From an optimization exercise on the open Yosys and OpenROAD flow, aimed at small area and a short achievable clock period; shortcuts taken in it are not production practice. Where RTL was checked, it was by simulation tests only, not by an equivalence proof against the original. Some runs may be left out. An edit can pass the tests and still lose a function that they never use. For run 6, only the layout was checked, not whether the RTL still works.

### M1 wires, run 1

The bar under the picture is 100 microns long.
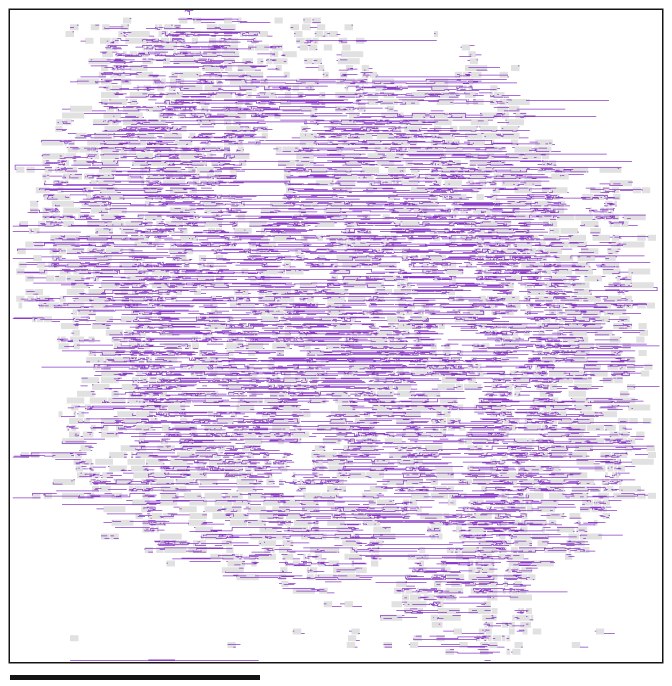
### Met2 routing, run 1

The bar under the picture is 100 microns long.
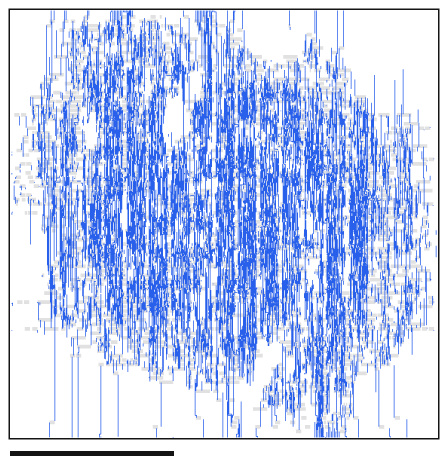
### The metal 3 layer, run 1

The bar under the picture is 100 microns long.
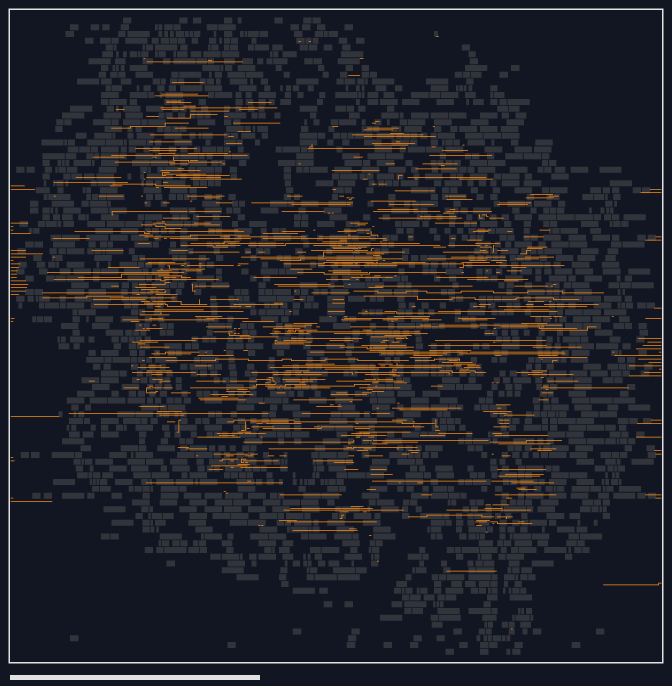
### The metal 4 layer, run 1

The bar under the picture is 100 microns long.
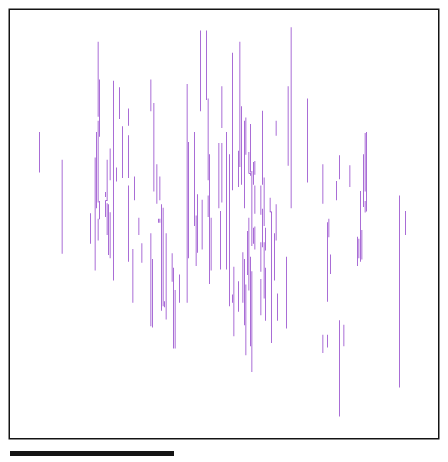
$ cat design/flow/run.sh
#!/bin/bash
# synth_recipe.tcl (not shown) runs the flow's synth.tcl, then flattens the netlist and writes it again
# the make line also repeats each setting of config.mk as NAME=value (left out here)
make -C /OpenROAD-flow-scripts/flow DESIGN_CONFIG=/design/flow/config.mk WORK_HOME=/design/flow/orfs CLKGATE_MAP_FILE= SYNTH_SCRIPT=/design/flow/synth_recipe.tcl finish
$ cat design/flow/config.mk
export PLATFORM = sky130hd
export DESIGN_NAME = macc_417
export DESIGN_NICKNAME = macc_417
export VERILOG_FILES = /design/flow/design.v
export SDC_FILE = /design/flow/constraint.sdc
export NUM_CORES = 4
export LEC_CHECK = 0
export CAP_MARGIN = 20
export CORE_MARGIN = 2
export CORE_UTILIZATION = 40
export SLEW_MARGIN = 20
export SYNTH_HIERARCHICAL = 1
export SYNTH_MINIMUM_KEEP_SIZE = 0
$ cat design/flow/constraint.sdc
create_clock -name core_clock -period 55.0 [get_ports {clk}]
set_input_delay 11.0000 -clock core_clock [delete_from_list [all_inputs] [get_ports {clk}]]
set_output_delay 11.0000 -clock core_clock [all_outputs]
set_load 0.01 [all_outputs]
$ cat design/flow/design.v
module macc_417
  #(parameter A_WIDTH = 32,
    parameter B_WIDTH = 32
  )
  (
    input clk,
    input rst,
    input [A_WIDTH-1:0] a,
    input [B_WIDTH-1:0] b,
    input accumulate_enable,
    output [A_WIDTH+B_WIDTH-1:0] result,
    output overflow
  );
  reg [63:0] accumulator;
  always @(posedge clk or posedge rst) begin
    if (rst) accumulator <= 64'd0;
    else accumulator <= result;
  end
  wire [31:0] ag = a & {32{accumulate_enable}};
  wire [32:0] bx = {b, 1'b0};
  wire [15:0] one, two, neg, negn;
  genvar gi;
  generate
    for (gi = 0; gi < 16; gi = gi + 1) begin : g_enc
      booth_enc u_enc (.y(bx[2*gi+2:2*gi]),
                       .one(one[gi]), .two(two[gi]), .neg(neg[gi]), .negn(negn[gi]));
    end
  endgenerate
  wire [31:0] pl;
  last_row u_last (.y(b[31]), .a(ag), .pl(pl));
  wire [32:0] pp0;
  booth_row u_row0 (.one(one[0]), .two(two[0]), .neg(neg[0]), .a(ag), .pp(pp0));
  wire [32:0] pp1;
  booth_row u_row1 (.one(one[1]), .two(two[1]), .neg(neg[1]), .a(ag), .pp(pp1));
  wire [32:0] pp2;
  booth_row u_row2 (.one(one[2]), .two(two[2]), .neg(neg[2]), .a(ag), .pp(pp2));
  wire [32:0] pp3;
  booth_row u_row3 (.one(one[3]), .two(two[3]), .neg(neg[3]), .a(ag), .pp(pp3));
  wire [32:0] pp4;
  booth_row u_row4 (.one(one[4]), .two(two[4]), .neg(neg[4]), .a(ag), .pp(pp4));
  wire [32:0] pp5;
  booth_row u_row5 (.one(one[5]), .two(two[5]), .neg(neg[5]), .a(ag), .pp(pp5));
  wire [32:0] pp6;
  booth_row u_row6 (.one(one[6]), .two(two[6]), .neg(neg[6]), .a(ag), .pp(pp6));
  wire [32:0] pp7;
  booth_row u_row7 (.one(one[7]), .two(two[7]), .neg(neg[7]), .a(ag), .pp(pp7));
  wire [32:0] pp8;
  booth_row u_row8 (.one(one[8]), .two(two[8]), .neg(neg[8]), .a(ag), .pp(pp8));
  wire [32:0] pp9;
  booth_row u_row9 (.one(one[9]), .two(two[9]), .neg(neg[9]), .a(ag), .pp(pp9));
  wire [32:0] pp10;
  booth_row u_row10 (.one(one[10]), .two(two[10]), .neg(neg[10]), .a(ag), .pp(pp10));
  wire [32:0] pp11;
  booth_row u_row11 (.one(one[11]), .two(two[11]), .neg(neg[11]), .a(ag), .pp(pp11));
  wire [32:0] pp12;
  booth_row u_row12 (.one(one[12]), .two(two[12]), .neg(neg[12]), .a(ag), .pp(pp12));
  wire [32:0] pp13;
  booth_row u_row13 (.one(one[13]), .two(two[13]), .neg(neg[13]), .a(ag), .pp(pp13));
  wire [32:0] pp14;
  booth_row u_row14 (.one(one[14]), .two(two[14]), .neg(neg[14]), .a(ag), .pp(pp14));
  wire [32:0] pp15;
  booth_row u_row15 (.one(one[15]), .two(two[15]), .neg(neg[15]), .a(ag), .pp(pp15));
  wire s0, c0, s1, c1, s2, c2, s3, c3, s4, c4, s5, c5, s6, c6, s7, c7;
  wire s8, c8, s9, c9, s10, c10, s11, c11, s12, c12, s13, c13, s14, c14, s15, c15;
  wire s16, c16, s17, c17, s18, c18, s19, c19, s20, c20, s21, c21, s22, c22, s23, c23;
  wire s24, c24, s25, c25, s26, c26, s27, c27, s28, c28, s29, c29, s30, c30, s31, c31;
  wire s32, c32, s33, c33, s34, c34, s35, c35, s36, c36, s37, c37, s38, c38, s39, c39;
  wire s40, c40, s41, c41, s42, c42, s43, c43, s44, c44, s45, c45, s46, c46, s47, c47;
  wire s48, c48, s49, c49, s50, c50, s51, c51, s52, c52, s53, c53, s54, c54, s55, c55;
  wire s56, c56, s57, c57, s58, c58, s59, c59, s60, c60, s61, c61, s62, c62, s63, c63;
  wire s64, c64, s65, c65, s66, c66, s67, c67, s68, c68, s69, c69, s70, c70, s71, c71;
  wire s72, c72, s73, c73, s74, c74, s75, c75, s76, c76, s77, c77, s78, c78, s79, c79;
  wire s80, c80, s81, c81, s82, c82, s83, c83, s84, c84, s85, c85, s86, c86, s87, c87;
  wire s88, c88, s89, c89, s90, c90, s91, c91, s92, c92, s93, c93, s94, c94, s95, c95;
  wire s96, c96, s97, c97, s98, c98, s99, c99, s100, c100, s101, c101, s102, c102, s103, c103;
  wire s104, c104, s105, c105, s106, c106, s107, c107, s108, c108, s109, c109, s110, c110, s111, c111;
  wire s112, c112, s113, c113, s114, c114, s115, c115, s116, c116, s117, c117, s118, c118, s119, c119;
  wire s120, c120, s121, c121, s122, c122, s123, c123, s124, c124, s125, c125, s126, c126, s127, c127;
  wire s128, c128, s129, c129, s130, c130, s131, c131, s132, c132, s133, c133, s134, c134, s135, c135;
  wire s136, c136, s137, c137, s138, c138, s139, c139, s140, c140, s141, c141, s142, c142, s143, c143;
  wire s144, c144, s145, c145, s146, c146, s147, c147, s148, c148, s149, c149, s150, c150, s151, c151;
  wire s152, c152, s153, c153, s154, c154, s155, c155, s156, c156, s157, c157, s158, c158, s159, c159;
  wire s160, c160, s161, c161, s162, c162, s163, c163, s164, c164, s165, c165, s166, c166, s167, c167;
  wire s168, c168, s169, c169, s170, c170, s171, c171, s172, c172, s173, c173, s174, c174, s175, c175;
  wire s176, c176, s177, c177, s178, c178, s179, c179, s180, c180, s181, c181, s182, c182, s183, c183;
  wire s184, c184, s185, c185, s186, c186, s187, c187, s188, c188, s189, c189, s190, c190, s191, c191;
  wire s192, c192, s193, c193, s194, c194, s195, c195, s196, c196, s197, c197, s198, c198, s199, c199;
  wire s200, c200, s201, c201, s202, c202, s203, c203, s204, c204, s205, c205, s206, c206, s207, c207;
  wire s208, c208, s209, c209, s210, c210, s211, c211, s212, c212, s213, c213, s214, c214, s215, c215;
  wire s216, c216, s217, c217, s218, c218, s219, c219, s220, c220, s221, c221, s222, c222, s223, c223;
  wire s224, c224, s225, c225, s226, c226, s227, c227, s228, c228, s229, c229, s230, c230, s231, c231;
  wire s232, c232, s233, c233, s234, c234, s235, c235, s236, c236, s237, c237, s238, c238, s239, c239;
  wire s240, c240, s241, c241, s242, c242, s243, c243, s244, c244, s245, c245, s246, c246, s247, c247;
  wire s248, c248, s249, c249, s250, c250, s251, c251, s252, c252, s253, c253, s254, c254, s255, c255;
  wire s256, c256, s257, c257, s258, c258, s259, c259, s260, c260, s261, c261, s262, c262, s263, c263;
  wire s264, c264, s265, c265, s266, c266, s267, c267, s268, c268, s269, c269, s270, c270, s271, c271;
  wire s272, c272, s273, c273, s274, c274, s275, c275, s276, c276, s277, c277, s278, c278, s279, c279;
  wire s280, c280, s281, c281, s282, c282, s283, c283, s284, c284, s285, c285, s286, c286, s287, c287;
  wire s288, c288, s289, c289, s290, c290, s291, c291, s292, c292, s293, c293, s294, c294, s295, c295;
  wire s296, c296, s297, c297, s298, c298, s299, c299, s300, c300, s301, c301, s302, c302, s303, c303;
  wire s304, c304, s305, c305, s306, c306, s307, c307, s308, c308, s309, c309, s310, c310, s311, c311;
  wire s312, c312, s313, c313, s314, c314, s315, c315, s316, c316, s317, c317, s318, c318, s319, c319;
  wire s320, c320, s321, c321, s322, c322, s323, c323, s324, c324, s325, c325, s326, c326, s327, c327;
  wire s328, c328, s329, c329, s330, c330, s331, c331, s332, c332, s333, c333, s334, c334, s335, c335;
  wire s336, c336, s337, c337, s338, c338, s339, c339, s340, c340, s341, c341, s342, c342, s343, c343;
  wire s344, c344, s345, c345, s346, c346, s347, c347, s348, c348, s349, c349, s350, c350, s351, c351;
  wire s352, c352, s353, c353, s354, c354, s355, c355, s356, c356, s357, c357, s358, c358, s359, c359;
  wire s360, c360, s361, c361, s362, c362, s363, c363, s364, c364, s365, c365, s366, c366, s367, c367;
  wire s368, c368, s369, c369, s370, c370, s371, c371, s372, c372, s373, c373, s374, c374, s375, c375;
  wire s376, c376, s377, c377, s378, c378, s379, c379, s380, c380, s381, c381, s382, c382, s383, c383;
  wire s384, c384, s385, c385, s386, c386, s387, c387, s388, c388, s389, c389, s390, c390, s391, c391;
  wire s392, c392, s393, c393, s394, c394, s395, c395, s396, c396, s397, c397, s398, c398, s399, c399;
  wire s400, c400, s401, c401, s402, c402, s403, c403, s404, c404, s405, c405, s406, c406, s407, c407;
  wire s408, c408, s409, c409, s410, c410, s411, c411, s412, c412, s413, c413, s414, c414, s415, c415;
  wire s416, c416, s417, c417, s418, c418, s419, c419, s420, c420, s421, c421, s422, c422, s423, c423;
  wire s424, c424, s425, c425, s426, c426, s427, c427, s428, c428, s429, c429, s430, c430, s431, c431;
  wire s432, c432, s433, c433, s434, c434, s435, c435, s436, c436, s437, c437, s438, c438, s439, c439;
  wire s440, c440, s441, c441, s442, c442, s443, c443, s444, c444, s445, c445, s446, c446, s447, c447;
  wire s448, c448, s449, c449, s450, c450, s451, c451, s452, c452, s453, c453, s454, c454, s455, c455;
  wire s456, c456, s457, c457, s458, c458, s459, c459, s460, c460, s461, c461, s462, c462, s463, c463;
  wire s464, c464, s465, c465, s466, c466, s467, c467, s468, c468, s469, c469, s470, c470, s471, c471;
  wire s472, c472, s473, c473, s474, c474, s475, c475, s476, c476, s477, c477, s478, c478, s479, c479;
  wire s480, c480, s481, c481, s482, c482, s483, c483, s484, c484, s485, c485, s486, c486, s487, c487;
  wire s488, c488, s489, c489, s490, c490, s491, c491, s492, c492, s493, c493, s494, c494, s495, c495;
  wire s496, c496, s497, c497, s498, c498, s499, c499, s500, c500, s501, c501, s502, c502, s503, c503;
  wire s504, c504, s505, c505, s506, c506, s507, c507, s508, c508, s509, c509, s510, c510, s511, c511;
  wire s512, c512, s513, c513, s514, c514, s515, c515, s516, c516, s517, c517, s518, c518, s519, c519;
  wire s520, c520, s521, c521, s522, c522, s523, c523, s524, c524, s525, c525, s526, c526, s527, c527;
  wire s528, c528, s529, c529, s530, c530, s531, c531, s532, c532, s533, c533, s534, c534, s535, c535;
  wire s536, c536, s537, c537, s538, c538, s539, c539, s540, c540, s541, c541, s542, c542, s543, c543;
  wire s544, c544, s545, c545, s546, c546, s547, c547, s548, c548, s549, c549, s550, c550, s551, c551;
  wire s552, c552, s553, c553, s554, c554, s555, c555, s556, c556, s557, c557, s558, c558, s559, c559;
  wire s560, c560, s561, c561, s562, c562, s563, c563, s564, c564, s565, c565, s566, c566, s567, c567;
  wire s568, c568, s569, c569, s570, c570, s571, c571, s572, c572, s573, c573, s574, c574, s575, c575;
  wire s576, c576, s577, c577, s578, c578, s579, c579, s580, c580, s581, c581, s582, c582, s583, c583;
  wire s584, c584, s585, c585, s586, c586, s587, c587, s588, c588, s589, c589, s590;
  ha u_ha0 (.a(accumulator[0]), .b(neg[0]), .s(s0), .co(c0));
  ha u_ha1 (.a(accumulator[1]), .b(c0), .s(s1), .co(c1));
  fa u_fa2 (.a(accumulator[2]), .b(neg[1]), .ci(pp0[2]), .s(s2), .co(c2));
  ha u_ha3 (.a(pp1[0]), .b(c1), .s(s3), .co(c3));
  fa u_fa4 (.a(accumulator[3]), .b(pp0[3]), .ci(pp1[1]), .s(s4), .co(c4));
  ha u_ha5 (.a(c2), .b(s4), .s(s5), .co(c5));
  fa u_fa6 (.a(accumulator[4]), .b(neg[2]), .ci(pp0[4]), .s(s6), .co(c6));
  fa u_fa7 (.a(pp1[2]), .b(pp2[0]), .ci(s6), .s(s7), .co(c7));
  ha u_ha8 (.a(c4), .b(c5), .s(s8), .co(c8));
  fa u_fa9 (.a(accumulator[5]), .b(pp0[5]), .ci(pp1[3]), .s(s9), .co(c9));
  fa u_fa10 (.a(pp2[1]), .b(c6), .ci(s9), .s(s10), .co(c10));
  ha u_ha11 (.a(c7), .b(s10), .s(s11), .co(c11));
  fa u_fa12 (.a(accumulator[6]), .b(neg[3]), .ci(pp0[6]), .s(s12), .co(c12));
  fa u_fa13 (.a(pp1[4]), .b(pp2[2]), .ci(pp3[0]), .s(s13), .co(c13));
  fa u_fa14 (.a(s12), .b(c9), .ci(s13), .s(s14), .co(c14));
  ha u_ha15 (.a(c10), .b(s14), .s(s15), .co(c15));
  fa u_fa16 (.a(accumulator[7]), .b(pp0[7]), .ci(pp1[5]), .s(s16), .co(c16));
  fa u_fa17 (.a(pp2[3]), .b(pp3[1]), .ci(c12), .s(s17), .co(c17));
  fa u_fa18 (.a(c13), .b(s16), .ci(s17), .s(s18), .co(c18));
  ha u_ha19 (.a(c14), .b(s18), .s(s19), .co(c19));
  fa u_fa20 (.a(accumulator[8]), .b(neg[4]), .ci(pp0[8]), .s(s20), .co(c20));
  fa u_fa21 (.a(pp1[6]), .b(pp2[4]), .ci(pp3[2]), .s(s21), .co(c21));
  fa u_fa22 (.a(pp4[0]), .b(s20), .ci(c16), .s(s22), .co(c22));
  fa u_fa23 (.a(s21), .b(c17), .ci(s22), .s(s23), .co(c23));
  ha u_ha24 (.a(c18), .b(s23), .s(s24), .co(c24));
  fa u_fa25 (.a(accumulator[9]), .b(pp0[9]), .ci(pp1[7]), .s(s25), .co(c25));
  fa u_fa26 (.a(pp2[5]), .b(pp3[3]), .ci(pp4[1]), .s(s26), .co(c26));
  fa u_fa27 (.a(c20), .b(c21), .ci(s25), .s(s27), .co(c27));
  fa u_fa28 (.a(s26), .b(c22), .ci(s27), .s(s28), .co(c28));
  ha u_ha29 (.a(c23), .b(s28), .s(s29), .co(c29));
  fa u_fa30 (.a(accumulator[10]), .b(neg[5]), .ci(pp0[10]), .s(s30), .co(c30));
  fa u_fa31 (.a(pp1[8]), .b(pp2[6]), .ci(pp3[4]), .s(s31), .co(c31));
  fa u_fa32 (.a(pp4[2]), .b(pp5[0]), .ci(s30), .s(s32), .co(c32));
  fa u_fa33 (.a(c25), .b(c26), .ci(s31), .s(s33), .co(c33));
  fa u_fa34 (.a(s32), .b(c27), .ci(s33), .s(s34), .co(c34));
  ha u_ha35 (.a(c28), .b(s34), .s(s35), .co(c35));
  fa u_fa36 (.a(accumulator[11]), .b(pp0[11]), .ci(pp1[9]), .s(s36), .co(c36));
  fa u_fa37 (.a(pp2[7]), .b(pp3[5]), .ci(pp4[3]), .s(s37), .co(c37));
  fa u_fa38 (.a(pp5[1]), .b(c30), .ci(c31), .s(s38), .co(c38));
  fa u_fa39 (.a(s36), .b(s37), .ci(c32), .s(s39), .co(c39));
  fa u_fa40 (.a(s38), .b(c33), .ci(s39), .s(s40), .co(c40));
  ha u_ha41 (.a(c34), .b(s40), .s(s41), .co(c41));
  fa u_fa42 (.a(accumulator[12]), .b(neg[6]), .ci(pp0[12]), .s(s42), .co(c42));
  fa u_fa43 (.a(pp1[10]), .b(pp2[8]), .ci(pp3[6]), .s(s43), .co(c43));
  fa u_fa44 (.a(pp4[4]), .b(pp5[2]), .ci(pp6[0]), .s(s44), .co(c44));
  fa u_fa45 (.a(s42), .b(c36), .ci(c37), .s(s45), .co(c45));
  fa u_fa46 (.a(s43), .b(s44), .ci(c38), .s(s46), .co(c46));
  fa u_fa47 (.a(s45), .b(c39), .ci(s46), .s(s47), .co(c47));
  ha u_ha48 (.a(c40), .b(s47), .s(s48), .co(c48));
  fa u_fa49 (.a(accumulator[13]), .b(pp0[13]), .ci(pp1[11]), .s(s49), .co(c49));
  fa u_fa50 (.a(pp2[9]), .b(pp3[7]), .ci(pp4[5]), .s(s50), .co(c50));
  fa u_fa51 (.a(pp5[3]), .b(pp6[1]), .ci(c42), .s(s51), .co(c51));
  fa u_fa52 (.a(c43), .b(c44), .ci(s49), .s(s52), .co(c52));
  fa u_fa53 (.a(s50), .b(s51), .ci(c45), .s(s53), .co(c53));
  fa u_fa54 (.a(s52), .b(c46), .ci(s53), .s(s54), .co(c54));
  ha u_ha55 (.a(c47), .b(s54), .s(s55), .co(c55));
  fa u_fa56 (.a(accumulator[14]), .b(neg[7]), .ci(pp0[14]), .s(s56), .co(c56));
  fa u_fa57 (.a(pp1[12]), .b(pp2[10]), .ci(pp3[8]), .s(s57), .co(c57));
  fa u_fa58 (.a(pp4[6]), .b(pp5[4]), .ci(pp6[2]), .s(s58), .co(c58));
  fa u_fa59 (.a(pp7[0]), .b(s56), .ci(c49), .s(s59), .co(c59));
  fa u_fa60 (.a(c50), .b(s57), .ci(s58), .s(s60), .co(c60));
  fa u_fa61 (.a(c51), .b(s59), .ci(c52), .s(s61), .co(c61));
  fa u_fa62 (.a(s60), .b(c53), .ci(s61), .s(s62), .co(c62));
  ha u_ha63 (.a(c54), .b(s62), .s(s63), .co(c63));
  fa u_fa64 (.a(accumulator[15]), .b(pp0[15]), .ci(pp1[13]), .s(s64), .co(c64));
  fa u_fa65 (.a(pp2[11]), .b(pp3[9]), .ci(pp4[7]), .s(s65), .co(c65));
  fa u_fa66 (.a(pp5[5]), .b(pp6[3]), .ci(pp7[1]), .s(s66), .co(c66));
  fa u_fa67 (.a(c56), .b(c57), .ci(c58), .s(s67), .co(c67));
  fa u_fa68 (.a(s64), .b(s65), .ci(s66), .s(s68), .co(c68));
  fa u_fa69 (.a(c59), .b(c60), .ci(s67), .s(s69), .co(c69));
  fa u_fa70 (.a(s68), .b(c61), .ci(s69), .s(s70), .co(c70));
  ha u_ha71 (.a(c62), .b(s70), .s(s71), .co(c71));
  fa u_fa72 (.a(accumulator[16]), .b(neg[8]), .ci(pp0[16]), .s(s72), .co(c72));
  fa u_fa73 (.a(pp1[14]), .b(pp2[12]), .ci(pp3[10]), .s(s73), .co(c73));
  fa u_fa74 (.a(pp4[8]), .b(pp5[6]), .ci(pp6[4]), .s(s74), .co(c74));
  fa u_fa75 (.a(pp7[2]), .b(pp8[0]), .ci(s72), .s(s75), .co(c75));
  fa u_fa76 (.a(c64), .b(c65), .ci(c66), .s(s76), .co(c76));
  fa u_fa77 (.a(s73), .b(s74), .ci(s75), .s(s77), .co(c77));
  fa u_fa78 (.a(c67), .b(c68), .ci(s76), .s(s78), .co(c78));
  fa u_fa79 (.a(s77), .b(c69), .ci(s78), .s(s79), .co(c79));
  ha u_ha80 (.a(c70), .b(s79), .s(s80), .co(c80));
  fa u_fa81 (.a(accumulator[17]), .b(pp0[17]), .ci(pp1[15]), .s(s81), .co(c81));
  fa u_fa82 (.a(pp2[13]), .b(pp3[11]), .ci(pp4[9]), .s(s82), .co(c82));
  fa u_fa83 (.a(pp5[7]), .b(pp6[5]), .ci(pp7[3]), .s(s83), .co(c83));
  fa u_fa84 (.a(pp8[1]), .b(c72), .ci(c73), .s(s84), .co(c84));
  fa u_fa85 (.a(c74), .b(s81), .ci(s82), .s(s85), .co(c85));
  fa u_fa86 (.a(s83), .b(c75), .ci(s84), .s(s86), .co(c86));
  fa u_fa87 (.a(c76), .b(s85), .ci(c77), .s(s87), .co(c87));
  fa u_fa88 (.a(s86), .b(c78), .ci(s87), .s(s88), .co(c88));
  ha u_ha89 (.a(c79), .b(s88), .s(s89), .co(c89));
  fa u_fa90 (.a(accumulator[18]), .b(neg[9]), .ci(pp0[18]), .s(s90), .co(c90));
  fa u_fa91 (.a(pp1[16]), .b(pp2[14]), .ci(pp3[12]), .s(s91), .co(c91));
  fa u_fa92 (.a(pp4[10]), .b(pp5[8]), .ci(pp6[6]), .s(s92), .co(c92));
  fa u_fa93 (.a(pp7[4]), .b(pp8[2]), .ci(pp9[0]), .s(s93), .co(c93));
  fa u_fa94 (.a(s90), .b(c81), .ci(c82), .s(s94), .co(c94));
  fa u_fa95 (.a(c83), .b(s91), .ci(s92), .s(s95), .co(c95));
  fa u_fa96 (.a(s93), .b(c84), .ci(c85), .s(s96), .co(c96));
  fa u_fa97 (.a(s94), .b(s95), .ci(c86), .s(s97), .co(c97));
  fa u_fa98 (.a(s96), .b(c87), .ci(s97), .s(s98), .co(c98));
  ha u_ha99 (.a(c88), .b(s98), .s(s99), .co(c99));
  fa u_fa100 (.a(accumulator[19]), .b(pp0[19]), .ci(pp1[17]), .s(s100), .co(c100));
  fa u_fa101 (.a(pp2[15]), .b(pp3[13]), .ci(pp4[11]), .s(s101), .co(c101));
  fa u_fa102 (.a(pp5[9]), .b(pp6[7]), .ci(pp7[5]), .s(s102), .co(c102));
  fa u_fa103 (.a(pp8[3]), .b(pp9[1]), .ci(c90), .s(s103), .co(c103));
  fa u_fa104 (.a(c91), .b(c92), .ci(c93), .s(s104), .co(c104));
  fa u_fa105 (.a(s100), .b(s101), .ci(s102), .s(s105), .co(c105));
  fa u_fa106 (.a(s103), .b(c94), .ci(c95), .s(s106), .co(c106));
  fa u_fa107 (.a(s104), .b(s105), .ci(c96), .s(s107), .co(c107));
  fa u_fa108 (.a(s106), .b(c97), .ci(s107), .s(s108), .co(c108));
  ha u_ha109 (.a(c98), .b(s108), .s(s109), .co(c109));
  fa u_fa110 (.a(accumulator[20]), .b(neg[10]), .ci(pp0[20]), .s(s110), .co(c110));
  fa u_fa111 (.a(pp1[18]), .b(pp2[16]), .ci(pp3[14]), .s(s111), .co(c111));
  fa u_fa112 (.a(pp4[12]), .b(pp5[10]), .ci(pp6[8]), .s(s112), .co(c112));
  fa u_fa113 (.a(pp7[6]), .b(pp8[4]), .ci(pp9[2]), .s(s113), .co(c113));
  fa u_fa114 (.a(pp10[0]), .b(s110), .ci(c100), .s(s114), .co(c114));
  fa u_fa115 (.a(c101), .b(c102), .ci(s111), .s(s115), .co(c115));
  fa u_fa116 (.a(s112), .b(s113), .ci(c103), .s(s116), .co(c116));
  fa u_fa117 (.a(s114), .b(c104), .ci(c105), .s(s117), .co(c117));
  fa u_fa118 (.a(s115), .b(s116), .ci(c106), .s(s118), .co(c118));
  fa u_fa119 (.a(s117), .b(c107), .ci(s118), .s(s119), .co(c119));
  ha u_ha120 (.a(c108), .b(s119), .s(s120), .co(c120));
  fa u_fa121 (.a(accumulator[21]), .b(pp0[21]), .ci(pp1[19]), .s(s121), .co(c121));
  fa u_fa122 (.a(pp2[17]), .b(pp3[15]), .ci(pp4[13]), .s(s122), .co(c122));
  fa u_fa123 (.a(pp5[11]), .b(pp6[9]), .ci(pp7[7]), .s(s123), .co(c123));
  fa u_fa124 (.a(pp8[5]), .b(pp9[3]), .ci(pp10[1]), .s(s124), .co(c124));
  fa u_fa125 (.a(c110), .b(c111), .ci(c112), .s(s125), .co(c125));
  fa u_fa126 (.a(c113), .b(s121), .ci(s122), .s(s126), .co(c126));
  fa u_fa127 (.a(s123), .b(s124), .ci(c114), .s(s127), .co(c127));
  fa u_fa128 (.a(c115), .b(s125), .ci(s126), .s(s128), .co(c128));
  fa u_fa129 (.a(c116), .b(s127), .ci(c117), .s(s129), .co(c129));
  fa u_fa130 (.a(s128), .b(c118), .ci(s129), .s(s130), .co(c130));
  ha u_ha131 (.a(c119), .b(s130), .s(s131), .co(c131));
  fa u_fa132 (.a(accumulator[22]), .b(neg[11]), .ci(pp0[22]), .s(s132), .co(c132));
  fa u_fa133 (.a(pp1[20]), .b(pp2[18]), .ci(pp3[16]), .s(s133), .co(c133));
  fa u_fa134 (.a(pp4[14]), .b(pp5[12]), .ci(pp6[10]), .s(s134), .co(c134));
  fa u_fa135 (.a(pp7[8]), .b(pp8[6]), .ci(pp9[4]), .s(s135), .co(c135));
  fa u_fa136 (.a(pp10[2]), .b(pp11[0]), .ci(s132), .s(s136), .co(c136));
  fa u_fa137 (.a(c121), .b(c122), .ci(c123), .s(s137), .co(c137));
  fa u_fa138 (.a(c124), .b(s133), .ci(s134), .s(s138), .co(c138));
  fa u_fa139 (.a(s135), .b(s136), .ci(c125), .s(s139), .co(c139));
  fa u_fa140 (.a(c126), .b(s137), .ci(s138), .s(s140), .co(c140));
  fa u_fa141 (.a(c127), .b(s139), .ci(c128), .s(s141), .co(c141));
  fa u_fa142 (.a(s140), .b(c129), .ci(s141), .s(s142), .co(c142));
  ha u_ha143 (.a(c130), .b(s142), .s(s143), .co(c143));
  fa u_fa144 (.a(accumulator[23]), .b(pp0[23]), .ci(pp1[21]), .s(s144), .co(c144));
  fa u_fa145 (.a(pp2[19]), .b(pp3[17]), .ci(pp4[15]), .s(s145), .co(c145));
  fa u_fa146 (.a(pp5[13]), .b(pp6[11]), .ci(pp7[9]), .s(s146), .co(c146));
  fa u_fa147 (.a(pp8[7]), .b(pp9[5]), .ci(pp10[3]), .s(s147), .co(c147));
  fa u_fa148 (.a(pp11[1]), .b(c132), .ci(c133), .s(s148), .co(c148));
  fa u_fa149 (.a(c134), .b(c135), .ci(s144), .s(s149), .co(c149));
  fa u_fa150 (.a(s145), .b(s146), .ci(s147), .s(s150), .co(c150));
  fa u_fa151 (.a(c136), .b(s148), .ci(c137), .s(s151), .co(c151));
  fa u_fa152 (.a(c138), .b(s149), .ci(s150), .s(s152), .co(c152));
  fa u_fa153 (.a(c139), .b(s151), .ci(c140), .s(s153), .co(c153));
  fa u_fa154 (.a(s152), .b(c141), .ci(s153), .s(s154), .co(c154));
  ha u_ha155 (.a(c142), .b(s154), .s(s155), .co(c155));
  fa u_fa156 (.a(accumulator[24]), .b(neg[12]), .ci(pp0[24]), .s(s156), .co(c156));
  fa u_fa157 (.a(pp1[22]), .b(pp2[20]), .ci(pp3[18]), .s(s157), .co(c157));
  fa u_fa158 (.a(pp4[16]), .b(pp5[14]), .ci(pp6[12]), .s(s158), .co(c158));
  fa u_fa159 (.a(pp7[10]), .b(pp8[8]), .ci(pp9[6]), .s(s159), .co(c159));
  fa u_fa160 (.a(pp10[4]), .b(pp11[2]), .ci(pp12[0]), .s(s160), .co(c160));
  fa u_fa161 (.a(s156), .b(c144), .ci(c145), .s(s161), .co(c161));
  fa u_fa162 (.a(c146), .b(c147), .ci(s157), .s(s162), .co(c162));
  fa u_fa163 (.a(s158), .b(s159), .ci(s160), .s(s163), .co(c163));
  fa u_fa164 (.a(c148), .b(c149), .ci(c150), .s(s164), .co(c164));
  fa u_fa165 (.a(s161), .b(s162), .ci(s163), .s(s165), .co(c165));
  fa u_fa166 (.a(c151), .b(c152), .ci(s164), .s(s166), .co(c166));
  fa u_fa167 (.a(s165), .b(c153), .ci(s166), .s(s167), .co(c167));
  ha u_ha168 (.a(c154), .b(s167), .s(s168), .co(c168));
  fa u_fa169 (.a(accumulator[25]), .b(pp0[25]), .ci(pp1[23]), .s(s169), .co(c169));
  fa u_fa170 (.a(pp2[21]), .b(pp3[19]), .ci(pp4[17]), .s(s170), .co(c170));
  fa u_fa171 (.a(pp5[15]), .b(pp6[13]), .ci(pp7[11]), .s(s171), .co(c171));
  fa u_fa172 (.a(pp8[9]), .b(pp9[7]), .ci(pp10[5]), .s(s172), .co(c172));
  fa u_fa173 (.a(pp11[3]), .b(pp12[1]), .ci(c156), .s(s173), .co(c173));
  fa u_fa174 (.a(c157), .b(c158), .ci(c159), .s(s174), .co(c174));
  fa u_fa175 (.a(c160), .b(s169), .ci(s170), .s(s175), .co(c175));
  fa u_fa176 (.a(s171), .b(s172), .ci(s173), .s(s176), .co(c176));
  fa u_fa177 (.a(c161), .b(c162), .ci(c163), .s(s177), .co(c177));
  fa u_fa178 (.a(s174), .b(s175), .ci(s176), .s(s178), .co(c178));
  fa u_fa179 (.a(c164), .b(c165), .ci(s177), .s(s179), .co(c179));
  fa u_fa180 (.a(s178), .b(c166), .ci(s179), .s(s180), .co(c180));
  ha u_ha181 (.a(c167), .b(s180), .s(s181), .co(c181));
  fa u_fa182 (.a(accumulator[26]), .b(neg[13]), .ci(pp0[26]), .s(s182), .co(c182));
  fa u_fa183 (.a(pp1[24]), .b(pp2[22]), .ci(pp3[20]), .s(s183), .co(c183));
  fa u_fa184 (.a(pp4[18]), .b(pp5[16]), .ci(pp6[14]), .s(s184), .co(c184));
  fa u_fa185 (.a(pp7[12]), .b(pp8[10]), .ci(pp9[8]), .s(s185), .co(c185));
  fa u_fa186 (.a(pp10[6]), .b(pp11[4]), .ci(pp12[2]), .s(s186), .co(c186));
  fa u_fa187 (.a(pp13[0]), .b(s182), .ci(c169), .s(s187), .co(c187));
  fa u_fa188 (.a(c170), .b(c171), .ci(c172), .s(s188), .co(c188));
  fa u_fa189 (.a(s183), .b(s184), .ci(s185), .s(s189), .co(c189));
  fa u_fa190 (.a(s186), .b(c173), .ci(s187), .s(s190), .co(c190));
  fa u_fa191 (.a(c174), .b(c175), .ci(s188), .s(s191), .co(c191));
  fa u_fa192 (.a(s189), .b(c176), .ci(s190), .s(s192), .co(c192));
  fa u_fa193 (.a(c177), .b(s191), .ci(c178), .s(s193), .co(c193));
  fa u_fa194 (.a(s192), .b(c179), .ci(s193), .s(s194), .co(c194));
  ha u_ha195 (.a(c180), .b(s194), .s(s195), .co(c195));
  fa u_fa196 (.a(accumulator[27]), .b(pp0[27]), .ci(pp1[25]), .s(s196), .co(c196));
  fa u_fa197 (.a(pp2[23]), .b(pp3[21]), .ci(pp4[19]), .s(s197), .co(c197));
  fa u_fa198 (.a(pp5[17]), .b(pp6[15]), .ci(pp7[13]), .s(s198), .co(c198));
  fa u_fa199 (.a(pp8[11]), .b(pp9[9]), .ci(pp10[7]), .s(s199), .co(c199));
  fa u_fa200 (.a(pp11[5]), .b(pp12[3]), .ci(pp13[1]), .s(s200), .co(c200));
  fa u_fa201 (.a(c182), .b(c183), .ci(c184), .s(s201), .co(c201));
  fa u_fa202 (.a(c185), .b(c186), .ci(s196), .s(s202), .co(c202));
  fa u_fa203 (.a(s197), .b(s198), .ci(s199), .s(s203), .co(c203));
  fa u_fa204 (.a(s200), .b(c187), .ci(c188), .s(s204), .co(c204));
  fa u_fa205 (.a(c189), .b(s201), .ci(s202), .s(s205), .co(c205));
  fa u_fa206 (.a(s203), .b(c190), .ci(s204), .s(s206), .co(c206));
  fa u_fa207 (.a(c191), .b(s205), .ci(c192), .s(s207), .co(c207));
  fa u_fa208 (.a(s206), .b(c193), .ci(s207), .s(s208), .co(c208));
  ha u_ha209 (.a(c194), .b(s208), .s(s209), .co(c209));
  fa u_fa210 (.a(accumulator[28]), .b(neg[14]), .ci(pp0[28]), .s(s210), .co(c210));
  fa u_fa211 (.a(pp1[26]), .b(pp2[24]), .ci(pp3[22]), .s(s211), .co(c211));
  fa u_fa212 (.a(pp4[20]), .b(pp5[18]), .ci(pp6[16]), .s(s212), .co(c212));
  fa u_fa213 (.a(pp7[14]), .b(pp8[12]), .ci(pp9[10]), .s(s213), .co(c213));
  fa u_fa214 (.a(pp10[8]), .b(pp11[6]), .ci(pp12[4]), .s(s214), .co(c214));
  fa u_fa215 (.a(pp13[2]), .b(pp14[0]), .ci(s210), .s(s215), .co(c215));
  fa u_fa216 (.a(c196), .b(c197), .ci(c198), .s(s216), .co(c216));
  fa u_fa217 (.a(c199), .b(c200), .ci(s211), .s(s217), .co(c217));
  fa u_fa218 (.a(s212), .b(s213), .ci(s214), .s(s218), .co(c218));
  fa u_fa219 (.a(s215), .b(c201), .ci(c202), .s(s219), .co(c219));
  fa u_fa220 (.a(c203), .b(s216), .ci(s217), .s(s220), .co(c220));
  fa u_fa221 (.a(s218), .b(c204), .ci(c205), .s(s221), .co(c221));
  fa u_fa222 (.a(s219), .b(s220), .ci(c206), .s(s222), .co(c222));
  fa u_fa223 (.a(s221), .b(c207), .ci(s222), .s(s223), .co(c223));
  ha u_ha224 (.a(c208), .b(s223), .s(s224), .co(c224));
  fa u_fa225 (.a(accumulator[29]), .b(pp0[29]), .ci(pp1[27]), .s(s225), .co(c225));
  fa u_fa226 (.a(pp2[25]), .b(pp3[23]), .ci(pp4[21]), .s(s226), .co(c226));
  fa u_fa227 (.a(pp5[19]), .b(pp6[17]), .ci(pp7[15]), .s(s227), .co(c227));
  fa u_fa228 (.a(pp8[13]), .b(pp9[11]), .ci(pp10[9]), .s(s228), .co(c228));
  fa u_fa229 (.a(pp11[7]), .b(pp12[5]), .ci(pp13[3]), .s(s229), .co(c229));
  fa u_fa230 (.a(pp14[1]), .b(c210), .ci(c211), .s(s230), .co(c230));
  fa u_fa231 (.a(c212), .b(c213), .ci(c214), .s(s231), .co(c231));
  fa u_fa232 (.a(s225), .b(s226), .ci(s227), .s(s232), .co(c232));
  fa u_fa233 (.a(s228), .b(s229), .ci(c215), .s(s233), .co(c233));
  fa u_fa234 (.a(s230), .b(c216), .ci(c217), .s(s234), .co(c234));
  fa u_fa235 (.a(c218), .b(s231), .ci(s232), .s(s235), .co(c235));
  fa u_fa236 (.a(s233), .b(c219), .ci(c220), .s(s236), .co(c236));
  fa u_fa237 (.a(s234), .b(s235), .ci(c221), .s(s237), .co(c237));
  fa u_fa238 (.a(s236), .b(c222), .ci(s237), .s(s238), .co(c238));
  ha u_ha239 (.a(c223), .b(s238), .s(s239), .co(c239));
  fa u_fa240 (.a(accumulator[30]), .b(neg[15]), .ci(pp0[30]), .s(s240), .co(c240));
  fa u_fa241 (.a(pp1[28]), .b(pp2[26]), .ci(pp3[24]), .s(s241), .co(c241));
  fa u_fa242 (.a(pp4[22]), .b(pp5[20]), .ci(pp6[18]), .s(s242), .co(c242));
  fa u_fa243 (.a(pp7[16]), .b(pp8[14]), .ci(pp9[12]), .s(s243), .co(c243));
  fa u_fa244 (.a(pp10[10]), .b(pp11[8]), .ci(pp12[6]), .s(s244), .co(c244));
  fa u_fa245 (.a(pp13[4]), .b(pp14[2]), .ci(pp15[0]), .s(s245), .co(c245));
  fa u_fa246 (.a(s240), .b(c225), .ci(c226), .s(s246), .co(c246));
  fa u_fa247 (.a(c227), .b(c228), .ci(c229), .s(s247), .co(c247));
  fa u_fa248 (.a(s241), .b(s242), .ci(s243), .s(s248), .co(c248));
  fa u_fa249 (.a(s244), .b(s245), .ci(c230), .s(s249), .co(c249));
  fa u_fa250 (.a(c231), .b(c232), .ci(s246), .s(s250), .co(c250));
  fa u_fa251 (.a(s247), .b(s248), .ci(c233), .s(s251), .co(c251));
  fa u_fa252 (.a(s249), .b(c234), .ci(c235), .s(s252), .co(c252));
  fa u_fa253 (.a(s250), .b(s251), .ci(c236), .s(s253), .co(c253));
  fa u_fa254 (.a(s252), .b(c237), .ci(s253), .s(s254), .co(c254));
  ha u_ha255 (.a(c238), .b(s254), .s(s255), .co(c255));
  fa u_fa256 (.a(accumulator[31]), .b(pp0[31]), .ci(pp1[29]), .s(s256), .co(c256));
  fa u_fa257 (.a(pp2[27]), .b(pp3[25]), .ci(pp4[23]), .s(s257), .co(c257));
  fa u_fa258 (.a(pp5[21]), .b(pp6[19]), .ci(pp7[17]), .s(s258), .co(c258));
  fa u_fa259 (.a(pp8[15]), .b(pp9[13]), .ci(pp10[11]), .s(s259), .co(c259));
  fa u_fa260 (.a(pp11[9]), .b(pp12[7]), .ci(pp13[5]), .s(s260), .co(c260));
  fa u_fa261 (.a(pp14[3]), .b(pp15[1]), .ci(c240), .s(s261), .co(c261));
  fa u_fa262 (.a(c241), .b(c242), .ci(c243), .s(s262), .co(c262));
  fa u_fa263 (.a(c244), .b(c245), .ci(s256), .s(s263), .co(c263));
  fa u_fa264 (.a(s257), .b(s258), .ci(s259), .s(s264), .co(c264));
  fa u_fa265 (.a(s260), .b(s261), .ci(c246), .s(s265), .co(c265));
  fa u_fa266 (.a(c247), .b(c248), .ci(s262), .s(s266), .co(c266));
  fa u_fa267 (.a(s263), .b(s264), .ci(c249), .s(s267), .co(c267));
  fa u_fa268 (.a(s265), .b(c250), .ci(s266), .s(s268), .co(c268));
  fa u_fa269 (.a(c251), .b(s267), .ci(c252), .s(s269), .co(c269));
  fa u_fa270 (.a(s268), .b(c253), .ci(s269), .s(s270), .co(c270));
  ha u_ha271 (.a(c254), .b(s270), .s(s271), .co(c271));
  fa u_fa272 (.a(accumulator[32]), .b(pp0[32]), .ci(pp1[30]), .s(s272), .co(c272));
  fa u_fa273 (.a(pp2[28]), .b(pp3[26]), .ci(pp4[24]), .s(s273), .co(c273));
  fa u_fa274 (.a(pp5[22]), .b(pp6[20]), .ci(pp7[18]), .s(s274), .co(c274));
  fa u_fa275 (.a(pp8[16]), .b(pp9[14]), .ci(pp10[12]), .s(s275), .co(c275));
  fa u_fa276 (.a(pp11[10]), .b(pp12[8]), .ci(pp13[6]), .s(s276), .co(c276));
  fa u_fa277 (.a(pp14[4]), .b(pp15[2]), .ci(pl[0]), .s(s277), .co(c277));
  fa u_fa278 (.a(c256), .b(c257), .ci(c258), .s(s278), .co(c278));
  fa u_fa279 (.a(c259), .b(c260), .ci(s272), .s(s279), .co(c279));
  fa u_fa280 (.a(s273), .b(s274), .ci(s275), .s(s280), .co(c280));
  fa u_fa281 (.a(s276), .b(s277), .ci(c261), .s(s281), .co(c281));
  fa u_fa282 (.a(c262), .b(c263), .ci(c264), .s(s282), .co(c282));
  fa u_fa283 (.a(s278), .b(s279), .ci(s280), .s(s283), .co(c283));
  fa u_fa284 (.a(s281), .b(c265), .ci(c266), .s(s284), .co(c284));
  fa u_fa285 (.a(s282), .b(s283), .ci(c267), .s(s285), .co(c285));
  fa u_fa286 (.a(s284), .b(c268), .ci(s285), .s(s286), .co(c286));
  fa u_fa287 (.a(c269), .b(s286), .ci(c270), .s(s287), .co(c287));
  fa1 u_fa288 (.a(accumulator[33]), .b(negn[0]), .s(s288), .co(c288));
  fa u_fa289 (.a(pp1[31]), .b(pp2[29]), .ci(pp3[27]), .s(s289), .co(c289));
  fa u_fa290 (.a(pp4[25]), .b(pp5[23]), .ci(pp6[21]), .s(s290), .co(c290));
  fa u_fa291 (.a(pp7[19]), .b(pp8[17]), .ci(pp9[15]), .s(s291), .co(c291));
  fa u_fa292 (.a(pp10[13]), .b(pp11[11]), .ci(pp12[9]), .s(s292), .co(c292));
  fa u_fa293 (.a(pp13[7]), .b(pp14[5]), .ci(pp15[3]), .s(s293), .co(c293));
  fa u_fa294 (.a(pl[1]), .b(s288), .ci(c272), .s(s294), .co(c294));
  fa u_fa295 (.a(c273), .b(c274), .ci(c275), .s(s295), .co(c295));
  fa u_fa296 (.a(c276), .b(c277), .ci(s289), .s(s296), .co(c296));
  fa u_fa297 (.a(s290), .b(s291), .ci(s292), .s(s297), .co(c297));
  fa u_fa298 (.a(s293), .b(s294), .ci(c278), .s(s298), .co(c298));
  fa u_fa299 (.a(c279), .b(c280), .ci(s295), .s(s299), .co(c299));
  fa u_fa300 (.a(s296), .b(s297), .ci(c281), .s(s300), .co(c300));
  fa u_fa301 (.a(s298), .b(c282), .ci(c283), .s(s301), .co(c301));
  fa u_fa302 (.a(s299), .b(s300), .ci(c284), .s(s302), .co(c302));
  fa u_fa303 (.a(s301), .b(c285), .ci(s302), .s(s303), .co(c303));
  ha u_ha304 (.a(c286), .b(s303), .s(s304), .co(c304));
  fa1 u_fa305 (.a(accumulator[34]), .b(pp1[32]), .s(s305), .co(c305));
  fa u_fa306 (.a(pp2[30]), .b(pp3[28]), .ci(pp4[26]), .s(s306), .co(c306));
  fa u_fa307 (.a(pp5[24]), .b(pp6[22]), .ci(pp7[20]), .s(s307), .co(c307));
  fa u_fa308 (.a(pp8[18]), .b(pp9[16]), .ci(pp10[14]), .s(s308), .co(c308));
  fa u_fa309 (.a(pp11[12]), .b(pp12[10]), .ci(pp13[8]), .s(s309), .co(c309));
  fa u_fa310 (.a(pp14[6]), .b(pp15[4]), .ci(pl[2]), .s(s310), .co(c310));
  fa u_fa311 (.a(c288), .b(s305), .ci(c289), .s(s311), .co(c311));
  fa u_fa312 (.a(c290), .b(c291), .ci(c292), .s(s312), .co(c312));
  fa u_fa313 (.a(c293), .b(s306), .ci(s307), .s(s313), .co(c313));
  fa u_fa314 (.a(s308), .b(s309), .ci(s310), .s(s314), .co(c314));
  fa u_fa315 (.a(c294), .b(s311), .ci(c295), .s(s315), .co(c315));
  fa u_fa316 (.a(c296), .b(c297), .ci(s312), .s(s316), .co(c316));
  fa u_fa317 (.a(s313), .b(s314), .ci(c298), .s(s317), .co(c317));
  fa u_fa318 (.a(s315), .b(c299), .ci(s316), .s(s318), .co(c318));
  fa u_fa319 (.a(c300), .b(s317), .ci(c301), .s(s319), .co(c319));
  fa u_fa320 (.a(s318), .b(c302), .ci(s319), .s(s320), .co(c320));
  ha u_ha321 (.a(c303), .b(s320), .s(s321), .co(c321));
  fa u_fa322 (.a(accumulator[35]), .b(negn[1]), .ci(pp2[31]), .s(s322), .co(c322));
  fa u_fa323 (.a(pp3[29]), .b(pp4[27]), .ci(pp5[25]), .s(s323), .co(c323));
  fa u_fa324 (.a(pp6[23]), .b(pp7[21]), .ci(pp8[19]), .s(s324), .co(c324));
  fa u_fa325 (.a(pp9[17]), .b(pp10[15]), .ci(pp11[13]), .s(s325), .co(c325));
  fa u_fa326 (.a(pp12[11]), .b(pp13[9]), .ci(pp14[7]), .s(s326), .co(c326));
  fa u_fa327 (.a(pp15[5]), .b(pl[3]), .ci(c305), .s(s327), .co(c327));
  fa u_fa328 (.a(s322), .b(c306), .ci(c307), .s(s328), .co(c328));
  fa u_fa329 (.a(c308), .b(c309), .ci(c310), .s(s329), .co(c329));
  fa u_fa330 (.a(s323), .b(s324), .ci(s325), .s(s330), .co(c330));
  fa u_fa331 (.a(s326), .b(s327), .ci(c311), .s(s331), .co(c331));
  fa u_fa332 (.a(c312), .b(c313), .ci(c314), .s(s332), .co(c332));
  fa u_fa333 (.a(s328), .b(s329), .ci(s330), .s(s333), .co(c333));
  fa u_fa334 (.a(s331), .b(c315), .ci(c316), .s(s334), .co(c334));
  fa u_fa335 (.a(s332), .b(s333), .ci(c317), .s(s335), .co(c335));
  fa u_fa336 (.a(s334), .b(c318), .ci(s335), .s(s336), .co(c336));
  fa u_fa337 (.a(c319), .b(s336), .ci(c320), .s(s337), .co(c337));
  fa1 u_fa338 (.a(accumulator[36]), .b(pp2[32]), .s(s338), .co(c338));
  fa u_fa339 (.a(pp3[30]), .b(pp4[28]), .ci(pp5[26]), .s(s339), .co(c339));
  fa u_fa340 (.a(pp6[24]), .b(pp7[22]), .ci(pp8[20]), .s(s340), .co(c340));
  fa u_fa341 (.a(pp9[18]), .b(pp10[16]), .ci(pp11[14]), .s(s341), .co(c341));
  fa u_fa342 (.a(pp12[12]), .b(pp13[10]), .ci(pp14[8]), .s(s342), .co(c342));
  fa u_fa343 (.a(pp15[6]), .b(pl[4]), .ci(c322), .s(s343), .co(c343));
  fa u_fa344 (.a(s338), .b(c323), .ci(c324), .s(s344), .co(c344));
  fa u_fa345 (.a(c325), .b(c326), .ci(s339), .s(s345), .co(c345));
  fa u_fa346 (.a(s340), .b(s341), .ci(s342), .s(s346), .co(c346));
  fa u_fa347 (.a(c327), .b(s343), .ci(c328), .s(s347), .co(c347));
  fa u_fa348 (.a(c329), .b(c330), .ci(s344), .s(s348), .co(c348));
  fa u_fa349 (.a(s345), .b(s346), .ci(c331), .s(s349), .co(c349));
  fa u_fa350 (.a(s347), .b(c332), .ci(c333), .s(s350), .co(c350));
  fa u_fa351 (.a(s348), .b(s349), .ci(c334), .s(s351), .co(c351));
  fa u_fa352 (.a(s350), .b(c335), .ci(s351), .s(s352), .co(c352));
  ha u_ha353 (.a(c336), .b(s352), .s(s353), .co(c353));
  fa u_fa354 (.a(accumulator[37]), .b(negn[2]), .ci(pp3[31]), .s(s354), .co(c354));
  fa u_fa355 (.a(pp4[29]), .b(pp5[27]), .ci(pp6[25]), .s(s355), .co(c355));
  fa u_fa356 (.a(pp7[23]), .b(pp8[21]), .ci(pp9[19]), .s(s356), .co(c356));
  fa u_fa357 (.a(pp10[17]), .b(pp11[15]), .ci(pp12[13]), .s(s357), .co(c357));
  fa u_fa358 (.a(pp13[11]), .b(pp14[9]), .ci(pp15[7]), .s(s358), .co(c358));
  fa u_fa359 (.a(pl[5]), .b(c338), .ci(s354), .s(s359), .co(c359));
  fa u_fa360 (.a(c339), .b(c340), .ci(c341), .s(s360), .co(c360));
  fa u_fa361 (.a(c342), .b(s355), .ci(s356), .s(s361), .co(c361));
  fa u_fa362 (.a(s357), .b(s358), .ci(c343), .s(s362), .co(c362));
  fa u_fa363 (.a(s359), .b(c344), .ci(c345), .s(s363), .co(c363));
  fa u_fa364 (.a(c346), .b(s360), .ci(s361), .s(s364), .co(c364));
  fa u_fa365 (.a(s362), .b(c347), .ci(c348), .s(s365), .co(c365));
  fa u_fa366 (.a(s363), .b(s364), .ci(c349), .s(s366), .co(c366));
  fa u_fa367 (.a(s365), .b(c350), .ci(s366), .s(s367), .co(c367));
  fa u_fa368 (.a(c351), .b(s367), .ci(c352), .s(s368), .co(c368));
  fa1 u_fa369 (.a(accumulator[38]), .b(pp3[32]), .s(s369), .co(c369));
  fa u_fa370 (.a(pp4[30]), .b(pp5[28]), .ci(pp6[26]), .s(s370), .co(c370));
  fa u_fa371 (.a(pp7[24]), .b(pp8[22]), .ci(pp9[20]), .s(s371), .co(c371));
  fa u_fa372 (.a(pp10[18]), .b(pp11[16]), .ci(pp12[14]), .s(s372), .co(c372));
  fa u_fa373 (.a(pp13[12]), .b(pp14[10]), .ci(pp15[8]), .s(s373), .co(c373));
  fa u_fa374 (.a(pl[6]), .b(c354), .ci(s369), .s(s374), .co(c374));
  fa u_fa375 (.a(c355), .b(c356), .ci(c357), .s(s375), .co(c375));
  fa u_fa376 (.a(c358), .b(s370), .ci(s371), .s(s376), .co(c376));
  fa u_fa377 (.a(s372), .b(s373), .ci(c359), .s(s377), .co(c377));
  fa u_fa378 (.a(s374), .b(c360), .ci(c361), .s(s378), .co(c378));
  fa u_fa379 (.a(s375), .b(s376), .ci(c362), .s(s379), .co(c379));
  fa u_fa380 (.a(s377), .b(c363), .ci(c364), .s(s380), .co(c380));
  fa u_fa381 (.a(s378), .b(s379), .ci(c365), .s(s381), .co(c381));
  fa u_fa382 (.a(s380), .b(c366), .ci(s381), .s(s382), .co(c382));
  ha u_ha383 (.a(c367), .b(s382), .s(s383), .co(c383));
  fa u_fa384 (.a(accumulator[39]), .b(negn[3]), .ci(pp4[31]), .s(s384), .co(c384));
  fa u_fa385 (.a(pp5[29]), .b(pp6[27]), .ci(pp7[25]), .s(s385), .co(c385));
  fa u_fa386 (.a(pp8[23]), .b(pp9[21]), .ci(pp10[19]), .s(s386), .co(c386));
  fa u_fa387 (.a(pp11[17]), .b(pp12[15]), .ci(pp13[13]), .s(s387), .co(c387));
  fa u_fa388 (.a(pp14[11]), .b(pp15[9]), .ci(pl[7]), .s(s388), .co(c388));
  fa u_fa389 (.a(c369), .b(s384), .ci(c370), .s(s389), .co(c389));
  fa u_fa390 (.a(c371), .b(c372), .ci(c373), .s(s390), .co(c390));
  fa u_fa391 (.a(s385), .b(s386), .ci(s387), .s(s391), .co(c391));
  fa u_fa392 (.a(s388), .b(c374), .ci(s389), .s(s392), .co(c392));
  fa u_fa393 (.a(c375), .b(c376), .ci(s390), .s(s393), .co(c393));
  fa u_fa394 (.a(s391), .b(c377), .ci(s392), .s(s394), .co(c394));
  fa u_fa395 (.a(c378), .b(s393), .ci(c379), .s(s395), .co(c395));
  fa u_fa396 (.a(s394), .b(c380), .ci(s395), .s(s396), .co(c396));
  fa u_fa397 (.a(c381), .b(s396), .ci(c382), .s(s397), .co(c397));
  fa1 u_fa398 (.a(accumulator[40]), .b(pp4[32]), .s(s398), .co(c398));
  fa u_fa399 (.a(pp5[30]), .b(pp6[28]), .ci(pp7[26]), .s(s399), .co(c399));
  fa u_fa400 (.a(pp8[24]), .b(pp9[22]), .ci(pp10[20]), .s(s400), .co(c400));
  fa u_fa401 (.a(pp11[18]), .b(pp12[16]), .ci(pp13[14]), .s(s401), .co(c401));
  fa u_fa402 (.a(pp14[12]), .b(pp15[10]), .ci(pl[8]), .s(s402), .co(c402));
  fa u_fa403 (.a(c384), .b(s398), .ci(c385), .s(s403), .co(c403));
  fa u_fa404 (.a(c386), .b(c387), .ci(c388), .s(s404), .co(c404));
  fa u_fa405 (.a(s399), .b(s400), .ci(s401), .s(s405), .co(c405));
  fa u_fa406 (.a(s402), .b(c389), .ci(s403), .s(s406), .co(c406));
  fa u_fa407 (.a(c390), .b(c391), .ci(s404), .s(s407), .co(c407));
  fa u_fa408 (.a(s405), .b(c392), .ci(s406), .s(s408), .co(c408));
  fa u_fa409 (.a(c393), .b(s407), .ci(c394), .s(s409), .co(c409));
  fa u_fa410 (.a(s408), .b(c395), .ci(s409), .s(s410), .co(c410));
  ha u_ha411 (.a(c396), .b(s410), .s(s411), .co(c411));
  fa u_fa412 (.a(accumulator[41]), .b(negn[4]), .ci(pp5[31]), .s(s412), .co(c412));
  fa u_fa413 (.a(pp6[29]), .b(pp7[27]), .ci(pp8[25]), .s(s413), .co(c413));
  fa u_fa414 (.a(pp9[23]), .b(pp10[21]), .ci(pp11[19]), .s(s414), .co(c414));
  fa u_fa415 (.a(pp12[17]), .b(pp13[15]), .ci(pp14[13]), .s(s415), .co(c415));
  fa u_fa416 (.a(pp15[11]), .b(pl[9]), .ci(c398), .s(s416), .co(c416));
  fa u_fa417 (.a(s412), .b(c399), .ci(c400), .s(s417), .co(c417));
  fa u_fa418 (.a(c401), .b(c402), .ci(s413), .s(s418), .co(c418));
  fa u_fa419 (.a(s414), .b(s415), .ci(s416), .s(s419), .co(c419));
  fa u_fa420 (.a(c403), .b(c404), .ci(c405), .s(s420), .co(c420));
  fa u_fa421 (.a(s417), .b(s418), .ci(s419), .s(s421), .co(c421));
  fa u_fa422 (.a(c406), .b(c407), .ci(s420), .s(s422), .co(c422));
  fa u_fa423 (.a(s421), .b(c408), .ci(s422), .s(s423), .co(c423));
  fa u_fa424 (.a(c409), .b(s423), .ci(c410), .s(s424), .co(c424));
  fa1 u_fa425 (.a(accumulator[42]), .b(pp5[32]), .s(s425), .co(c425));
  fa u_fa426 (.a(pp6[30]), .b(pp7[28]), .ci(pp8[26]), .s(s426), .co(c426));
  fa u_fa427 (.a(pp9[24]), .b(pp10[22]), .ci(pp11[20]), .s(s427), .co(c427));
  fa u_fa428 (.a(pp12[18]), .b(pp13[16]), .ci(pp14[14]), .s(s428), .co(c428));
  fa u_fa429 (.a(pp15[12]), .b(pl[10]), .ci(c412), .s(s429), .co(c429));
  fa u_fa430 (.a(s425), .b(c413), .ci(c414), .s(s430), .co(c430));
  fa u_fa431 (.a(c415), .b(s426), .ci(s427), .s(s431), .co(c431));
  fa u_fa432 (.a(s428), .b(c416), .ci(s429), .s(s432), .co(c432));
  fa u_fa433 (.a(c417), .b(c418), .ci(s430), .s(s433), .co(c433));
  fa u_fa434 (.a(s431), .b(c419), .ci(s432), .s(s434), .co(c434));
  fa u_fa435 (.a(c420), .b(s433), .ci(c421), .s(s435), .co(c435));
  fa u_fa436 (.a(s434), .b(c422), .ci(s435), .s(s436), .co(c436));
  ha u_ha437 (.a(c423), .b(s436), .s(s437), .co(c437));
  fa u_fa438 (.a(accumulator[43]), .b(negn[5]), .ci(pp6[31]), .s(s438), .co(c438));
  fa u_fa439 (.a(pp7[29]), .b(pp8[27]), .ci(pp9[25]), .s(s439), .co(c439));
  fa u_fa440 (.a(pp10[23]), .b(pp11[21]), .ci(pp12[19]), .s(s440), .co(c440));
  fa u_fa441 (.a(pp13[17]), .b(pp14[15]), .ci(pp15[13]), .s(s441), .co(c441));
  fa u_fa442 (.a(pl[11]), .b(c425), .ci(s438), .s(s442), .co(c442));
  fa u_fa443 (.a(c426), .b(c427), .ci(c428), .s(s443), .co(c443));
  fa u_fa444 (.a(s439), .b(s440), .ci(s441), .s(s444), .co(c444));
  fa u_fa445 (.a(c429), .b(s442), .ci(c430), .s(s445), .co(c445));
  fa u_fa446 (.a(c431), .b(s443), .ci(s444), .s(s446), .co(c446));
  fa u_fa447 (.a(c432), .b(s445), .ci(c433), .s(s447), .co(c447));
  fa u_fa448 (.a(s446), .b(c434), .ci(s447), .s(s448), .co(c448));
  fa u_fa449 (.a(c435), .b(s448), .ci(c436), .s(s449), .co(c449));
  fa1 u_fa450 (.a(accumulator[44]), .b(pp6[32]), .s(s450), .co(c450));
  fa u_fa451 (.a(pp7[30]), .b(pp8[28]), .ci(pp9[26]), .s(s451), .co(c451));
  fa u_fa452 (.a(pp10[24]), .b(pp11[22]), .ci(pp12[20]), .s(s452), .co(c452));
  fa u_fa453 (.a(pp13[18]), .b(pp14[16]), .ci(pp15[14]), .s(s453), .co(c453));
  fa u_fa454 (.a(pl[12]), .b(c438), .ci(s450), .s(s454), .co(c454));
  fa u_fa455 (.a(c439), .b(c440), .ci(c441), .s(s455), .co(c455));
  fa u_fa456 (.a(s451), .b(s452), .ci(s453), .s(s456), .co(c456));
  fa u_fa457 (.a(c442), .b(s454), .ci(c443), .s(s457), .co(c457));
  fa u_fa458 (.a(c444), .b(s455), .ci(s456), .s(s458), .co(c458));
  fa u_fa459 (.a(c445), .b(s457), .ci(c446), .s(s459), .co(c459));
  fa u_fa460 (.a(s458), .b(c447), .ci(s459), .s(s460), .co(c460));
  ha u_ha461 (.a(c448), .b(s460), .s(s461), .co(c461));
  fa u_fa462 (.a(accumulator[45]), .b(negn[6]), .ci(pp7[31]), .s(s462), .co(c462));
  fa u_fa463 (.a(pp8[29]), .b(pp9[27]), .ci(pp10[25]), .s(s463), .co(c463));
  fa u_fa464 (.a(pp11[23]), .b(pp12[21]), .ci(pp13[19]), .s(s464), .co(c464));
  fa u_fa465 (.a(pp14[17]), .b(pp15[15]), .ci(pl[13]), .s(s465), .co(c465));
  fa u_fa466 (.a(c450), .b(s462), .ci(c451), .s(s466), .co(c466));
  fa u_fa467 (.a(c452), .b(c453), .ci(s463), .s(s467), .co(c467));
  fa u_fa468 (.a(s464), .b(s465), .ci(c454), .s(s468), .co(c468));
  fa u_fa469 (.a(s466), .b(c455), .ci(c456), .s(s469), .co(c469));
  fa u_fa470 (.a(s467), .b(s468), .ci(c457), .s(s470), .co(c470));
  fa u_fa471 (.a(c458), .b(s469), .ci(s470), .s(s471), .co(c471));
  fa u_fa472 (.a(c459), .b(s471), .ci(c460), .s(s472), .co(c472));
  fa1 u_fa473 (.a(accumulator[46]), .b(pp7[32]), .s(s473), .co(c473));
  fa u_fa474 (.a(pp8[30]), .b(pp9[28]), .ci(pp10[26]), .s(s474), .co(c474));
  fa u_fa475 (.a(pp11[24]), .b(pp12[22]), .ci(pp13[20]), .s(s475), .co(c475));
  fa u_fa476 (.a(pp14[18]), .b(pp15[16]), .ci(pl[14]), .s(s476), .co(c476));
  fa u_fa477 (.a(c462), .b(s473), .ci(c463), .s(s477), .co(c477));
  fa u_fa478 (.a(c464), .b(c465), .ci(s474), .s(s478), .co(c478));
  fa u_fa479 (.a(s475), .b(s476), .ci(c466), .s(s479), .co(c479));
  fa u_fa480 (.a(s477), .b(c467), .ci(s478), .s(s480), .co(c480));
  fa u_fa481 (.a(c468), .b(s479), .ci(c469), .s(s481), .co(c481));
  fa u_fa482 (.a(s480), .b(c470), .ci(s481), .s(s482), .co(c482));
  ha u_ha483 (.a(c471), .b(s482), .s(s483), .co(c483));
  fa u_fa484 (.a(accumulator[47]), .b(negn[7]), .ci(pp8[31]), .s(s484), .co(c484));
  fa u_fa485 (.a(pp9[29]), .b(pp10[27]), .ci(pp11[25]), .s(s485), .co(c485));
  fa u_fa486 (.a(pp12[23]), .b(pp13[21]), .ci(pp14[19]), .s(s486), .co(c486));
  fa u_fa487 (.a(pp15[17]), .b(pl[15]), .ci(c473), .s(s487), .co(c487));
  fa u_fa488 (.a(s484), .b(c474), .ci(c475), .s(s488), .co(c488));
  fa u_fa489 (.a(c476), .b(s485), .ci(s486), .s(s489), .co(c489));
  fa u_fa490 (.a(s487), .b(c477), .ci(c478), .s(s490), .co(c490));
  fa u_fa491 (.a(s488), .b(s489), .ci(c479), .s(s491), .co(c491));
  fa u_fa492 (.a(s490), .b(c480), .ci(s491), .s(s492), .co(c492));
  fa u_fa493 (.a(c481), .b(s492), .ci(c482), .s(s493), .co(c493));
  fa1 u_fa494 (.a(accumulator[48]), .b(pp8[32]), .s(s494), .co(c494));
  fa u_fa495 (.a(pp9[30]), .b(pp10[28]), .ci(pp11[26]), .s(s495), .co(c495));
  fa u_fa496 (.a(pp12[24]), .b(pp13[22]), .ci(pp14[20]), .s(s496), .co(c496));
  fa u_fa497 (.a(pp15[18]), .b(pl[16]), .ci(c484), .s(s497), .co(c497));
  fa u_fa498 (.a(s494), .b(c485), .ci(c486), .s(s498), .co(c498));
  fa u_fa499 (.a(s495), .b(s496), .ci(c487), .s(s499), .co(c499));
  fa u_fa500 (.a(s497), .b(c488), .ci(c489), .s(s500), .co(c500));
  fa u_fa501 (.a(s498), .b(s499), .ci(c490), .s(s501), .co(c501));
  fa u_fa502 (.a(s500), .b(c491), .ci(s501), .s(s502), .co(c502));
  ha u_ha503 (.a(c492), .b(s502), .s(s503), .co(c503));
  fa u_fa504 (.a(accumulator[49]), .b(negn[8]), .ci(pp9[31]), .s(s504), .co(c504));
  fa u_fa505 (.a(pp10[29]), .b(pp11[27]), .ci(pp12[25]), .s(s505), .co(c505));
  fa u_fa506 (.a(pp13[23]), .b(pp14[21]), .ci(pp15[19]), .s(s506), .co(c506));
  fa u_fa507 (.a(pl[17]), .b(c494), .ci(s504), .s(s507), .co(c507));
  fa u_fa508 (.a(c495), .b(c496), .ci(s505), .s(s508), .co(c508));
  fa u_fa509 (.a(s506), .b(c497), .ci(s507), .s(s509), .co(c509));
  fa u_fa510 (.a(c498), .b(s508), .ci(c499), .s(s510), .co(c510));
  fa u_fa511 (.a(s509), .b(c500), .ci(s510), .s(s511), .co(c511));
  fa u_fa512 (.a(c501), .b(s511), .ci(c502), .s(s512), .co(c512));
  fa1 u_fa513 (.a(accumulator[50]), .b(pp9[32]), .s(s513), .co(c513));
  fa u_fa514 (.a(pp10[30]), .b(pp11[28]), .ci(pp12[26]), .s(s514), .co(c514));
  fa u_fa515 (.a(pp13[24]), .b(pp14[22]), .ci(pp15[20]), .s(s515), .co(c515));
  fa u_fa516 (.a(pl[18]), .b(c504), .ci(s513), .s(s516), .co(c516));
  fa u_fa517 (.a(c505), .b(c506), .ci(s514), .s(s517), .co(c517));
  fa u_fa518 (.a(s515), .b(c507), .ci(s516), .s(s518), .co(c518));
  fa u_fa519 (.a(c508), .b(s517), .ci(c509), .s(s519), .co(c519));
  fa u_fa520 (.a(s518), .b(c510), .ci(s519), .s(s520), .co(c520));
  ha u_ha521 (.a(c511), .b(s520), .s(s521), .co(c521));
  fa u_fa522 (.a(accumulator[51]), .b(negn[9]), .ci(pp10[31]), .s(s522), .co(c522));
  fa u_fa523 (.a(pp11[29]), .b(pp12[27]), .ci(pp13[25]), .s(s523), .co(c523));
  fa u_fa524 (.a(pp14[23]), .b(pp15[21]), .ci(pl[19]), .s(s524), .co(c524));
  fa u_fa525 (.a(c513), .b(s522), .ci(c514), .s(s525), .co(c525));
  fa u_fa526 (.a(c515), .b(s523), .ci(s524), .s(s526), .co(c526));
  fa u_fa527 (.a(c516), .b(s525), .ci(c517), .s(s527), .co(c527));
  fa u_fa528 (.a(s526), .b(c518), .ci(s527), .s(s528), .co(c528));
  fa u_fa529 (.a(c519), .b(s528), .ci(c520), .s(s529), .co(c529));
  fa1 u_fa530 (.a(accumulator[52]), .b(pp10[32]), .s(s530), .co(c530));
  fa u_fa531 (.a(pp11[30]), .b(pp12[28]), .ci(pp13[26]), .s(s531), .co(c531));
  fa u_fa532 (.a(pp14[24]), .b(pp15[22]), .ci(pl[20]), .s(s532), .co(c532));
  fa u_fa533 (.a(c522), .b(s530), .ci(c523), .s(s533), .co(c533));
  fa u_fa534 (.a(c524), .b(s531), .ci(s532), .s(s534), .co(c534));
  fa u_fa535 (.a(c525), .b(s533), .ci(c526), .s(s535), .co(c535));
  fa u_fa536 (.a(s534), .b(c527), .ci(s535), .s(s536), .co(c536));
  ha u_ha537 (.a(c528), .b(s536), .s(s537), .co(c537));
  fa u_fa538 (.a(accumulator[53]), .b(negn[10]), .ci(pp11[31]), .s(s538), .co(c538));
  fa u_fa539 (.a(pp12[29]), .b(pp13[27]), .ci(pp14[25]), .s(s539), .co(c539));
  fa u_fa540 (.a(pp15[23]), .b(pl[21]), .ci(c530), .s(s540), .co(c540));
  fa u_fa541 (.a(s538), .b(c531), .ci(c532), .s(s541), .co(c541));
  fa u_fa542 (.a(s539), .b(s540), .ci(c533), .s(s542), .co(c542));
  fa u_fa543 (.a(c534), .b(s541), .ci(s542), .s(s543), .co(c543));
  fa u_fa544 (.a(c535), .b(s543), .ci(c536), .s(s544), .co(c544));
  fa1 u_fa545 (.a(accumulator[54]), .b(pp11[32]), .s(s545), .co(c545));
  fa u_fa546 (.a(pp12[30]), .b(pp13[28]), .ci(pp14[26]), .s(s546), .co(c546));
  fa u_fa547 (.a(pp15[24]), .b(pl[22]), .ci(c538), .s(s547), .co(c547));
  fa u_fa548 (.a(s545), .b(c539), .ci(s546), .s(s548), .co(c548));
  fa u_fa549 (.a(c540), .b(s547), .ci(c541), .s(s549), .co(c549));
  fa u_fa550 (.a(s548), .b(c542), .ci(s549), .s(s550), .co(c550));
  ha u_ha551 (.a(c543), .b(s550), .s(s551), .co(c551));
  fa u_fa552 (.a(accumulator[55]), .b(negn[11]), .ci(pp12[31]), .s(s552), .co(c552));
  fa u_fa553 (.a(pp13[29]), .b(pp14[27]), .ci(pp15[25]), .s(s553), .co(c553));
  fa u_fa554 (.a(pl[23]), .b(c545), .ci(s552), .s(s554), .co(c554));
  fa u_fa555 (.a(c546), .b(s553), .ci(c547), .s(s555), .co(c555));
  fa u_fa556 (.a(s554), .b(c548), .ci(s555), .s(s556), .co(c556));
  fa u_fa557 (.a(c549), .b(s556), .ci(c550), .s(s557), .co(c557));
  fa1 u_fa558 (.a(accumulator[56]), .b(pp12[32]), .s(s558), .co(c558));
  fa u_fa559 (.a(pp13[30]), .b(pp14[28]), .ci(pp15[26]), .s(s559), .co(c559));
  fa u_fa560 (.a(pl[24]), .b(c552), .ci(s558), .s(s560), .co(c560));
  fa u_fa561 (.a(c553), .b(s559), .ci(c554), .s(s561), .co(c561));
  fa u_fa562 (.a(s560), .b(c555), .ci(s561), .s(s562), .co(c562));
  ha u_ha563 (.a(c556), .b(s562), .s(s563), .co(c563));
  fa u_fa564 (.a(accumulator[57]), .b(negn[12]), .ci(pp13[31]), .s(s564), .co(c564));
  fa u_fa565 (.a(pp14[29]), .b(pp15[27]), .ci(pl[25]), .s(s565), .co(c565));
  fa u_fa566 (.a(c558), .b(s564), .ci(c559), .s(s566), .co(c566));
  fa u_fa567 (.a(s565), .b(c560), .ci(s566), .s(s567), .co(c567));
  fa u_fa568 (.a(c561), .b(s567), .ci(c562), .s(s568), .co(c568));
  fa1 u_fa569 (.a(accumulator[58]), .b(pp13[32]), .s(s569), .co(c569));
  fa u_fa570 (.a(pp14[30]), .b(pp15[28]), .ci(pl[26]), .s(s570), .co(c570));
  fa u_fa571 (.a(c564), .b(s569), .ci(c565), .s(s571), .co(c571));
  fa u_fa572 (.a(s570), .b(c566), .ci(s571), .s(s572), .co(c572));
  ha u_ha573 (.a(c567), .b(s572), .s(s573), .co(c573));
  fa u_fa574 (.a(accumulator[59]), .b(negn[13]), .ci(pp14[31]), .s(s574), .co(c574));
  fa u_fa575 (.a(pp15[29]), .b(pl[27]), .ci(c569), .s(s575), .co(c575));
  fa u_fa576 (.a(s574), .b(c570), .ci(s575), .s(s576), .co(c576));
  fa u_fa577 (.a(c571), .b(s576), .ci(c572), .s(s577), .co(c577));
  fa1 u_fa578 (.a(accumulator[60]), .b(pp14[32]), .s(s578), .co(c578));
  fa u_fa579 (.a(pp15[30]), .b(pl[28]), .ci(c574), .s(s579), .co(c579));
  fa u_fa580 (.a(s578), .b(c575), .ci(s579), .s(s580), .co(c580));
  ha u_ha581 (.a(c576), .b(s580), .s(s581), .co(c581));
  fa u_fa582 (.a(accumulator[61]), .b(negn[14]), .ci(pp15[31]), .s(s582), .co(c582));
  fa u_fa583 (.a(pl[29]), .b(c578), .ci(s582), .s(s583), .co(c583));
  fa u_fa584 (.a(c579), .b(s583), .ci(c580), .s(s584), .co(c584));
  fa1 u_fa585 (.a(accumulator[62]), .b(pp15[32]), .s(s585), .co(c585));
  fa u_fa586 (.a(pl[30]), .b(c582), .ci(s585), .s(s586), .co(c586));
  ha u_ha587 (.a(c583), .b(s586), .s(s587), .co(c587));
  fa u_fa588 (.a(accumulator[63]), .b(negn[15]), .ci(pl[31]), .s(s588), .co(c588));
  fa u_fa589 (.a(c585), .b(s588), .ci(c586), .s(s589), .co(c589));
  assign s590 = ~c588;
  wire [64:0] x = {c589, c587, c584, c581, c577, c573, c568, c563, c557, c551, c544, c537, c529, c521, c512, c503, c493, c483, c472, c461, c449, c437, c424, c411, c397, c383, c368, c353, c337, c321, c304, c287, c271, c255, c239, c224, c209, c195, c181, c168, c155, c143, c131, c120, c109, c99, c89, c80, c71, c63, c55, c48, c41, c35, c29, c24, c19, c15, c11, c8, s7, c3, s2, pp0[1], pp0[0]};
  wire [64:0] y = {s590, s589, s587, s584, s581, s577, s573, s568, s563, s557, s551, s544, s537, s529, s521, s512, s503, s493, s483, s472, s461, s449, s437, s424, s411, s397, s383, s368, s353, s337, s321, s304, s287, s271, s255, s239, s224, s209, s195, s181, s168, s155, s143, s131, s120, s109, s99, s89, s80, s71, s63, s55, s48, s41, s35, s29, s24, s19, s15, s11, s8, s5, s3, s1, s0};
  wire [64:0] sum;
  final_adder u_add (.x(x), .y(y), .s(sum));
  assign result = sum[63:0];
  assign overflow = sum[64];
endmodule
module booth_enc (input [2:0] y, output one, output two, output neg, output negn);
  assign one = y[1] ^ y[0];
  assign two = (y[2] & ~y[1] & ~y[0]) | (~y[2] & y[1] & y[0]);
  assign neg = y[2];
  assign negn = ~neg;
endmodule
module booth_row (input one, input two, input neg, input [31:0] a, output [32:0] pp);
  wire [32:0] a0 = {1'b0, a};
  wire [32:0] a1 = {a, 1'b0};
  assign pp = ((a0 & {33{one}}) | (a1 & {33{two}})) ^ {33{neg}};
endmodule
module last_row (input y, input [31:0] a, output [31:0] pl);
  assign pl = a & {32{y}};
endmodule
module fa (input a, input b, input ci, output s, output co);
  assign s = a ^ b ^ ci;
  assign co = (a & b) | (a & ci) | (b & ci);
endmodule
module ha (input a, input b, output s, output co);
  assign s = a ^ b;
  assign co = a & b;
endmodule
module fa1 (input a, input b, output s, output co);
  xnor_g u_s (.a(a), .b(b), .y(s));
  or_g u_c (.a(a), .b(b), .y(co));
endmodule
module xnor_g (input a, input b, output y);
  assign y = ~(a ^ b);
endmodule
module or_g (input a, input b, output y);
  assign y = a | b;
endmodule
module final_adder (input [64:0] x, input [64:0] y, output [64:0] s);
  wire [64:0] p0;
  wire w1;
  ha u_h0 (.a(x[0]), .b(y[0]), .s(p0[0]), .co(w1));
  wire w2;
  ha u_h1 (.a(x[1]), .b(y[1]), .s(p0[1]), .co(w2));
  wire w3;
  ha u_h2 (.a(x[2]), .b(y[2]), .s(p0[2]), .co(w3));
  wire w4;
  ha u_h3 (.a(x[3]), .b(y[3]), .s(p0[3]), .co(w4));
  wire w5;
  ha u_h4 (.a(x[4]), .b(y[4]), .s(p0[4]), .co(w5));
  wire w6;
  ha u_h5 (.a(x[5]), .b(y[5]), .s(p0[5]), .co(w6));
  wire w7;
  ha u_h6 (.a(x[6]), .b(y[6]), .s(p0[6]), .co(w7));
  wire w8;
  ha u_h7 (.a(x[7]), .b(y[7]), .s(p0[7]), .co(w8));
  wire w9;
  ha u_h8 (.a(x[8]), .b(y[8]), .s(p0[8]), .co(w9));
  wire w10;
  ha u_h9 (.a(x[9]), .b(y[9]), .s(p0[9]), .co(w10));
  wire w11;
  ha u_h10 (.a(x[10]), .b(y[10]), .s(p0[10]), .co(w11));
  wire w12;
  ha u_h11 (.a(x[11]), .b(y[11]), .s(p0[11]), .co(w12));
  wire w13;
  ha u_h12 (.a(x[12]), .b(y[12]), .s(p0[12]), .co(w13));
  wire w14;
  ha u_h13 (.a(x[13]), .b(y[13]), .s(p0[13]), .co(w14));
  wire w15;
  ha u_h14 (.a(x[14]), .b(y[14]), .s(p0[14]), .co(w15));
  wire w16;
  ha u_h15 (.a(x[15]), .b(y[15]), .s(p0[15]), .co(w16));
  wire w17;
  ha u_h16 (.a(x[16]), .b(y[16]), .s(p0[16]), .co(w17));
  wire w18;
  ha u_h17 (.a(x[17]), .b(y[17]), .s(p0[17]), .co(w18));
  wire w19;
  ha u_h18 (.a(x[18]), .b(y[18]), .s(p0[18]), .co(w19));
  wire w20;
  ha u_h19 (.a(x[19]), .b(y[19]), .s(p0[19]), .co(w20));
  wire w21;
  ha u_h20 (.a(x[20]), .b(y[20]), .s(p0[20]), .co(w21));
  wire w22;
  ha u_h21 (.a(x[21]), .b(y[21]), .s(p0[21]), .co(w22));
  wire w23;
  ha u_h22 (.a(x[22]), .b(y[22]), .s(p0[22]), .co(w23));
  wire w24;
  ha u_h23 (.a(x[23]), .b(y[23]), .s(p0[23]), .co(w24));
  wire w25;
  ha u_h24 (.a(x[24]), .b(y[24]), .s(p0[24]), .co(w25));
  wire w26;
  ha u_h25 (.a(x[25]), .b(y[25]), .s(p0[25]), .co(w26));
  wire w27;
  ha u_h26 (.a(x[26]), .b(y[26]), .s(p0[26]), .co(w27));
  wire w28;
  ha u_h27 (.a(x[27]), .b(y[27]), .s(p0[27]), .co(w28));
  wire w29;
  ha u_h28 (.a(x[28]), .b(y[28]), .s(p0[28]), .co(w29));
  wire w30;
  ha u_h29 (.a(x[29]), .b(y[29]), .s(p0[29]), .co(w30));
  wire w31;
  ha u_h30 (.a(x[30]), .b(y[30]), .s(p0[30]), .co(w31));
  wire w32;
  ha u_h31 (.a(x[31]), .b(y[31]), .s(p0[31]), .co(w32));
  wire w33;
  ha u_h32 (.a(x[32]), .b(y[32]), .s(p0[32]), .co(w33));
  wire w34;
  ha u_h33 (.a(x[33]), .b(y[33]), .s(p0[33]), .co(w34));
  wire w35;
  ha u_h34 (.a(x[34]), .b(y[34]), .s(p0[34]), .co(w35));
  wire w36;
  ha u_h35 (.a(x[35]), .b(y[35]), .s(p0[35]), .co(w36));
  wire w37;
  ha u_h36 (.a(x[36]), .b(y[36]), .s(p0[36]), .co(w37));
  wire w38;
  ha u_h37 (.a(x[37]), .b(y[37]), .s(p0[37]), .co(w38));
  wire w39;
  ha u_h38 (.a(x[38]), .b(y[38]), .s(p0[38]), .co(w39));
  wire w40;
  ha u_h39 (.a(x[39]), .b(y[39]), .s(p0[39]), .co(w40));
  wire w41;
  ha u_h40 (.a(x[40]), .b(y[40]), .s(p0[40]), .co(w41));
  wire w42;
  ha u_h41 (.a(x[41]), .b(y[41]), .s(p0[41]), .co(w42));
  wire w43;
  ha u_h42 (.a(x[42]), .b(y[42]), .s(p0[42]), .co(w43));
  wire w44;
  ha u_h43 (.a(x[43]), .b(y[43]), .s(p0[43]), .co(w44));
  wire w45;
  ha u_h44 (.a(x[44]), .b(y[44]), .s(p0[44]), .co(w45));
  wire w46;
  ha u_h45 (.a(x[45]), .b(y[45]), .s(p0[45]), .co(w46));
  wire w47;
  ha u_h46 (.a(x[46]), .b(y[46]), .s(p0[46]), .co(w47));
  wire w48;
  ha u_h47 (.a(x[47]), .b(y[47]), .s(p0[47]), .co(w48));
  wire w49;
  ha u_h48 (.a(x[48]), .b(y[48]), .s(p0[48]), .co(w49));
  wire w50;
  ha u_h49 (.a(x[49]), .b(y[49]), .s(p0[49]), .co(w50));
  wire w51;
  ha u_h50 (.a(x[50]), .b(y[50]), .s(p0[50]), .co(w51));
  wire w52;
  ha u_h51 (.a(x[51]), .b(y[51]), .s(p0[51]), .co(w52));
  wire w53;
  ha u_h52 (.a(x[52]), .b(y[52]), .s(p0[52]), .co(w53));
  wire w54;
  ha u_h53 (.a(x[53]), .b(y[53]), .s(p0[53]), .co(w54));
  wire w55;
  ha u_h54 (.a(x[54]), .b(y[54]), .s(p0[54]), .co(w55));
  wire w56;
  ha u_h55 (.a(x[55]), .b(y[55]), .s(p0[55]), .co(w56));
  wire w57;
  ha u_h56 (.a(x[56]), .b(y[56]), .s(p0[56]), .co(w57));
  wire w58;
  ha u_h57 (.a(x[57]), .b(y[57]), .s(p0[57]), .co(w58));
  wire w59;
  ha u_h58 (.a(x[58]), .b(y[58]), .s(p0[58]), .co(w59));
  wire w60;
  ha u_h59 (.a(x[59]), .b(y[59]), .s(p0[59]), .co(w60));
  wire w61;
  ha u_h60 (.a(x[60]), .b(y[60]), .s(p0[60]), .co(w61));
  wire w62;
  ha u_h61 (.a(x[61]), .b(y[61]), .s(p0[61]), .co(w62));
  wire w63;
  ha u_h62 (.a(x[62]), .b(y[62]), .s(p0[62]), .co(w63));
  wire w64;
  ha u_h63 (.a(x[63]), .b(y[63]), .s(p0[63]), .co(w64));
  wire w65;
  ha u_h64 (.a(x[64]), .b(y[64]), .s(p0[64]), .co(w65));
  wire w66;
  g_aoi21 u_n66 (.a1(p0[1]), .a2(w1), .b(w2), .y(w66));
  wire w67;
  g_aoi21 u_n67 (.a1(p0[3]), .a2(w3), .b(w4), .y(w67));
  wire w68;
  g_nand u_q68 (.a(p0[3]), .b(p0[2]), .y(w68));
  wire w69;
  g_aoi21 u_n69 (.a1(p0[5]), .a2(w5), .b(w6), .y(w69));
  wire w70;
  g_nand u_q70 (.a(p0[5]), .b(p0[4]), .y(w70));
  wire w71;
  g_aoi21 u_n71 (.a1(p0[7]), .a2(w7), .b(w8), .y(w71));
  wire w72;
  g_nand u_q72 (.a(p0[7]), .b(p0[6]), .y(w72));
  wire w73;
  g_aoi21 u_n73 (.a1(p0[9]), .a2(w9), .b(w10), .y(w73));
  wire w74;
  g_nand u_q74 (.a(p0[9]), .b(p0[8]), .y(w74));
  wire w75;
  g_aoi21 u_n75 (.a1(p0[11]), .a2(w11), .b(w12), .y(w75));
  wire w76;
  g_nand u_q76 (.a(p0[11]), .b(p0[10]), .y(w76));
  wire w77;
  g_aoi21 u_n77 (.a1(p0[13]), .a2(w13), .b(w14), .y(w77));
  wire w78;
  g_nand u_q78 (.a(p0[13]), .b(p0[12]), .y(w78));
  wire w79;
  g_aoi21 u_n79 (.a1(p0[15]), .a2(w15), .b(w16), .y(w79));
  wire w80;
  g_nand u_q80 (.a(p0[15]), .b(p0[14]), .y(w80));
  wire w81;
  g_aoi21 u_n81 (.a1(p0[17]), .a2(w17), .b(w18), .y(w81));
  wire w82;
  g_nand u_q82 (.a(p0[17]), .b(p0[16]), .y(w82));
  wire w83;
  g_aoi21 u_n83 (.a1(p0[19]), .a2(w19), .b(w20), .y(w83));
  wire w84;
  g_nand u_q84 (.a(p0[19]), .b(p0[18]), .y(w84));
  wire w85;
  g_aoi21 u_n85 (.a1(p0[21]), .a2(w21), .b(w22), .y(w85));
  wire w86;
  g_nand u_q86 (.a(p0[21]), .b(p0[20]), .y(w86));
  wire w87;
  g_aoi21 u_n87 (.a1(p0[23]), .a2(w23), .b(w24), .y(w87));
  wire w88;
  g_nand u_q88 (.a(p0[23]), .b(p0[22]), .y(w88));
  wire w89;
  g_aoi21 u_n89 (.a1(p0[25]), .a2(w25), .b(w26), .y(w89));
  wire w90;
  g_nand u_q90 (.a(p0[25]), .b(p0[24]), .y(w90));
  wire w91;
  g_aoi21 u_n91 (.a1(p0[27]), .a2(w27), .b(w28), .y(w91));
  wire w92;
  g_nand u_q92 (.a(p0[27]), .b(p0[26]), .y(w92));
  wire w93;
  g_aoi21 u_n93 (.a1(p0[29]), .a2(w29), .b(w30), .y(w93));
  wire w94;
  g_nand u_q94 (.a(p0[29]), .b(p0[28]), .y(w94));
  wire w95;
  g_aoi21 u_n95 (.a1(p0[31]), .a2(w31), .b(w32), .y(w95));
  wire w96;
  g_nand u_q96 (.a(p0[31]), .b(p0[30]), .y(w96));
  wire w97;
  g_aoi21 u_n97 (.a1(p0[33]), .a2(w33), .b(w34), .y(w97));
  wire w98;
  g_nand u_q98 (.a(p0[33]), .b(p0[32]), .y(w98));
  wire w99;
  g_aoi21 u_n99 (.a1(p0[35]), .a2(w35), .b(w36), .y(w99));
  wire w100;
  g_nand u_q100 (.a(p0[35]), .b(p0[34]), .y(w100));
  wire w101;
  g_aoi21 u_n101 (.a1(p0[37]), .a2(w37), .b(w38), .y(w101));
  wire w102;
  g_nand u_q102 (.a(p0[37]), .b(p0[36]), .y(w102));
  wire w103;
  g_aoi21 u_n103 (.a1(p0[39]), .a2(w39), .b(w40), .y(w103));
  wire w104;
  g_nand u_q104 (.a(p0[39]), .b(p0[38]), .y(w104));
  wire w105;
  g_aoi21 u_n105 (.a1(p0[41]), .a2(w41), .b(w42), .y(w105));
  wire w106;
  g_nand u_q106 (.a(p0[41]), .b(p0[40]), .y(w106));
  wire w107;
  g_aoi21 u_n107 (.a1(p0[43]), .a2(w43), .b(w44), .y(w107));
  wire w108;
  g_nand u_q108 (.a(p0[43]), .b(p0[42]), .y(w108));
  wire w109;
  g_aoi21 u_n109 (.a1(p0[45]), .a2(w45), .b(w46), .y(w109));
  wire w110;
  g_nand u_q110 (.a(p0[45]), .b(p0[44]), .y(w110));
  wire w111;
  g_aoi21 u_n111 (.a1(p0[47]), .a2(w47), .b(w48), .y(w111));
  wire w112;
  g_nand u_q112 (.a(p0[47]), .b(p0[46]), .y(w112));
  wire w113;
  g_aoi21 u_n113 (.a1(p0[49]), .a2(w49), .b(w50), .y(w113));
  wire w114;
  g_nand u_q114 (.a(p0[49]), .b(p0[48]), .y(w114));
  wire w115;
  g_aoi21 u_n115 (.a1(p0[51]), .a2(w51), .b(w52), .y(w115));
  wire w116;
  g_nand u_q116 (.a(p0[51]), .b(p0[50]), .y(w116));
  wire w117;
  g_aoi21 u_n117 (.a1(p0[53]), .a2(w53), .b(w54), .y(w117));
  wire w118;
  g_nand u_q118 (.a(p0[53]), .b(p0[52]), .y(w118));
  wire w119;
  g_aoi21 u_n119 (.a1(p0[55]), .a2(w55), .b(w56), .y(w119));
  wire w120;
  g_nand u_q120 (.a(p0[55]), .b(p0[54]), .y(w120));
  wire w121;
  g_aoi21 u_n121 (.a1(p0[57]), .a2(w57), .b(w58), .y(w121));
  wire w122;
  g_nand u_q122 (.a(p0[57]), .b(p0[56]), .y(w122));
  wire w123;
  g_aoi21 u_n123 (.a1(p0[59]), .a2(w59), .b(w60), .y(w123));
  wire w124;
  g_nand u_q124 (.a(p0[59]), .b(p0[58]), .y(w124));
  wire w125;
  g_aoi21 u_n125 (.a1(p0[61]), .a2(w61), .b(w62), .y(w125));
  wire w126;
  g_nand u_q126 (.a(p0[61]), .b(p0[60]), .y(w126));
  wire w127;
  g_aoi21 u_n127 (.a1(p0[63]), .a2(w63), .b(w64), .y(w127));
  wire w128;
  g_nand u_q128 (.a(p0[63]), .b(p0[62]), .y(w128));
  wire w129;
  g_oai21 u_n129 (.a1(w68), .a2(w66), .b(w67), .y(w129));
  wire w130;
  g_oai21 u_n130 (.a1(w72), .a2(w69), .b(w71), .y(w130));
  wire w131;
  g_nor u_q131 (.a(w72), .b(w70), .y(w131));
  wire w132;
  g_oai21 u_n132 (.a1(w76), .a2(w73), .b(w75), .y(w132));
  wire w133;
  g_nor u_q133 (.a(w76), .b(w74), .y(w133));
  wire w134;
  g_oai21 u_n134 (.a1(w80), .a2(w77), .b(w79), .y(w134));
  wire w135;
  g_nor u_q135 (.a(w80), .b(w78), .y(w135));
  wire w136;
  g_oai21 u_n136 (.a1(w84), .a2(w81), .b(w83), .y(w136));
  wire w137;
  g_nor u_q137 (.a(w84), .b(w82), .y(w137));
  wire w138;
  g_oai21 u_n138 (.a1(w88), .a2(w85), .b(w87), .y(w138));
  wire w139;
  g_nor u_q139 (.a(w88), .b(w86), .y(w139));
  wire w140;
  g_oai21 u_n140 (.a1(w92), .a2(w89), .b(w91), .y(w140));
  wire w141;
  g_nor u_q141 (.a(w92), .b(w90), .y(w141));
  wire w142;
  g_oai21 u_n142 (.a1(w96), .a2(w93), .b(w95), .y(w142));
  wire w143;
  g_nor u_q143 (.a(w96), .b(w94), .y(w143));
  wire w144;
  g_oai21 u_n144 (.a1(w100), .a2(w97), .b(w99), .y(w144));
  wire w145;
  g_nor u_q145 (.a(w100), .b(w98), .y(w145));
  wire w146;
  g_oai21 u_n146 (.a1(w104), .a2(w101), .b(w103), .y(w146));
  wire w147;
  g_nor u_q147 (.a(w104), .b(w102), .y(w147));
  wire w148;
  g_oai21 u_n148 (.a1(w108), .a2(w105), .b(w107), .y(w148));
  wire w149;
  g_nor u_q149 (.a(w108), .b(w106), .y(w149));
  wire w150;
  g_oai21 u_n150 (.a1(w112), .a2(w109), .b(w111), .y(w150));
  wire w151;
  g_nor u_q151 (.a(w112), .b(w110), .y(w151));
  wire w152;
  g_oai21 u_n152 (.a1(w116), .a2(w113), .b(w115), .y(w152));
  wire w153;
  g_nor u_q153 (.a(w116), .b(w114), .y(w153));
  wire w154;
  g_oai21 u_n154 (.a1(w120), .a2(w117), .b(w119), .y(w154));
  wire w155;
  g_nor u_q155 (.a(w120), .b(w118), .y(w155));
  wire w156;
  g_oai21 u_n156 (.a1(w124), .a2(w121), .b(w123), .y(w156));
  wire w157;
  g_nor u_q157 (.a(w124), .b(w122), .y(w157));
  wire w158;
  g_oai21 u_n158 (.a1(w128), .a2(w125), .b(w127), .y(w158));
  wire w159;
  g_nor u_q159 (.a(w128), .b(w126), .y(w159));
  wire w160;
  g_aoi21 u_n160 (.a1(w131), .a2(w129), .b(w130), .y(w160));
  wire w161;
  g_aoi21 u_n161 (.a1(w135), .a2(w132), .b(w134), .y(w161));
  wire w162;
  g_nand u_q162 (.a(w135), .b(w133), .y(w162));
  wire w163;
  g_aoi21 u_n163 (.a1(w139), .a2(w136), .b(w138), .y(w163));
  wire w164;
  g_nand u_q164 (.a(w139), .b(w137), .y(w164));
  wire w165;
  g_aoi21 u_n165 (.a1(w143), .a2(w140), .b(w142), .y(w165));
  wire w166;
  g_nand u_q166 (.a(w143), .b(w141), .y(w166));
  wire w167;
  g_aoi21 u_n167 (.a1(w147), .a2(w144), .b(w146), .y(w167));
  wire w168;
  g_nand u_q168 (.a(w147), .b(w145), .y(w168));
  wire w169;
  g_aoi21 u_n169 (.a1(w151), .a2(w148), .b(w150), .y(w169));
  wire w170;
  g_nand u_q170 (.a(w151), .b(w149), .y(w170));
  wire w171;
  g_aoi21 u_n171 (.a1(w155), .a2(w152), .b(w154), .y(w171));
  wire w172;
  g_nand u_q172 (.a(w155), .b(w153), .y(w172));
  wire w173;
  g_aoi21 u_n173 (.a1(w159), .a2(w156), .b(w158), .y(w173));
  wire w174;
  g_nand u_q174 (.a(w159), .b(w157), .y(w174));
  wire w175;
  g_oai21 u_n175 (.a1(w162), .a2(w160), .b(w161), .y(w175));
  wire w176;
  g_oai21 u_n176 (.a1(w166), .a2(w163), .b(w165), .y(w176));
  wire w177;
  g_nor u_q177 (.a(w166), .b(w164), .y(w177));
  wire w178;
  g_oai21 u_n178 (.a1(w170), .a2(w167), .b(w169), .y(w178));
  wire w179;
  g_nor u_q179 (.a(w170), .b(w168), .y(w179));
  wire w180;
  g_oai21 u_n180 (.a1(w174), .a2(w171), .b(w173), .y(w180));
  wire w181;
  g_nor u_q181 (.a(w174), .b(w172), .y(w181));
  wire w182;
  g_aoi21 u_n182 (.a1(w177), .a2(w175), .b(w176), .y(w182));
  wire w183;
  g_aoi21 u_n183 (.a1(w181), .a2(w178), .b(w180), .y(w183));
  wire w184;
  g_nand u_q184 (.a(w181), .b(w179), .y(w184));
  wire w185;
  g_oai21 u_n185 (.a1(w184), .a2(w182), .b(w183), .y(w185));
  wire w186;
  g_inv u_i186 (.a(w182), .y(w186));
  wire w187;
  g_aoi21 u_n187 (.a1(w179), .a2(w186), .b(w178), .y(w187));
  wire w188;
  g_inv u_i188 (.a(w175), .y(w188));
  wire w189;
  g_oai21 u_n189 (.a1(w164), .a2(w188), .b(w163), .y(w189));
  wire w190;
  g_oai21 u_n190 (.a1(w168), .a2(w182), .b(w167), .y(w190));
  wire w191;
  g_oai21 u_n191 (.a1(w172), .a2(w187), .b(w171), .y(w191));
  wire w192;
  g_inv u_i192 (.a(w160), .y(w192));
  wire w193;
  g_aoi21 u_n193 (.a1(w133), .a2(w192), .b(w132), .y(w193));
  wire w194;
  g_aoi21 u_n194 (.a1(w137), .a2(w175), .b(w136), .y(w194));
  wire w195;
  g_aoi21 u_n195 (.a1(w141), .a2(w189), .b(w140), .y(w195));
  wire w196;
  g_inv u_i196 (.a(w182), .y(w196));
  wire w197;
  g_aoi21 u_n197 (.a1(w145), .a2(w196), .b(w144), .y(w197));
  wire w198;
  g_aoi21 u_n198 (.a1(w149), .a2(w190), .b(w148), .y(w198));
  wire w199;
  g_inv u_i199 (.a(w187), .y(w199));
  wire w200;
  g_aoi21 u_n200 (.a1(w153), .a2(w199), .b(w152), .y(w200));
  wire w201;
  g_aoi21 u_n201 (.a1(w157), .a2(w191), .b(w156), .y(w201));
  wire w202;
  g_inv u_i202 (.a(w129), .y(w202));
  wire w203;
  g_oai21 u_n203 (.a1(w70), .a2(w202), .b(w69), .y(w203));
  wire w204;
  g_oai21 u_n204 (.a1(w74), .a2(w160), .b(w73), .y(w204));
  wire w205;
  g_oai21 u_n205 (.a1(w78), .a2(w193), .b(w77), .y(w205));
  wire w206;
  g_inv u_i206 (.a(w175), .y(w206));
  wire w207;
  g_oai21 u_n207 (.a1(w82), .a2(w206), .b(w81), .y(w207));
  wire w208;
  g_oai21 u_n208 (.a1(w86), .a2(w194), .b(w85), .y(w208));
  wire w209;
  g_inv u_i209 (.a(w189), .y(w209));
  wire w210;
  g_oai21 u_n210 (.a1(w90), .a2(w209), .b(w89), .y(w210));
  wire w211;
  g_oai21 u_n211 (.a1(w94), .a2(w195), .b(w93), .y(w211));
  wire w212;
  g_oai21 u_n212 (.a1(w98), .a2(w182), .b(w97), .y(w212));
  wire w213;
  g_oai21 u_n213 (.a1(w102), .a2(w197), .b(w101), .y(w213));
  wire w214;
  g_inv u_i214 (.a(w190), .y(w214));
  wire w215;
  g_oai21 u_n215 (.a1(w106), .a2(w214), .b(w105), .y(w215));
  wire w216;
  g_oai21 u_n216 (.a1(w110), .a2(w198), .b(w109), .y(w216));
  wire w217;
  g_oai21 u_n217 (.a1(w114), .a2(w187), .b(w113), .y(w217));
  wire w218;
  g_oai21 u_n218 (.a1(w118), .a2(w200), .b(w117), .y(w218));
  wire w219;
  g_inv u_i219 (.a(w191), .y(w219));
  wire w220;
  g_oai21 u_n220 (.a1(w122), .a2(w219), .b(w121), .y(w220));
  wire w221;
  g_oai21 u_n221 (.a1(w126), .a2(w201), .b(w125), .y(w221));
  wire w222;
  g_inv u_i222 (.a(w66), .y(w222));
  wire w223;
  g_aoi21 u_n223 (.a1(p0[2]), .a2(w222), .b(w3), .y(w223));
  wire w224;
  g_aoi21 u_n224 (.a1(p0[4]), .a2(w129), .b(w5), .y(w224));
  wire w225;
  g_aoi21 u_n225 (.a1(p0[6]), .a2(w203), .b(w7), .y(w225));
  wire w226;
  g_inv u_i226 (.a(w160), .y(w226));
  wire w227;
  g_aoi21 u_n227 (.a1(p0[8]), .a2(w226), .b(w9), .y(w227));
  wire w228;
  g_aoi21 u_n228 (.a1(p0[10]), .a2(w204), .b(w11), .y(w228));
  wire w229;
  g_inv u_i229 (.a(w193), .y(w229));
  wire w230;
  g_aoi21 u_n230 (.a1(p0[12]), .a2(w229), .b(w13), .y(w230));
  wire w231;
  g_aoi21 u_n231 (.a1(p0[14]), .a2(w205), .b(w15), .y(w231));
  wire w232;
  g_aoi21 u_n232 (.a1(p0[16]), .a2(w175), .b(w17), .y(w232));
  wire w233;
  g_aoi21 u_n233 (.a1(p0[18]), .a2(w207), .b(w19), .y(w233));
  wire w234;
  g_inv u_i234 (.a(w194), .y(w234));
  wire w235;
  g_aoi21 u_n235 (.a1(p0[20]), .a2(w234), .b(w21), .y(w235));
  wire w236;
  g_aoi21 u_n236 (.a1(p0[22]), .a2(w208), .b(w23), .y(w236));
  wire w237;
  g_aoi21 u_n237 (.a1(p0[24]), .a2(w189), .b(w25), .y(w237));
  wire w238;
  g_aoi21 u_n238 (.a1(p0[26]), .a2(w210), .b(w27), .y(w238));
  wire w239;
  g_inv u_i239 (.a(w195), .y(w239));
  wire w240;
  g_aoi21 u_n240 (.a1(p0[28]), .a2(w239), .b(w29), .y(w240));
  wire w241;
  g_aoi21 u_n241 (.a1(p0[30]), .a2(w211), .b(w31), .y(w241));
  wire w242;
  g_inv u_i242 (.a(w182), .y(w242));
  wire w243;
  g_aoi21 u_n243 (.a1(p0[32]), .a2(w242), .b(w33), .y(w243));
  wire w244;
  g_aoi21 u_n244 (.a1(p0[34]), .a2(w212), .b(w35), .y(w244));
  wire w245;
  g_inv u_i245 (.a(w197), .y(w245));
  wire w246;
  g_aoi21 u_n246 (.a1(p0[36]), .a2(w245), .b(w37), .y(w246));
  wire w247;
  g_aoi21 u_n247 (.a1(p0[38]), .a2(w213), .b(w39), .y(w247));
  wire w248;
  g_aoi21 u_n248 (.a1(p0[40]), .a2(w190), .b(w41), .y(w248));
  wire w249;
  g_aoi21 u_n249 (.a1(p0[42]), .a2(w215), .b(w43), .y(w249));
  wire w250;
  g_inv u_i250 (.a(w198), .y(w250));
  wire w251;
  g_aoi21 u_n251 (.a1(p0[44]), .a2(w250), .b(w45), .y(w251));
  wire w252;
  g_aoi21 u_n252 (.a1(p0[46]), .a2(w216), .b(w47), .y(w252));
  wire w253;
  g_inv u_i253 (.a(w187), .y(w253));
  wire w254;
  g_aoi21 u_n254 (.a1(p0[48]), .a2(w253), .b(w49), .y(w254));
  wire w255;
  g_aoi21 u_n255 (.a1(p0[50]), .a2(w217), .b(w51), .y(w255));
  wire w256;
  g_inv u_i256 (.a(w200), .y(w256));
  wire w257;
  g_aoi21 u_n257 (.a1(p0[52]), .a2(w256), .b(w53), .y(w257));
  wire w258;
  g_aoi21 u_n258 (.a1(p0[54]), .a2(w218), .b(w55), .y(w258));
  wire w259;
  g_aoi21 u_n259 (.a1(p0[56]), .a2(w191), .b(w57), .y(w259));
  wire w260;
  g_aoi21 u_n260 (.a1(p0[58]), .a2(w220), .b(w59), .y(w260));
  wire w261;
  g_inv u_i261 (.a(w201), .y(w261));
  wire w262;
  g_aoi21 u_n262 (.a1(p0[60]), .a2(w261), .b(w61), .y(w262));
  wire w263;
  g_aoi21 u_n263 (.a1(p0[62]), .a2(w221), .b(w63), .y(w263));
  wire w264;
  g_aoi21 u_n264 (.a1(p0[64]), .a2(w185), .b(w65), .y(w264));
  assign s[0] = p0[0];
  g_xor u_s1 (.a(p0[1]), .b(w1), .y(s[1]));
  g_xnor u_s2 (.a(p0[2]), .b(w66), .y(s[2]));
  g_xnor u_s3 (.a(p0[3]), .b(w223), .y(s[3]));
  g_xor u_s4 (.a(p0[4]), .b(w129), .y(s[4]));
  g_xnor u_s5 (.a(p0[5]), .b(w224), .y(s[5]));
  g_xor u_s6 (.a(p0[6]), .b(w203), .y(s[6]));
  g_xnor u_s7 (.a(p0[7]), .b(w225), .y(s[7]));
  g_xnor u_s8 (.a(p0[8]), .b(w160), .y(s[8]));
  g_xnor u_s9 (.a(p0[9]), .b(w227), .y(s[9]));
  g_xor u_s10 (.a(p0[10]), .b(w204), .y(s[10]));
  g_xnor u_s11 (.a(p0[11]), .b(w228), .y(s[11]));
  g_xnor u_s12 (.a(p0[12]), .b(w193), .y(s[12]));
  g_xnor u_s13 (.a(p0[13]), .b(w230), .y(s[13]));
  g_xor u_s14 (.a(p0[14]), .b(w205), .y(s[14]));
  g_xnor u_s15 (.a(p0[15]), .b(w231), .y(s[15]));
  g_xor u_s16 (.a(p0[16]), .b(w175), .y(s[16]));
  g_xnor u_s17 (.a(p0[17]), .b(w232), .y(s[17]));
  g_xor u_s18 (.a(p0[18]), .b(w207), .y(s[18]));
  g_xnor u_s19 (.a(p0[19]), .b(w233), .y(s[19]));
  g_xnor u_s20 (.a(p0[20]), .b(w194), .y(s[20]));
  g_xnor u_s21 (.a(p0[21]), .b(w235), .y(s[21]));
  g_xor u_s22 (.a(p0[22]), .b(w208), .y(s[22]));
  g_xnor u_s23 (.a(p0[23]), .b(w236), .y(s[23]));
  g_xor u_s24 (.a(p0[24]), .b(w189), .y(s[24]));
  g_xnor u_s25 (.a(p0[25]), .b(w237), .y(s[25]));
  g_xor u_s26 (.a(p0[26]), .b(w210), .y(s[26]));
  g_xnor u_s27 (.a(p0[27]), .b(w238), .y(s[27]));
  g_xnor u_s28 (.a(p0[28]), .b(w195), .y(s[28]));
  g_xnor u_s29 (.a(p0[29]), .b(w240), .y(s[29]));
  g_xor u_s30 (.a(p0[30]), .b(w211), .y(s[30]));
  g_xnor u_s31 (.a(p0[31]), .b(w241), .y(s[31]));
  g_xnor u_s32 (.a(p0[32]), .b(w182), .y(s[32]));
  g_xnor u_s33 (.a(p0[33]), .b(w243), .y(s[33]));
  g_xor u_s34 (.a(p0[34]), .b(w212), .y(s[34]));
  g_xnor u_s35 (.a(p0[35]), .b(w244), .y(s[35]));
  g_xnor u_s36 (.a(p0[36]), .b(w197), .y(s[36]));
  g_xnor u_s37 (.a(p0[37]), .b(w246), .y(s[37]));
  g_xor u_s38 (.a(p0[38]), .b(w213), .y(s[38]));
  g_xnor u_s39 (.a(p0[39]), .b(w247), .y(s[39]));
  g_xor u_s40 (.a(p0[40]), .b(w190), .y(s[40]));
  g_xnor u_s41 (.a(p0[41]), .b(w248), .y(s[41]));
  g_xor u_s42 (.a(p0[42]), .b(w215), .y(s[42]));
  g_xnor u_s43 (.a(p0[43]), .b(w249), .y(s[43]));
  g_xnor u_s44 (.a(p0[44]), .b(w198), .y(s[44]));
  g_xnor u_s45 (.a(p0[45]), .b(w251), .y(s[45]));
  g_xor u_s46 (.a(p0[46]), .b(w216), .y(s[46]));
  g_xnor u_s47 (.a(p0[47]), .b(w252), .y(s[47]));
  g_xnor u_s48 (.a(p0[48]), .b(w187), .y(s[48]));
  g_xnor u_s49 (.a(p0[49]), .b(w254), .y(s[49]));
  g_xor u_s50 (.a(p0[50]), .b(w217), .y(s[50]));
  g_xnor u_s51 (.a(p0[51]), .b(w255), .y(s[51]));
  g_xnor u_s52 (.a(p0[52]), .b(w200), .y(s[52]));
  g_xnor u_s53 (.a(p0[53]), .b(w257), .y(s[53]));
  g_xor u_s54 (.a(p0[54]), .b(w218), .y(s[54]));
  g_xnor u_s55 (.a(p0[55]), .b(w258), .y(s[55]));
  g_xor u_s56 (.a(p0[56]), .b(w191), .y(s[56]));
  g_xnor u_s57 (.a(p0[57]), .b(w259), .y(s[57]));
  g_xor u_s58 (.a(p0[58]), .b(w220), .y(s[58]));
  g_xnor u_s59 (.a(p0[59]), .b(w260), .y(s[59]));
  g_xnor u_s60 (.a(p0[60]), .b(w201), .y(s[60]));
  g_xnor u_s61 (.a(p0[61]), .b(w262), .y(s[61]));
  g_xor u_s62 (.a(p0[62]), .b(w221), .y(s[62]));
  g_xnor u_s63 (.a(p0[63]), .b(w263), .y(s[63]));
  g_xor u_s64 (.a(p0[64]), .b(w185), .y(s[64]));
endmodule
module g_inv (input a, output y);
  assign y = ~a;
endmodule
module g_nand (input a, input b, output y);
  assign y = ~(a & b);
endmodule
module g_or (input a, input b, output y);
  assign y = a | b;
endmodule
module g_nor (input a, input b, output y);
  assign y = ~(a | b);
endmodule
module g_xor (input a, input b, output y);
  assign y = a ^ b;
endmodule
module g_xnor (input a, input b, output y);
  assign y = ~(a ^ b);
endmodule
module g_aoi21 (input a1, input a2, input b, output y);
  assign y = ~((a1 & a2) | b);
endmodule
module g_oai21 (input a1, input a2, input b, output y);
  assign y = ~((a1 | a2) & b);
endmodule
==> summary.txt, run 1 <==
Largest cell class=multi-input combinational cells; Cells after Synth=2383; Multi-input gate area=23400 sq um; largest fanout on the critical path=40; placed wire-length estimate=61.5 mm; final net count=3107; IO Pins=~130; end of the worst register-to-register path=accumulator[63]; Slew Viols, Final=0; post-synth top area cell=fa_1; post-synthesis cell type count=21; clock slew at reported path FFs=0.07 ns; clock buffer count=12; Clock Latency Late Sink=0.41 ns; initial core utilization=0.403; sequential cell count=64; wire length per cell=~28 microns; Yosys warning count=7; cts-stage hold buffer count=0; Antenna diodes=0; clk_skew=0.0154 ns; Seq area share=0.0568; path length in cells of the critical path=28; Fin. Hold Viols=0; die width=261 microns; Critical Path End=result[63]; slowest CP cell=buf_4; worst hold-check path type=register to register; NonClk Buf Share=0.0588; cts repair resizes=0; setup bufs post-CTS=0; slew of the pin with the lowest slew margin=between 0.9 and 1 ns; status=no timing/DRC/antenna violations; RR Startpoint=accumulator[26]; cts bufs inserted=9; R2R depth=20; Filler cells=between 6000 and 7000; Final min period=30.76 ns; Routed Antenna Nets=0; clk root buf=clkbuf_16; total grt overflow=0; Layout area overhead=6.59%; fin util=0.430; n_taps=864; Clock-cell share=0.00971; nonclk buf count=roughly 190; first-pass GRT wire length=142 mm; setup_tns=0 ns; post-synthesis sequential area ratio=0.0605; unrepaired setup endpoints after global routing=false; comb_multi_in=2099; critical path endpoint category=output pin; register area=1600 sq um; PortBufs=131; routability cong.=0.911; Synth Register Bits=64; period utilization=0.559; multi-input gate share of the layout cell area=0.831; max reg flops=64; crit start category=input pin; Max-slew headroom=0.371; Detailed Route Iter0 Violations=2354; die area=68200 sq um; Max Fclk=approximately 33 MHz; Largest Register=accumulator; Sink Count=64; DRC Markers=0; Avg Vias per Cell=between 6 and 7; Hold EP=accumulator[0]; Non-Filler Instances=3269; fraction of layout cells with a size suffix above 1=0.111; initial antenna violation count=0; # Max-Cap Violations=0; Longest Clk Path Bufs=2; synthesized area per cell=~11 sq um; post-route design area=approximately 28000 sq um; Post-Syn Area=approximately 26000 sq um; FF-to-FF setup slack=48.22 ns; Crit path max-delay family=adder cells; TritonCTS clock tree=yes; WS Path Type=input pin to output pin; Worst Setup SP=b[9]; area of the core=around 66000 sq um; area post-placement=27900 sq um; Max stage delay on crit path=0.66 ns; worst hold path startpoint=accumulator[0]; Req. time, crit path=between 40 and 50 ns; Inst Count DP=3254; Core Rows=94; top flop regs=accumulator: 64 flops; dominant cells by area after synthesis=fa_1, xnor2_1, a22oi_1, dfrtp_1, ha_1; # setup viols final=0; H-Tree Level Count=3; Worst Path Arrival=19.76 ns; post-synth top area share=0.398; pin count of the biggest net entering global routing=65; Global Route Usage Sum=0.277; Die Ht=about 260 microns; Pre-antenna DRT Iters=7; vias in the first global route=22500; Hold Path Stages=2; WP buf/inv=5; inverter count=39
About 'M1 wires':
main direction: horizontal
nets with wire on the layer: 2731
wire length on this layer: 36.2 mm
longest straight run: 75.4 microns
grt met1 use: 0.363
routed wire length: 92.3 mm
Vias: 20300

About 'Met2 routing':
wire length on this layer: 43.3 mm
share of all routed wire: 47%
nets with wire on the layer: 2681
main direction: vertical
met2 Track Usage GR: 0.440

About 'The metal 3 layer':
longest straight run: 79.8 microns
share of all routed wire: 9.2%
main direction: horizontal
wire length on this layer: 8450 microns
met3 Track Usage GR: 0.0610

About 'The metal 4 layer':
share of all routed wire: 4.7%
longest straight run: 133 microns
main direction: vertical

-- run 1: cells in the final DEF, fill, tap and decap left out --
| cell | netlist | routed |
|---|---|---|
| or2_1 | 16 | 16 |
| xnor2_1 | 586 | 586 |
| dfrtp_1 | 64 | 64 |
| clkbuf_16 | 0 | 9 |
| inv_1 | 39 | 38 |
| clkbuf_1 | 0 | 1 |
| o21ai_1 | 39 | 39 |
| buf_6 | 64 | 1 |
| conb_1 | 1 | 3 |
| clkinv_2 | 0 | 3 |
| clkdlybuf4s50_1 | 0 | 114 |
| ha_1 | 113 | 113 |
| xor2_1 | 38 | 22 |
| nand2_1 | 87 | 87 |
| and2_2 | 64 | 64 |
| xor2_2 | 0 | 16 |
| a22oi_1 | 496 | 496 |
| clkinvlp_4 | 0 | 1 |
| buf_2 | 80 | 17 |
| fa_1 | 526 | 526 |
| nand2b_1 | 16 | 16 |
| buf_4 | 17 | 56 |
| o22ai_2 | 16 | 16 |
| nor2_1 | 18 | 18 |
| clkbuf_8 | 0 | 2 |
| a21oi_2 | 81 | 81 |
-- run 1: synthesized netlist by cell type --
cell,count
a21oi_2,81
a22oi_1,496
and2_2,64
buf_2,80
buf_4,17
buf_6,64
clkbuf_2,6
clkbuf_4,16
conb_1,1
dfrtp_1,64
fa_1,526
ha_1,113
inv_1,39
nand2_1,87
nand2b_1,16
nor2_1,18
o21ai_1,39
o22ai_2,16
or2_1,16
xnor2_1,586
xor2_1,38
-- run 1: kinds of logic (layout without fill, tap and decap cells) --
logic type / after synthesis / count (layout) / share of synthesized area
adders and majority gates: 639 / 639 / 0.451
AOI/OAI and AO/OA: 632 / 632 / 0.182
xor gates and xnor gates: 624 / 624 / 0.207
DFF: 64 / 64 / 0.0605
buffers and inverters: 222 / 242 / 0.0584
and+or+nand+nor: 201 / 201 / 0.0406
other: 1 / 3 / 0.000142
-- run 1: through the flow --
stage          setup slack, ns  hold WS [ns]
4_1_cts                  23.54         0.665
3_3_place_gp             23.77         0.618
6_report                 24.24         0.645
3_5_place_dp             23.56         0.649
2_1_floorplan            27.06         0.683
5_1_grt                  23.94         0.691
-- run 1: metal layers --
metal,GRT usage,up-vias,part of all wire
met5,0,-,0
met2,0.440,1267,0.47
met1,0.363,10600,0.39
met4,0.125,0,0.047
met3,0.0610,276,0.092
li1,-,8226,-
### The routed nets, run 1

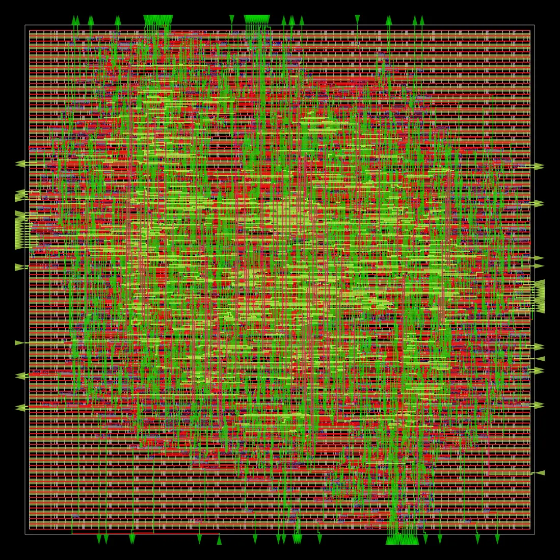

==> run 2: changes to the inputs <==
==> design/flow/flow/run.sh (new file) <==
#!/bin/bash
# The standard layout (standard.sh: standard synthesis, then ORFS to
# finish), with one change: the buffers placed on the input and output ports
# are sky130_fd_sc_hd__buf_2 cells instead of the ones buffer_ports picks.
set -euo pipefail
export BUFFER_PORTS_ARGS="-buffer_cell sky130_fd_sc_hd__buf_2"
bash standard.sh > standard_flow.log 2>&1
==> design/flow/standard.sh (new file) <==
#!/bin/bash
# synth_recipe.tcl (not shown) runs the flow's synth.tcl, then flattens the netlist and writes it again
# the make line also repeats each setting of config.mk as NAME=value (left out here)
make -C /OpenROAD-flow-scripts/flow DESIGN_CONFIG=/design/flow/config.mk WORK_HOME=/design/flow/orfs CLKGATE_MAP_FILE= SYNTH_SCRIPT=/design/flow/synth_recipe.tcl "${@:-finish}"
removed: design/flow/run.sh
### The routed nets, run 2

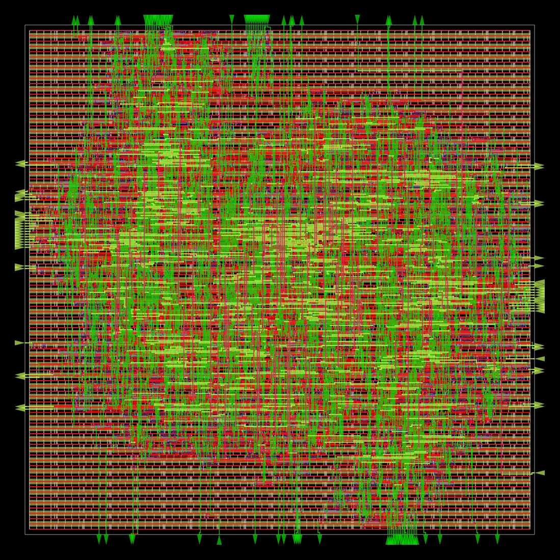
routed wire length: 89.4 mm
highest routed layer: met4
met3 wire len: 8.57 mm

### The metal 4 layer, run 2

The bar under the picture is 100 microns long.
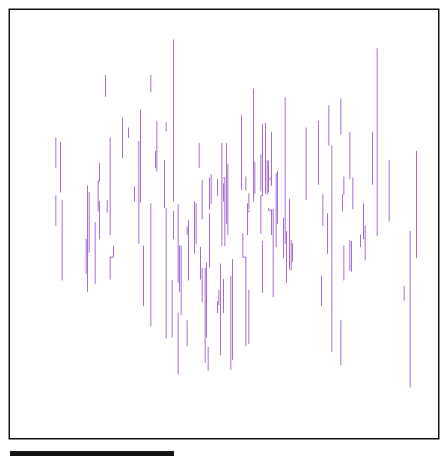
main direction: vertical
wire length on this layer: 3730 microns
Vias: 20300

### The metal 3 layer, run 2

The bar under the picture is 100 microns long.
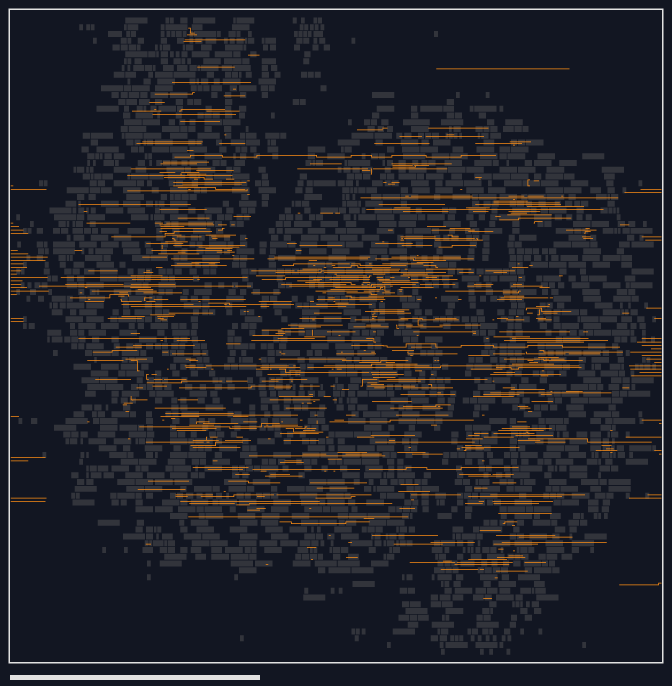
main direction: horizontal
share of all routed wire: 9.6%
met3 Track Usage GR: 0.0587

==> run 2 against run 1 <==
Effect of this change:
- largest cell class unchanged
- global-route usage decreased by 0.88 points
- sequential cell count unchanged
- utilization decreased by 0.86 points
- synthesized cell count unchanged
==> summary.txt, run 2 <==
H-Tree Level Count=3; WS Path Type=input pin to output pin; clk_skew=0.0190 ns; clk root buf=clkbuf_16; total grt overflow=0; Cells after Synth=around 2400; Worst Slack Setup Final=24.72 ns; FF-to-FF setup slack=48.42 ns; Synth Register Bits=64; RR Startpoint=accumulator[26]; period utilization=0.551; asr flop ratio synth=1.00; slew of the pin with the lowest slew margin=1.04 ns; Pre-antenna DRT Iters=6; cts-stage hold buffer count=0; Filler cells=6310; Multi-input gate area=approximately 23000 sq um; PortBufs=131; clock slew at reported path FFs=0.06 ns; setup bufs post-CTS=0; Inst Count DP=3253; top-count cell post-synth=xnor2_1; Commonest cells post-synth=xnor2_1, fa_1, a22oi_1; Yosys warning count=7; die area=approximately 68000 sq um; Die Ht=261 microns; status=no timing/DRC/antenna violations; placed wire-length estimate=60.4 mm; post-synth top area share=0.398; cts repair resizes=0; Post-Syn Area=between 20000 and 30000 sq um; largest fanout on the critical path=40; max reg flops=64; Max Fclk=33.0 MHz; # setup viols final=0; Layout area overhead=4.45%; R2R depth=20; Longest Clk Path Bufs=2; unrepaired setup endpoints after global routing=false; crit start category=input pin; end of the worst register-to-register path=accumulator[63]; post-synthesis cell type count=21; post-synthesis sequential area ratio=0.0605; initial core utilization=0.403; Antenna diodes=0; Avg Vias per Cell=6.22; first-pass GRT wire length=138 mm; die width=261 microns; final net count=roughly 3100; worst hold-check path type=register to register; Worst Setup SP=b[13]; Core Rows=94; Req. time, crit path=44.00 ns; critical path endpoint category=output pin; Worst Path Arrival=19.28 ns; # Max-Cap Violations=0; synthesized area per cell=approximately 11 sq um; wire length per cell=27.3 microns; setup_tns=0 ns; DRC Markers=0; Largest Register=accumulator; Routed Antenna Nets=0; area of the core=between 60000 and 70000 sq um; pre-CTS WS=approximately 25 ns; dominant cells by area after synthesis=fa_1, xnor2_1, a22oi_1, dfrtp_1, ha_1; Slew Viols, Final=0; routability cong.=0.894; Fin. Hold Viols=0; Global Route Usage Sum=0.268; Clock Latency Late Sink=0.41 ns; initial antenna violation count=0; IO Pins=around 130; top flop regs=accumulator: 64 flops; TritonCTS clock tree=yes; fraction of layout cells with a size suffix above 1=0.158; most frequent cells in the layout=xnor2_1, fa_1, a22oi_1, buf_2, ha_1; Post-synth EDFFs=0; area post-placement=27400 sq um; Sink Count=64; Non-Filler Instances=3268; register area=between 1500 and 2000 sq um; Detailed Route Iter0 Violations=2344; Final min period=30.28 ns; vias in the first global route=22300; cts bufs inserted=9; post-synth top area cell=fa_1; pin count of the biggest net entering global routing=65; main flop type after synthesis=dfrtp_1; Critical Path End=result[63]; post-route design area=27600 sq um; Max-slew headroom=0.305; most common cell after layout, fill and taps aside=xnor2_1
run 2: cell counts after synthesis:
Identical to the previous run, type by type.
run 2: logic make-up (layout without fill, tap and decap cells):
group           count (synthesis)  count (layout)  synth area share
xor+xnor                      624             624             0.207
other cells                     1               3          0.000142
compound gates                632             632             0.182
fa+ha+maj                     639             639             0.451
buf+inv                       222             241            0.0584
simple gates                  201             201            0.0406
flops                          64              64            0.0605
run 2: layer usage:
layer | GRT usage | up-vias | wire (microns) | part of all wire
met4 | 0.122 | 0 | 3730 | 0.042
met3 | 0.0587 | 246 | 8570 | 0.096
met2 | 0.427 | 1271 | 42200 | 0.47
li1 | - | 8221 | - | -
met1 | 0.350 | 10600 | 34900 | 0.39
met5 | 0 | - | 0 | 0
run 2: final cells by class:
cell class,count,share of cell area
timing repair buffer,187,0.0391
tap,864,0.0391
clock buffer,11,0.00878
multi-input combinational,2099,0.848
sequential,64,0.0579
clock inverter,4,0.00163
inverter,39,0.00534
run 2: worst max-delay path, stage by stage:
cell and delay (ns):
buf_2 0.07, buf_4 0.59, nand2_1 0.14, o22ai_2 0.63, buf_4 0.37, a22oi_1 0.12, xnor2_1 0.21, fa_1 0.53
fa_1 0.43, fa_1 0.46, fa_1 0.40, fa_1 0.52, fa_1 0.43, ha_1 0.29, ha_1 0.33, a21oi_2 0.15
o21ai_1 0.08, a21oi_2 0.10, o21ai_1 0.08, a21oi_2 0.38, inv_1 0.11, a21oi_2 0.52, o21ai_1 0.32, a21oi_2 0.26
o21ai_1 0.15, a21oi_2 0.16, xnor2_1 0.17, buf_2 0.19
run 2: worst min path at each step:
stage              startpoint        endpoint  slack [ns]  depth (start not counted)
3_3_place_gp   accumulator[0]  accumulator[0]        0.61                          2
2_1_floorplan  accumulator[0]  accumulator[0]        0.68                          3
5_1_grt        accumulator[0]  accumulator[0]        0.67                          2
6_report       accumulator[0]  accumulator[0]        0.62                          2
3_5_place_dp   accumulator[0]  accumulator[0]        0.61                          2
4_1_cts        accumulator[0]  accumulator[0]        0.63                          2
run 2: per-stage QoR:
stage | hold WS, ns | utilization
global route | 0.667 | 0.421
finish | 0.618 | 0.421
detailed placement | 0.613 | 0.417
floorplan | 0.683 | -
CTS | 0.630 | 0.421
global placement | 0.606 | 0.417
### The worst timing path, run 2

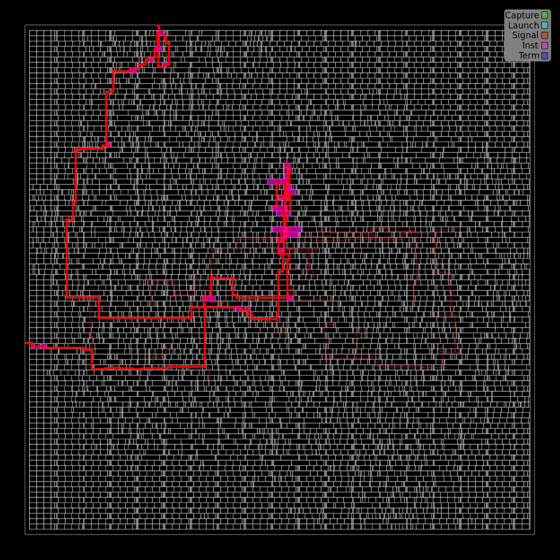

==> run 3: changes to the inputs <==
--- a/design/flow/design.v
+++ b/design/flow/design.v
@@ -24,3 +24,3 @@
     for (gi = 0; gi < 16; gi = gi + 1) begin : g_enc
-      booth_enc u_enc (.y(bx[2*gi+2:2*gi]),
+      booth_enc u_enc (.en(accumulate_enable), .y(bx[2*gi+2:2*gi]),
                        .one(one[gi]), .two(two[gi]), .neg(neg[gi]), .negn(negn[gi]));
@@ -734,6 +734,6 @@
 endmodule
-module booth_enc (input [2:0] y, output one, output two, output neg, output negn);
+module booth_enc (input en, input [2:0] y, output one, output two, output neg, output negn);
   assign one = y[1] ^ y[0];
   assign two = (y[2] & ~y[1] & ~y[0]) | (~y[2] & y[1] & y[0]);
-  assign neg = y[2];
+  assign neg = en & y[2];
   assign negn = ~neg;
### The worst timing path, run 3

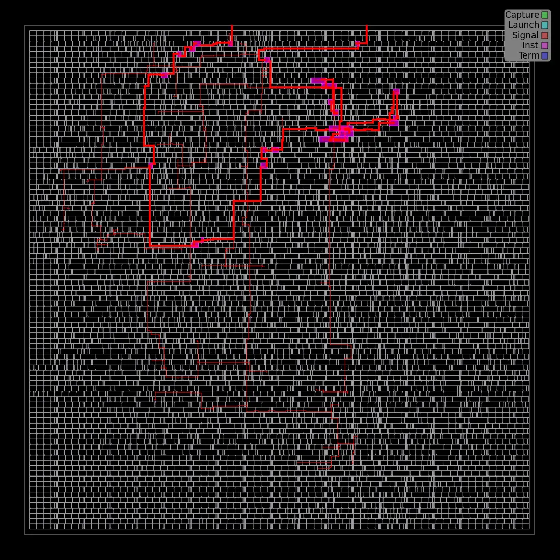
Non-Filler Instances: 3289
Final min period: 30.47 ns
fin util: 0.423
Worst Slack Setup Final: 24.53 ns

### The metal 4 layer, run 3

The bar under the picture is 100 microns long.
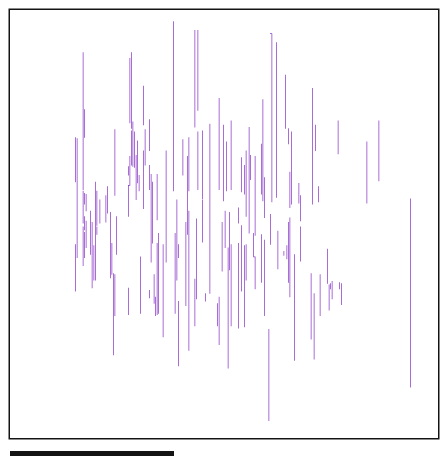
longest straight run: 115 microns
main direction: vertical
share of all routed wire: 4.9%
wire length on this layer: 4550 microns
Vias: 20800
routed wire length: 93.7 mm

==> run 3 against run 2 <==
Effect of this change:
- still clean
- utilization is 0.19 points higher
- non-clock buffer count is 7 higher
- global-route usage is 1.4 points higher
- register-to-register slack hardly changed
- cell area is 0.28% higher
- first-iteration DRC count is 2.6% higher
- synthesized area is 0.23% lower
- sequential share of layout area hardly changed
- die area is 0.22% lower
==> summary.txt, run 3 <==
Max Fclk=32.8 MHz; xor/xnor share of the synthesized area=0.207; Worst Path Arrival=approximately 20 ns; FF-to-FF setup slack=48.41 ns; post-synth top area share=0.399; Post-Synth Simple-Gate Area=0.0430; Inst Count DP=3276; Pre-antenna DRT Iters=6; Routed Antenna Nets=0; post-synthesis sequential area ratio=0.0607; main flop type after synthesis=dfrtp_1; # Max-Cap Violations=0; slew of the pin with the lowest slew margin=1.06 ns; largest family of logic cells by synthesized area=adder cells; Commonest cells post-synth=xnor2_1, fa_1, a22oi_1; period utilization=0.554; vias in the first global route=22800; total grt overflow=0; worst hold-check path type=register to register; setup bufs post-CTS=0; placed wire-length estimate=61.3 mm; Avg Vias per Cell=6.31; post-synth top area cell=fa_1; clock slew at reported path FFs=approximately 0.070 ns; Post-Synth Adder-Cell Area=0.452; met3 wire len=9.29 mm; H-Tree Level Count=3; Clock Latency Late Sink=around 0.41 ns; Longest Clk Path Bufs=2; PortBufs=131; R2R depth=20; Sink Count=64; Largest Register=accumulator; post-synthesis mux area share=0; crit start category=input pin; gr busiest metal=met2; Antenna diodes=0; asr flop ratio synth=1.00; critical path endpoint category=output pin; Yosys warning count=7; Max-slew headroom=0.295; Slew Viols, Final=0; dominant cells by area after synthesis=fa_1, xnor2_1, a22oi_1, dfrtp_1, ha_1; cts bufs inserted=9; Post-synth EDFFs=0; end of the worst register-to-register path=accumulator[63]; Cells after Synth=2383; Detailed Route Iter0 Violations=between 2000 and 2500; Post-Syn Area=between 20000 and 30000 sq um; wire length per cell=about 28 microns; first-pass GRT wire length=144 mm; top-count cell post-synth=xnor2_1; final net count=between 3000 and 4000; area of the core=65500 sq um; metal1 wirelength=36.4 mm; grt met1 use=0.365; RR Startpoint=accumulator[26]; largest fanout on the critical path=48; die width=261 microns; Die Ht=261 microns; WS Path Type=input pin to output pin; clk_skew=0.0126 ns; status=no timing/DRC/antenna violations; Worst Setup SP=accumulate_enable; max reg flops=64; Critical Path End=result[63]; Layout area overhead=4.98%; cts repair resizes=0; IO Pins=132; worst hold path startpoint=accumulator[0]; fraction of layout cells with a size suffix above 1=0.162; initial core utilization=0.403; Hold Path Stages=2; clk root buf=clkbuf_16; unrepaired setup endpoints after global routing=false; Hold EP=accumulator[0]; Req. time, crit path=44.00 ns; die area=68100 sq um; Global Route Usage Sum=0.282; top flop regs=accumulator: 64 flops; post-synthesis cell type count=21; TritonCTS clock tree=yes; met2 Track Usage GR=0.444; Synth Register Bits=64; # setup viols final=0; initial antenna violation count=0; most common cell after layout, fill and taps aside=xnor2_1
### The metal 3 layer, run 3

The bar under the picture is 100 microns long.
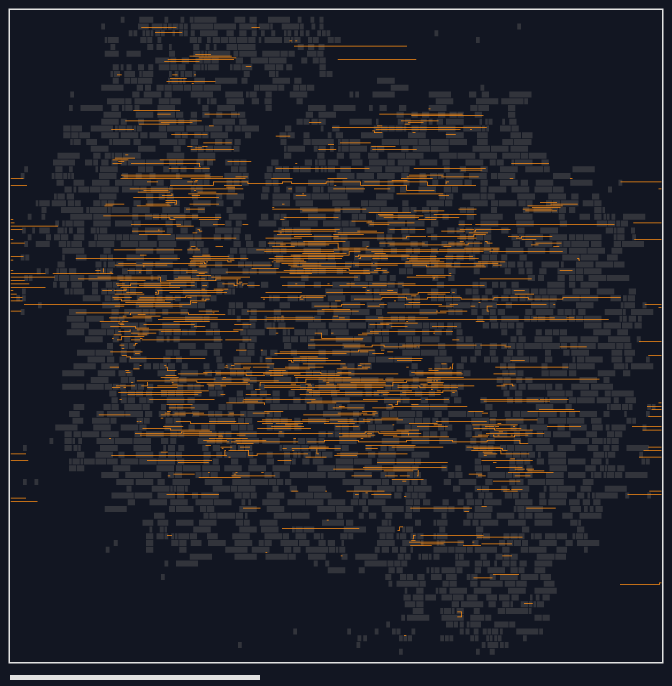
wire length on this layer: 9290 microns
nets with wire on the layer: 302
met3 Track Usage GR: 0.0659

run 3: cell types whose count changed after synthesis, sizes merged:
cell and delta:
buf -16, nand2 +16
run 3: worst max-delay path: stages:
cell,delay (ns)
buf_2,0.74
and2_2,0.94
a22oi_1,0.24
xnor2_1,0.25
fa_1,0.47
fa_1,0.56
fa_1,0.43
fa_1,0.40
fa_1,0.51
fa_1,0.42
ha_1,0.32
ha_1,0.34
a21oi_2,0.16
o21ai_1,0.19
a21oi_2,0.17
o21ai_1,0.09
a21oi_2,0.41
inv_1,0.12
a21oi_2,0.45
o21ai_1,0.32
a21oi_2,0.27
o21ai_1,0.15
a21oi_2,0.15
xnor2_1,0.16
buf_2,0.17
run 3: final cells by class:
type	instances	area (sq um)
inverters	39	149
flip-flops and latches	64	1600
fillers	6287	37800
multi-input cells	2115	23500
clock buffers	9	225
clock inverters	4	25.0
repair buffers	194	1130
well taps	864	1080
run 3: modules after synthesis (local to each module, per instance), a selection:
module | cell area [sq um] | cells | times used | flops+latches
macc_417 | 1870 | 102 | 1 | 64
g_nand | 3.75 | 1 | 39 | 0
booth_row | 607 | 76 | 16 | 0
g_xnor | 8.76 | 1 | 42 | 0
booth_enc | 38.8 | 6 | 16 | 0
g_nor | 3.75 | 1 | 18 | 0
last_row | 255 | 35 | 1 | 0
g_aoi21 | 8.76 | 1 | 81 | 0
g_inv | 3.75 | 1 | 21 | 0
fa | 20.0 | 1 | 526 | 0
g_xor | 8.76 | 1 | 22 | 0
run 3: metrics by stage:
stage / cell area, sq um / utilization / hold WS (ns) / worst slack [ns]
floorplan: 26400 / - / 0.683 / 27.06
global placement: 27500 / 0.419 / 0.598 / 24.88
detailed placement: 27500 / 0.419 / 0.620 / 24.69
CTS: 27700 / 0.423 / 0.637 / 24.66
global route: 27700 / 0.423 / 0.655 / 24.25
finish: 27700 / 0.423 / 0.634 / 24.53
### Met2 routing, run 3

The bar under the picture is 100 microns long.
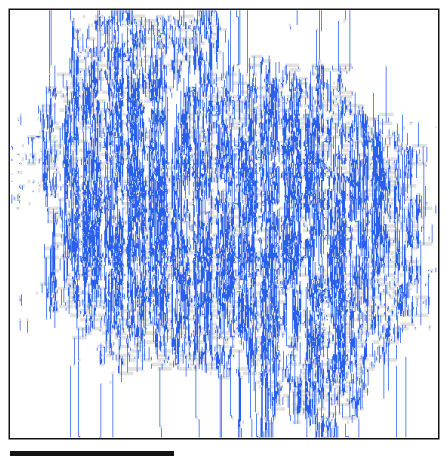

==> run 4: changes to the inputs <==
--- a/design/flow/config.mk
+++ b/design/flow/config.mk
@@ -9,3 +9,4 @@
 export CORE_MARGIN = 2
-export CORE_UTILIZATION = 40
+export CORE_UTILIZATION = 55
+export PLACE_DENSITY = 0.72
 export SLEW_MARGIN = 20
### Met2 routing, run 4

The bar under the picture is 50 microns long.
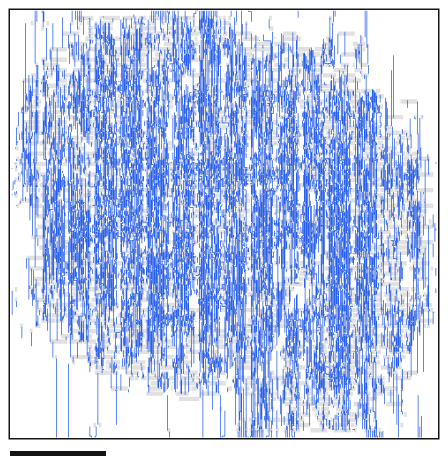
wire length on this layer: 40.1 mm
share of all routed wire: 45%
nets with wire on the layer: 2755
met2 Track Usage GR: 0.565
Vias: 21200
routed wire length: 88.5 mm

### The worst timing path, run 4

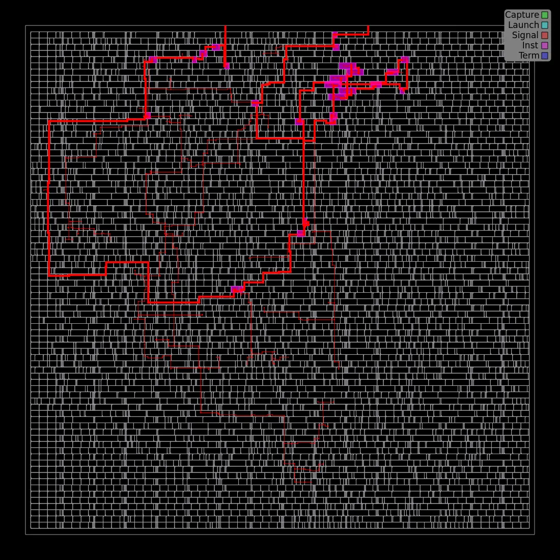
Worst Slack Setup Final: 24.72 ns
Non-Filler Instances: 3040
Final min period: 30.28 ns

==> run 4 against run 3 <==
Effect of this change:
- still clean on timing, DRC and antenna
- non-clock buffer count fell by 3
- cell area is 0.93% lower
- clock-buffer cell count up 1
- final cell count decreased by 7.6%
- synthesized cell count did not move
- via count is 2.1% higher
- fmax rose by 0.65%
==> summary.txt, run 4 <==
Max-slew headroom=0.316; Synth Register Bits=64; Hold Path Stages=2; Layout area overhead=4.01%; most common cell after layout, fill and taps aside=xnor2_1; setup_tns=0 ns; wire length per cell=29.1 microns; Clock Latency Late Sink=0.42 ns; Antenna diodes=0; # setup viols final=0; top flop regs=accumulator: 64 flops; end of the worst register-to-register path=accumulator[63]; PortBufs=131; cts-stage hold buffer count=0; vias in the first global route=23200; Cells after Synth=2383; Avg Vias per Cell=around 7; TritonCTS clock tree=yes; crit start category=input pin; Max stage delay on crit path=approximately 0.89 ns; Fin. Hold Viols=0; die area=49800 sq um; DRC Markers=0; post-route design area=27500 sq um; critical path endpoint category=output pin; main flop type after synthesis=dfrtp_1; dominant cells by area after synthesis=fa_1, xnor2_1, a22oi_1, dfrtp_1, ha_1; area of the core=47500 sq um; routability cong.=0.950; worst hold path startpoint=accumulator[0]; Slew Viols, Final=0; period utilization=0.550; Core Rows=80; R2R depth=20; asr flop ratio synth=1.00; WP buf/inv=4; post-synthesis cell type count=21; die width=223 microns; # Max-Cap Violations=0; clock slew at reported path FFs=0.07 ns; Detailed Route Iter0 Violations=2918; Sink Count=64; pin count of the biggest net entering global routing=65; clk_skew=0.0139 ns; final net count=3126; status=no timing/DRC/antenna violations; first-pass GRT wire length=137 mm; Largest Register=accumulator; unrepaired setup endpoints after global routing=false; initial core utilization=0.555; synthesized area per cell=around 11 sq um; RR Startpoint=accumulator[26]; top-count cell post-synth=xnor2_1; worst hold margin=0.649 ns; Req. time, crit path=around 44 ns; slowest CP cell=and2_2; area post-placement=27100 sq um; post-synthesis sequential area ratio=0.0607; slew of the pin with the lowest slew margin=1.03 ns; post-synth top area share=0.399; Global Route Usage Sum=0.365; initial antenna violation count=0; H-Tree Level Count=3; Routed Antenna Nets=0; IO Pins=132; cts repair resizes=0; pre-CTS WS=24.97 ns; Commonest cells post-synth=xnor2_1, fa_1, a22oi_1; most frequent cells in the layout=xnor2_1, fa_1, a22oi_1, buf_2, ha_1; Post-Syn Area=around 26000 sq um; Yosys warning count=7; largest fanout on the critical path=48; max reg flops=64; post-synth top area cell=fa_1; clk root buf=clkbuf_16; Crit path max-delay family=adder cells; fraction of layout cells with a size suffix above 1=0.159; FF-to-FF setup slack=48.33 ns; setup bufs post-CTS=0; cts bufs inserted=9; Worst Path Arrival=just under 20 ns; Pre-antenna DRT Iters=8; Max Fclk=33.0 MHz
### The metal 3 layer, run 4

The bar under the picture is 50 microns long.
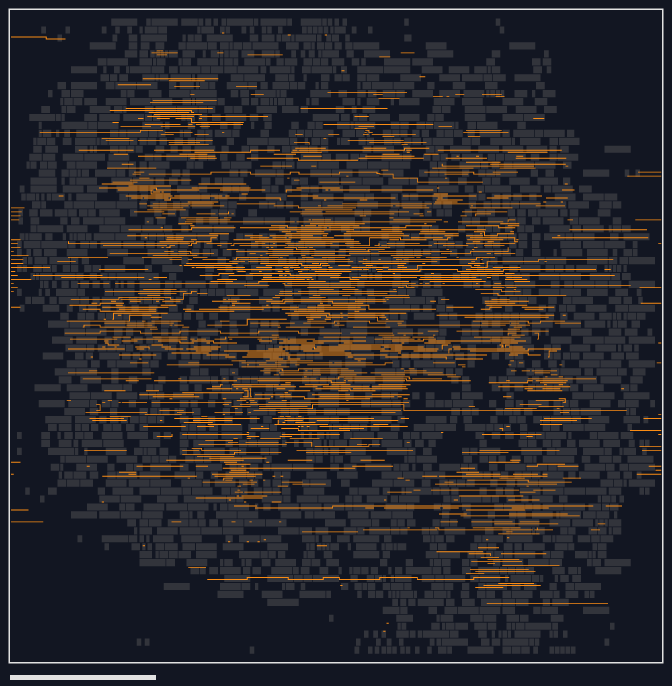
main direction: horizontal
wire length on this layer: 11100 microns
share of all routed wire: 13%
nets with wire on the layer: 376
longest straight run: 89.0 microns
met3 Track Usage GR: 0.113

run 4: worst max-delay path by stage:
stage                  to         startpoint  depth (start not counted)  slack [ns]
2_1_floorplan  result[63]  accumulate_enable                         24       27.06
3_3_place_gp   result[63]  accumulate_enable                         26       25.04
3_5_place_dp   result[63]  accumulate_enable                         26       24.97
4_1_cts        result[63]  accumulate_enable                         26       24.95
5_1_grt        result[63]  accumulate_enable                         26       24.57
6_report       result[63]  accumulate_enable                         26       24.72
run 4: worst register-to-register path, delay by kind of cell (launching register included):
kind            cells  cell delay [ns]
compound gates     10             2.50
fa+ha+maj           8             3.43
buf+inv             1             0.12
xor+xnor            1             0.15
flops               1             0.38
run 4: stage by stage:
step	cells	utilization
3_3_place_gp	3024	0.571
2_1_floorplan	2385	-
4_1_cts	3040	0.578
5_1_grt	3040	0.578
3_5_place_dp	3024	0.571
6_report	3040	0.578
run 4: logic make-up after synthesis:
group,count (synthesis),share of synthesized area
AO/OA/AOI/OAI,632,0.183
adder cells (fa/ha/maj),639,0.452
other,1,0.000142
buffers and inverters,206,0.0540
AND/OR/NAND/NOR,217,0.0430
flip-flops,64,0.0607
XOR/XNOR,624,0.207
run 4: final cells by class:
cell class	instances	area [sq um]
tap	615	769
sequential	64	1600
fill	3944	20100
timing repair buffer	191	1110
clock inverter	6	91.3
inverter	39	146
clock buffer	10	239
multi-input combinational	2115	23500
run 4: routing by layer:
layer  vias up  GRT usage  part of all wire
li1       8286          -                 -
met3       489      0.113              0.13
met4         0      0.207             0.066
met5         -    0.00293                 0
met1     10700      0.456              0.35
met2      1770      0.565              0.45
run 4: modules after synthesis, one instance, submodules excluded, excerpt:
module	cell area (sq um)	times used
g_oai21	5.00	39
fa	20.0	526
g_inv	3.75	21
booth_row	607	16
final_adder	7.51	1
g_nor	3.75	18
or_g	6.26	16
g_nand	3.75	39
macc_417	1870	1
booth_enc	38.8	16
last_row	255	1
g_xnor	8.76	42
ha	12.5	113
xnor_g	8.76	16
### The metal 4 layer, run 4

The bar under the picture is 50 microns long.
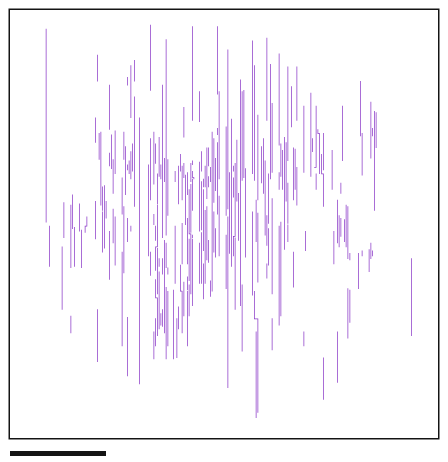

==> run 5: changes to the inputs <==
--- a/design/flow/config.mk
+++ b/design/flow/config.mk
@@ -9,4 +9,4 @@
 export CORE_MARGIN = 2
-export CORE_UTILIZATION = 55
-export PLACE_DENSITY = 0.72
+export CORE_UTILIZATION = 65
+export PLACE_DENSITY = 0.8
 export SLEW_MARGIN = 20
### The metal 4 layer, run 5

The bar under the picture is 50 microns long.
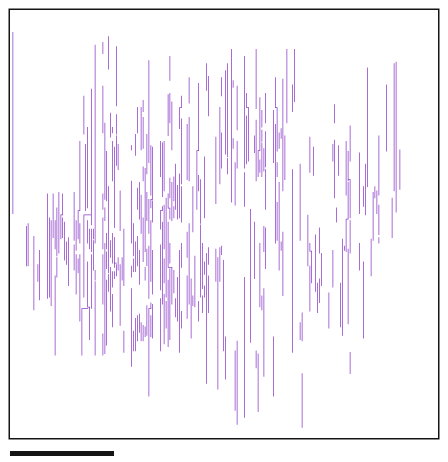
wire length on this layer: 6620 microns
main direction: vertical
longest straight run: 95.2 microns
Vias: 21900
routed wire length: 90.1 mm

### The routed nets, run 5

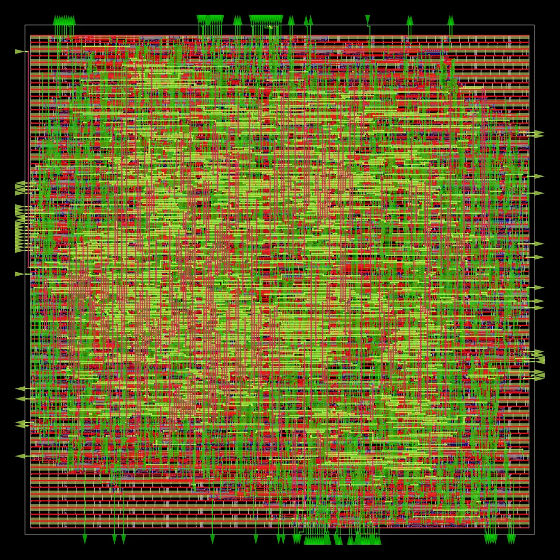
metal1 wirelength: 29.7 mm
metal2 WL: 40.5 mm
met3 wire len: 13.3 mm
wire length per cell: 30.6 microns
Global Route Usage Sum: 0.441

### M1 wires, run 5

The bar under the picture is 50 microns long.
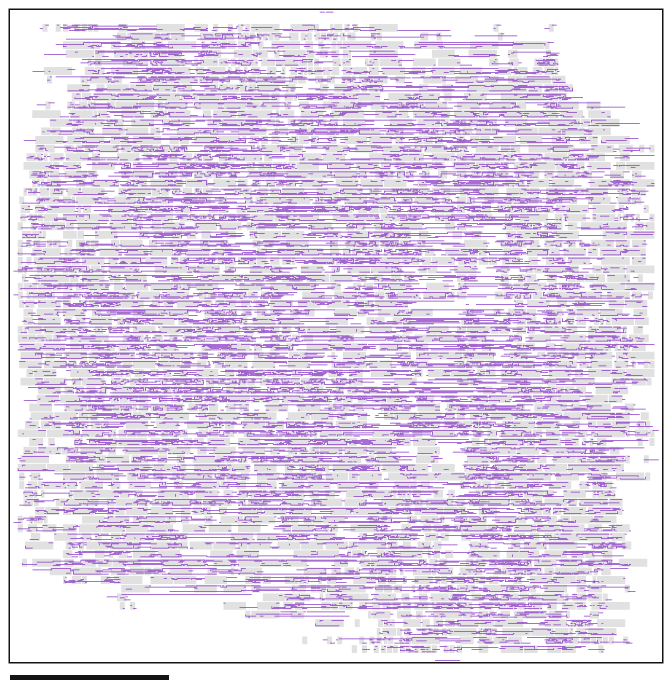
wire length on this layer: 29.7 mm
main direction: horizontal
share of all routed wire: 33%
longest straight run: 56.1 microns
grt met1 use: 0.539

==> run 5 against run 4 <==
Effect of this change:
- sequential cell count did not move
- critical path depth did not move
- critical endpoint unchanged
- still clean on timing, DRC and antenna
- utilization rose by 11 points
- clock skew fell by 0.0029 ns
- critical path type unchanged
- non-clock buffer count fell by 7
==> summary.txt, run 5 <==
post-synthesis sequential area ratio=0.0607; dominant cells by area after synthesis=fa_1, xnor2_1, a22oi_1, dfrtp_1, ha_1; clock slew at reported path FFs=0.06 ns; Crit path max-delay family=adder cells; placed wire-length estimate=57.4 mm; Max Fclk=approximately 33 MHz; Commonest cells post-synth=xnor2_1, fa_1, a22oi_1; cts bufs inserted=9; fraction of layout cells with a size suffix above 1=0.156; status=no timing/DRC/antenna violations; Clock Latency Late Sink=0.40 ns; Req. time, crit path=44.00 ns; Post-Synth Adder-Cell Area=0.452; Routed Antenna Nets=0; asr flop ratio synth=1.00; post-synth top area share=0.399; top flop regs=accumulator: 64 flops; slew of the pin with the lowest slew margin=1.09 ns; slowest CP cell=and2_2; # Max-Cap Violations=0; Post-Synth Simple-Gate Area=0.0430; initial core utilization=0.661; top-count cell post-synth=xnor2_1; Fin. Hold Viols=0; met2 Track Usage GR=0.673; DRC Markers=0; die width=206 microns; Pre-antenna DRT Iters=10; routability cong.=0.931; main flop type after synthesis=dfrtp_1; Largest Register=accumulator; pin count of the biggest net entering global routing=65; cts-stage hold buffer count=0; Die Ht=just over 200 microns; compound-cell area share of the yosys netlist=0.183; fin util=0.684; cts repair resizes=0; setup bufs post-CTS=0; clk root buf=clkbuf_16; unrepaired setup endpoints after global routing=false; Max-slew headroom=0.272; WP buf/inv=4; most frequent cells in the layout=xnor2_1, fa_1, a22oi_1, buf_2, ha_1; Longest Clk Path Bufs=2; IO Pins=about 130; Antenna diodes=0; worst hold margin=approximately 0.67 ns; TritonCTS clock tree=yes; total grt overflow=0; largest family of logic cells by synthesized area=adder cells; Layout area overhead=3.45%; setup_tns=0 ns; # setup viols final=0; most common cell after layout, fill and taps aside=xnor2_1; Post-Syn Area=26400 sq um; post-synthesis mux area share=0; register area=1600 sq um; Worst Path Arrival=19.41 ns; Core Rows=73; Slew Viols, Final=0; final net count=3119; worst hold-check path type=register to register; die area=42200 sq um; Cells after Synth=2383; Filler cells=approximately 3000; Max stage delay on crit path=0.95 ns; Sink Count=64; period utilization=0.553; WS Path Type=input pin to output pin; Multi-input gate area=23500 sq um; gr busiest metal=met2; Post-synth EDFFs=0; initial antenna violation count=0; largest fanout on the critical path=48; max reg flops=64; post-synth top area cell=fa_1; vias in the first global route=24200; Detailed Route Iter0 Violations=3635; Yosys warning count=7; critical path endpoint category=output pin; PortBufs=131; clk_skew=0.0110 ns; met3 Track Usage GR=0.149; Synth Register Bits=64; Avg Vias per Cell=7.46; H-Tree Level Count=3; synthesized area per cell=between 10 and 15 sq um; post-synthesis cell type count=21; xor/xnor share of the synthesized area=0.207; Final min period=30.41 ns; crit start category=input pin; area of the core=39900 sq um; first-pass GRT wire length=between 100 and 150 mm
## run 5: cell count changes in the layout (fill, tap and decap cells not counted), sizes merged
| cell | previous run | this run |
|---|---|---|
| inv | 25 | 24 |
| clkinv | 15 | 16 |
| buf | 191 | 184 |
| clkbuf | 10 | 12 |
| clkinvlp | 3 | 1 |
## run 5: worst reg2reg max path: stages (launching register included)
cell and delay, ns:
dfrtp_1 0.45, fa_1 0.57, fa_1 0.52, fa_1 0.40, fa_1 0.40, fa_1 0.51, fa_1 0.42, ha_1 0.34
ha_1 0.35, a21oi_2 0.14, o21ai_1 0.14, a21oi_2 0.25, o21ai_1 0.12, a21oi_2 0.56, inv_1 0.13, a21oi_2 0.38
o21ai_1 0.30, a21oi_2 0.30, o21ai_1 0.15, a21oi_2 0.15, xnor2_1 0.14
## run 5: cells by family after synthesis
group	count (synthesis)
AO/OA/AOI/OAI	632
XOR/XNOR	624
adder cells (fa/ha/maj)	639
buffers and inverters	206
flip-flops	64
other	1
AND/OR/NAND/NOR	217
## run 5: worst paths after layout
kind	to	depth (start not counted)	slack, ns	startpoint
setup reg to reg	accumulator[63]	20	48.19	accumulator[29]
hold reg to reg	accumulator[0]	2	0.67	accumulator[0]
min in group asynchronous	accumulator[28]	3	10.64	rst
setup / recovery	result[63]	26	24.59	accumulate_enable
hold / removal	accumulator[0]	2	0.67	accumulator[0]
max in group asynchronous	accumulator[45]	4	43.73	rst
## run 5: metal layers
| metal | vias up | part of all wire |
|---|---|---|
| met2 | 2220 | 0.45 |
| met3 | 672 | 0.15 |
| li1 | 8267 | - |
| met1 | 10800 | 0.33 |
| met5 | - | 0 |
| met4 | 0 | 0.073 |
## run 5: layout make-up
class / instances / area share
multi-input cells: 2115 / 0.860
flip-flops and latches: 64 / 0.0586
repair buffers: 184 / 0.0393
well taps: 525 / 0.0240
clock buffers: 12 / 0.00939
inverters: 39 / 0.00536
clock inverters: 4 / 0.00279
## run 5: metrics by stage
step / cell area (sq um) / worst slack [ns] / instances
after floorplan: 26400 / 27.06 / 2385
after global placement: 27000 / 24.96 / 2926
after detailed placement: 27000 / 24.87 / 2926
after CTS: 27300 / 24.85 / 2942
after global routing: 27300 / 24.39 / 2943
final: 27300 / 24.59 / 2943
### The worst timing path, run 5

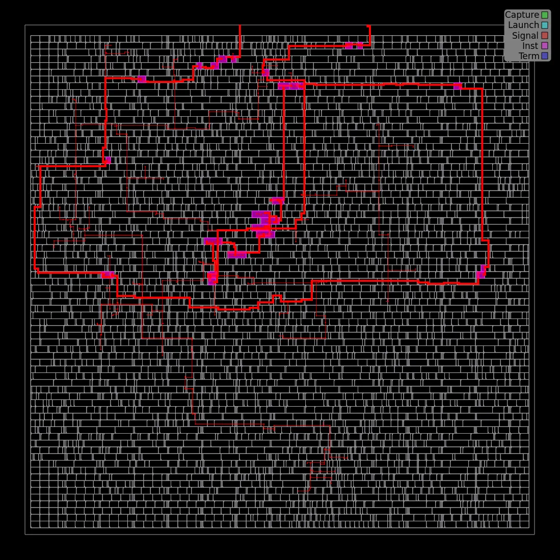

==> run 6: changes to the inputs <==
--- a/design/flow/design.v
+++ b/design/flow/design.v
@@ -18,3 +18,2 @@
   end
-  wire [31:0] ag = a & {32{accumulate_enable}};
   wire [32:0] bx = {b, 1'b0};
@@ -29,35 +28,35 @@
   wire [31:0] pl;
-  last_row u_last (.y(b[31]), .a(ag), .pl(pl));
+  last_row u_last (.en(accumulate_enable), .y(b[31]), .a(a), .pl(pl));
   wire [32:0] pp0;
-  booth_row u_row0 (.one(one[0]), .two(two[0]), .neg(neg[0]), .a(ag), .pp(pp0));
+  booth_row u_row0 (.one(one[0]), .two(two[0]), .neg(neg[0]), .a(a), .pp(pp0));
   wire [32:0] pp1;
-  booth_row u_row1 (.one(one[1]), .two(two[1]), .neg(neg[1]), .a(ag), .pp(pp1));
+  booth_row u_row1 (.one(one[1]), .two(two[1]), .neg(neg[1]), .a(a), .pp(pp1));
   wire [32:0] pp2;
-  booth_row u_row2 (.one(one[2]), .two(two[2]), .neg(neg[2]), .a(ag), .pp(pp2));
+  booth_row u_row2 (.one(one[2]), .two(two[2]), .neg(neg[2]), .a(a), .pp(pp2));
   wire [32:0] pp3;
-  booth_row u_row3 (.one(one[3]), .two(two[3]), .neg(neg[3]), .a(ag), .pp(pp3));
+  booth_row u_row3 (.one(one[3]), .two(two[3]), .neg(neg[3]), .a(a), .pp(pp3));
   wire [32:0] pp4;
-  booth_row u_row4 (.one(one[4]), .two(two[4]), .neg(neg[4]), .a(ag), .pp(pp4));
+  booth_row u_row4 (.one(one[4]), .two(two[4]), .neg(neg[4]), .a(a), .pp(pp4));
   wire [32:0] pp5;
-  booth_row u_row5 (.one(one[5]), .two(two[5]), .neg(neg[5]), .a(ag), .pp(pp5));
+  booth_row u_row5 (.one(one[5]), .two(two[5]), .neg(neg[5]), .a(a), .pp(pp5));
   wire [32:0] pp6;
-  booth_row u_row6 (.one(one[6]), .two(two[6]), .neg(neg[6]), .a(ag), .pp(pp6));
+  booth_row u_row6 (.one(one[6]), .two(two[6]), .neg(neg[6]), .a(a), .pp(pp6));
   wire [32:0] pp7;
-  booth_row u_row7 (.one(one[7]), .two(two[7]), .neg(neg[7]), .a(ag), .pp(pp7));
+  booth_row u_row7 (.one(one[7]), .two(two[7]), .neg(neg[7]), .a(a), .pp(pp7));
   wire [32:0] pp8;
-  booth_row u_row8 (.one(one[8]), .two(two[8]), .neg(neg[8]), .a(ag), .pp(pp8));
+  booth_row u_row8 (.one(one[8]), .two(two[8]), .neg(neg[8]), .a(a), .pp(pp8));
   wire [32:0] pp9;
-  booth_row u_row9 (.one(one[9]), .two(two[9]), .neg(neg[9]), .a(ag), .pp(pp9));
+  booth_row u_row9 (.one(one[9]), .two(two[9]), .neg(neg[9]), .a(a), .pp(pp9));
   wire [32:0] pp10;
-  booth_row u_row10 (.one(one[10]), .two(two[10]), .neg(neg[10]), .a(ag), .pp(pp10));
+  booth_row u_row10 (.one(one[10]), .two(two[10]), .neg(neg[10]), .a(a), .pp(pp10));
   wire [32:0] pp11;
-  booth_row u_row11 (.one(one[11]), .two(two[11]), .neg(neg[11]), .a(ag), .pp(pp11));
+  booth_row u_row11 (.one(one[11]), .two(two[11]), .neg(neg[11]), .a(a), .pp(pp11));
   wire [32:0] pp12;
-  booth_row u_row12 (.one(one[12]), .two(two[12]), .neg(neg[12]), .a(ag), .pp(pp12));
+  booth_row u_row12 (.one(one[12]), .two(two[12]), .neg(neg[12]), .a(a), .pp(pp12));
   wire [32:0] pp13;
-  booth_row u_row13 (.one(one[13]), .two(two[13]), .neg(neg[13]), .a(ag), .pp(pp13));
+  booth_row u_row13 (.one(one[13]), .two(two[13]), .neg(neg[13]), .a(a), .pp(pp13));
   wire [32:0] pp14;
-  booth_row u_row14 (.one(one[14]), .two(two[14]), .neg(neg[14]), .a(ag), .pp(pp14));
+  booth_row u_row14 (.one(one[14]), .two(two[14]), .neg(neg[14]), .a(a), .pp(pp14));
   wire [32:0] pp15;
-  booth_row u_row15 (.one(one[15]), .two(two[15]), .neg(neg[15]), .a(ag), .pp(pp15));
+  booth_row u_row15 (.one(one[15]), .two(two[15]), .neg(neg[15]), .a(a), .pp(pp15));
   wire s0, c0, s1, c1, s2, c2, s3, c3, s4, c4, s5, c5, s6, c6, s7, c7;
@@ -735,4 +734,4 @@
 module booth_enc (input en, input [2:0] y, output one, output two, output neg, output negn);
-  assign one = y[1] ^ y[0];
-  assign two = (y[2] & ~y[1] & ~y[0]) | (~y[2] & y[1] & y[0]);
+  assign one = en & (y[1] ^ y[0]);
+  assign two = en & ((y[2] & ~y[1] & ~y[0]) | (~y[2] & y[1] & y[0]));
   assign neg = en & y[2];
@@ -745,4 +744,5 @@
 endmodule
-module last_row (input y, input [31:0] a, output [31:0] pl);
-  assign pl = a & {32{y}};
+module last_row (input en, input y, input [31:0] a, output [31:0] pl);
+  wire e = en & y;
+  assign pl = a & {32{e}};
 endmodule
--- a/design/flow/config.mk
+++ b/design/flow/config.mk
@@ -9,4 +9,3 @@
 export CORE_MARGIN = 2
-export CORE_UTILIZATION = 65
-export PLACE_DENSITY = 0.8
+export CORE_UTILIZATION = 40
 export SLEW_MARGIN = 20
### The worst timing path, run 6

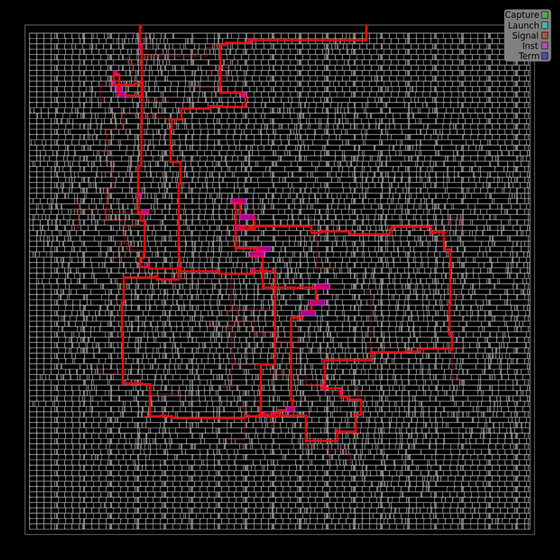
Worst Slack Setup Final: 24.26 ns
setup_tns: 0 ns
Final min period: 30.74 ns
Non-Filler Instances: 3237

### M1 wires, run 6

The bar under the picture is 100 microns long.
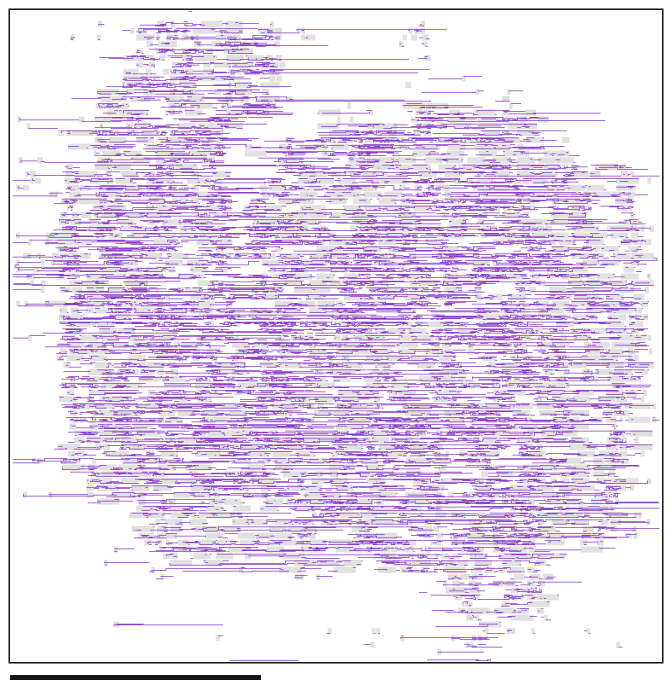
nets with wire on the layer: 2701
main direction: horizontal
share of all routed wire: 39%
Vias: 20800
grt met1 use: 0.372
routed wire length: 94.7 mm

==> run 6 against run 5 <==
Effect of this change:
- cell area is 0.75% higher
- final cell count grew 10%
- sequential share of layout area about the same
- sequential cell count did not move
- utilization down 26 points
- worst hold slack lost 0.013 ns
- via count is 5.0% lower
- first-iteration DRC count is 28% lower
- register-to-register slack gained 0.21 ns
- synthesized cell count down 1.3%
==> summary.txt, run 6 <==
met2 Track Usage GR=0.435; Yosys warning count=7; # Max-Cap Violations=0; Max Fclk=32.5 MHz; placed wire-length estimate=61.6 mm; initial core utilization=0.405; top flop regs=accumulator: 64 flops; die width=around 260 microns; pin count of the biggest net entering global routing=65; critical path endpoint category=output pin; most frequent cells in the layout=xnor2_1, fa_1, a22oi_1, buf_2, ha_1; Routed Antenna Nets=0; cts repair resizes=0; most common cell after layout, fill and taps aside=xnor2_1; H-Tree Level Count=3; wire length per cell=29.2 microns; Cells after Synth=approximately 2400; Req. time, crit path=44.00 ns; Die Ht=260 microns; main flop type after synthesis=dfrtp_1; DRC Markers=0; TritonCTS clock tree=yes; Fin. Hold Viols=0; Sink Count=64; final net count=3083; routability cong.=0.902; post-synth top area share=0.402; Detailed Route Iter0 Violations=around 2600; post-synth top area cell=fa_1; area of the core=between 60000 and 70000 sq um; # setup viols final=0; die area=67500 sq um; synthesized area per cell=11.1 sq um; first-pass GRT wire length=roughly 140 mm; xor/xnor share of the synthesized area=0.209; Post-Synth Simple-Gate Area=0.0380; metal2 WL=around 43 mm; Slew Viols, Final=0; Post-Synth Adder-Cell Area=0.456; Pre-antenna DRT Iters=6; crit start category=input pin; Clock Latency Late Sink=roughly 0.4 ns; metal1 wirelength=between 30 and 40 mm; largest fanout on the critical path=61; Avg Vias per Cell=around 6.4; worst hold-check path type=register to register; PortBufs=131; vias in the first global route=approximately 23000; Max-slew headroom=0.212; Worst Path Arrival=19.74 ns; total grt overflow=0; Post-Syn Area=26200 sq um; Post-synth EDFFs=0; pre-CTS WS=between 20 and 25 ns; fraction of layout cells with a size suffix above 1=0.149; clk_skew=0.0179 ns; Global Route Usage Sum=0.283; unrepaired setup endpoints after global routing=false; Commonest cells post-synth=xnor2_1, fa_1, a22oi_1; Layout area overhead=5.10%; status=no timing/DRC/antenna violations; Longest Clk Path Bufs=2; post-synthesis cell type count=22
### The metal 3 layer, run 6

The bar under the picture is 100 microns long.
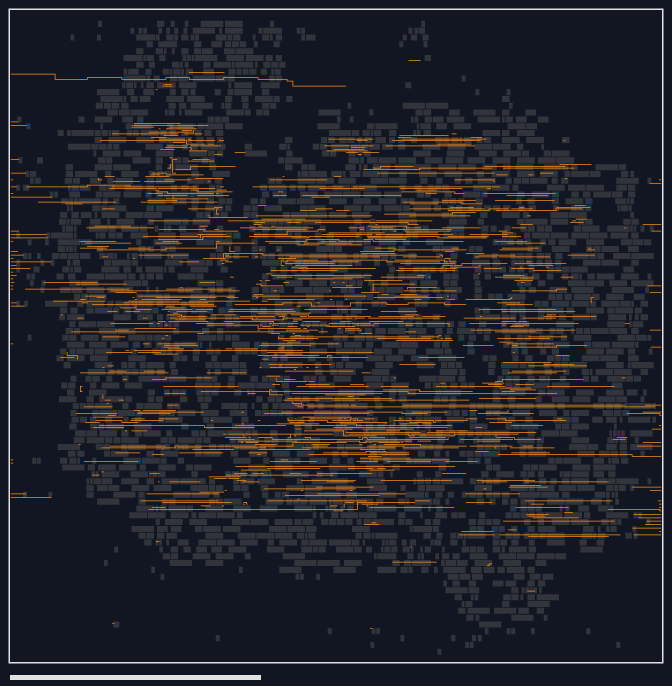
longest straight run: 138 microns
wire length on this layer: 11100 microns
met3 Track Usage GR: 0.0781

run 6: cell count changes after synthesis:
cell	previous run	this run
and2_2	64	16
and3_2	0	32
buf_2	80	83
clkbuf_2	6	3
nand2_1	103	87
nand2b_1	16	0
nand4b_1	0	16
o22ai_2	16	0
o31ai_1	0	16
run 6: per-stage QoR:
stage	cell area (sq um)	utilization	hold slack (ns)	instances
3_3_place_gp	27200	0.422	0.659	3221
5_1_grt	27500	0.426	0.670	3237
6_report	27500	0.426	0.653	3237
3_5_place_dp	27200	0.422	0.650	3221
2_1_floorplan	26200	-	0.683	2353
4_1_cts	27500	0.426	0.667	3237
run 6: layout make-up:
class	instances	area, sq um
Inverter	39	149
Multi-Input combinational cell	2083	23400
Sequential cell	64	1600
Clock inverter	5	41.3
Fill cell	6081	37100
Timing Repair Buffer	180	1030
Tap cell	855	1070
Clock buffer	11	243
run 6: worst paths after layout:
check                                  start         endpoint  slack (ns)  cells past startpoint
hold / removal                accumulator[0]   accumulator[0]        0.65                      2
max in group asynchronous                rst   accumulator[7]       43.67                      3
setup / recovery           accumulate_enable       result[59]       24.26                     24
hold reg to reg               accumulator[0]   accumulator[0]        0.65                      2
setup reg to reg             accumulator[31]  accumulator[59]       48.40                     18
min in group asynchronous                rst  accumulator[63]       10.78                      3
run 6: logic make-up after synthesis:
kind of cell	after synthesis
other	1
adder cells (fa/ha/maj)	639
buffers and inverters	206
AND/OR/NAND/NOR	185
XOR/XNOR	624
flip-flops	64
AO/OA/AOI/OAI	632
run 6: critical path: stages:
cell and delay [ns]:
buf_2 0.30, buf_4 0.62, nand2_1 0.32, inv_2 0.93, xnor2_1 0.26, fa_1 0.50
fa_1 0.50, fa_1 0.45, fa_1 0.44, fa_1 0.42, fa_1 0.42, fa_1 0.44
ha_1 0.38, nand2_1 0.09, nor2_1 0.39, nand2_1 0.23, nor2_1 0.30, a21oi_2 0.17
o21ai_1 0.54, inv_1 0.10, o21ai_1 0.25, a21oi_2 0.09, xnor2_1 0.28, buf_2 0.19
### The routed nets, run 6

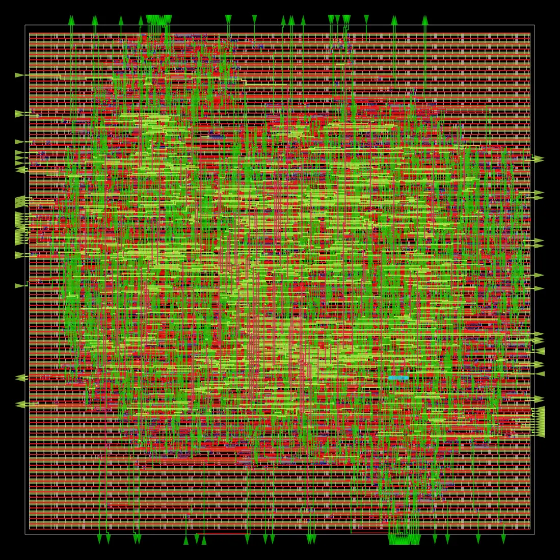

==> run 7: changes to the inputs <==
--- a/design/flow/design.v
+++ b/design/flow/design.v
@@ -18,3 +18,4 @@
   end
-  wire [32:0] bx = {b, 1'b0};
+  wire [31:0] bg = b & {32{accumulate_enable}};
+  wire [32:0] bx = {bg, 1'b0};
   wire [15:0] one, two, neg, negn;
@@ -23,3 +24,3 @@
     for (gi = 0; gi < 16; gi = gi + 1) begin : g_enc
-      booth_enc u_enc (.en(accumulate_enable), .y(bx[2*gi+2:2*gi]),
+      booth_enc u_enc (.y(bx[2*gi+2:2*gi]),
                        .one(one[gi]), .two(two[gi]), .neg(neg[gi]), .negn(negn[gi]));
@@ -28,3 +29,3 @@
   wire [31:0] pl;
-  last_row u_last (.en(accumulate_enable), .y(b[31]), .a(a), .pl(pl));
+  last_row u_last (.y(bg[31]), .a(a), .pl(pl));
   wire [32:0] pp0;
@@ -733,6 +734,6 @@
 endmodule
-module booth_enc (input en, input [2:0] y, output one, output two, output neg, output negn);
-  assign one = en & (y[1] ^ y[0]);
-  assign two = en & ((y[2] & ~y[1] & ~y[0]) | (~y[2] & y[1] & y[0]));
-  assign neg = en & y[2];
+module booth_enc (input [2:0] y, output one, output two, output neg, output negn);
+  assign one = y[1] ^ y[0];
+  assign two = (y[2] & ~y[1] & ~y[0]) | (~y[2] & y[1] & y[0]);
+  assign neg = y[2];
   assign negn = ~neg;
@@ -744,5 +745,4 @@
 endmodule
-module last_row (input en, input y, input [31:0] a, output [31:0] pl);
-  wire e = en & y;
-  assign pl = a & {32{e}};
+module last_row (input y, input [31:0] a, output [31:0] pl);
+  assign pl = a & {32{y}};
 endmodule
--- a/design/flow/config.mk
+++ b/design/flow/config.mk
@@ -9,3 +9,4 @@
 export CORE_MARGIN = 2
-export CORE_UTILIZATION = 40
+export CORE_UTILIZATION = 55
+export PLACE_DENSITY = 0.72
 export SLEW_MARGIN = 20
### The routed nets, run 7

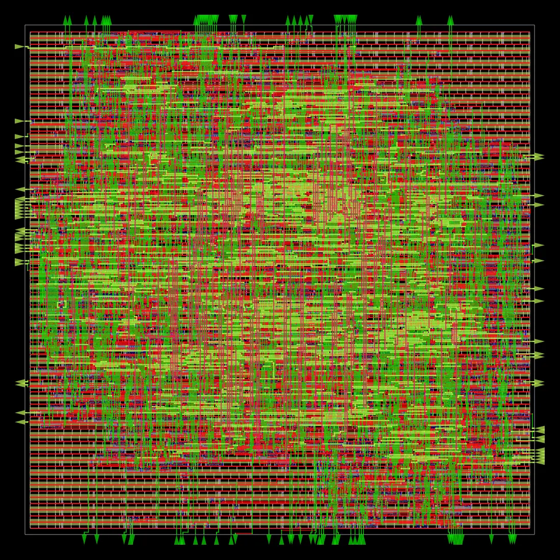
metal2 WL: 39.9 mm
met3 wire len: 11.4 mm
wire length per cell: 29.2 microns
Vias: 21200

### Met2 routing, run 7

The bar under the picture is 50 microns long.
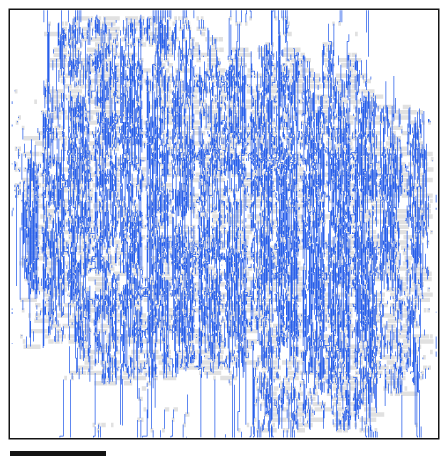
share of all routed wire: 45%
main direction: vertical
routed wire length: 88.3 mm
met2 Track Usage GR: 0.562

### The metal 3 layer, run 7

The bar under the picture is 50 microns long.
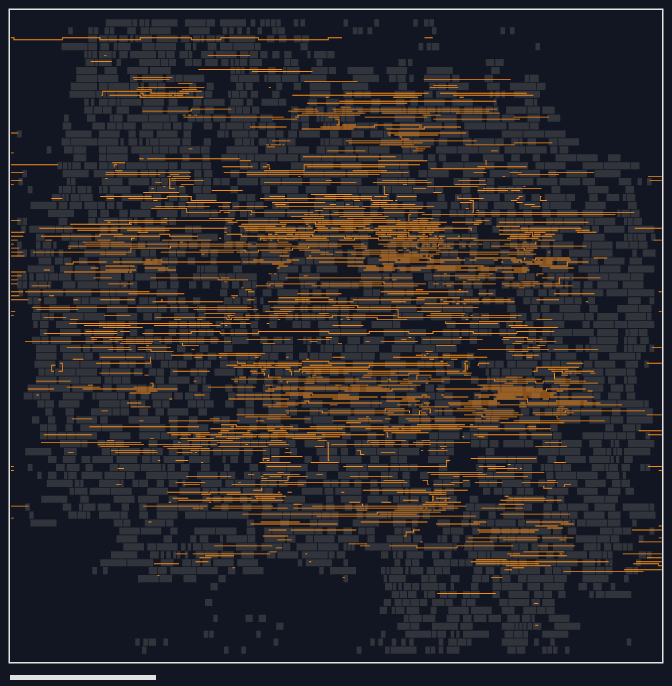
main direction: horizontal
nets with wire on the layer: 387
met3 Track Usage GR: 0.117

==> run 7 against run 6 <==
Effect of this change:
- utilization grew 15 points
- critical endpoint is now result[63]
- non-clock buffer count grew 9
- still clean on timing, DRC and antenna
- synthesized area grew 1.1%
- worst hold slack lost 0.018 ns
- fmax shrank 0.41%
- register-to-register slack gained 0.02 ns
- die area shrank 26%
- final cell count shrank 6.5%
- critical path depth grew 5
==> summary.txt, run 7 <==
register area=1600 sq um; status=no timing/DRC/antenna violations; Pre-antenna DRT Iters=7; TritonCTS clock tree=yes; initial antenna violation count=2; post-synth top area share=0.398; Commonest cells post-synth=xnor2_1, fa_1, a22oi_1; Max stage delay on crit path=0.54 ns; Req. time, crit path=44.00 ns; dominant cells by area after synthesis=fa_1, xnor2_1, a22oi_1, dfrtp_1, ha_1; largest fanout on the critical path=32; top-count cell post-synth=xnor2_1; critical path endpoint category=output pin; die width=223 microns; Synth Register Bits=64; unrepaired setup endpoints after global routing=false; # setup viols final=0; Yosys warning count=7; Max-slew headroom=0.254; post-synthesis sequential area ratio=0.0605; clk_skew=0.0179 ns; Fin. Hold Viols=0; clock slew at reported path FFs=0.07 ns; synthesized area per cell=around 11 sq um; post-synth top area cell=fa_1; Inst Count DP=3006; placed wire-length estimate=57.4 mm; slew of the pin with the lowest slew margin=1.12 ns; Sink Count=between 60 and 70; IO Pins=132; compound-cell area share of the yosys netlist=0.182; Cells after Synth=between 2000 and 2500; main flop type after synthesis=dfrtp_1; cts repair resizes=0; Worst Slack Setup Final=around 24 ns; Worst Path Arrival=a little under 20 ns; PortBufs=131; Clock Latency Late Sink=0.40 ns; cts-stage hold buffer count=0; Final min period=30.87 ns; H-Tree Level Count=3; initial core utilization=0.555; Multi-input gate area=23500 sq um; setup_tns=0 ns; Largest Register=accumulator; asr flop ratio synth=1.00; Post-synth EDFFs=0; setup bufs post-CTS=0; largest family of logic cells by synthesized area=adder cells; Layout area overhead=3.57%; slowest CP cell=buf_4; Slew Viols, Final=0; most frequent cells in the layout=xnor2_1, fa_1, a22oi_1, buf_2, ha_1; WS Path Type=input pin to output pin; Global Route Usage Sum=0.363; max reg flops=64; Core Rows=80; Post-Synth Simple-Gate Area=0.0406; xor/xnor share of the synthesized area=0.207; crit start category=input pin; Die Ht=223 microns; cts bufs inserted=9; Filler cells=4080; post-synthesis cell type count=21; Max Fclk=32.4 MHz; routability cong.=0.943; period utilization=0.561; Avg Vias per Cell=6.99; vias in the first global route=23200; Routed Antenna Nets=0; Post-Synth Adder-Cell Area=0.451
## run 7: per-layer routing
layer | global-route usage | vias up | part of all wire
met5 | 0 | - | 0
met4 | 0.205 | 0 | 0.061
met3 | 0.117 | 428 | 0.13
met2 | 0.562 | 1776 | 0.45
met1 | 0.448 | 10700 | 0.36
li1 | - | 8239 | -
## run 7: modules after synthesis, one instance, submodules excluded, a selection
module     cells inside  cell area (sq um)  flops+latches  times used
booth_enc             6               42.5              0          16
g_inv                 1               3.75              0          21
fa                    1               20.0              0         526
or_g                  1               6.26              0          16
macc_417            102               1870             64           1
xnor_g                1               8.76              0          16
## run 7: kinds of logic after synthesis
logic type                 after synthesis
adders and majority gates              639
buffers and inverters                  222
DFF                                     64
other                                    1
AOI/OAI and AO/OA                      632
xor gates and xnor gates               624
and+or+nand+nor                        201
## run 7: cell type report
cell class              count  area share
inverters                  39     0.00539
clock buffers              11     0.00922
repair buffers            189      0.0398
clock inverters             5     0.00288
multi-input cells        2099       0.856
flip-flops and latches     64      0.0584
diodes                      4    0.000365
well taps                 615      0.0281
## run 7: critical path, delay by kind of cell
family / cells / cell delay (ns)
AND/OR/NAND/NOR: 2 / 0.64
XOR/XNOR: 2 / 0.45
buffers and inverters: 5 / 1.66
AO/OA/AOI/OAI: 12 / 2.77
adder cells (fa/ha/maj): 8 / 3.27
## run 7: final timing paths
kind	startpoint	endpoint	slack, ns	depth (start not counted)
min in group asynchronous	rst	accumulator[40]	10.92	3
worst min-delay path	accumulator[0]	accumulator[0]	0.63	2
worst max register to register	accumulator[26]	accumulator[63]	48.42	20
max in group asynchronous	rst	accumulator[19]	43.38	3
worst min register to register	accumulator[0]	accumulator[0]	0.63	2
worst max-delay path	accumulate_enable	result[63]	24.13	29
## run 7: metrics by stage
| stage | utilization | hold WS (ns) |
|---|---|---|
| 6_report | 0.575 | 0.634 |
| 5_1_grt | 0.575 | 0.678 |
| 4_1_cts | 0.575 | 0.639 |
| 3_5_place_dp | 0.568 | 0.622 |
| 3_3_place_gp | 0.568 | 0.601 |
| 2_1_floorplan | - | 0.683 |
### M1 wires, run 7

The bar under the picture is 50 microns long.
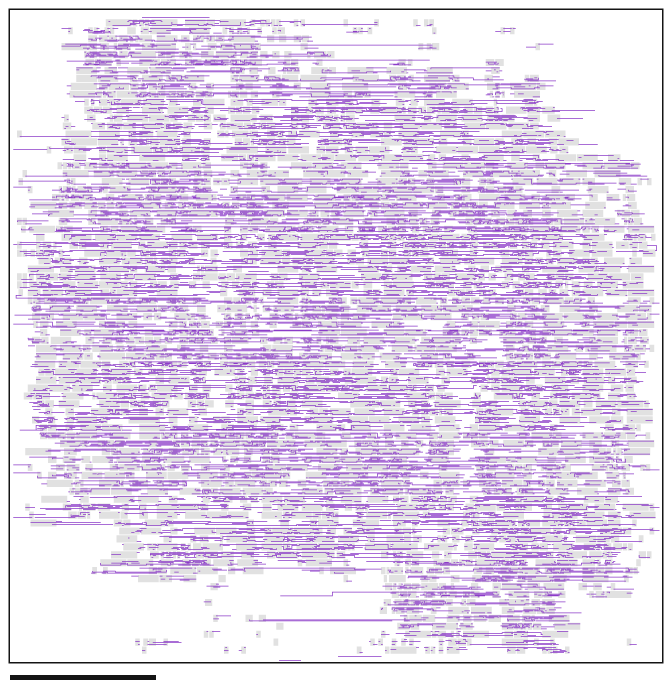

==> run 8: too many edits to list; what changed since run 7 <==
design/flow/design.v: 1386 -> 1247 lines; modules unchanged: 3
  macc_417: edited, 734 -> 1207 lines
  pp_row: new, 3 lines
  han: new, 4 lines
  final_adder: edited, 596 -> 23 lines
  removed: booth_enc, booth_row, last_row, ha, fa1, g_inv, g_nand, g_or, g_nor, g_xor, g_xnor, g_aoi21, g_oai21
==> module pp_row as of run 8 <==
module pp_row (input ai, input [31:0] b, output [31:0] ppn);
  assign ppn = ~(b & {32{ai}});
endmodule
==> module han as of run 8 <==
module han (input a, input b, output s, output co);
  xnor_g u_s (.a(a), .b(b), .y(s));
  or_g u_c (.a(a), .b(b), .y(co));
endmodule
==> module final_adder as of run 8 <==
module final_adder (input [64:0] xn, input [64:0] yn, output [64:0] s);
  wire [64:0] p0 = xn ^ yn;
  wire [64:0] g [0:7];
  wire [64:0] p [0:7];
  assign g[0] = {xn[64:1] & yn[64:1], xn[0] | yn[0]};
  assign p[0] = p0;
  genvar l, i;
  generate
    for (l = 0; l < 7; l = l + 1) begin : g_lvl
      for (i = 0; i < 65; i = i + 1) begin : g_bit
        if (((i >> l) & 1) && (i >= (1 << l))) begin : g_op
          localparam integer J = ((i >> l) << l) - 1;
          assign g[l+1][i] = g[l][i] | (p[l][i] & g[l][J]);
          assign p[l+1][i] = p[l][i] & p[l][J];
        end else begin : g_pass
          assign g[l+1][i] = g[l][i];
          assign p[l+1][i] = p[l][i];
        end
      end
    end
  endgenerate
  assign s = ~(p0 ^ {g[7][63:0], 1'b1});
endmodule
==> design/flow/run.sh (new file) <==
#!/bin/bash
# synth_recipe.tcl (not shown) runs the flow's synth.tcl, then flattens the netlist and writes it again
# the make line also repeats each setting of config.mk as NAME=value (left out here)
make -C /OpenROAD-flow-scripts/flow DESIGN_CONFIG=/design/flow/config.mk WORK_HOME=/design/flow/orfs CLKGATE_MAP_FILE= SYNTH_SCRIPT=/design/flow/synth_recipe.tcl finish
--- a/design/flow/config.mk
+++ b/design/flow/config.mk
@@ -8,6 +8,5 @@
 export CAP_MARGIN = 20
 export CORE_MARGIN = 2
-export CORE_UTILIZATION = 55
-export PLACE_DENSITY = 0.72
+export CORE_UTILIZATION = 40
 export SLEW_MARGIN = 20
 export SYNTH_HIERARCHICAL = 1
removed: design/flow/flow/run.sh
removed: design/flow/standard.sh
### M1 wires, run 8

The bar under the picture is 100 microns long.
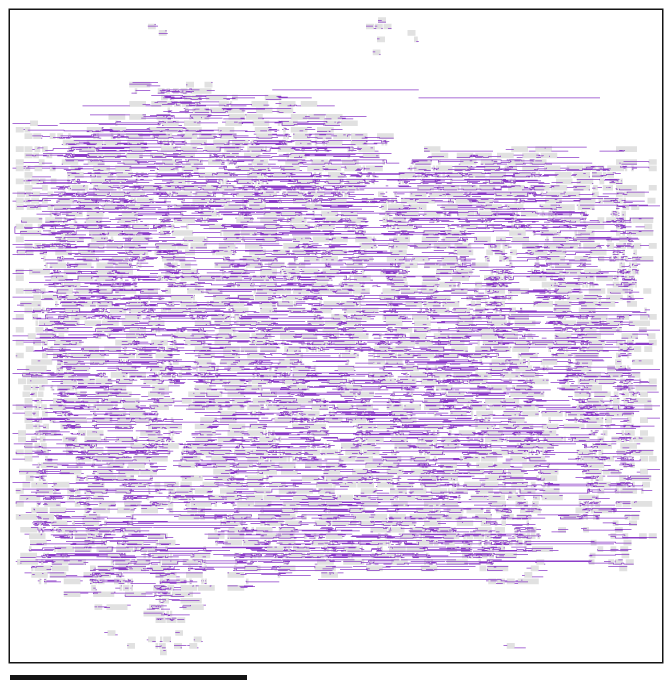
wire length on this layer: 37.8 mm
longest straight run: 130 microns
nets with wire on the layer: 3405
share of all routed wire: 37%
main direction: horizontal
Vias: 21900
grt met1 use: 0.362
routed wire length: 104 mm

### The metal 4 layer, run 8

The bar under the picture is 100 microns long.
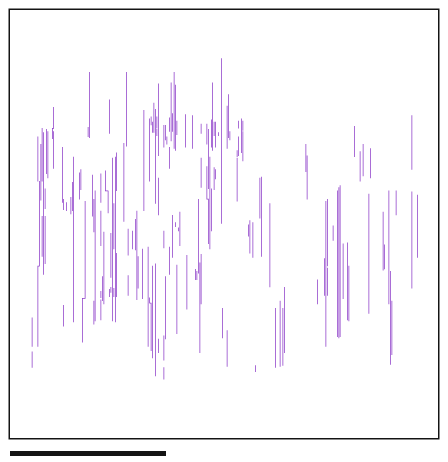
share of all routed wire: 4.9%
main direction: vertical
nets with wire on the layer: 108

==> run 8 against run 7 <==
Effect of this change:
- synthesized area is 11% higher
- die area is 51% higher
- clock-buffer cell count increased by 2
- fmax decreased by 1.8%
- first-iteration DRC count shrank 3.7%
- cell area up 15%
- final cell count increased by 22%
- clock skew shrank 0.0046 ns
- sequential cell count is the same
- register-to-register slack got worse by 0.95 ns
- non-clock buffer count shrank 2
- critical path type unchanged
- highest routed layer unchanged
==> summary.txt, run 8 <==
status=no timing/DRC/antenna violations; Max-slew headroom=0.358; Worst Slack Setup Final=23.57 ns; Max Fclk=31.8 MHz; top-count cell post-synth=nand2_1; met3 Track Usage GR=0.0889; Commonest cells post-synth=nand2_1, fa_1, buf_6; worst hold path startpoint=accumulator[0]; crit start category=input pin; main flop type after synthesis=dfrtp_1; routability cong.=approximately 0.9; largest fanout on the critical path=32; setup bufs post-CTS=0; Longest Clk Path Bufs=2; most frequent cells in the layout=nand2_1, fa_1, clkdlybuf4s50_1, inv_1, dfrtp_1; CP most frequent cell=fa_1; Post-Syn Area=~29000 sq um; pre-CTS WS=23.66 ns; Layout area overhead=7.28%; highest routed layer=met4; clk_skew=0.0133 ns; post-synthesis cell type count=between 40 and 50; H-Tree Level Count=3; post-synth top area cell=fa_1; # Max-Cap Violations=0; Detailed Route Iter0 Violations=2563; Synth Register Bits=64; Cells after Synth=2636; synthesized area per cell=~11 sq um; Req. time, crit path=44.00 ns; post-synthesis sequential area ratio=0.0546; Pre-antenna DRT Iters=7; final net count=3831; PortBufs=between 100 and 150; first-pass GRT wire length=156 mm; period utilization=0.571; end of the worst register-to-register path=accumulator[53]; Post-synth EDFFs=0; Clock Latency Late Sink=approximately 0.4 ns; most common cell after layout, fill and taps aside=nand2_1; Hold EP=accumulator[0]; top flop regs=accumulator: 64 flops; setup_tns=0 ns; die width=275 microns; die area=75600 sq um; Avg Vias per Cell=5.93; worst hold-check path type=register to register; slowest CP cell=and2_2; slew of the pin with the lowest slew margin=0.962 ns; area post-placement=31200 sq um; Routed Antenna Nets=0; Final min period=31.43 ns; Largest Register=accumulator; vias in the first global route=25300; WP buf/inv=4; unrepaired setup endpoints after global routing=false; Crit path max-delay family=adder cells; Yosys warning count=8; IO Pins=132; R2R depth=20; RR Startpoint=accumulator[28]; DRC Markers=0; dominant cells by area after synthesis=fa_1, nand2_1, dfrtp_1, buf_6, ha_1; Core Rows=99; Hold Path Stages=3; placed wire-length estimate=69.8 mm; # setup viols final=0; cts repair resizes=0; Sink Count=64; cts-stage hold buffer count=0; initial antenna violation count=2; asr flop ratio synth=1.00; Die Ht=275 microns; total grt overflow=0; gr busiest metal=met2; max reg flops=64; Max stage delay on crit path=0.58 ns; clock slew at reported path FFs=0.06 ns; Worst Path Arrival=20.43 ns; TritonCTS clock tree=yes; initial core utilization=0.403; cts bufs inserted=9; pin count of the biggest net entering global routing=34; FF-to-FF setup slack=47.47 ns; Slew Viols, Final=0; Filler cells=6856; met2 Track Usage GR=0.443; WS Path Type=input pin to output pin; post-synth top area share=0.659; critical path endpoint category=output pin; area of the core=72800 sq um; clk root buf=clkbuf_16; fraction of layout cells with a size suffix above 1=0.0474; post-route design area=31500 sq um; Fin. Hold Viols=0
### The routed nets, run 8

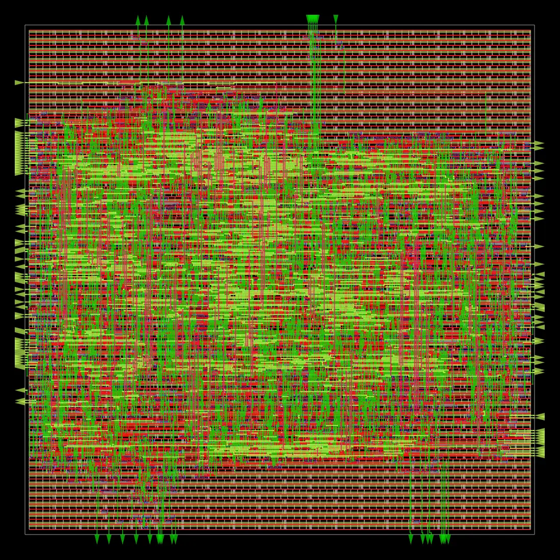
metal1 wirelength: 37.8 mm
metal2 WL: 47.7 mm
wire length per cell: 28.0 microns
Global Route Usage Sum: 0.284
met3 wire len: 13.0 mm

-- run 8: cell count changes after synthesis, sizes merged, moves of 46 or more --
cell   previous run  this run
ha              113        63
fa              526       966
a22oi           496         0
a21oi            81        35
xnor2           586        53
nand2            87      1034
buf             161        97
inv              39        85
-- run 8: how the worst max path moves through the flow --
stage | startpoint | to | slack, ns | cells after the start
floorplan | accumulate_enable | result[53] | 26.49 | 23
global placement | accumulate_enable | result[53] | 23.70 | 25
detailed placement | accumulate_enable | result[53] | 23.66 | 24
CTS | accumulate_enable | result[53] | 23.63 | 24
global route | accumulate_enable | result[63] | 23.37 | 24
finish | accumulate_enable | result[53] | 23.57 | 25
-- run 8: per-stage QoR --
stage          cells  hold slack (ns)   util
3_3_place_gp    3683            0.546  0.428
2_1_floorplan   2637            0.621      -
6_report        3700            0.564  0.432
5_1_grt         3699            0.630  0.432
4_1_cts         3699            0.571  0.432
3_5_place_dp    3683            0.553  0.428
-- run 8: cell type report --
cell class / count / area, sq um / share of cell area
Antenna cell: 1 / 2.50 / 0.0000795
Tap cell: 959 / 1200 / 0.0381
Inverter: 85 / 320 / 0.0102
Timing Repair Buffer: 187 / 1730 / 0.0550
Clock inverter: 3 / 40.0 / 0.00127
Clock buffer: 13 / 260 / 0.00827
Multi-Input combinational cell: 2388 / 26300 / 0.836
Sequential cell: 64 / 1600 / 0.0509
-- run 8: per-module statistics from Yosys, one instance, submodules excluded, a selection --
| module | flops+latches | cell area, sq um | times used |
|---|---|---|---|
| fa | 0 | 20.0 | 960 |
| or_g | 0 | 6.26 | 32 |
| pp_row | 0 | 154 | 32 |
| xnor_g | 0 | 8.76 | 32 |
| final_adder | 0 | 2620 | 1 |
| macc_417 | 64 | 2100 | 1 |
-- run 8: logic make-up (layout without fill, tap and decap cells) --
kind of cell / count (synthesis) / count (layout) / share of synthesized area
and+or+nand+nor: 1169 / 1169 / 0.160
adders and majority gates: 1029 / 1029 / 0.686
buffers and inverters: 185 / 288 / 0.0485
AOI/OAI and AO/OA: 106 / 106 / 0.0263
xor gates and xnor gates: 82 / 82 / 0.0245
DFF: 64 / 64 / 0.0546
other: 1 / 3 / 0.000128

[afterwards: timing with drivers on the ports]
The results above use ideal ports. As a check the final layouts listed here were re-extracted and re-timed, cells and wires unchanged. Step 1 assumes that a clkbuf_16 drives the clock port and a buf_2 every other input. Step 2 also shifts input and output timing later by t, the mid clock arrival at the registers, as if the neighbouring blocks saw the same clock. Slacks: ideal / step 1 / step 2; pairs: ideal / step 1.
run | shift t [ns] | setup WS [ns] | worst data-port slew with drivers (ns)
run 1 | 0.465 | 24.241 / 24.218 / 24.218 | 0.06
run 2 | 0.462 | 24.717 / 24.696 / 24.696 | 0.05
run 3 | 0.470 | 24.527 / 24.498 / 24.498 | 0.05
run 4 | 0.473 | 24.724 / 24.695 / 24.695 | 0.04
run 5 | 0.447 | 24.591 / 24.565 / 24.565 | 0.05
run 6 | 0.452 | 24.260 / 24.200 / 24.200 | 0.09
run 7 | 0.451 | 24.133 / 24.111 / 24.111 | 0.05
run 8 | 0.455 | 23.568 / 23.544 / 23.544 | 0.04
After both steps setup and hold are still met in every run listed. For run 6, which loses most, drivers alone change the setup slack by -0.060 ns; drivers and shift together by -0.060 ns.
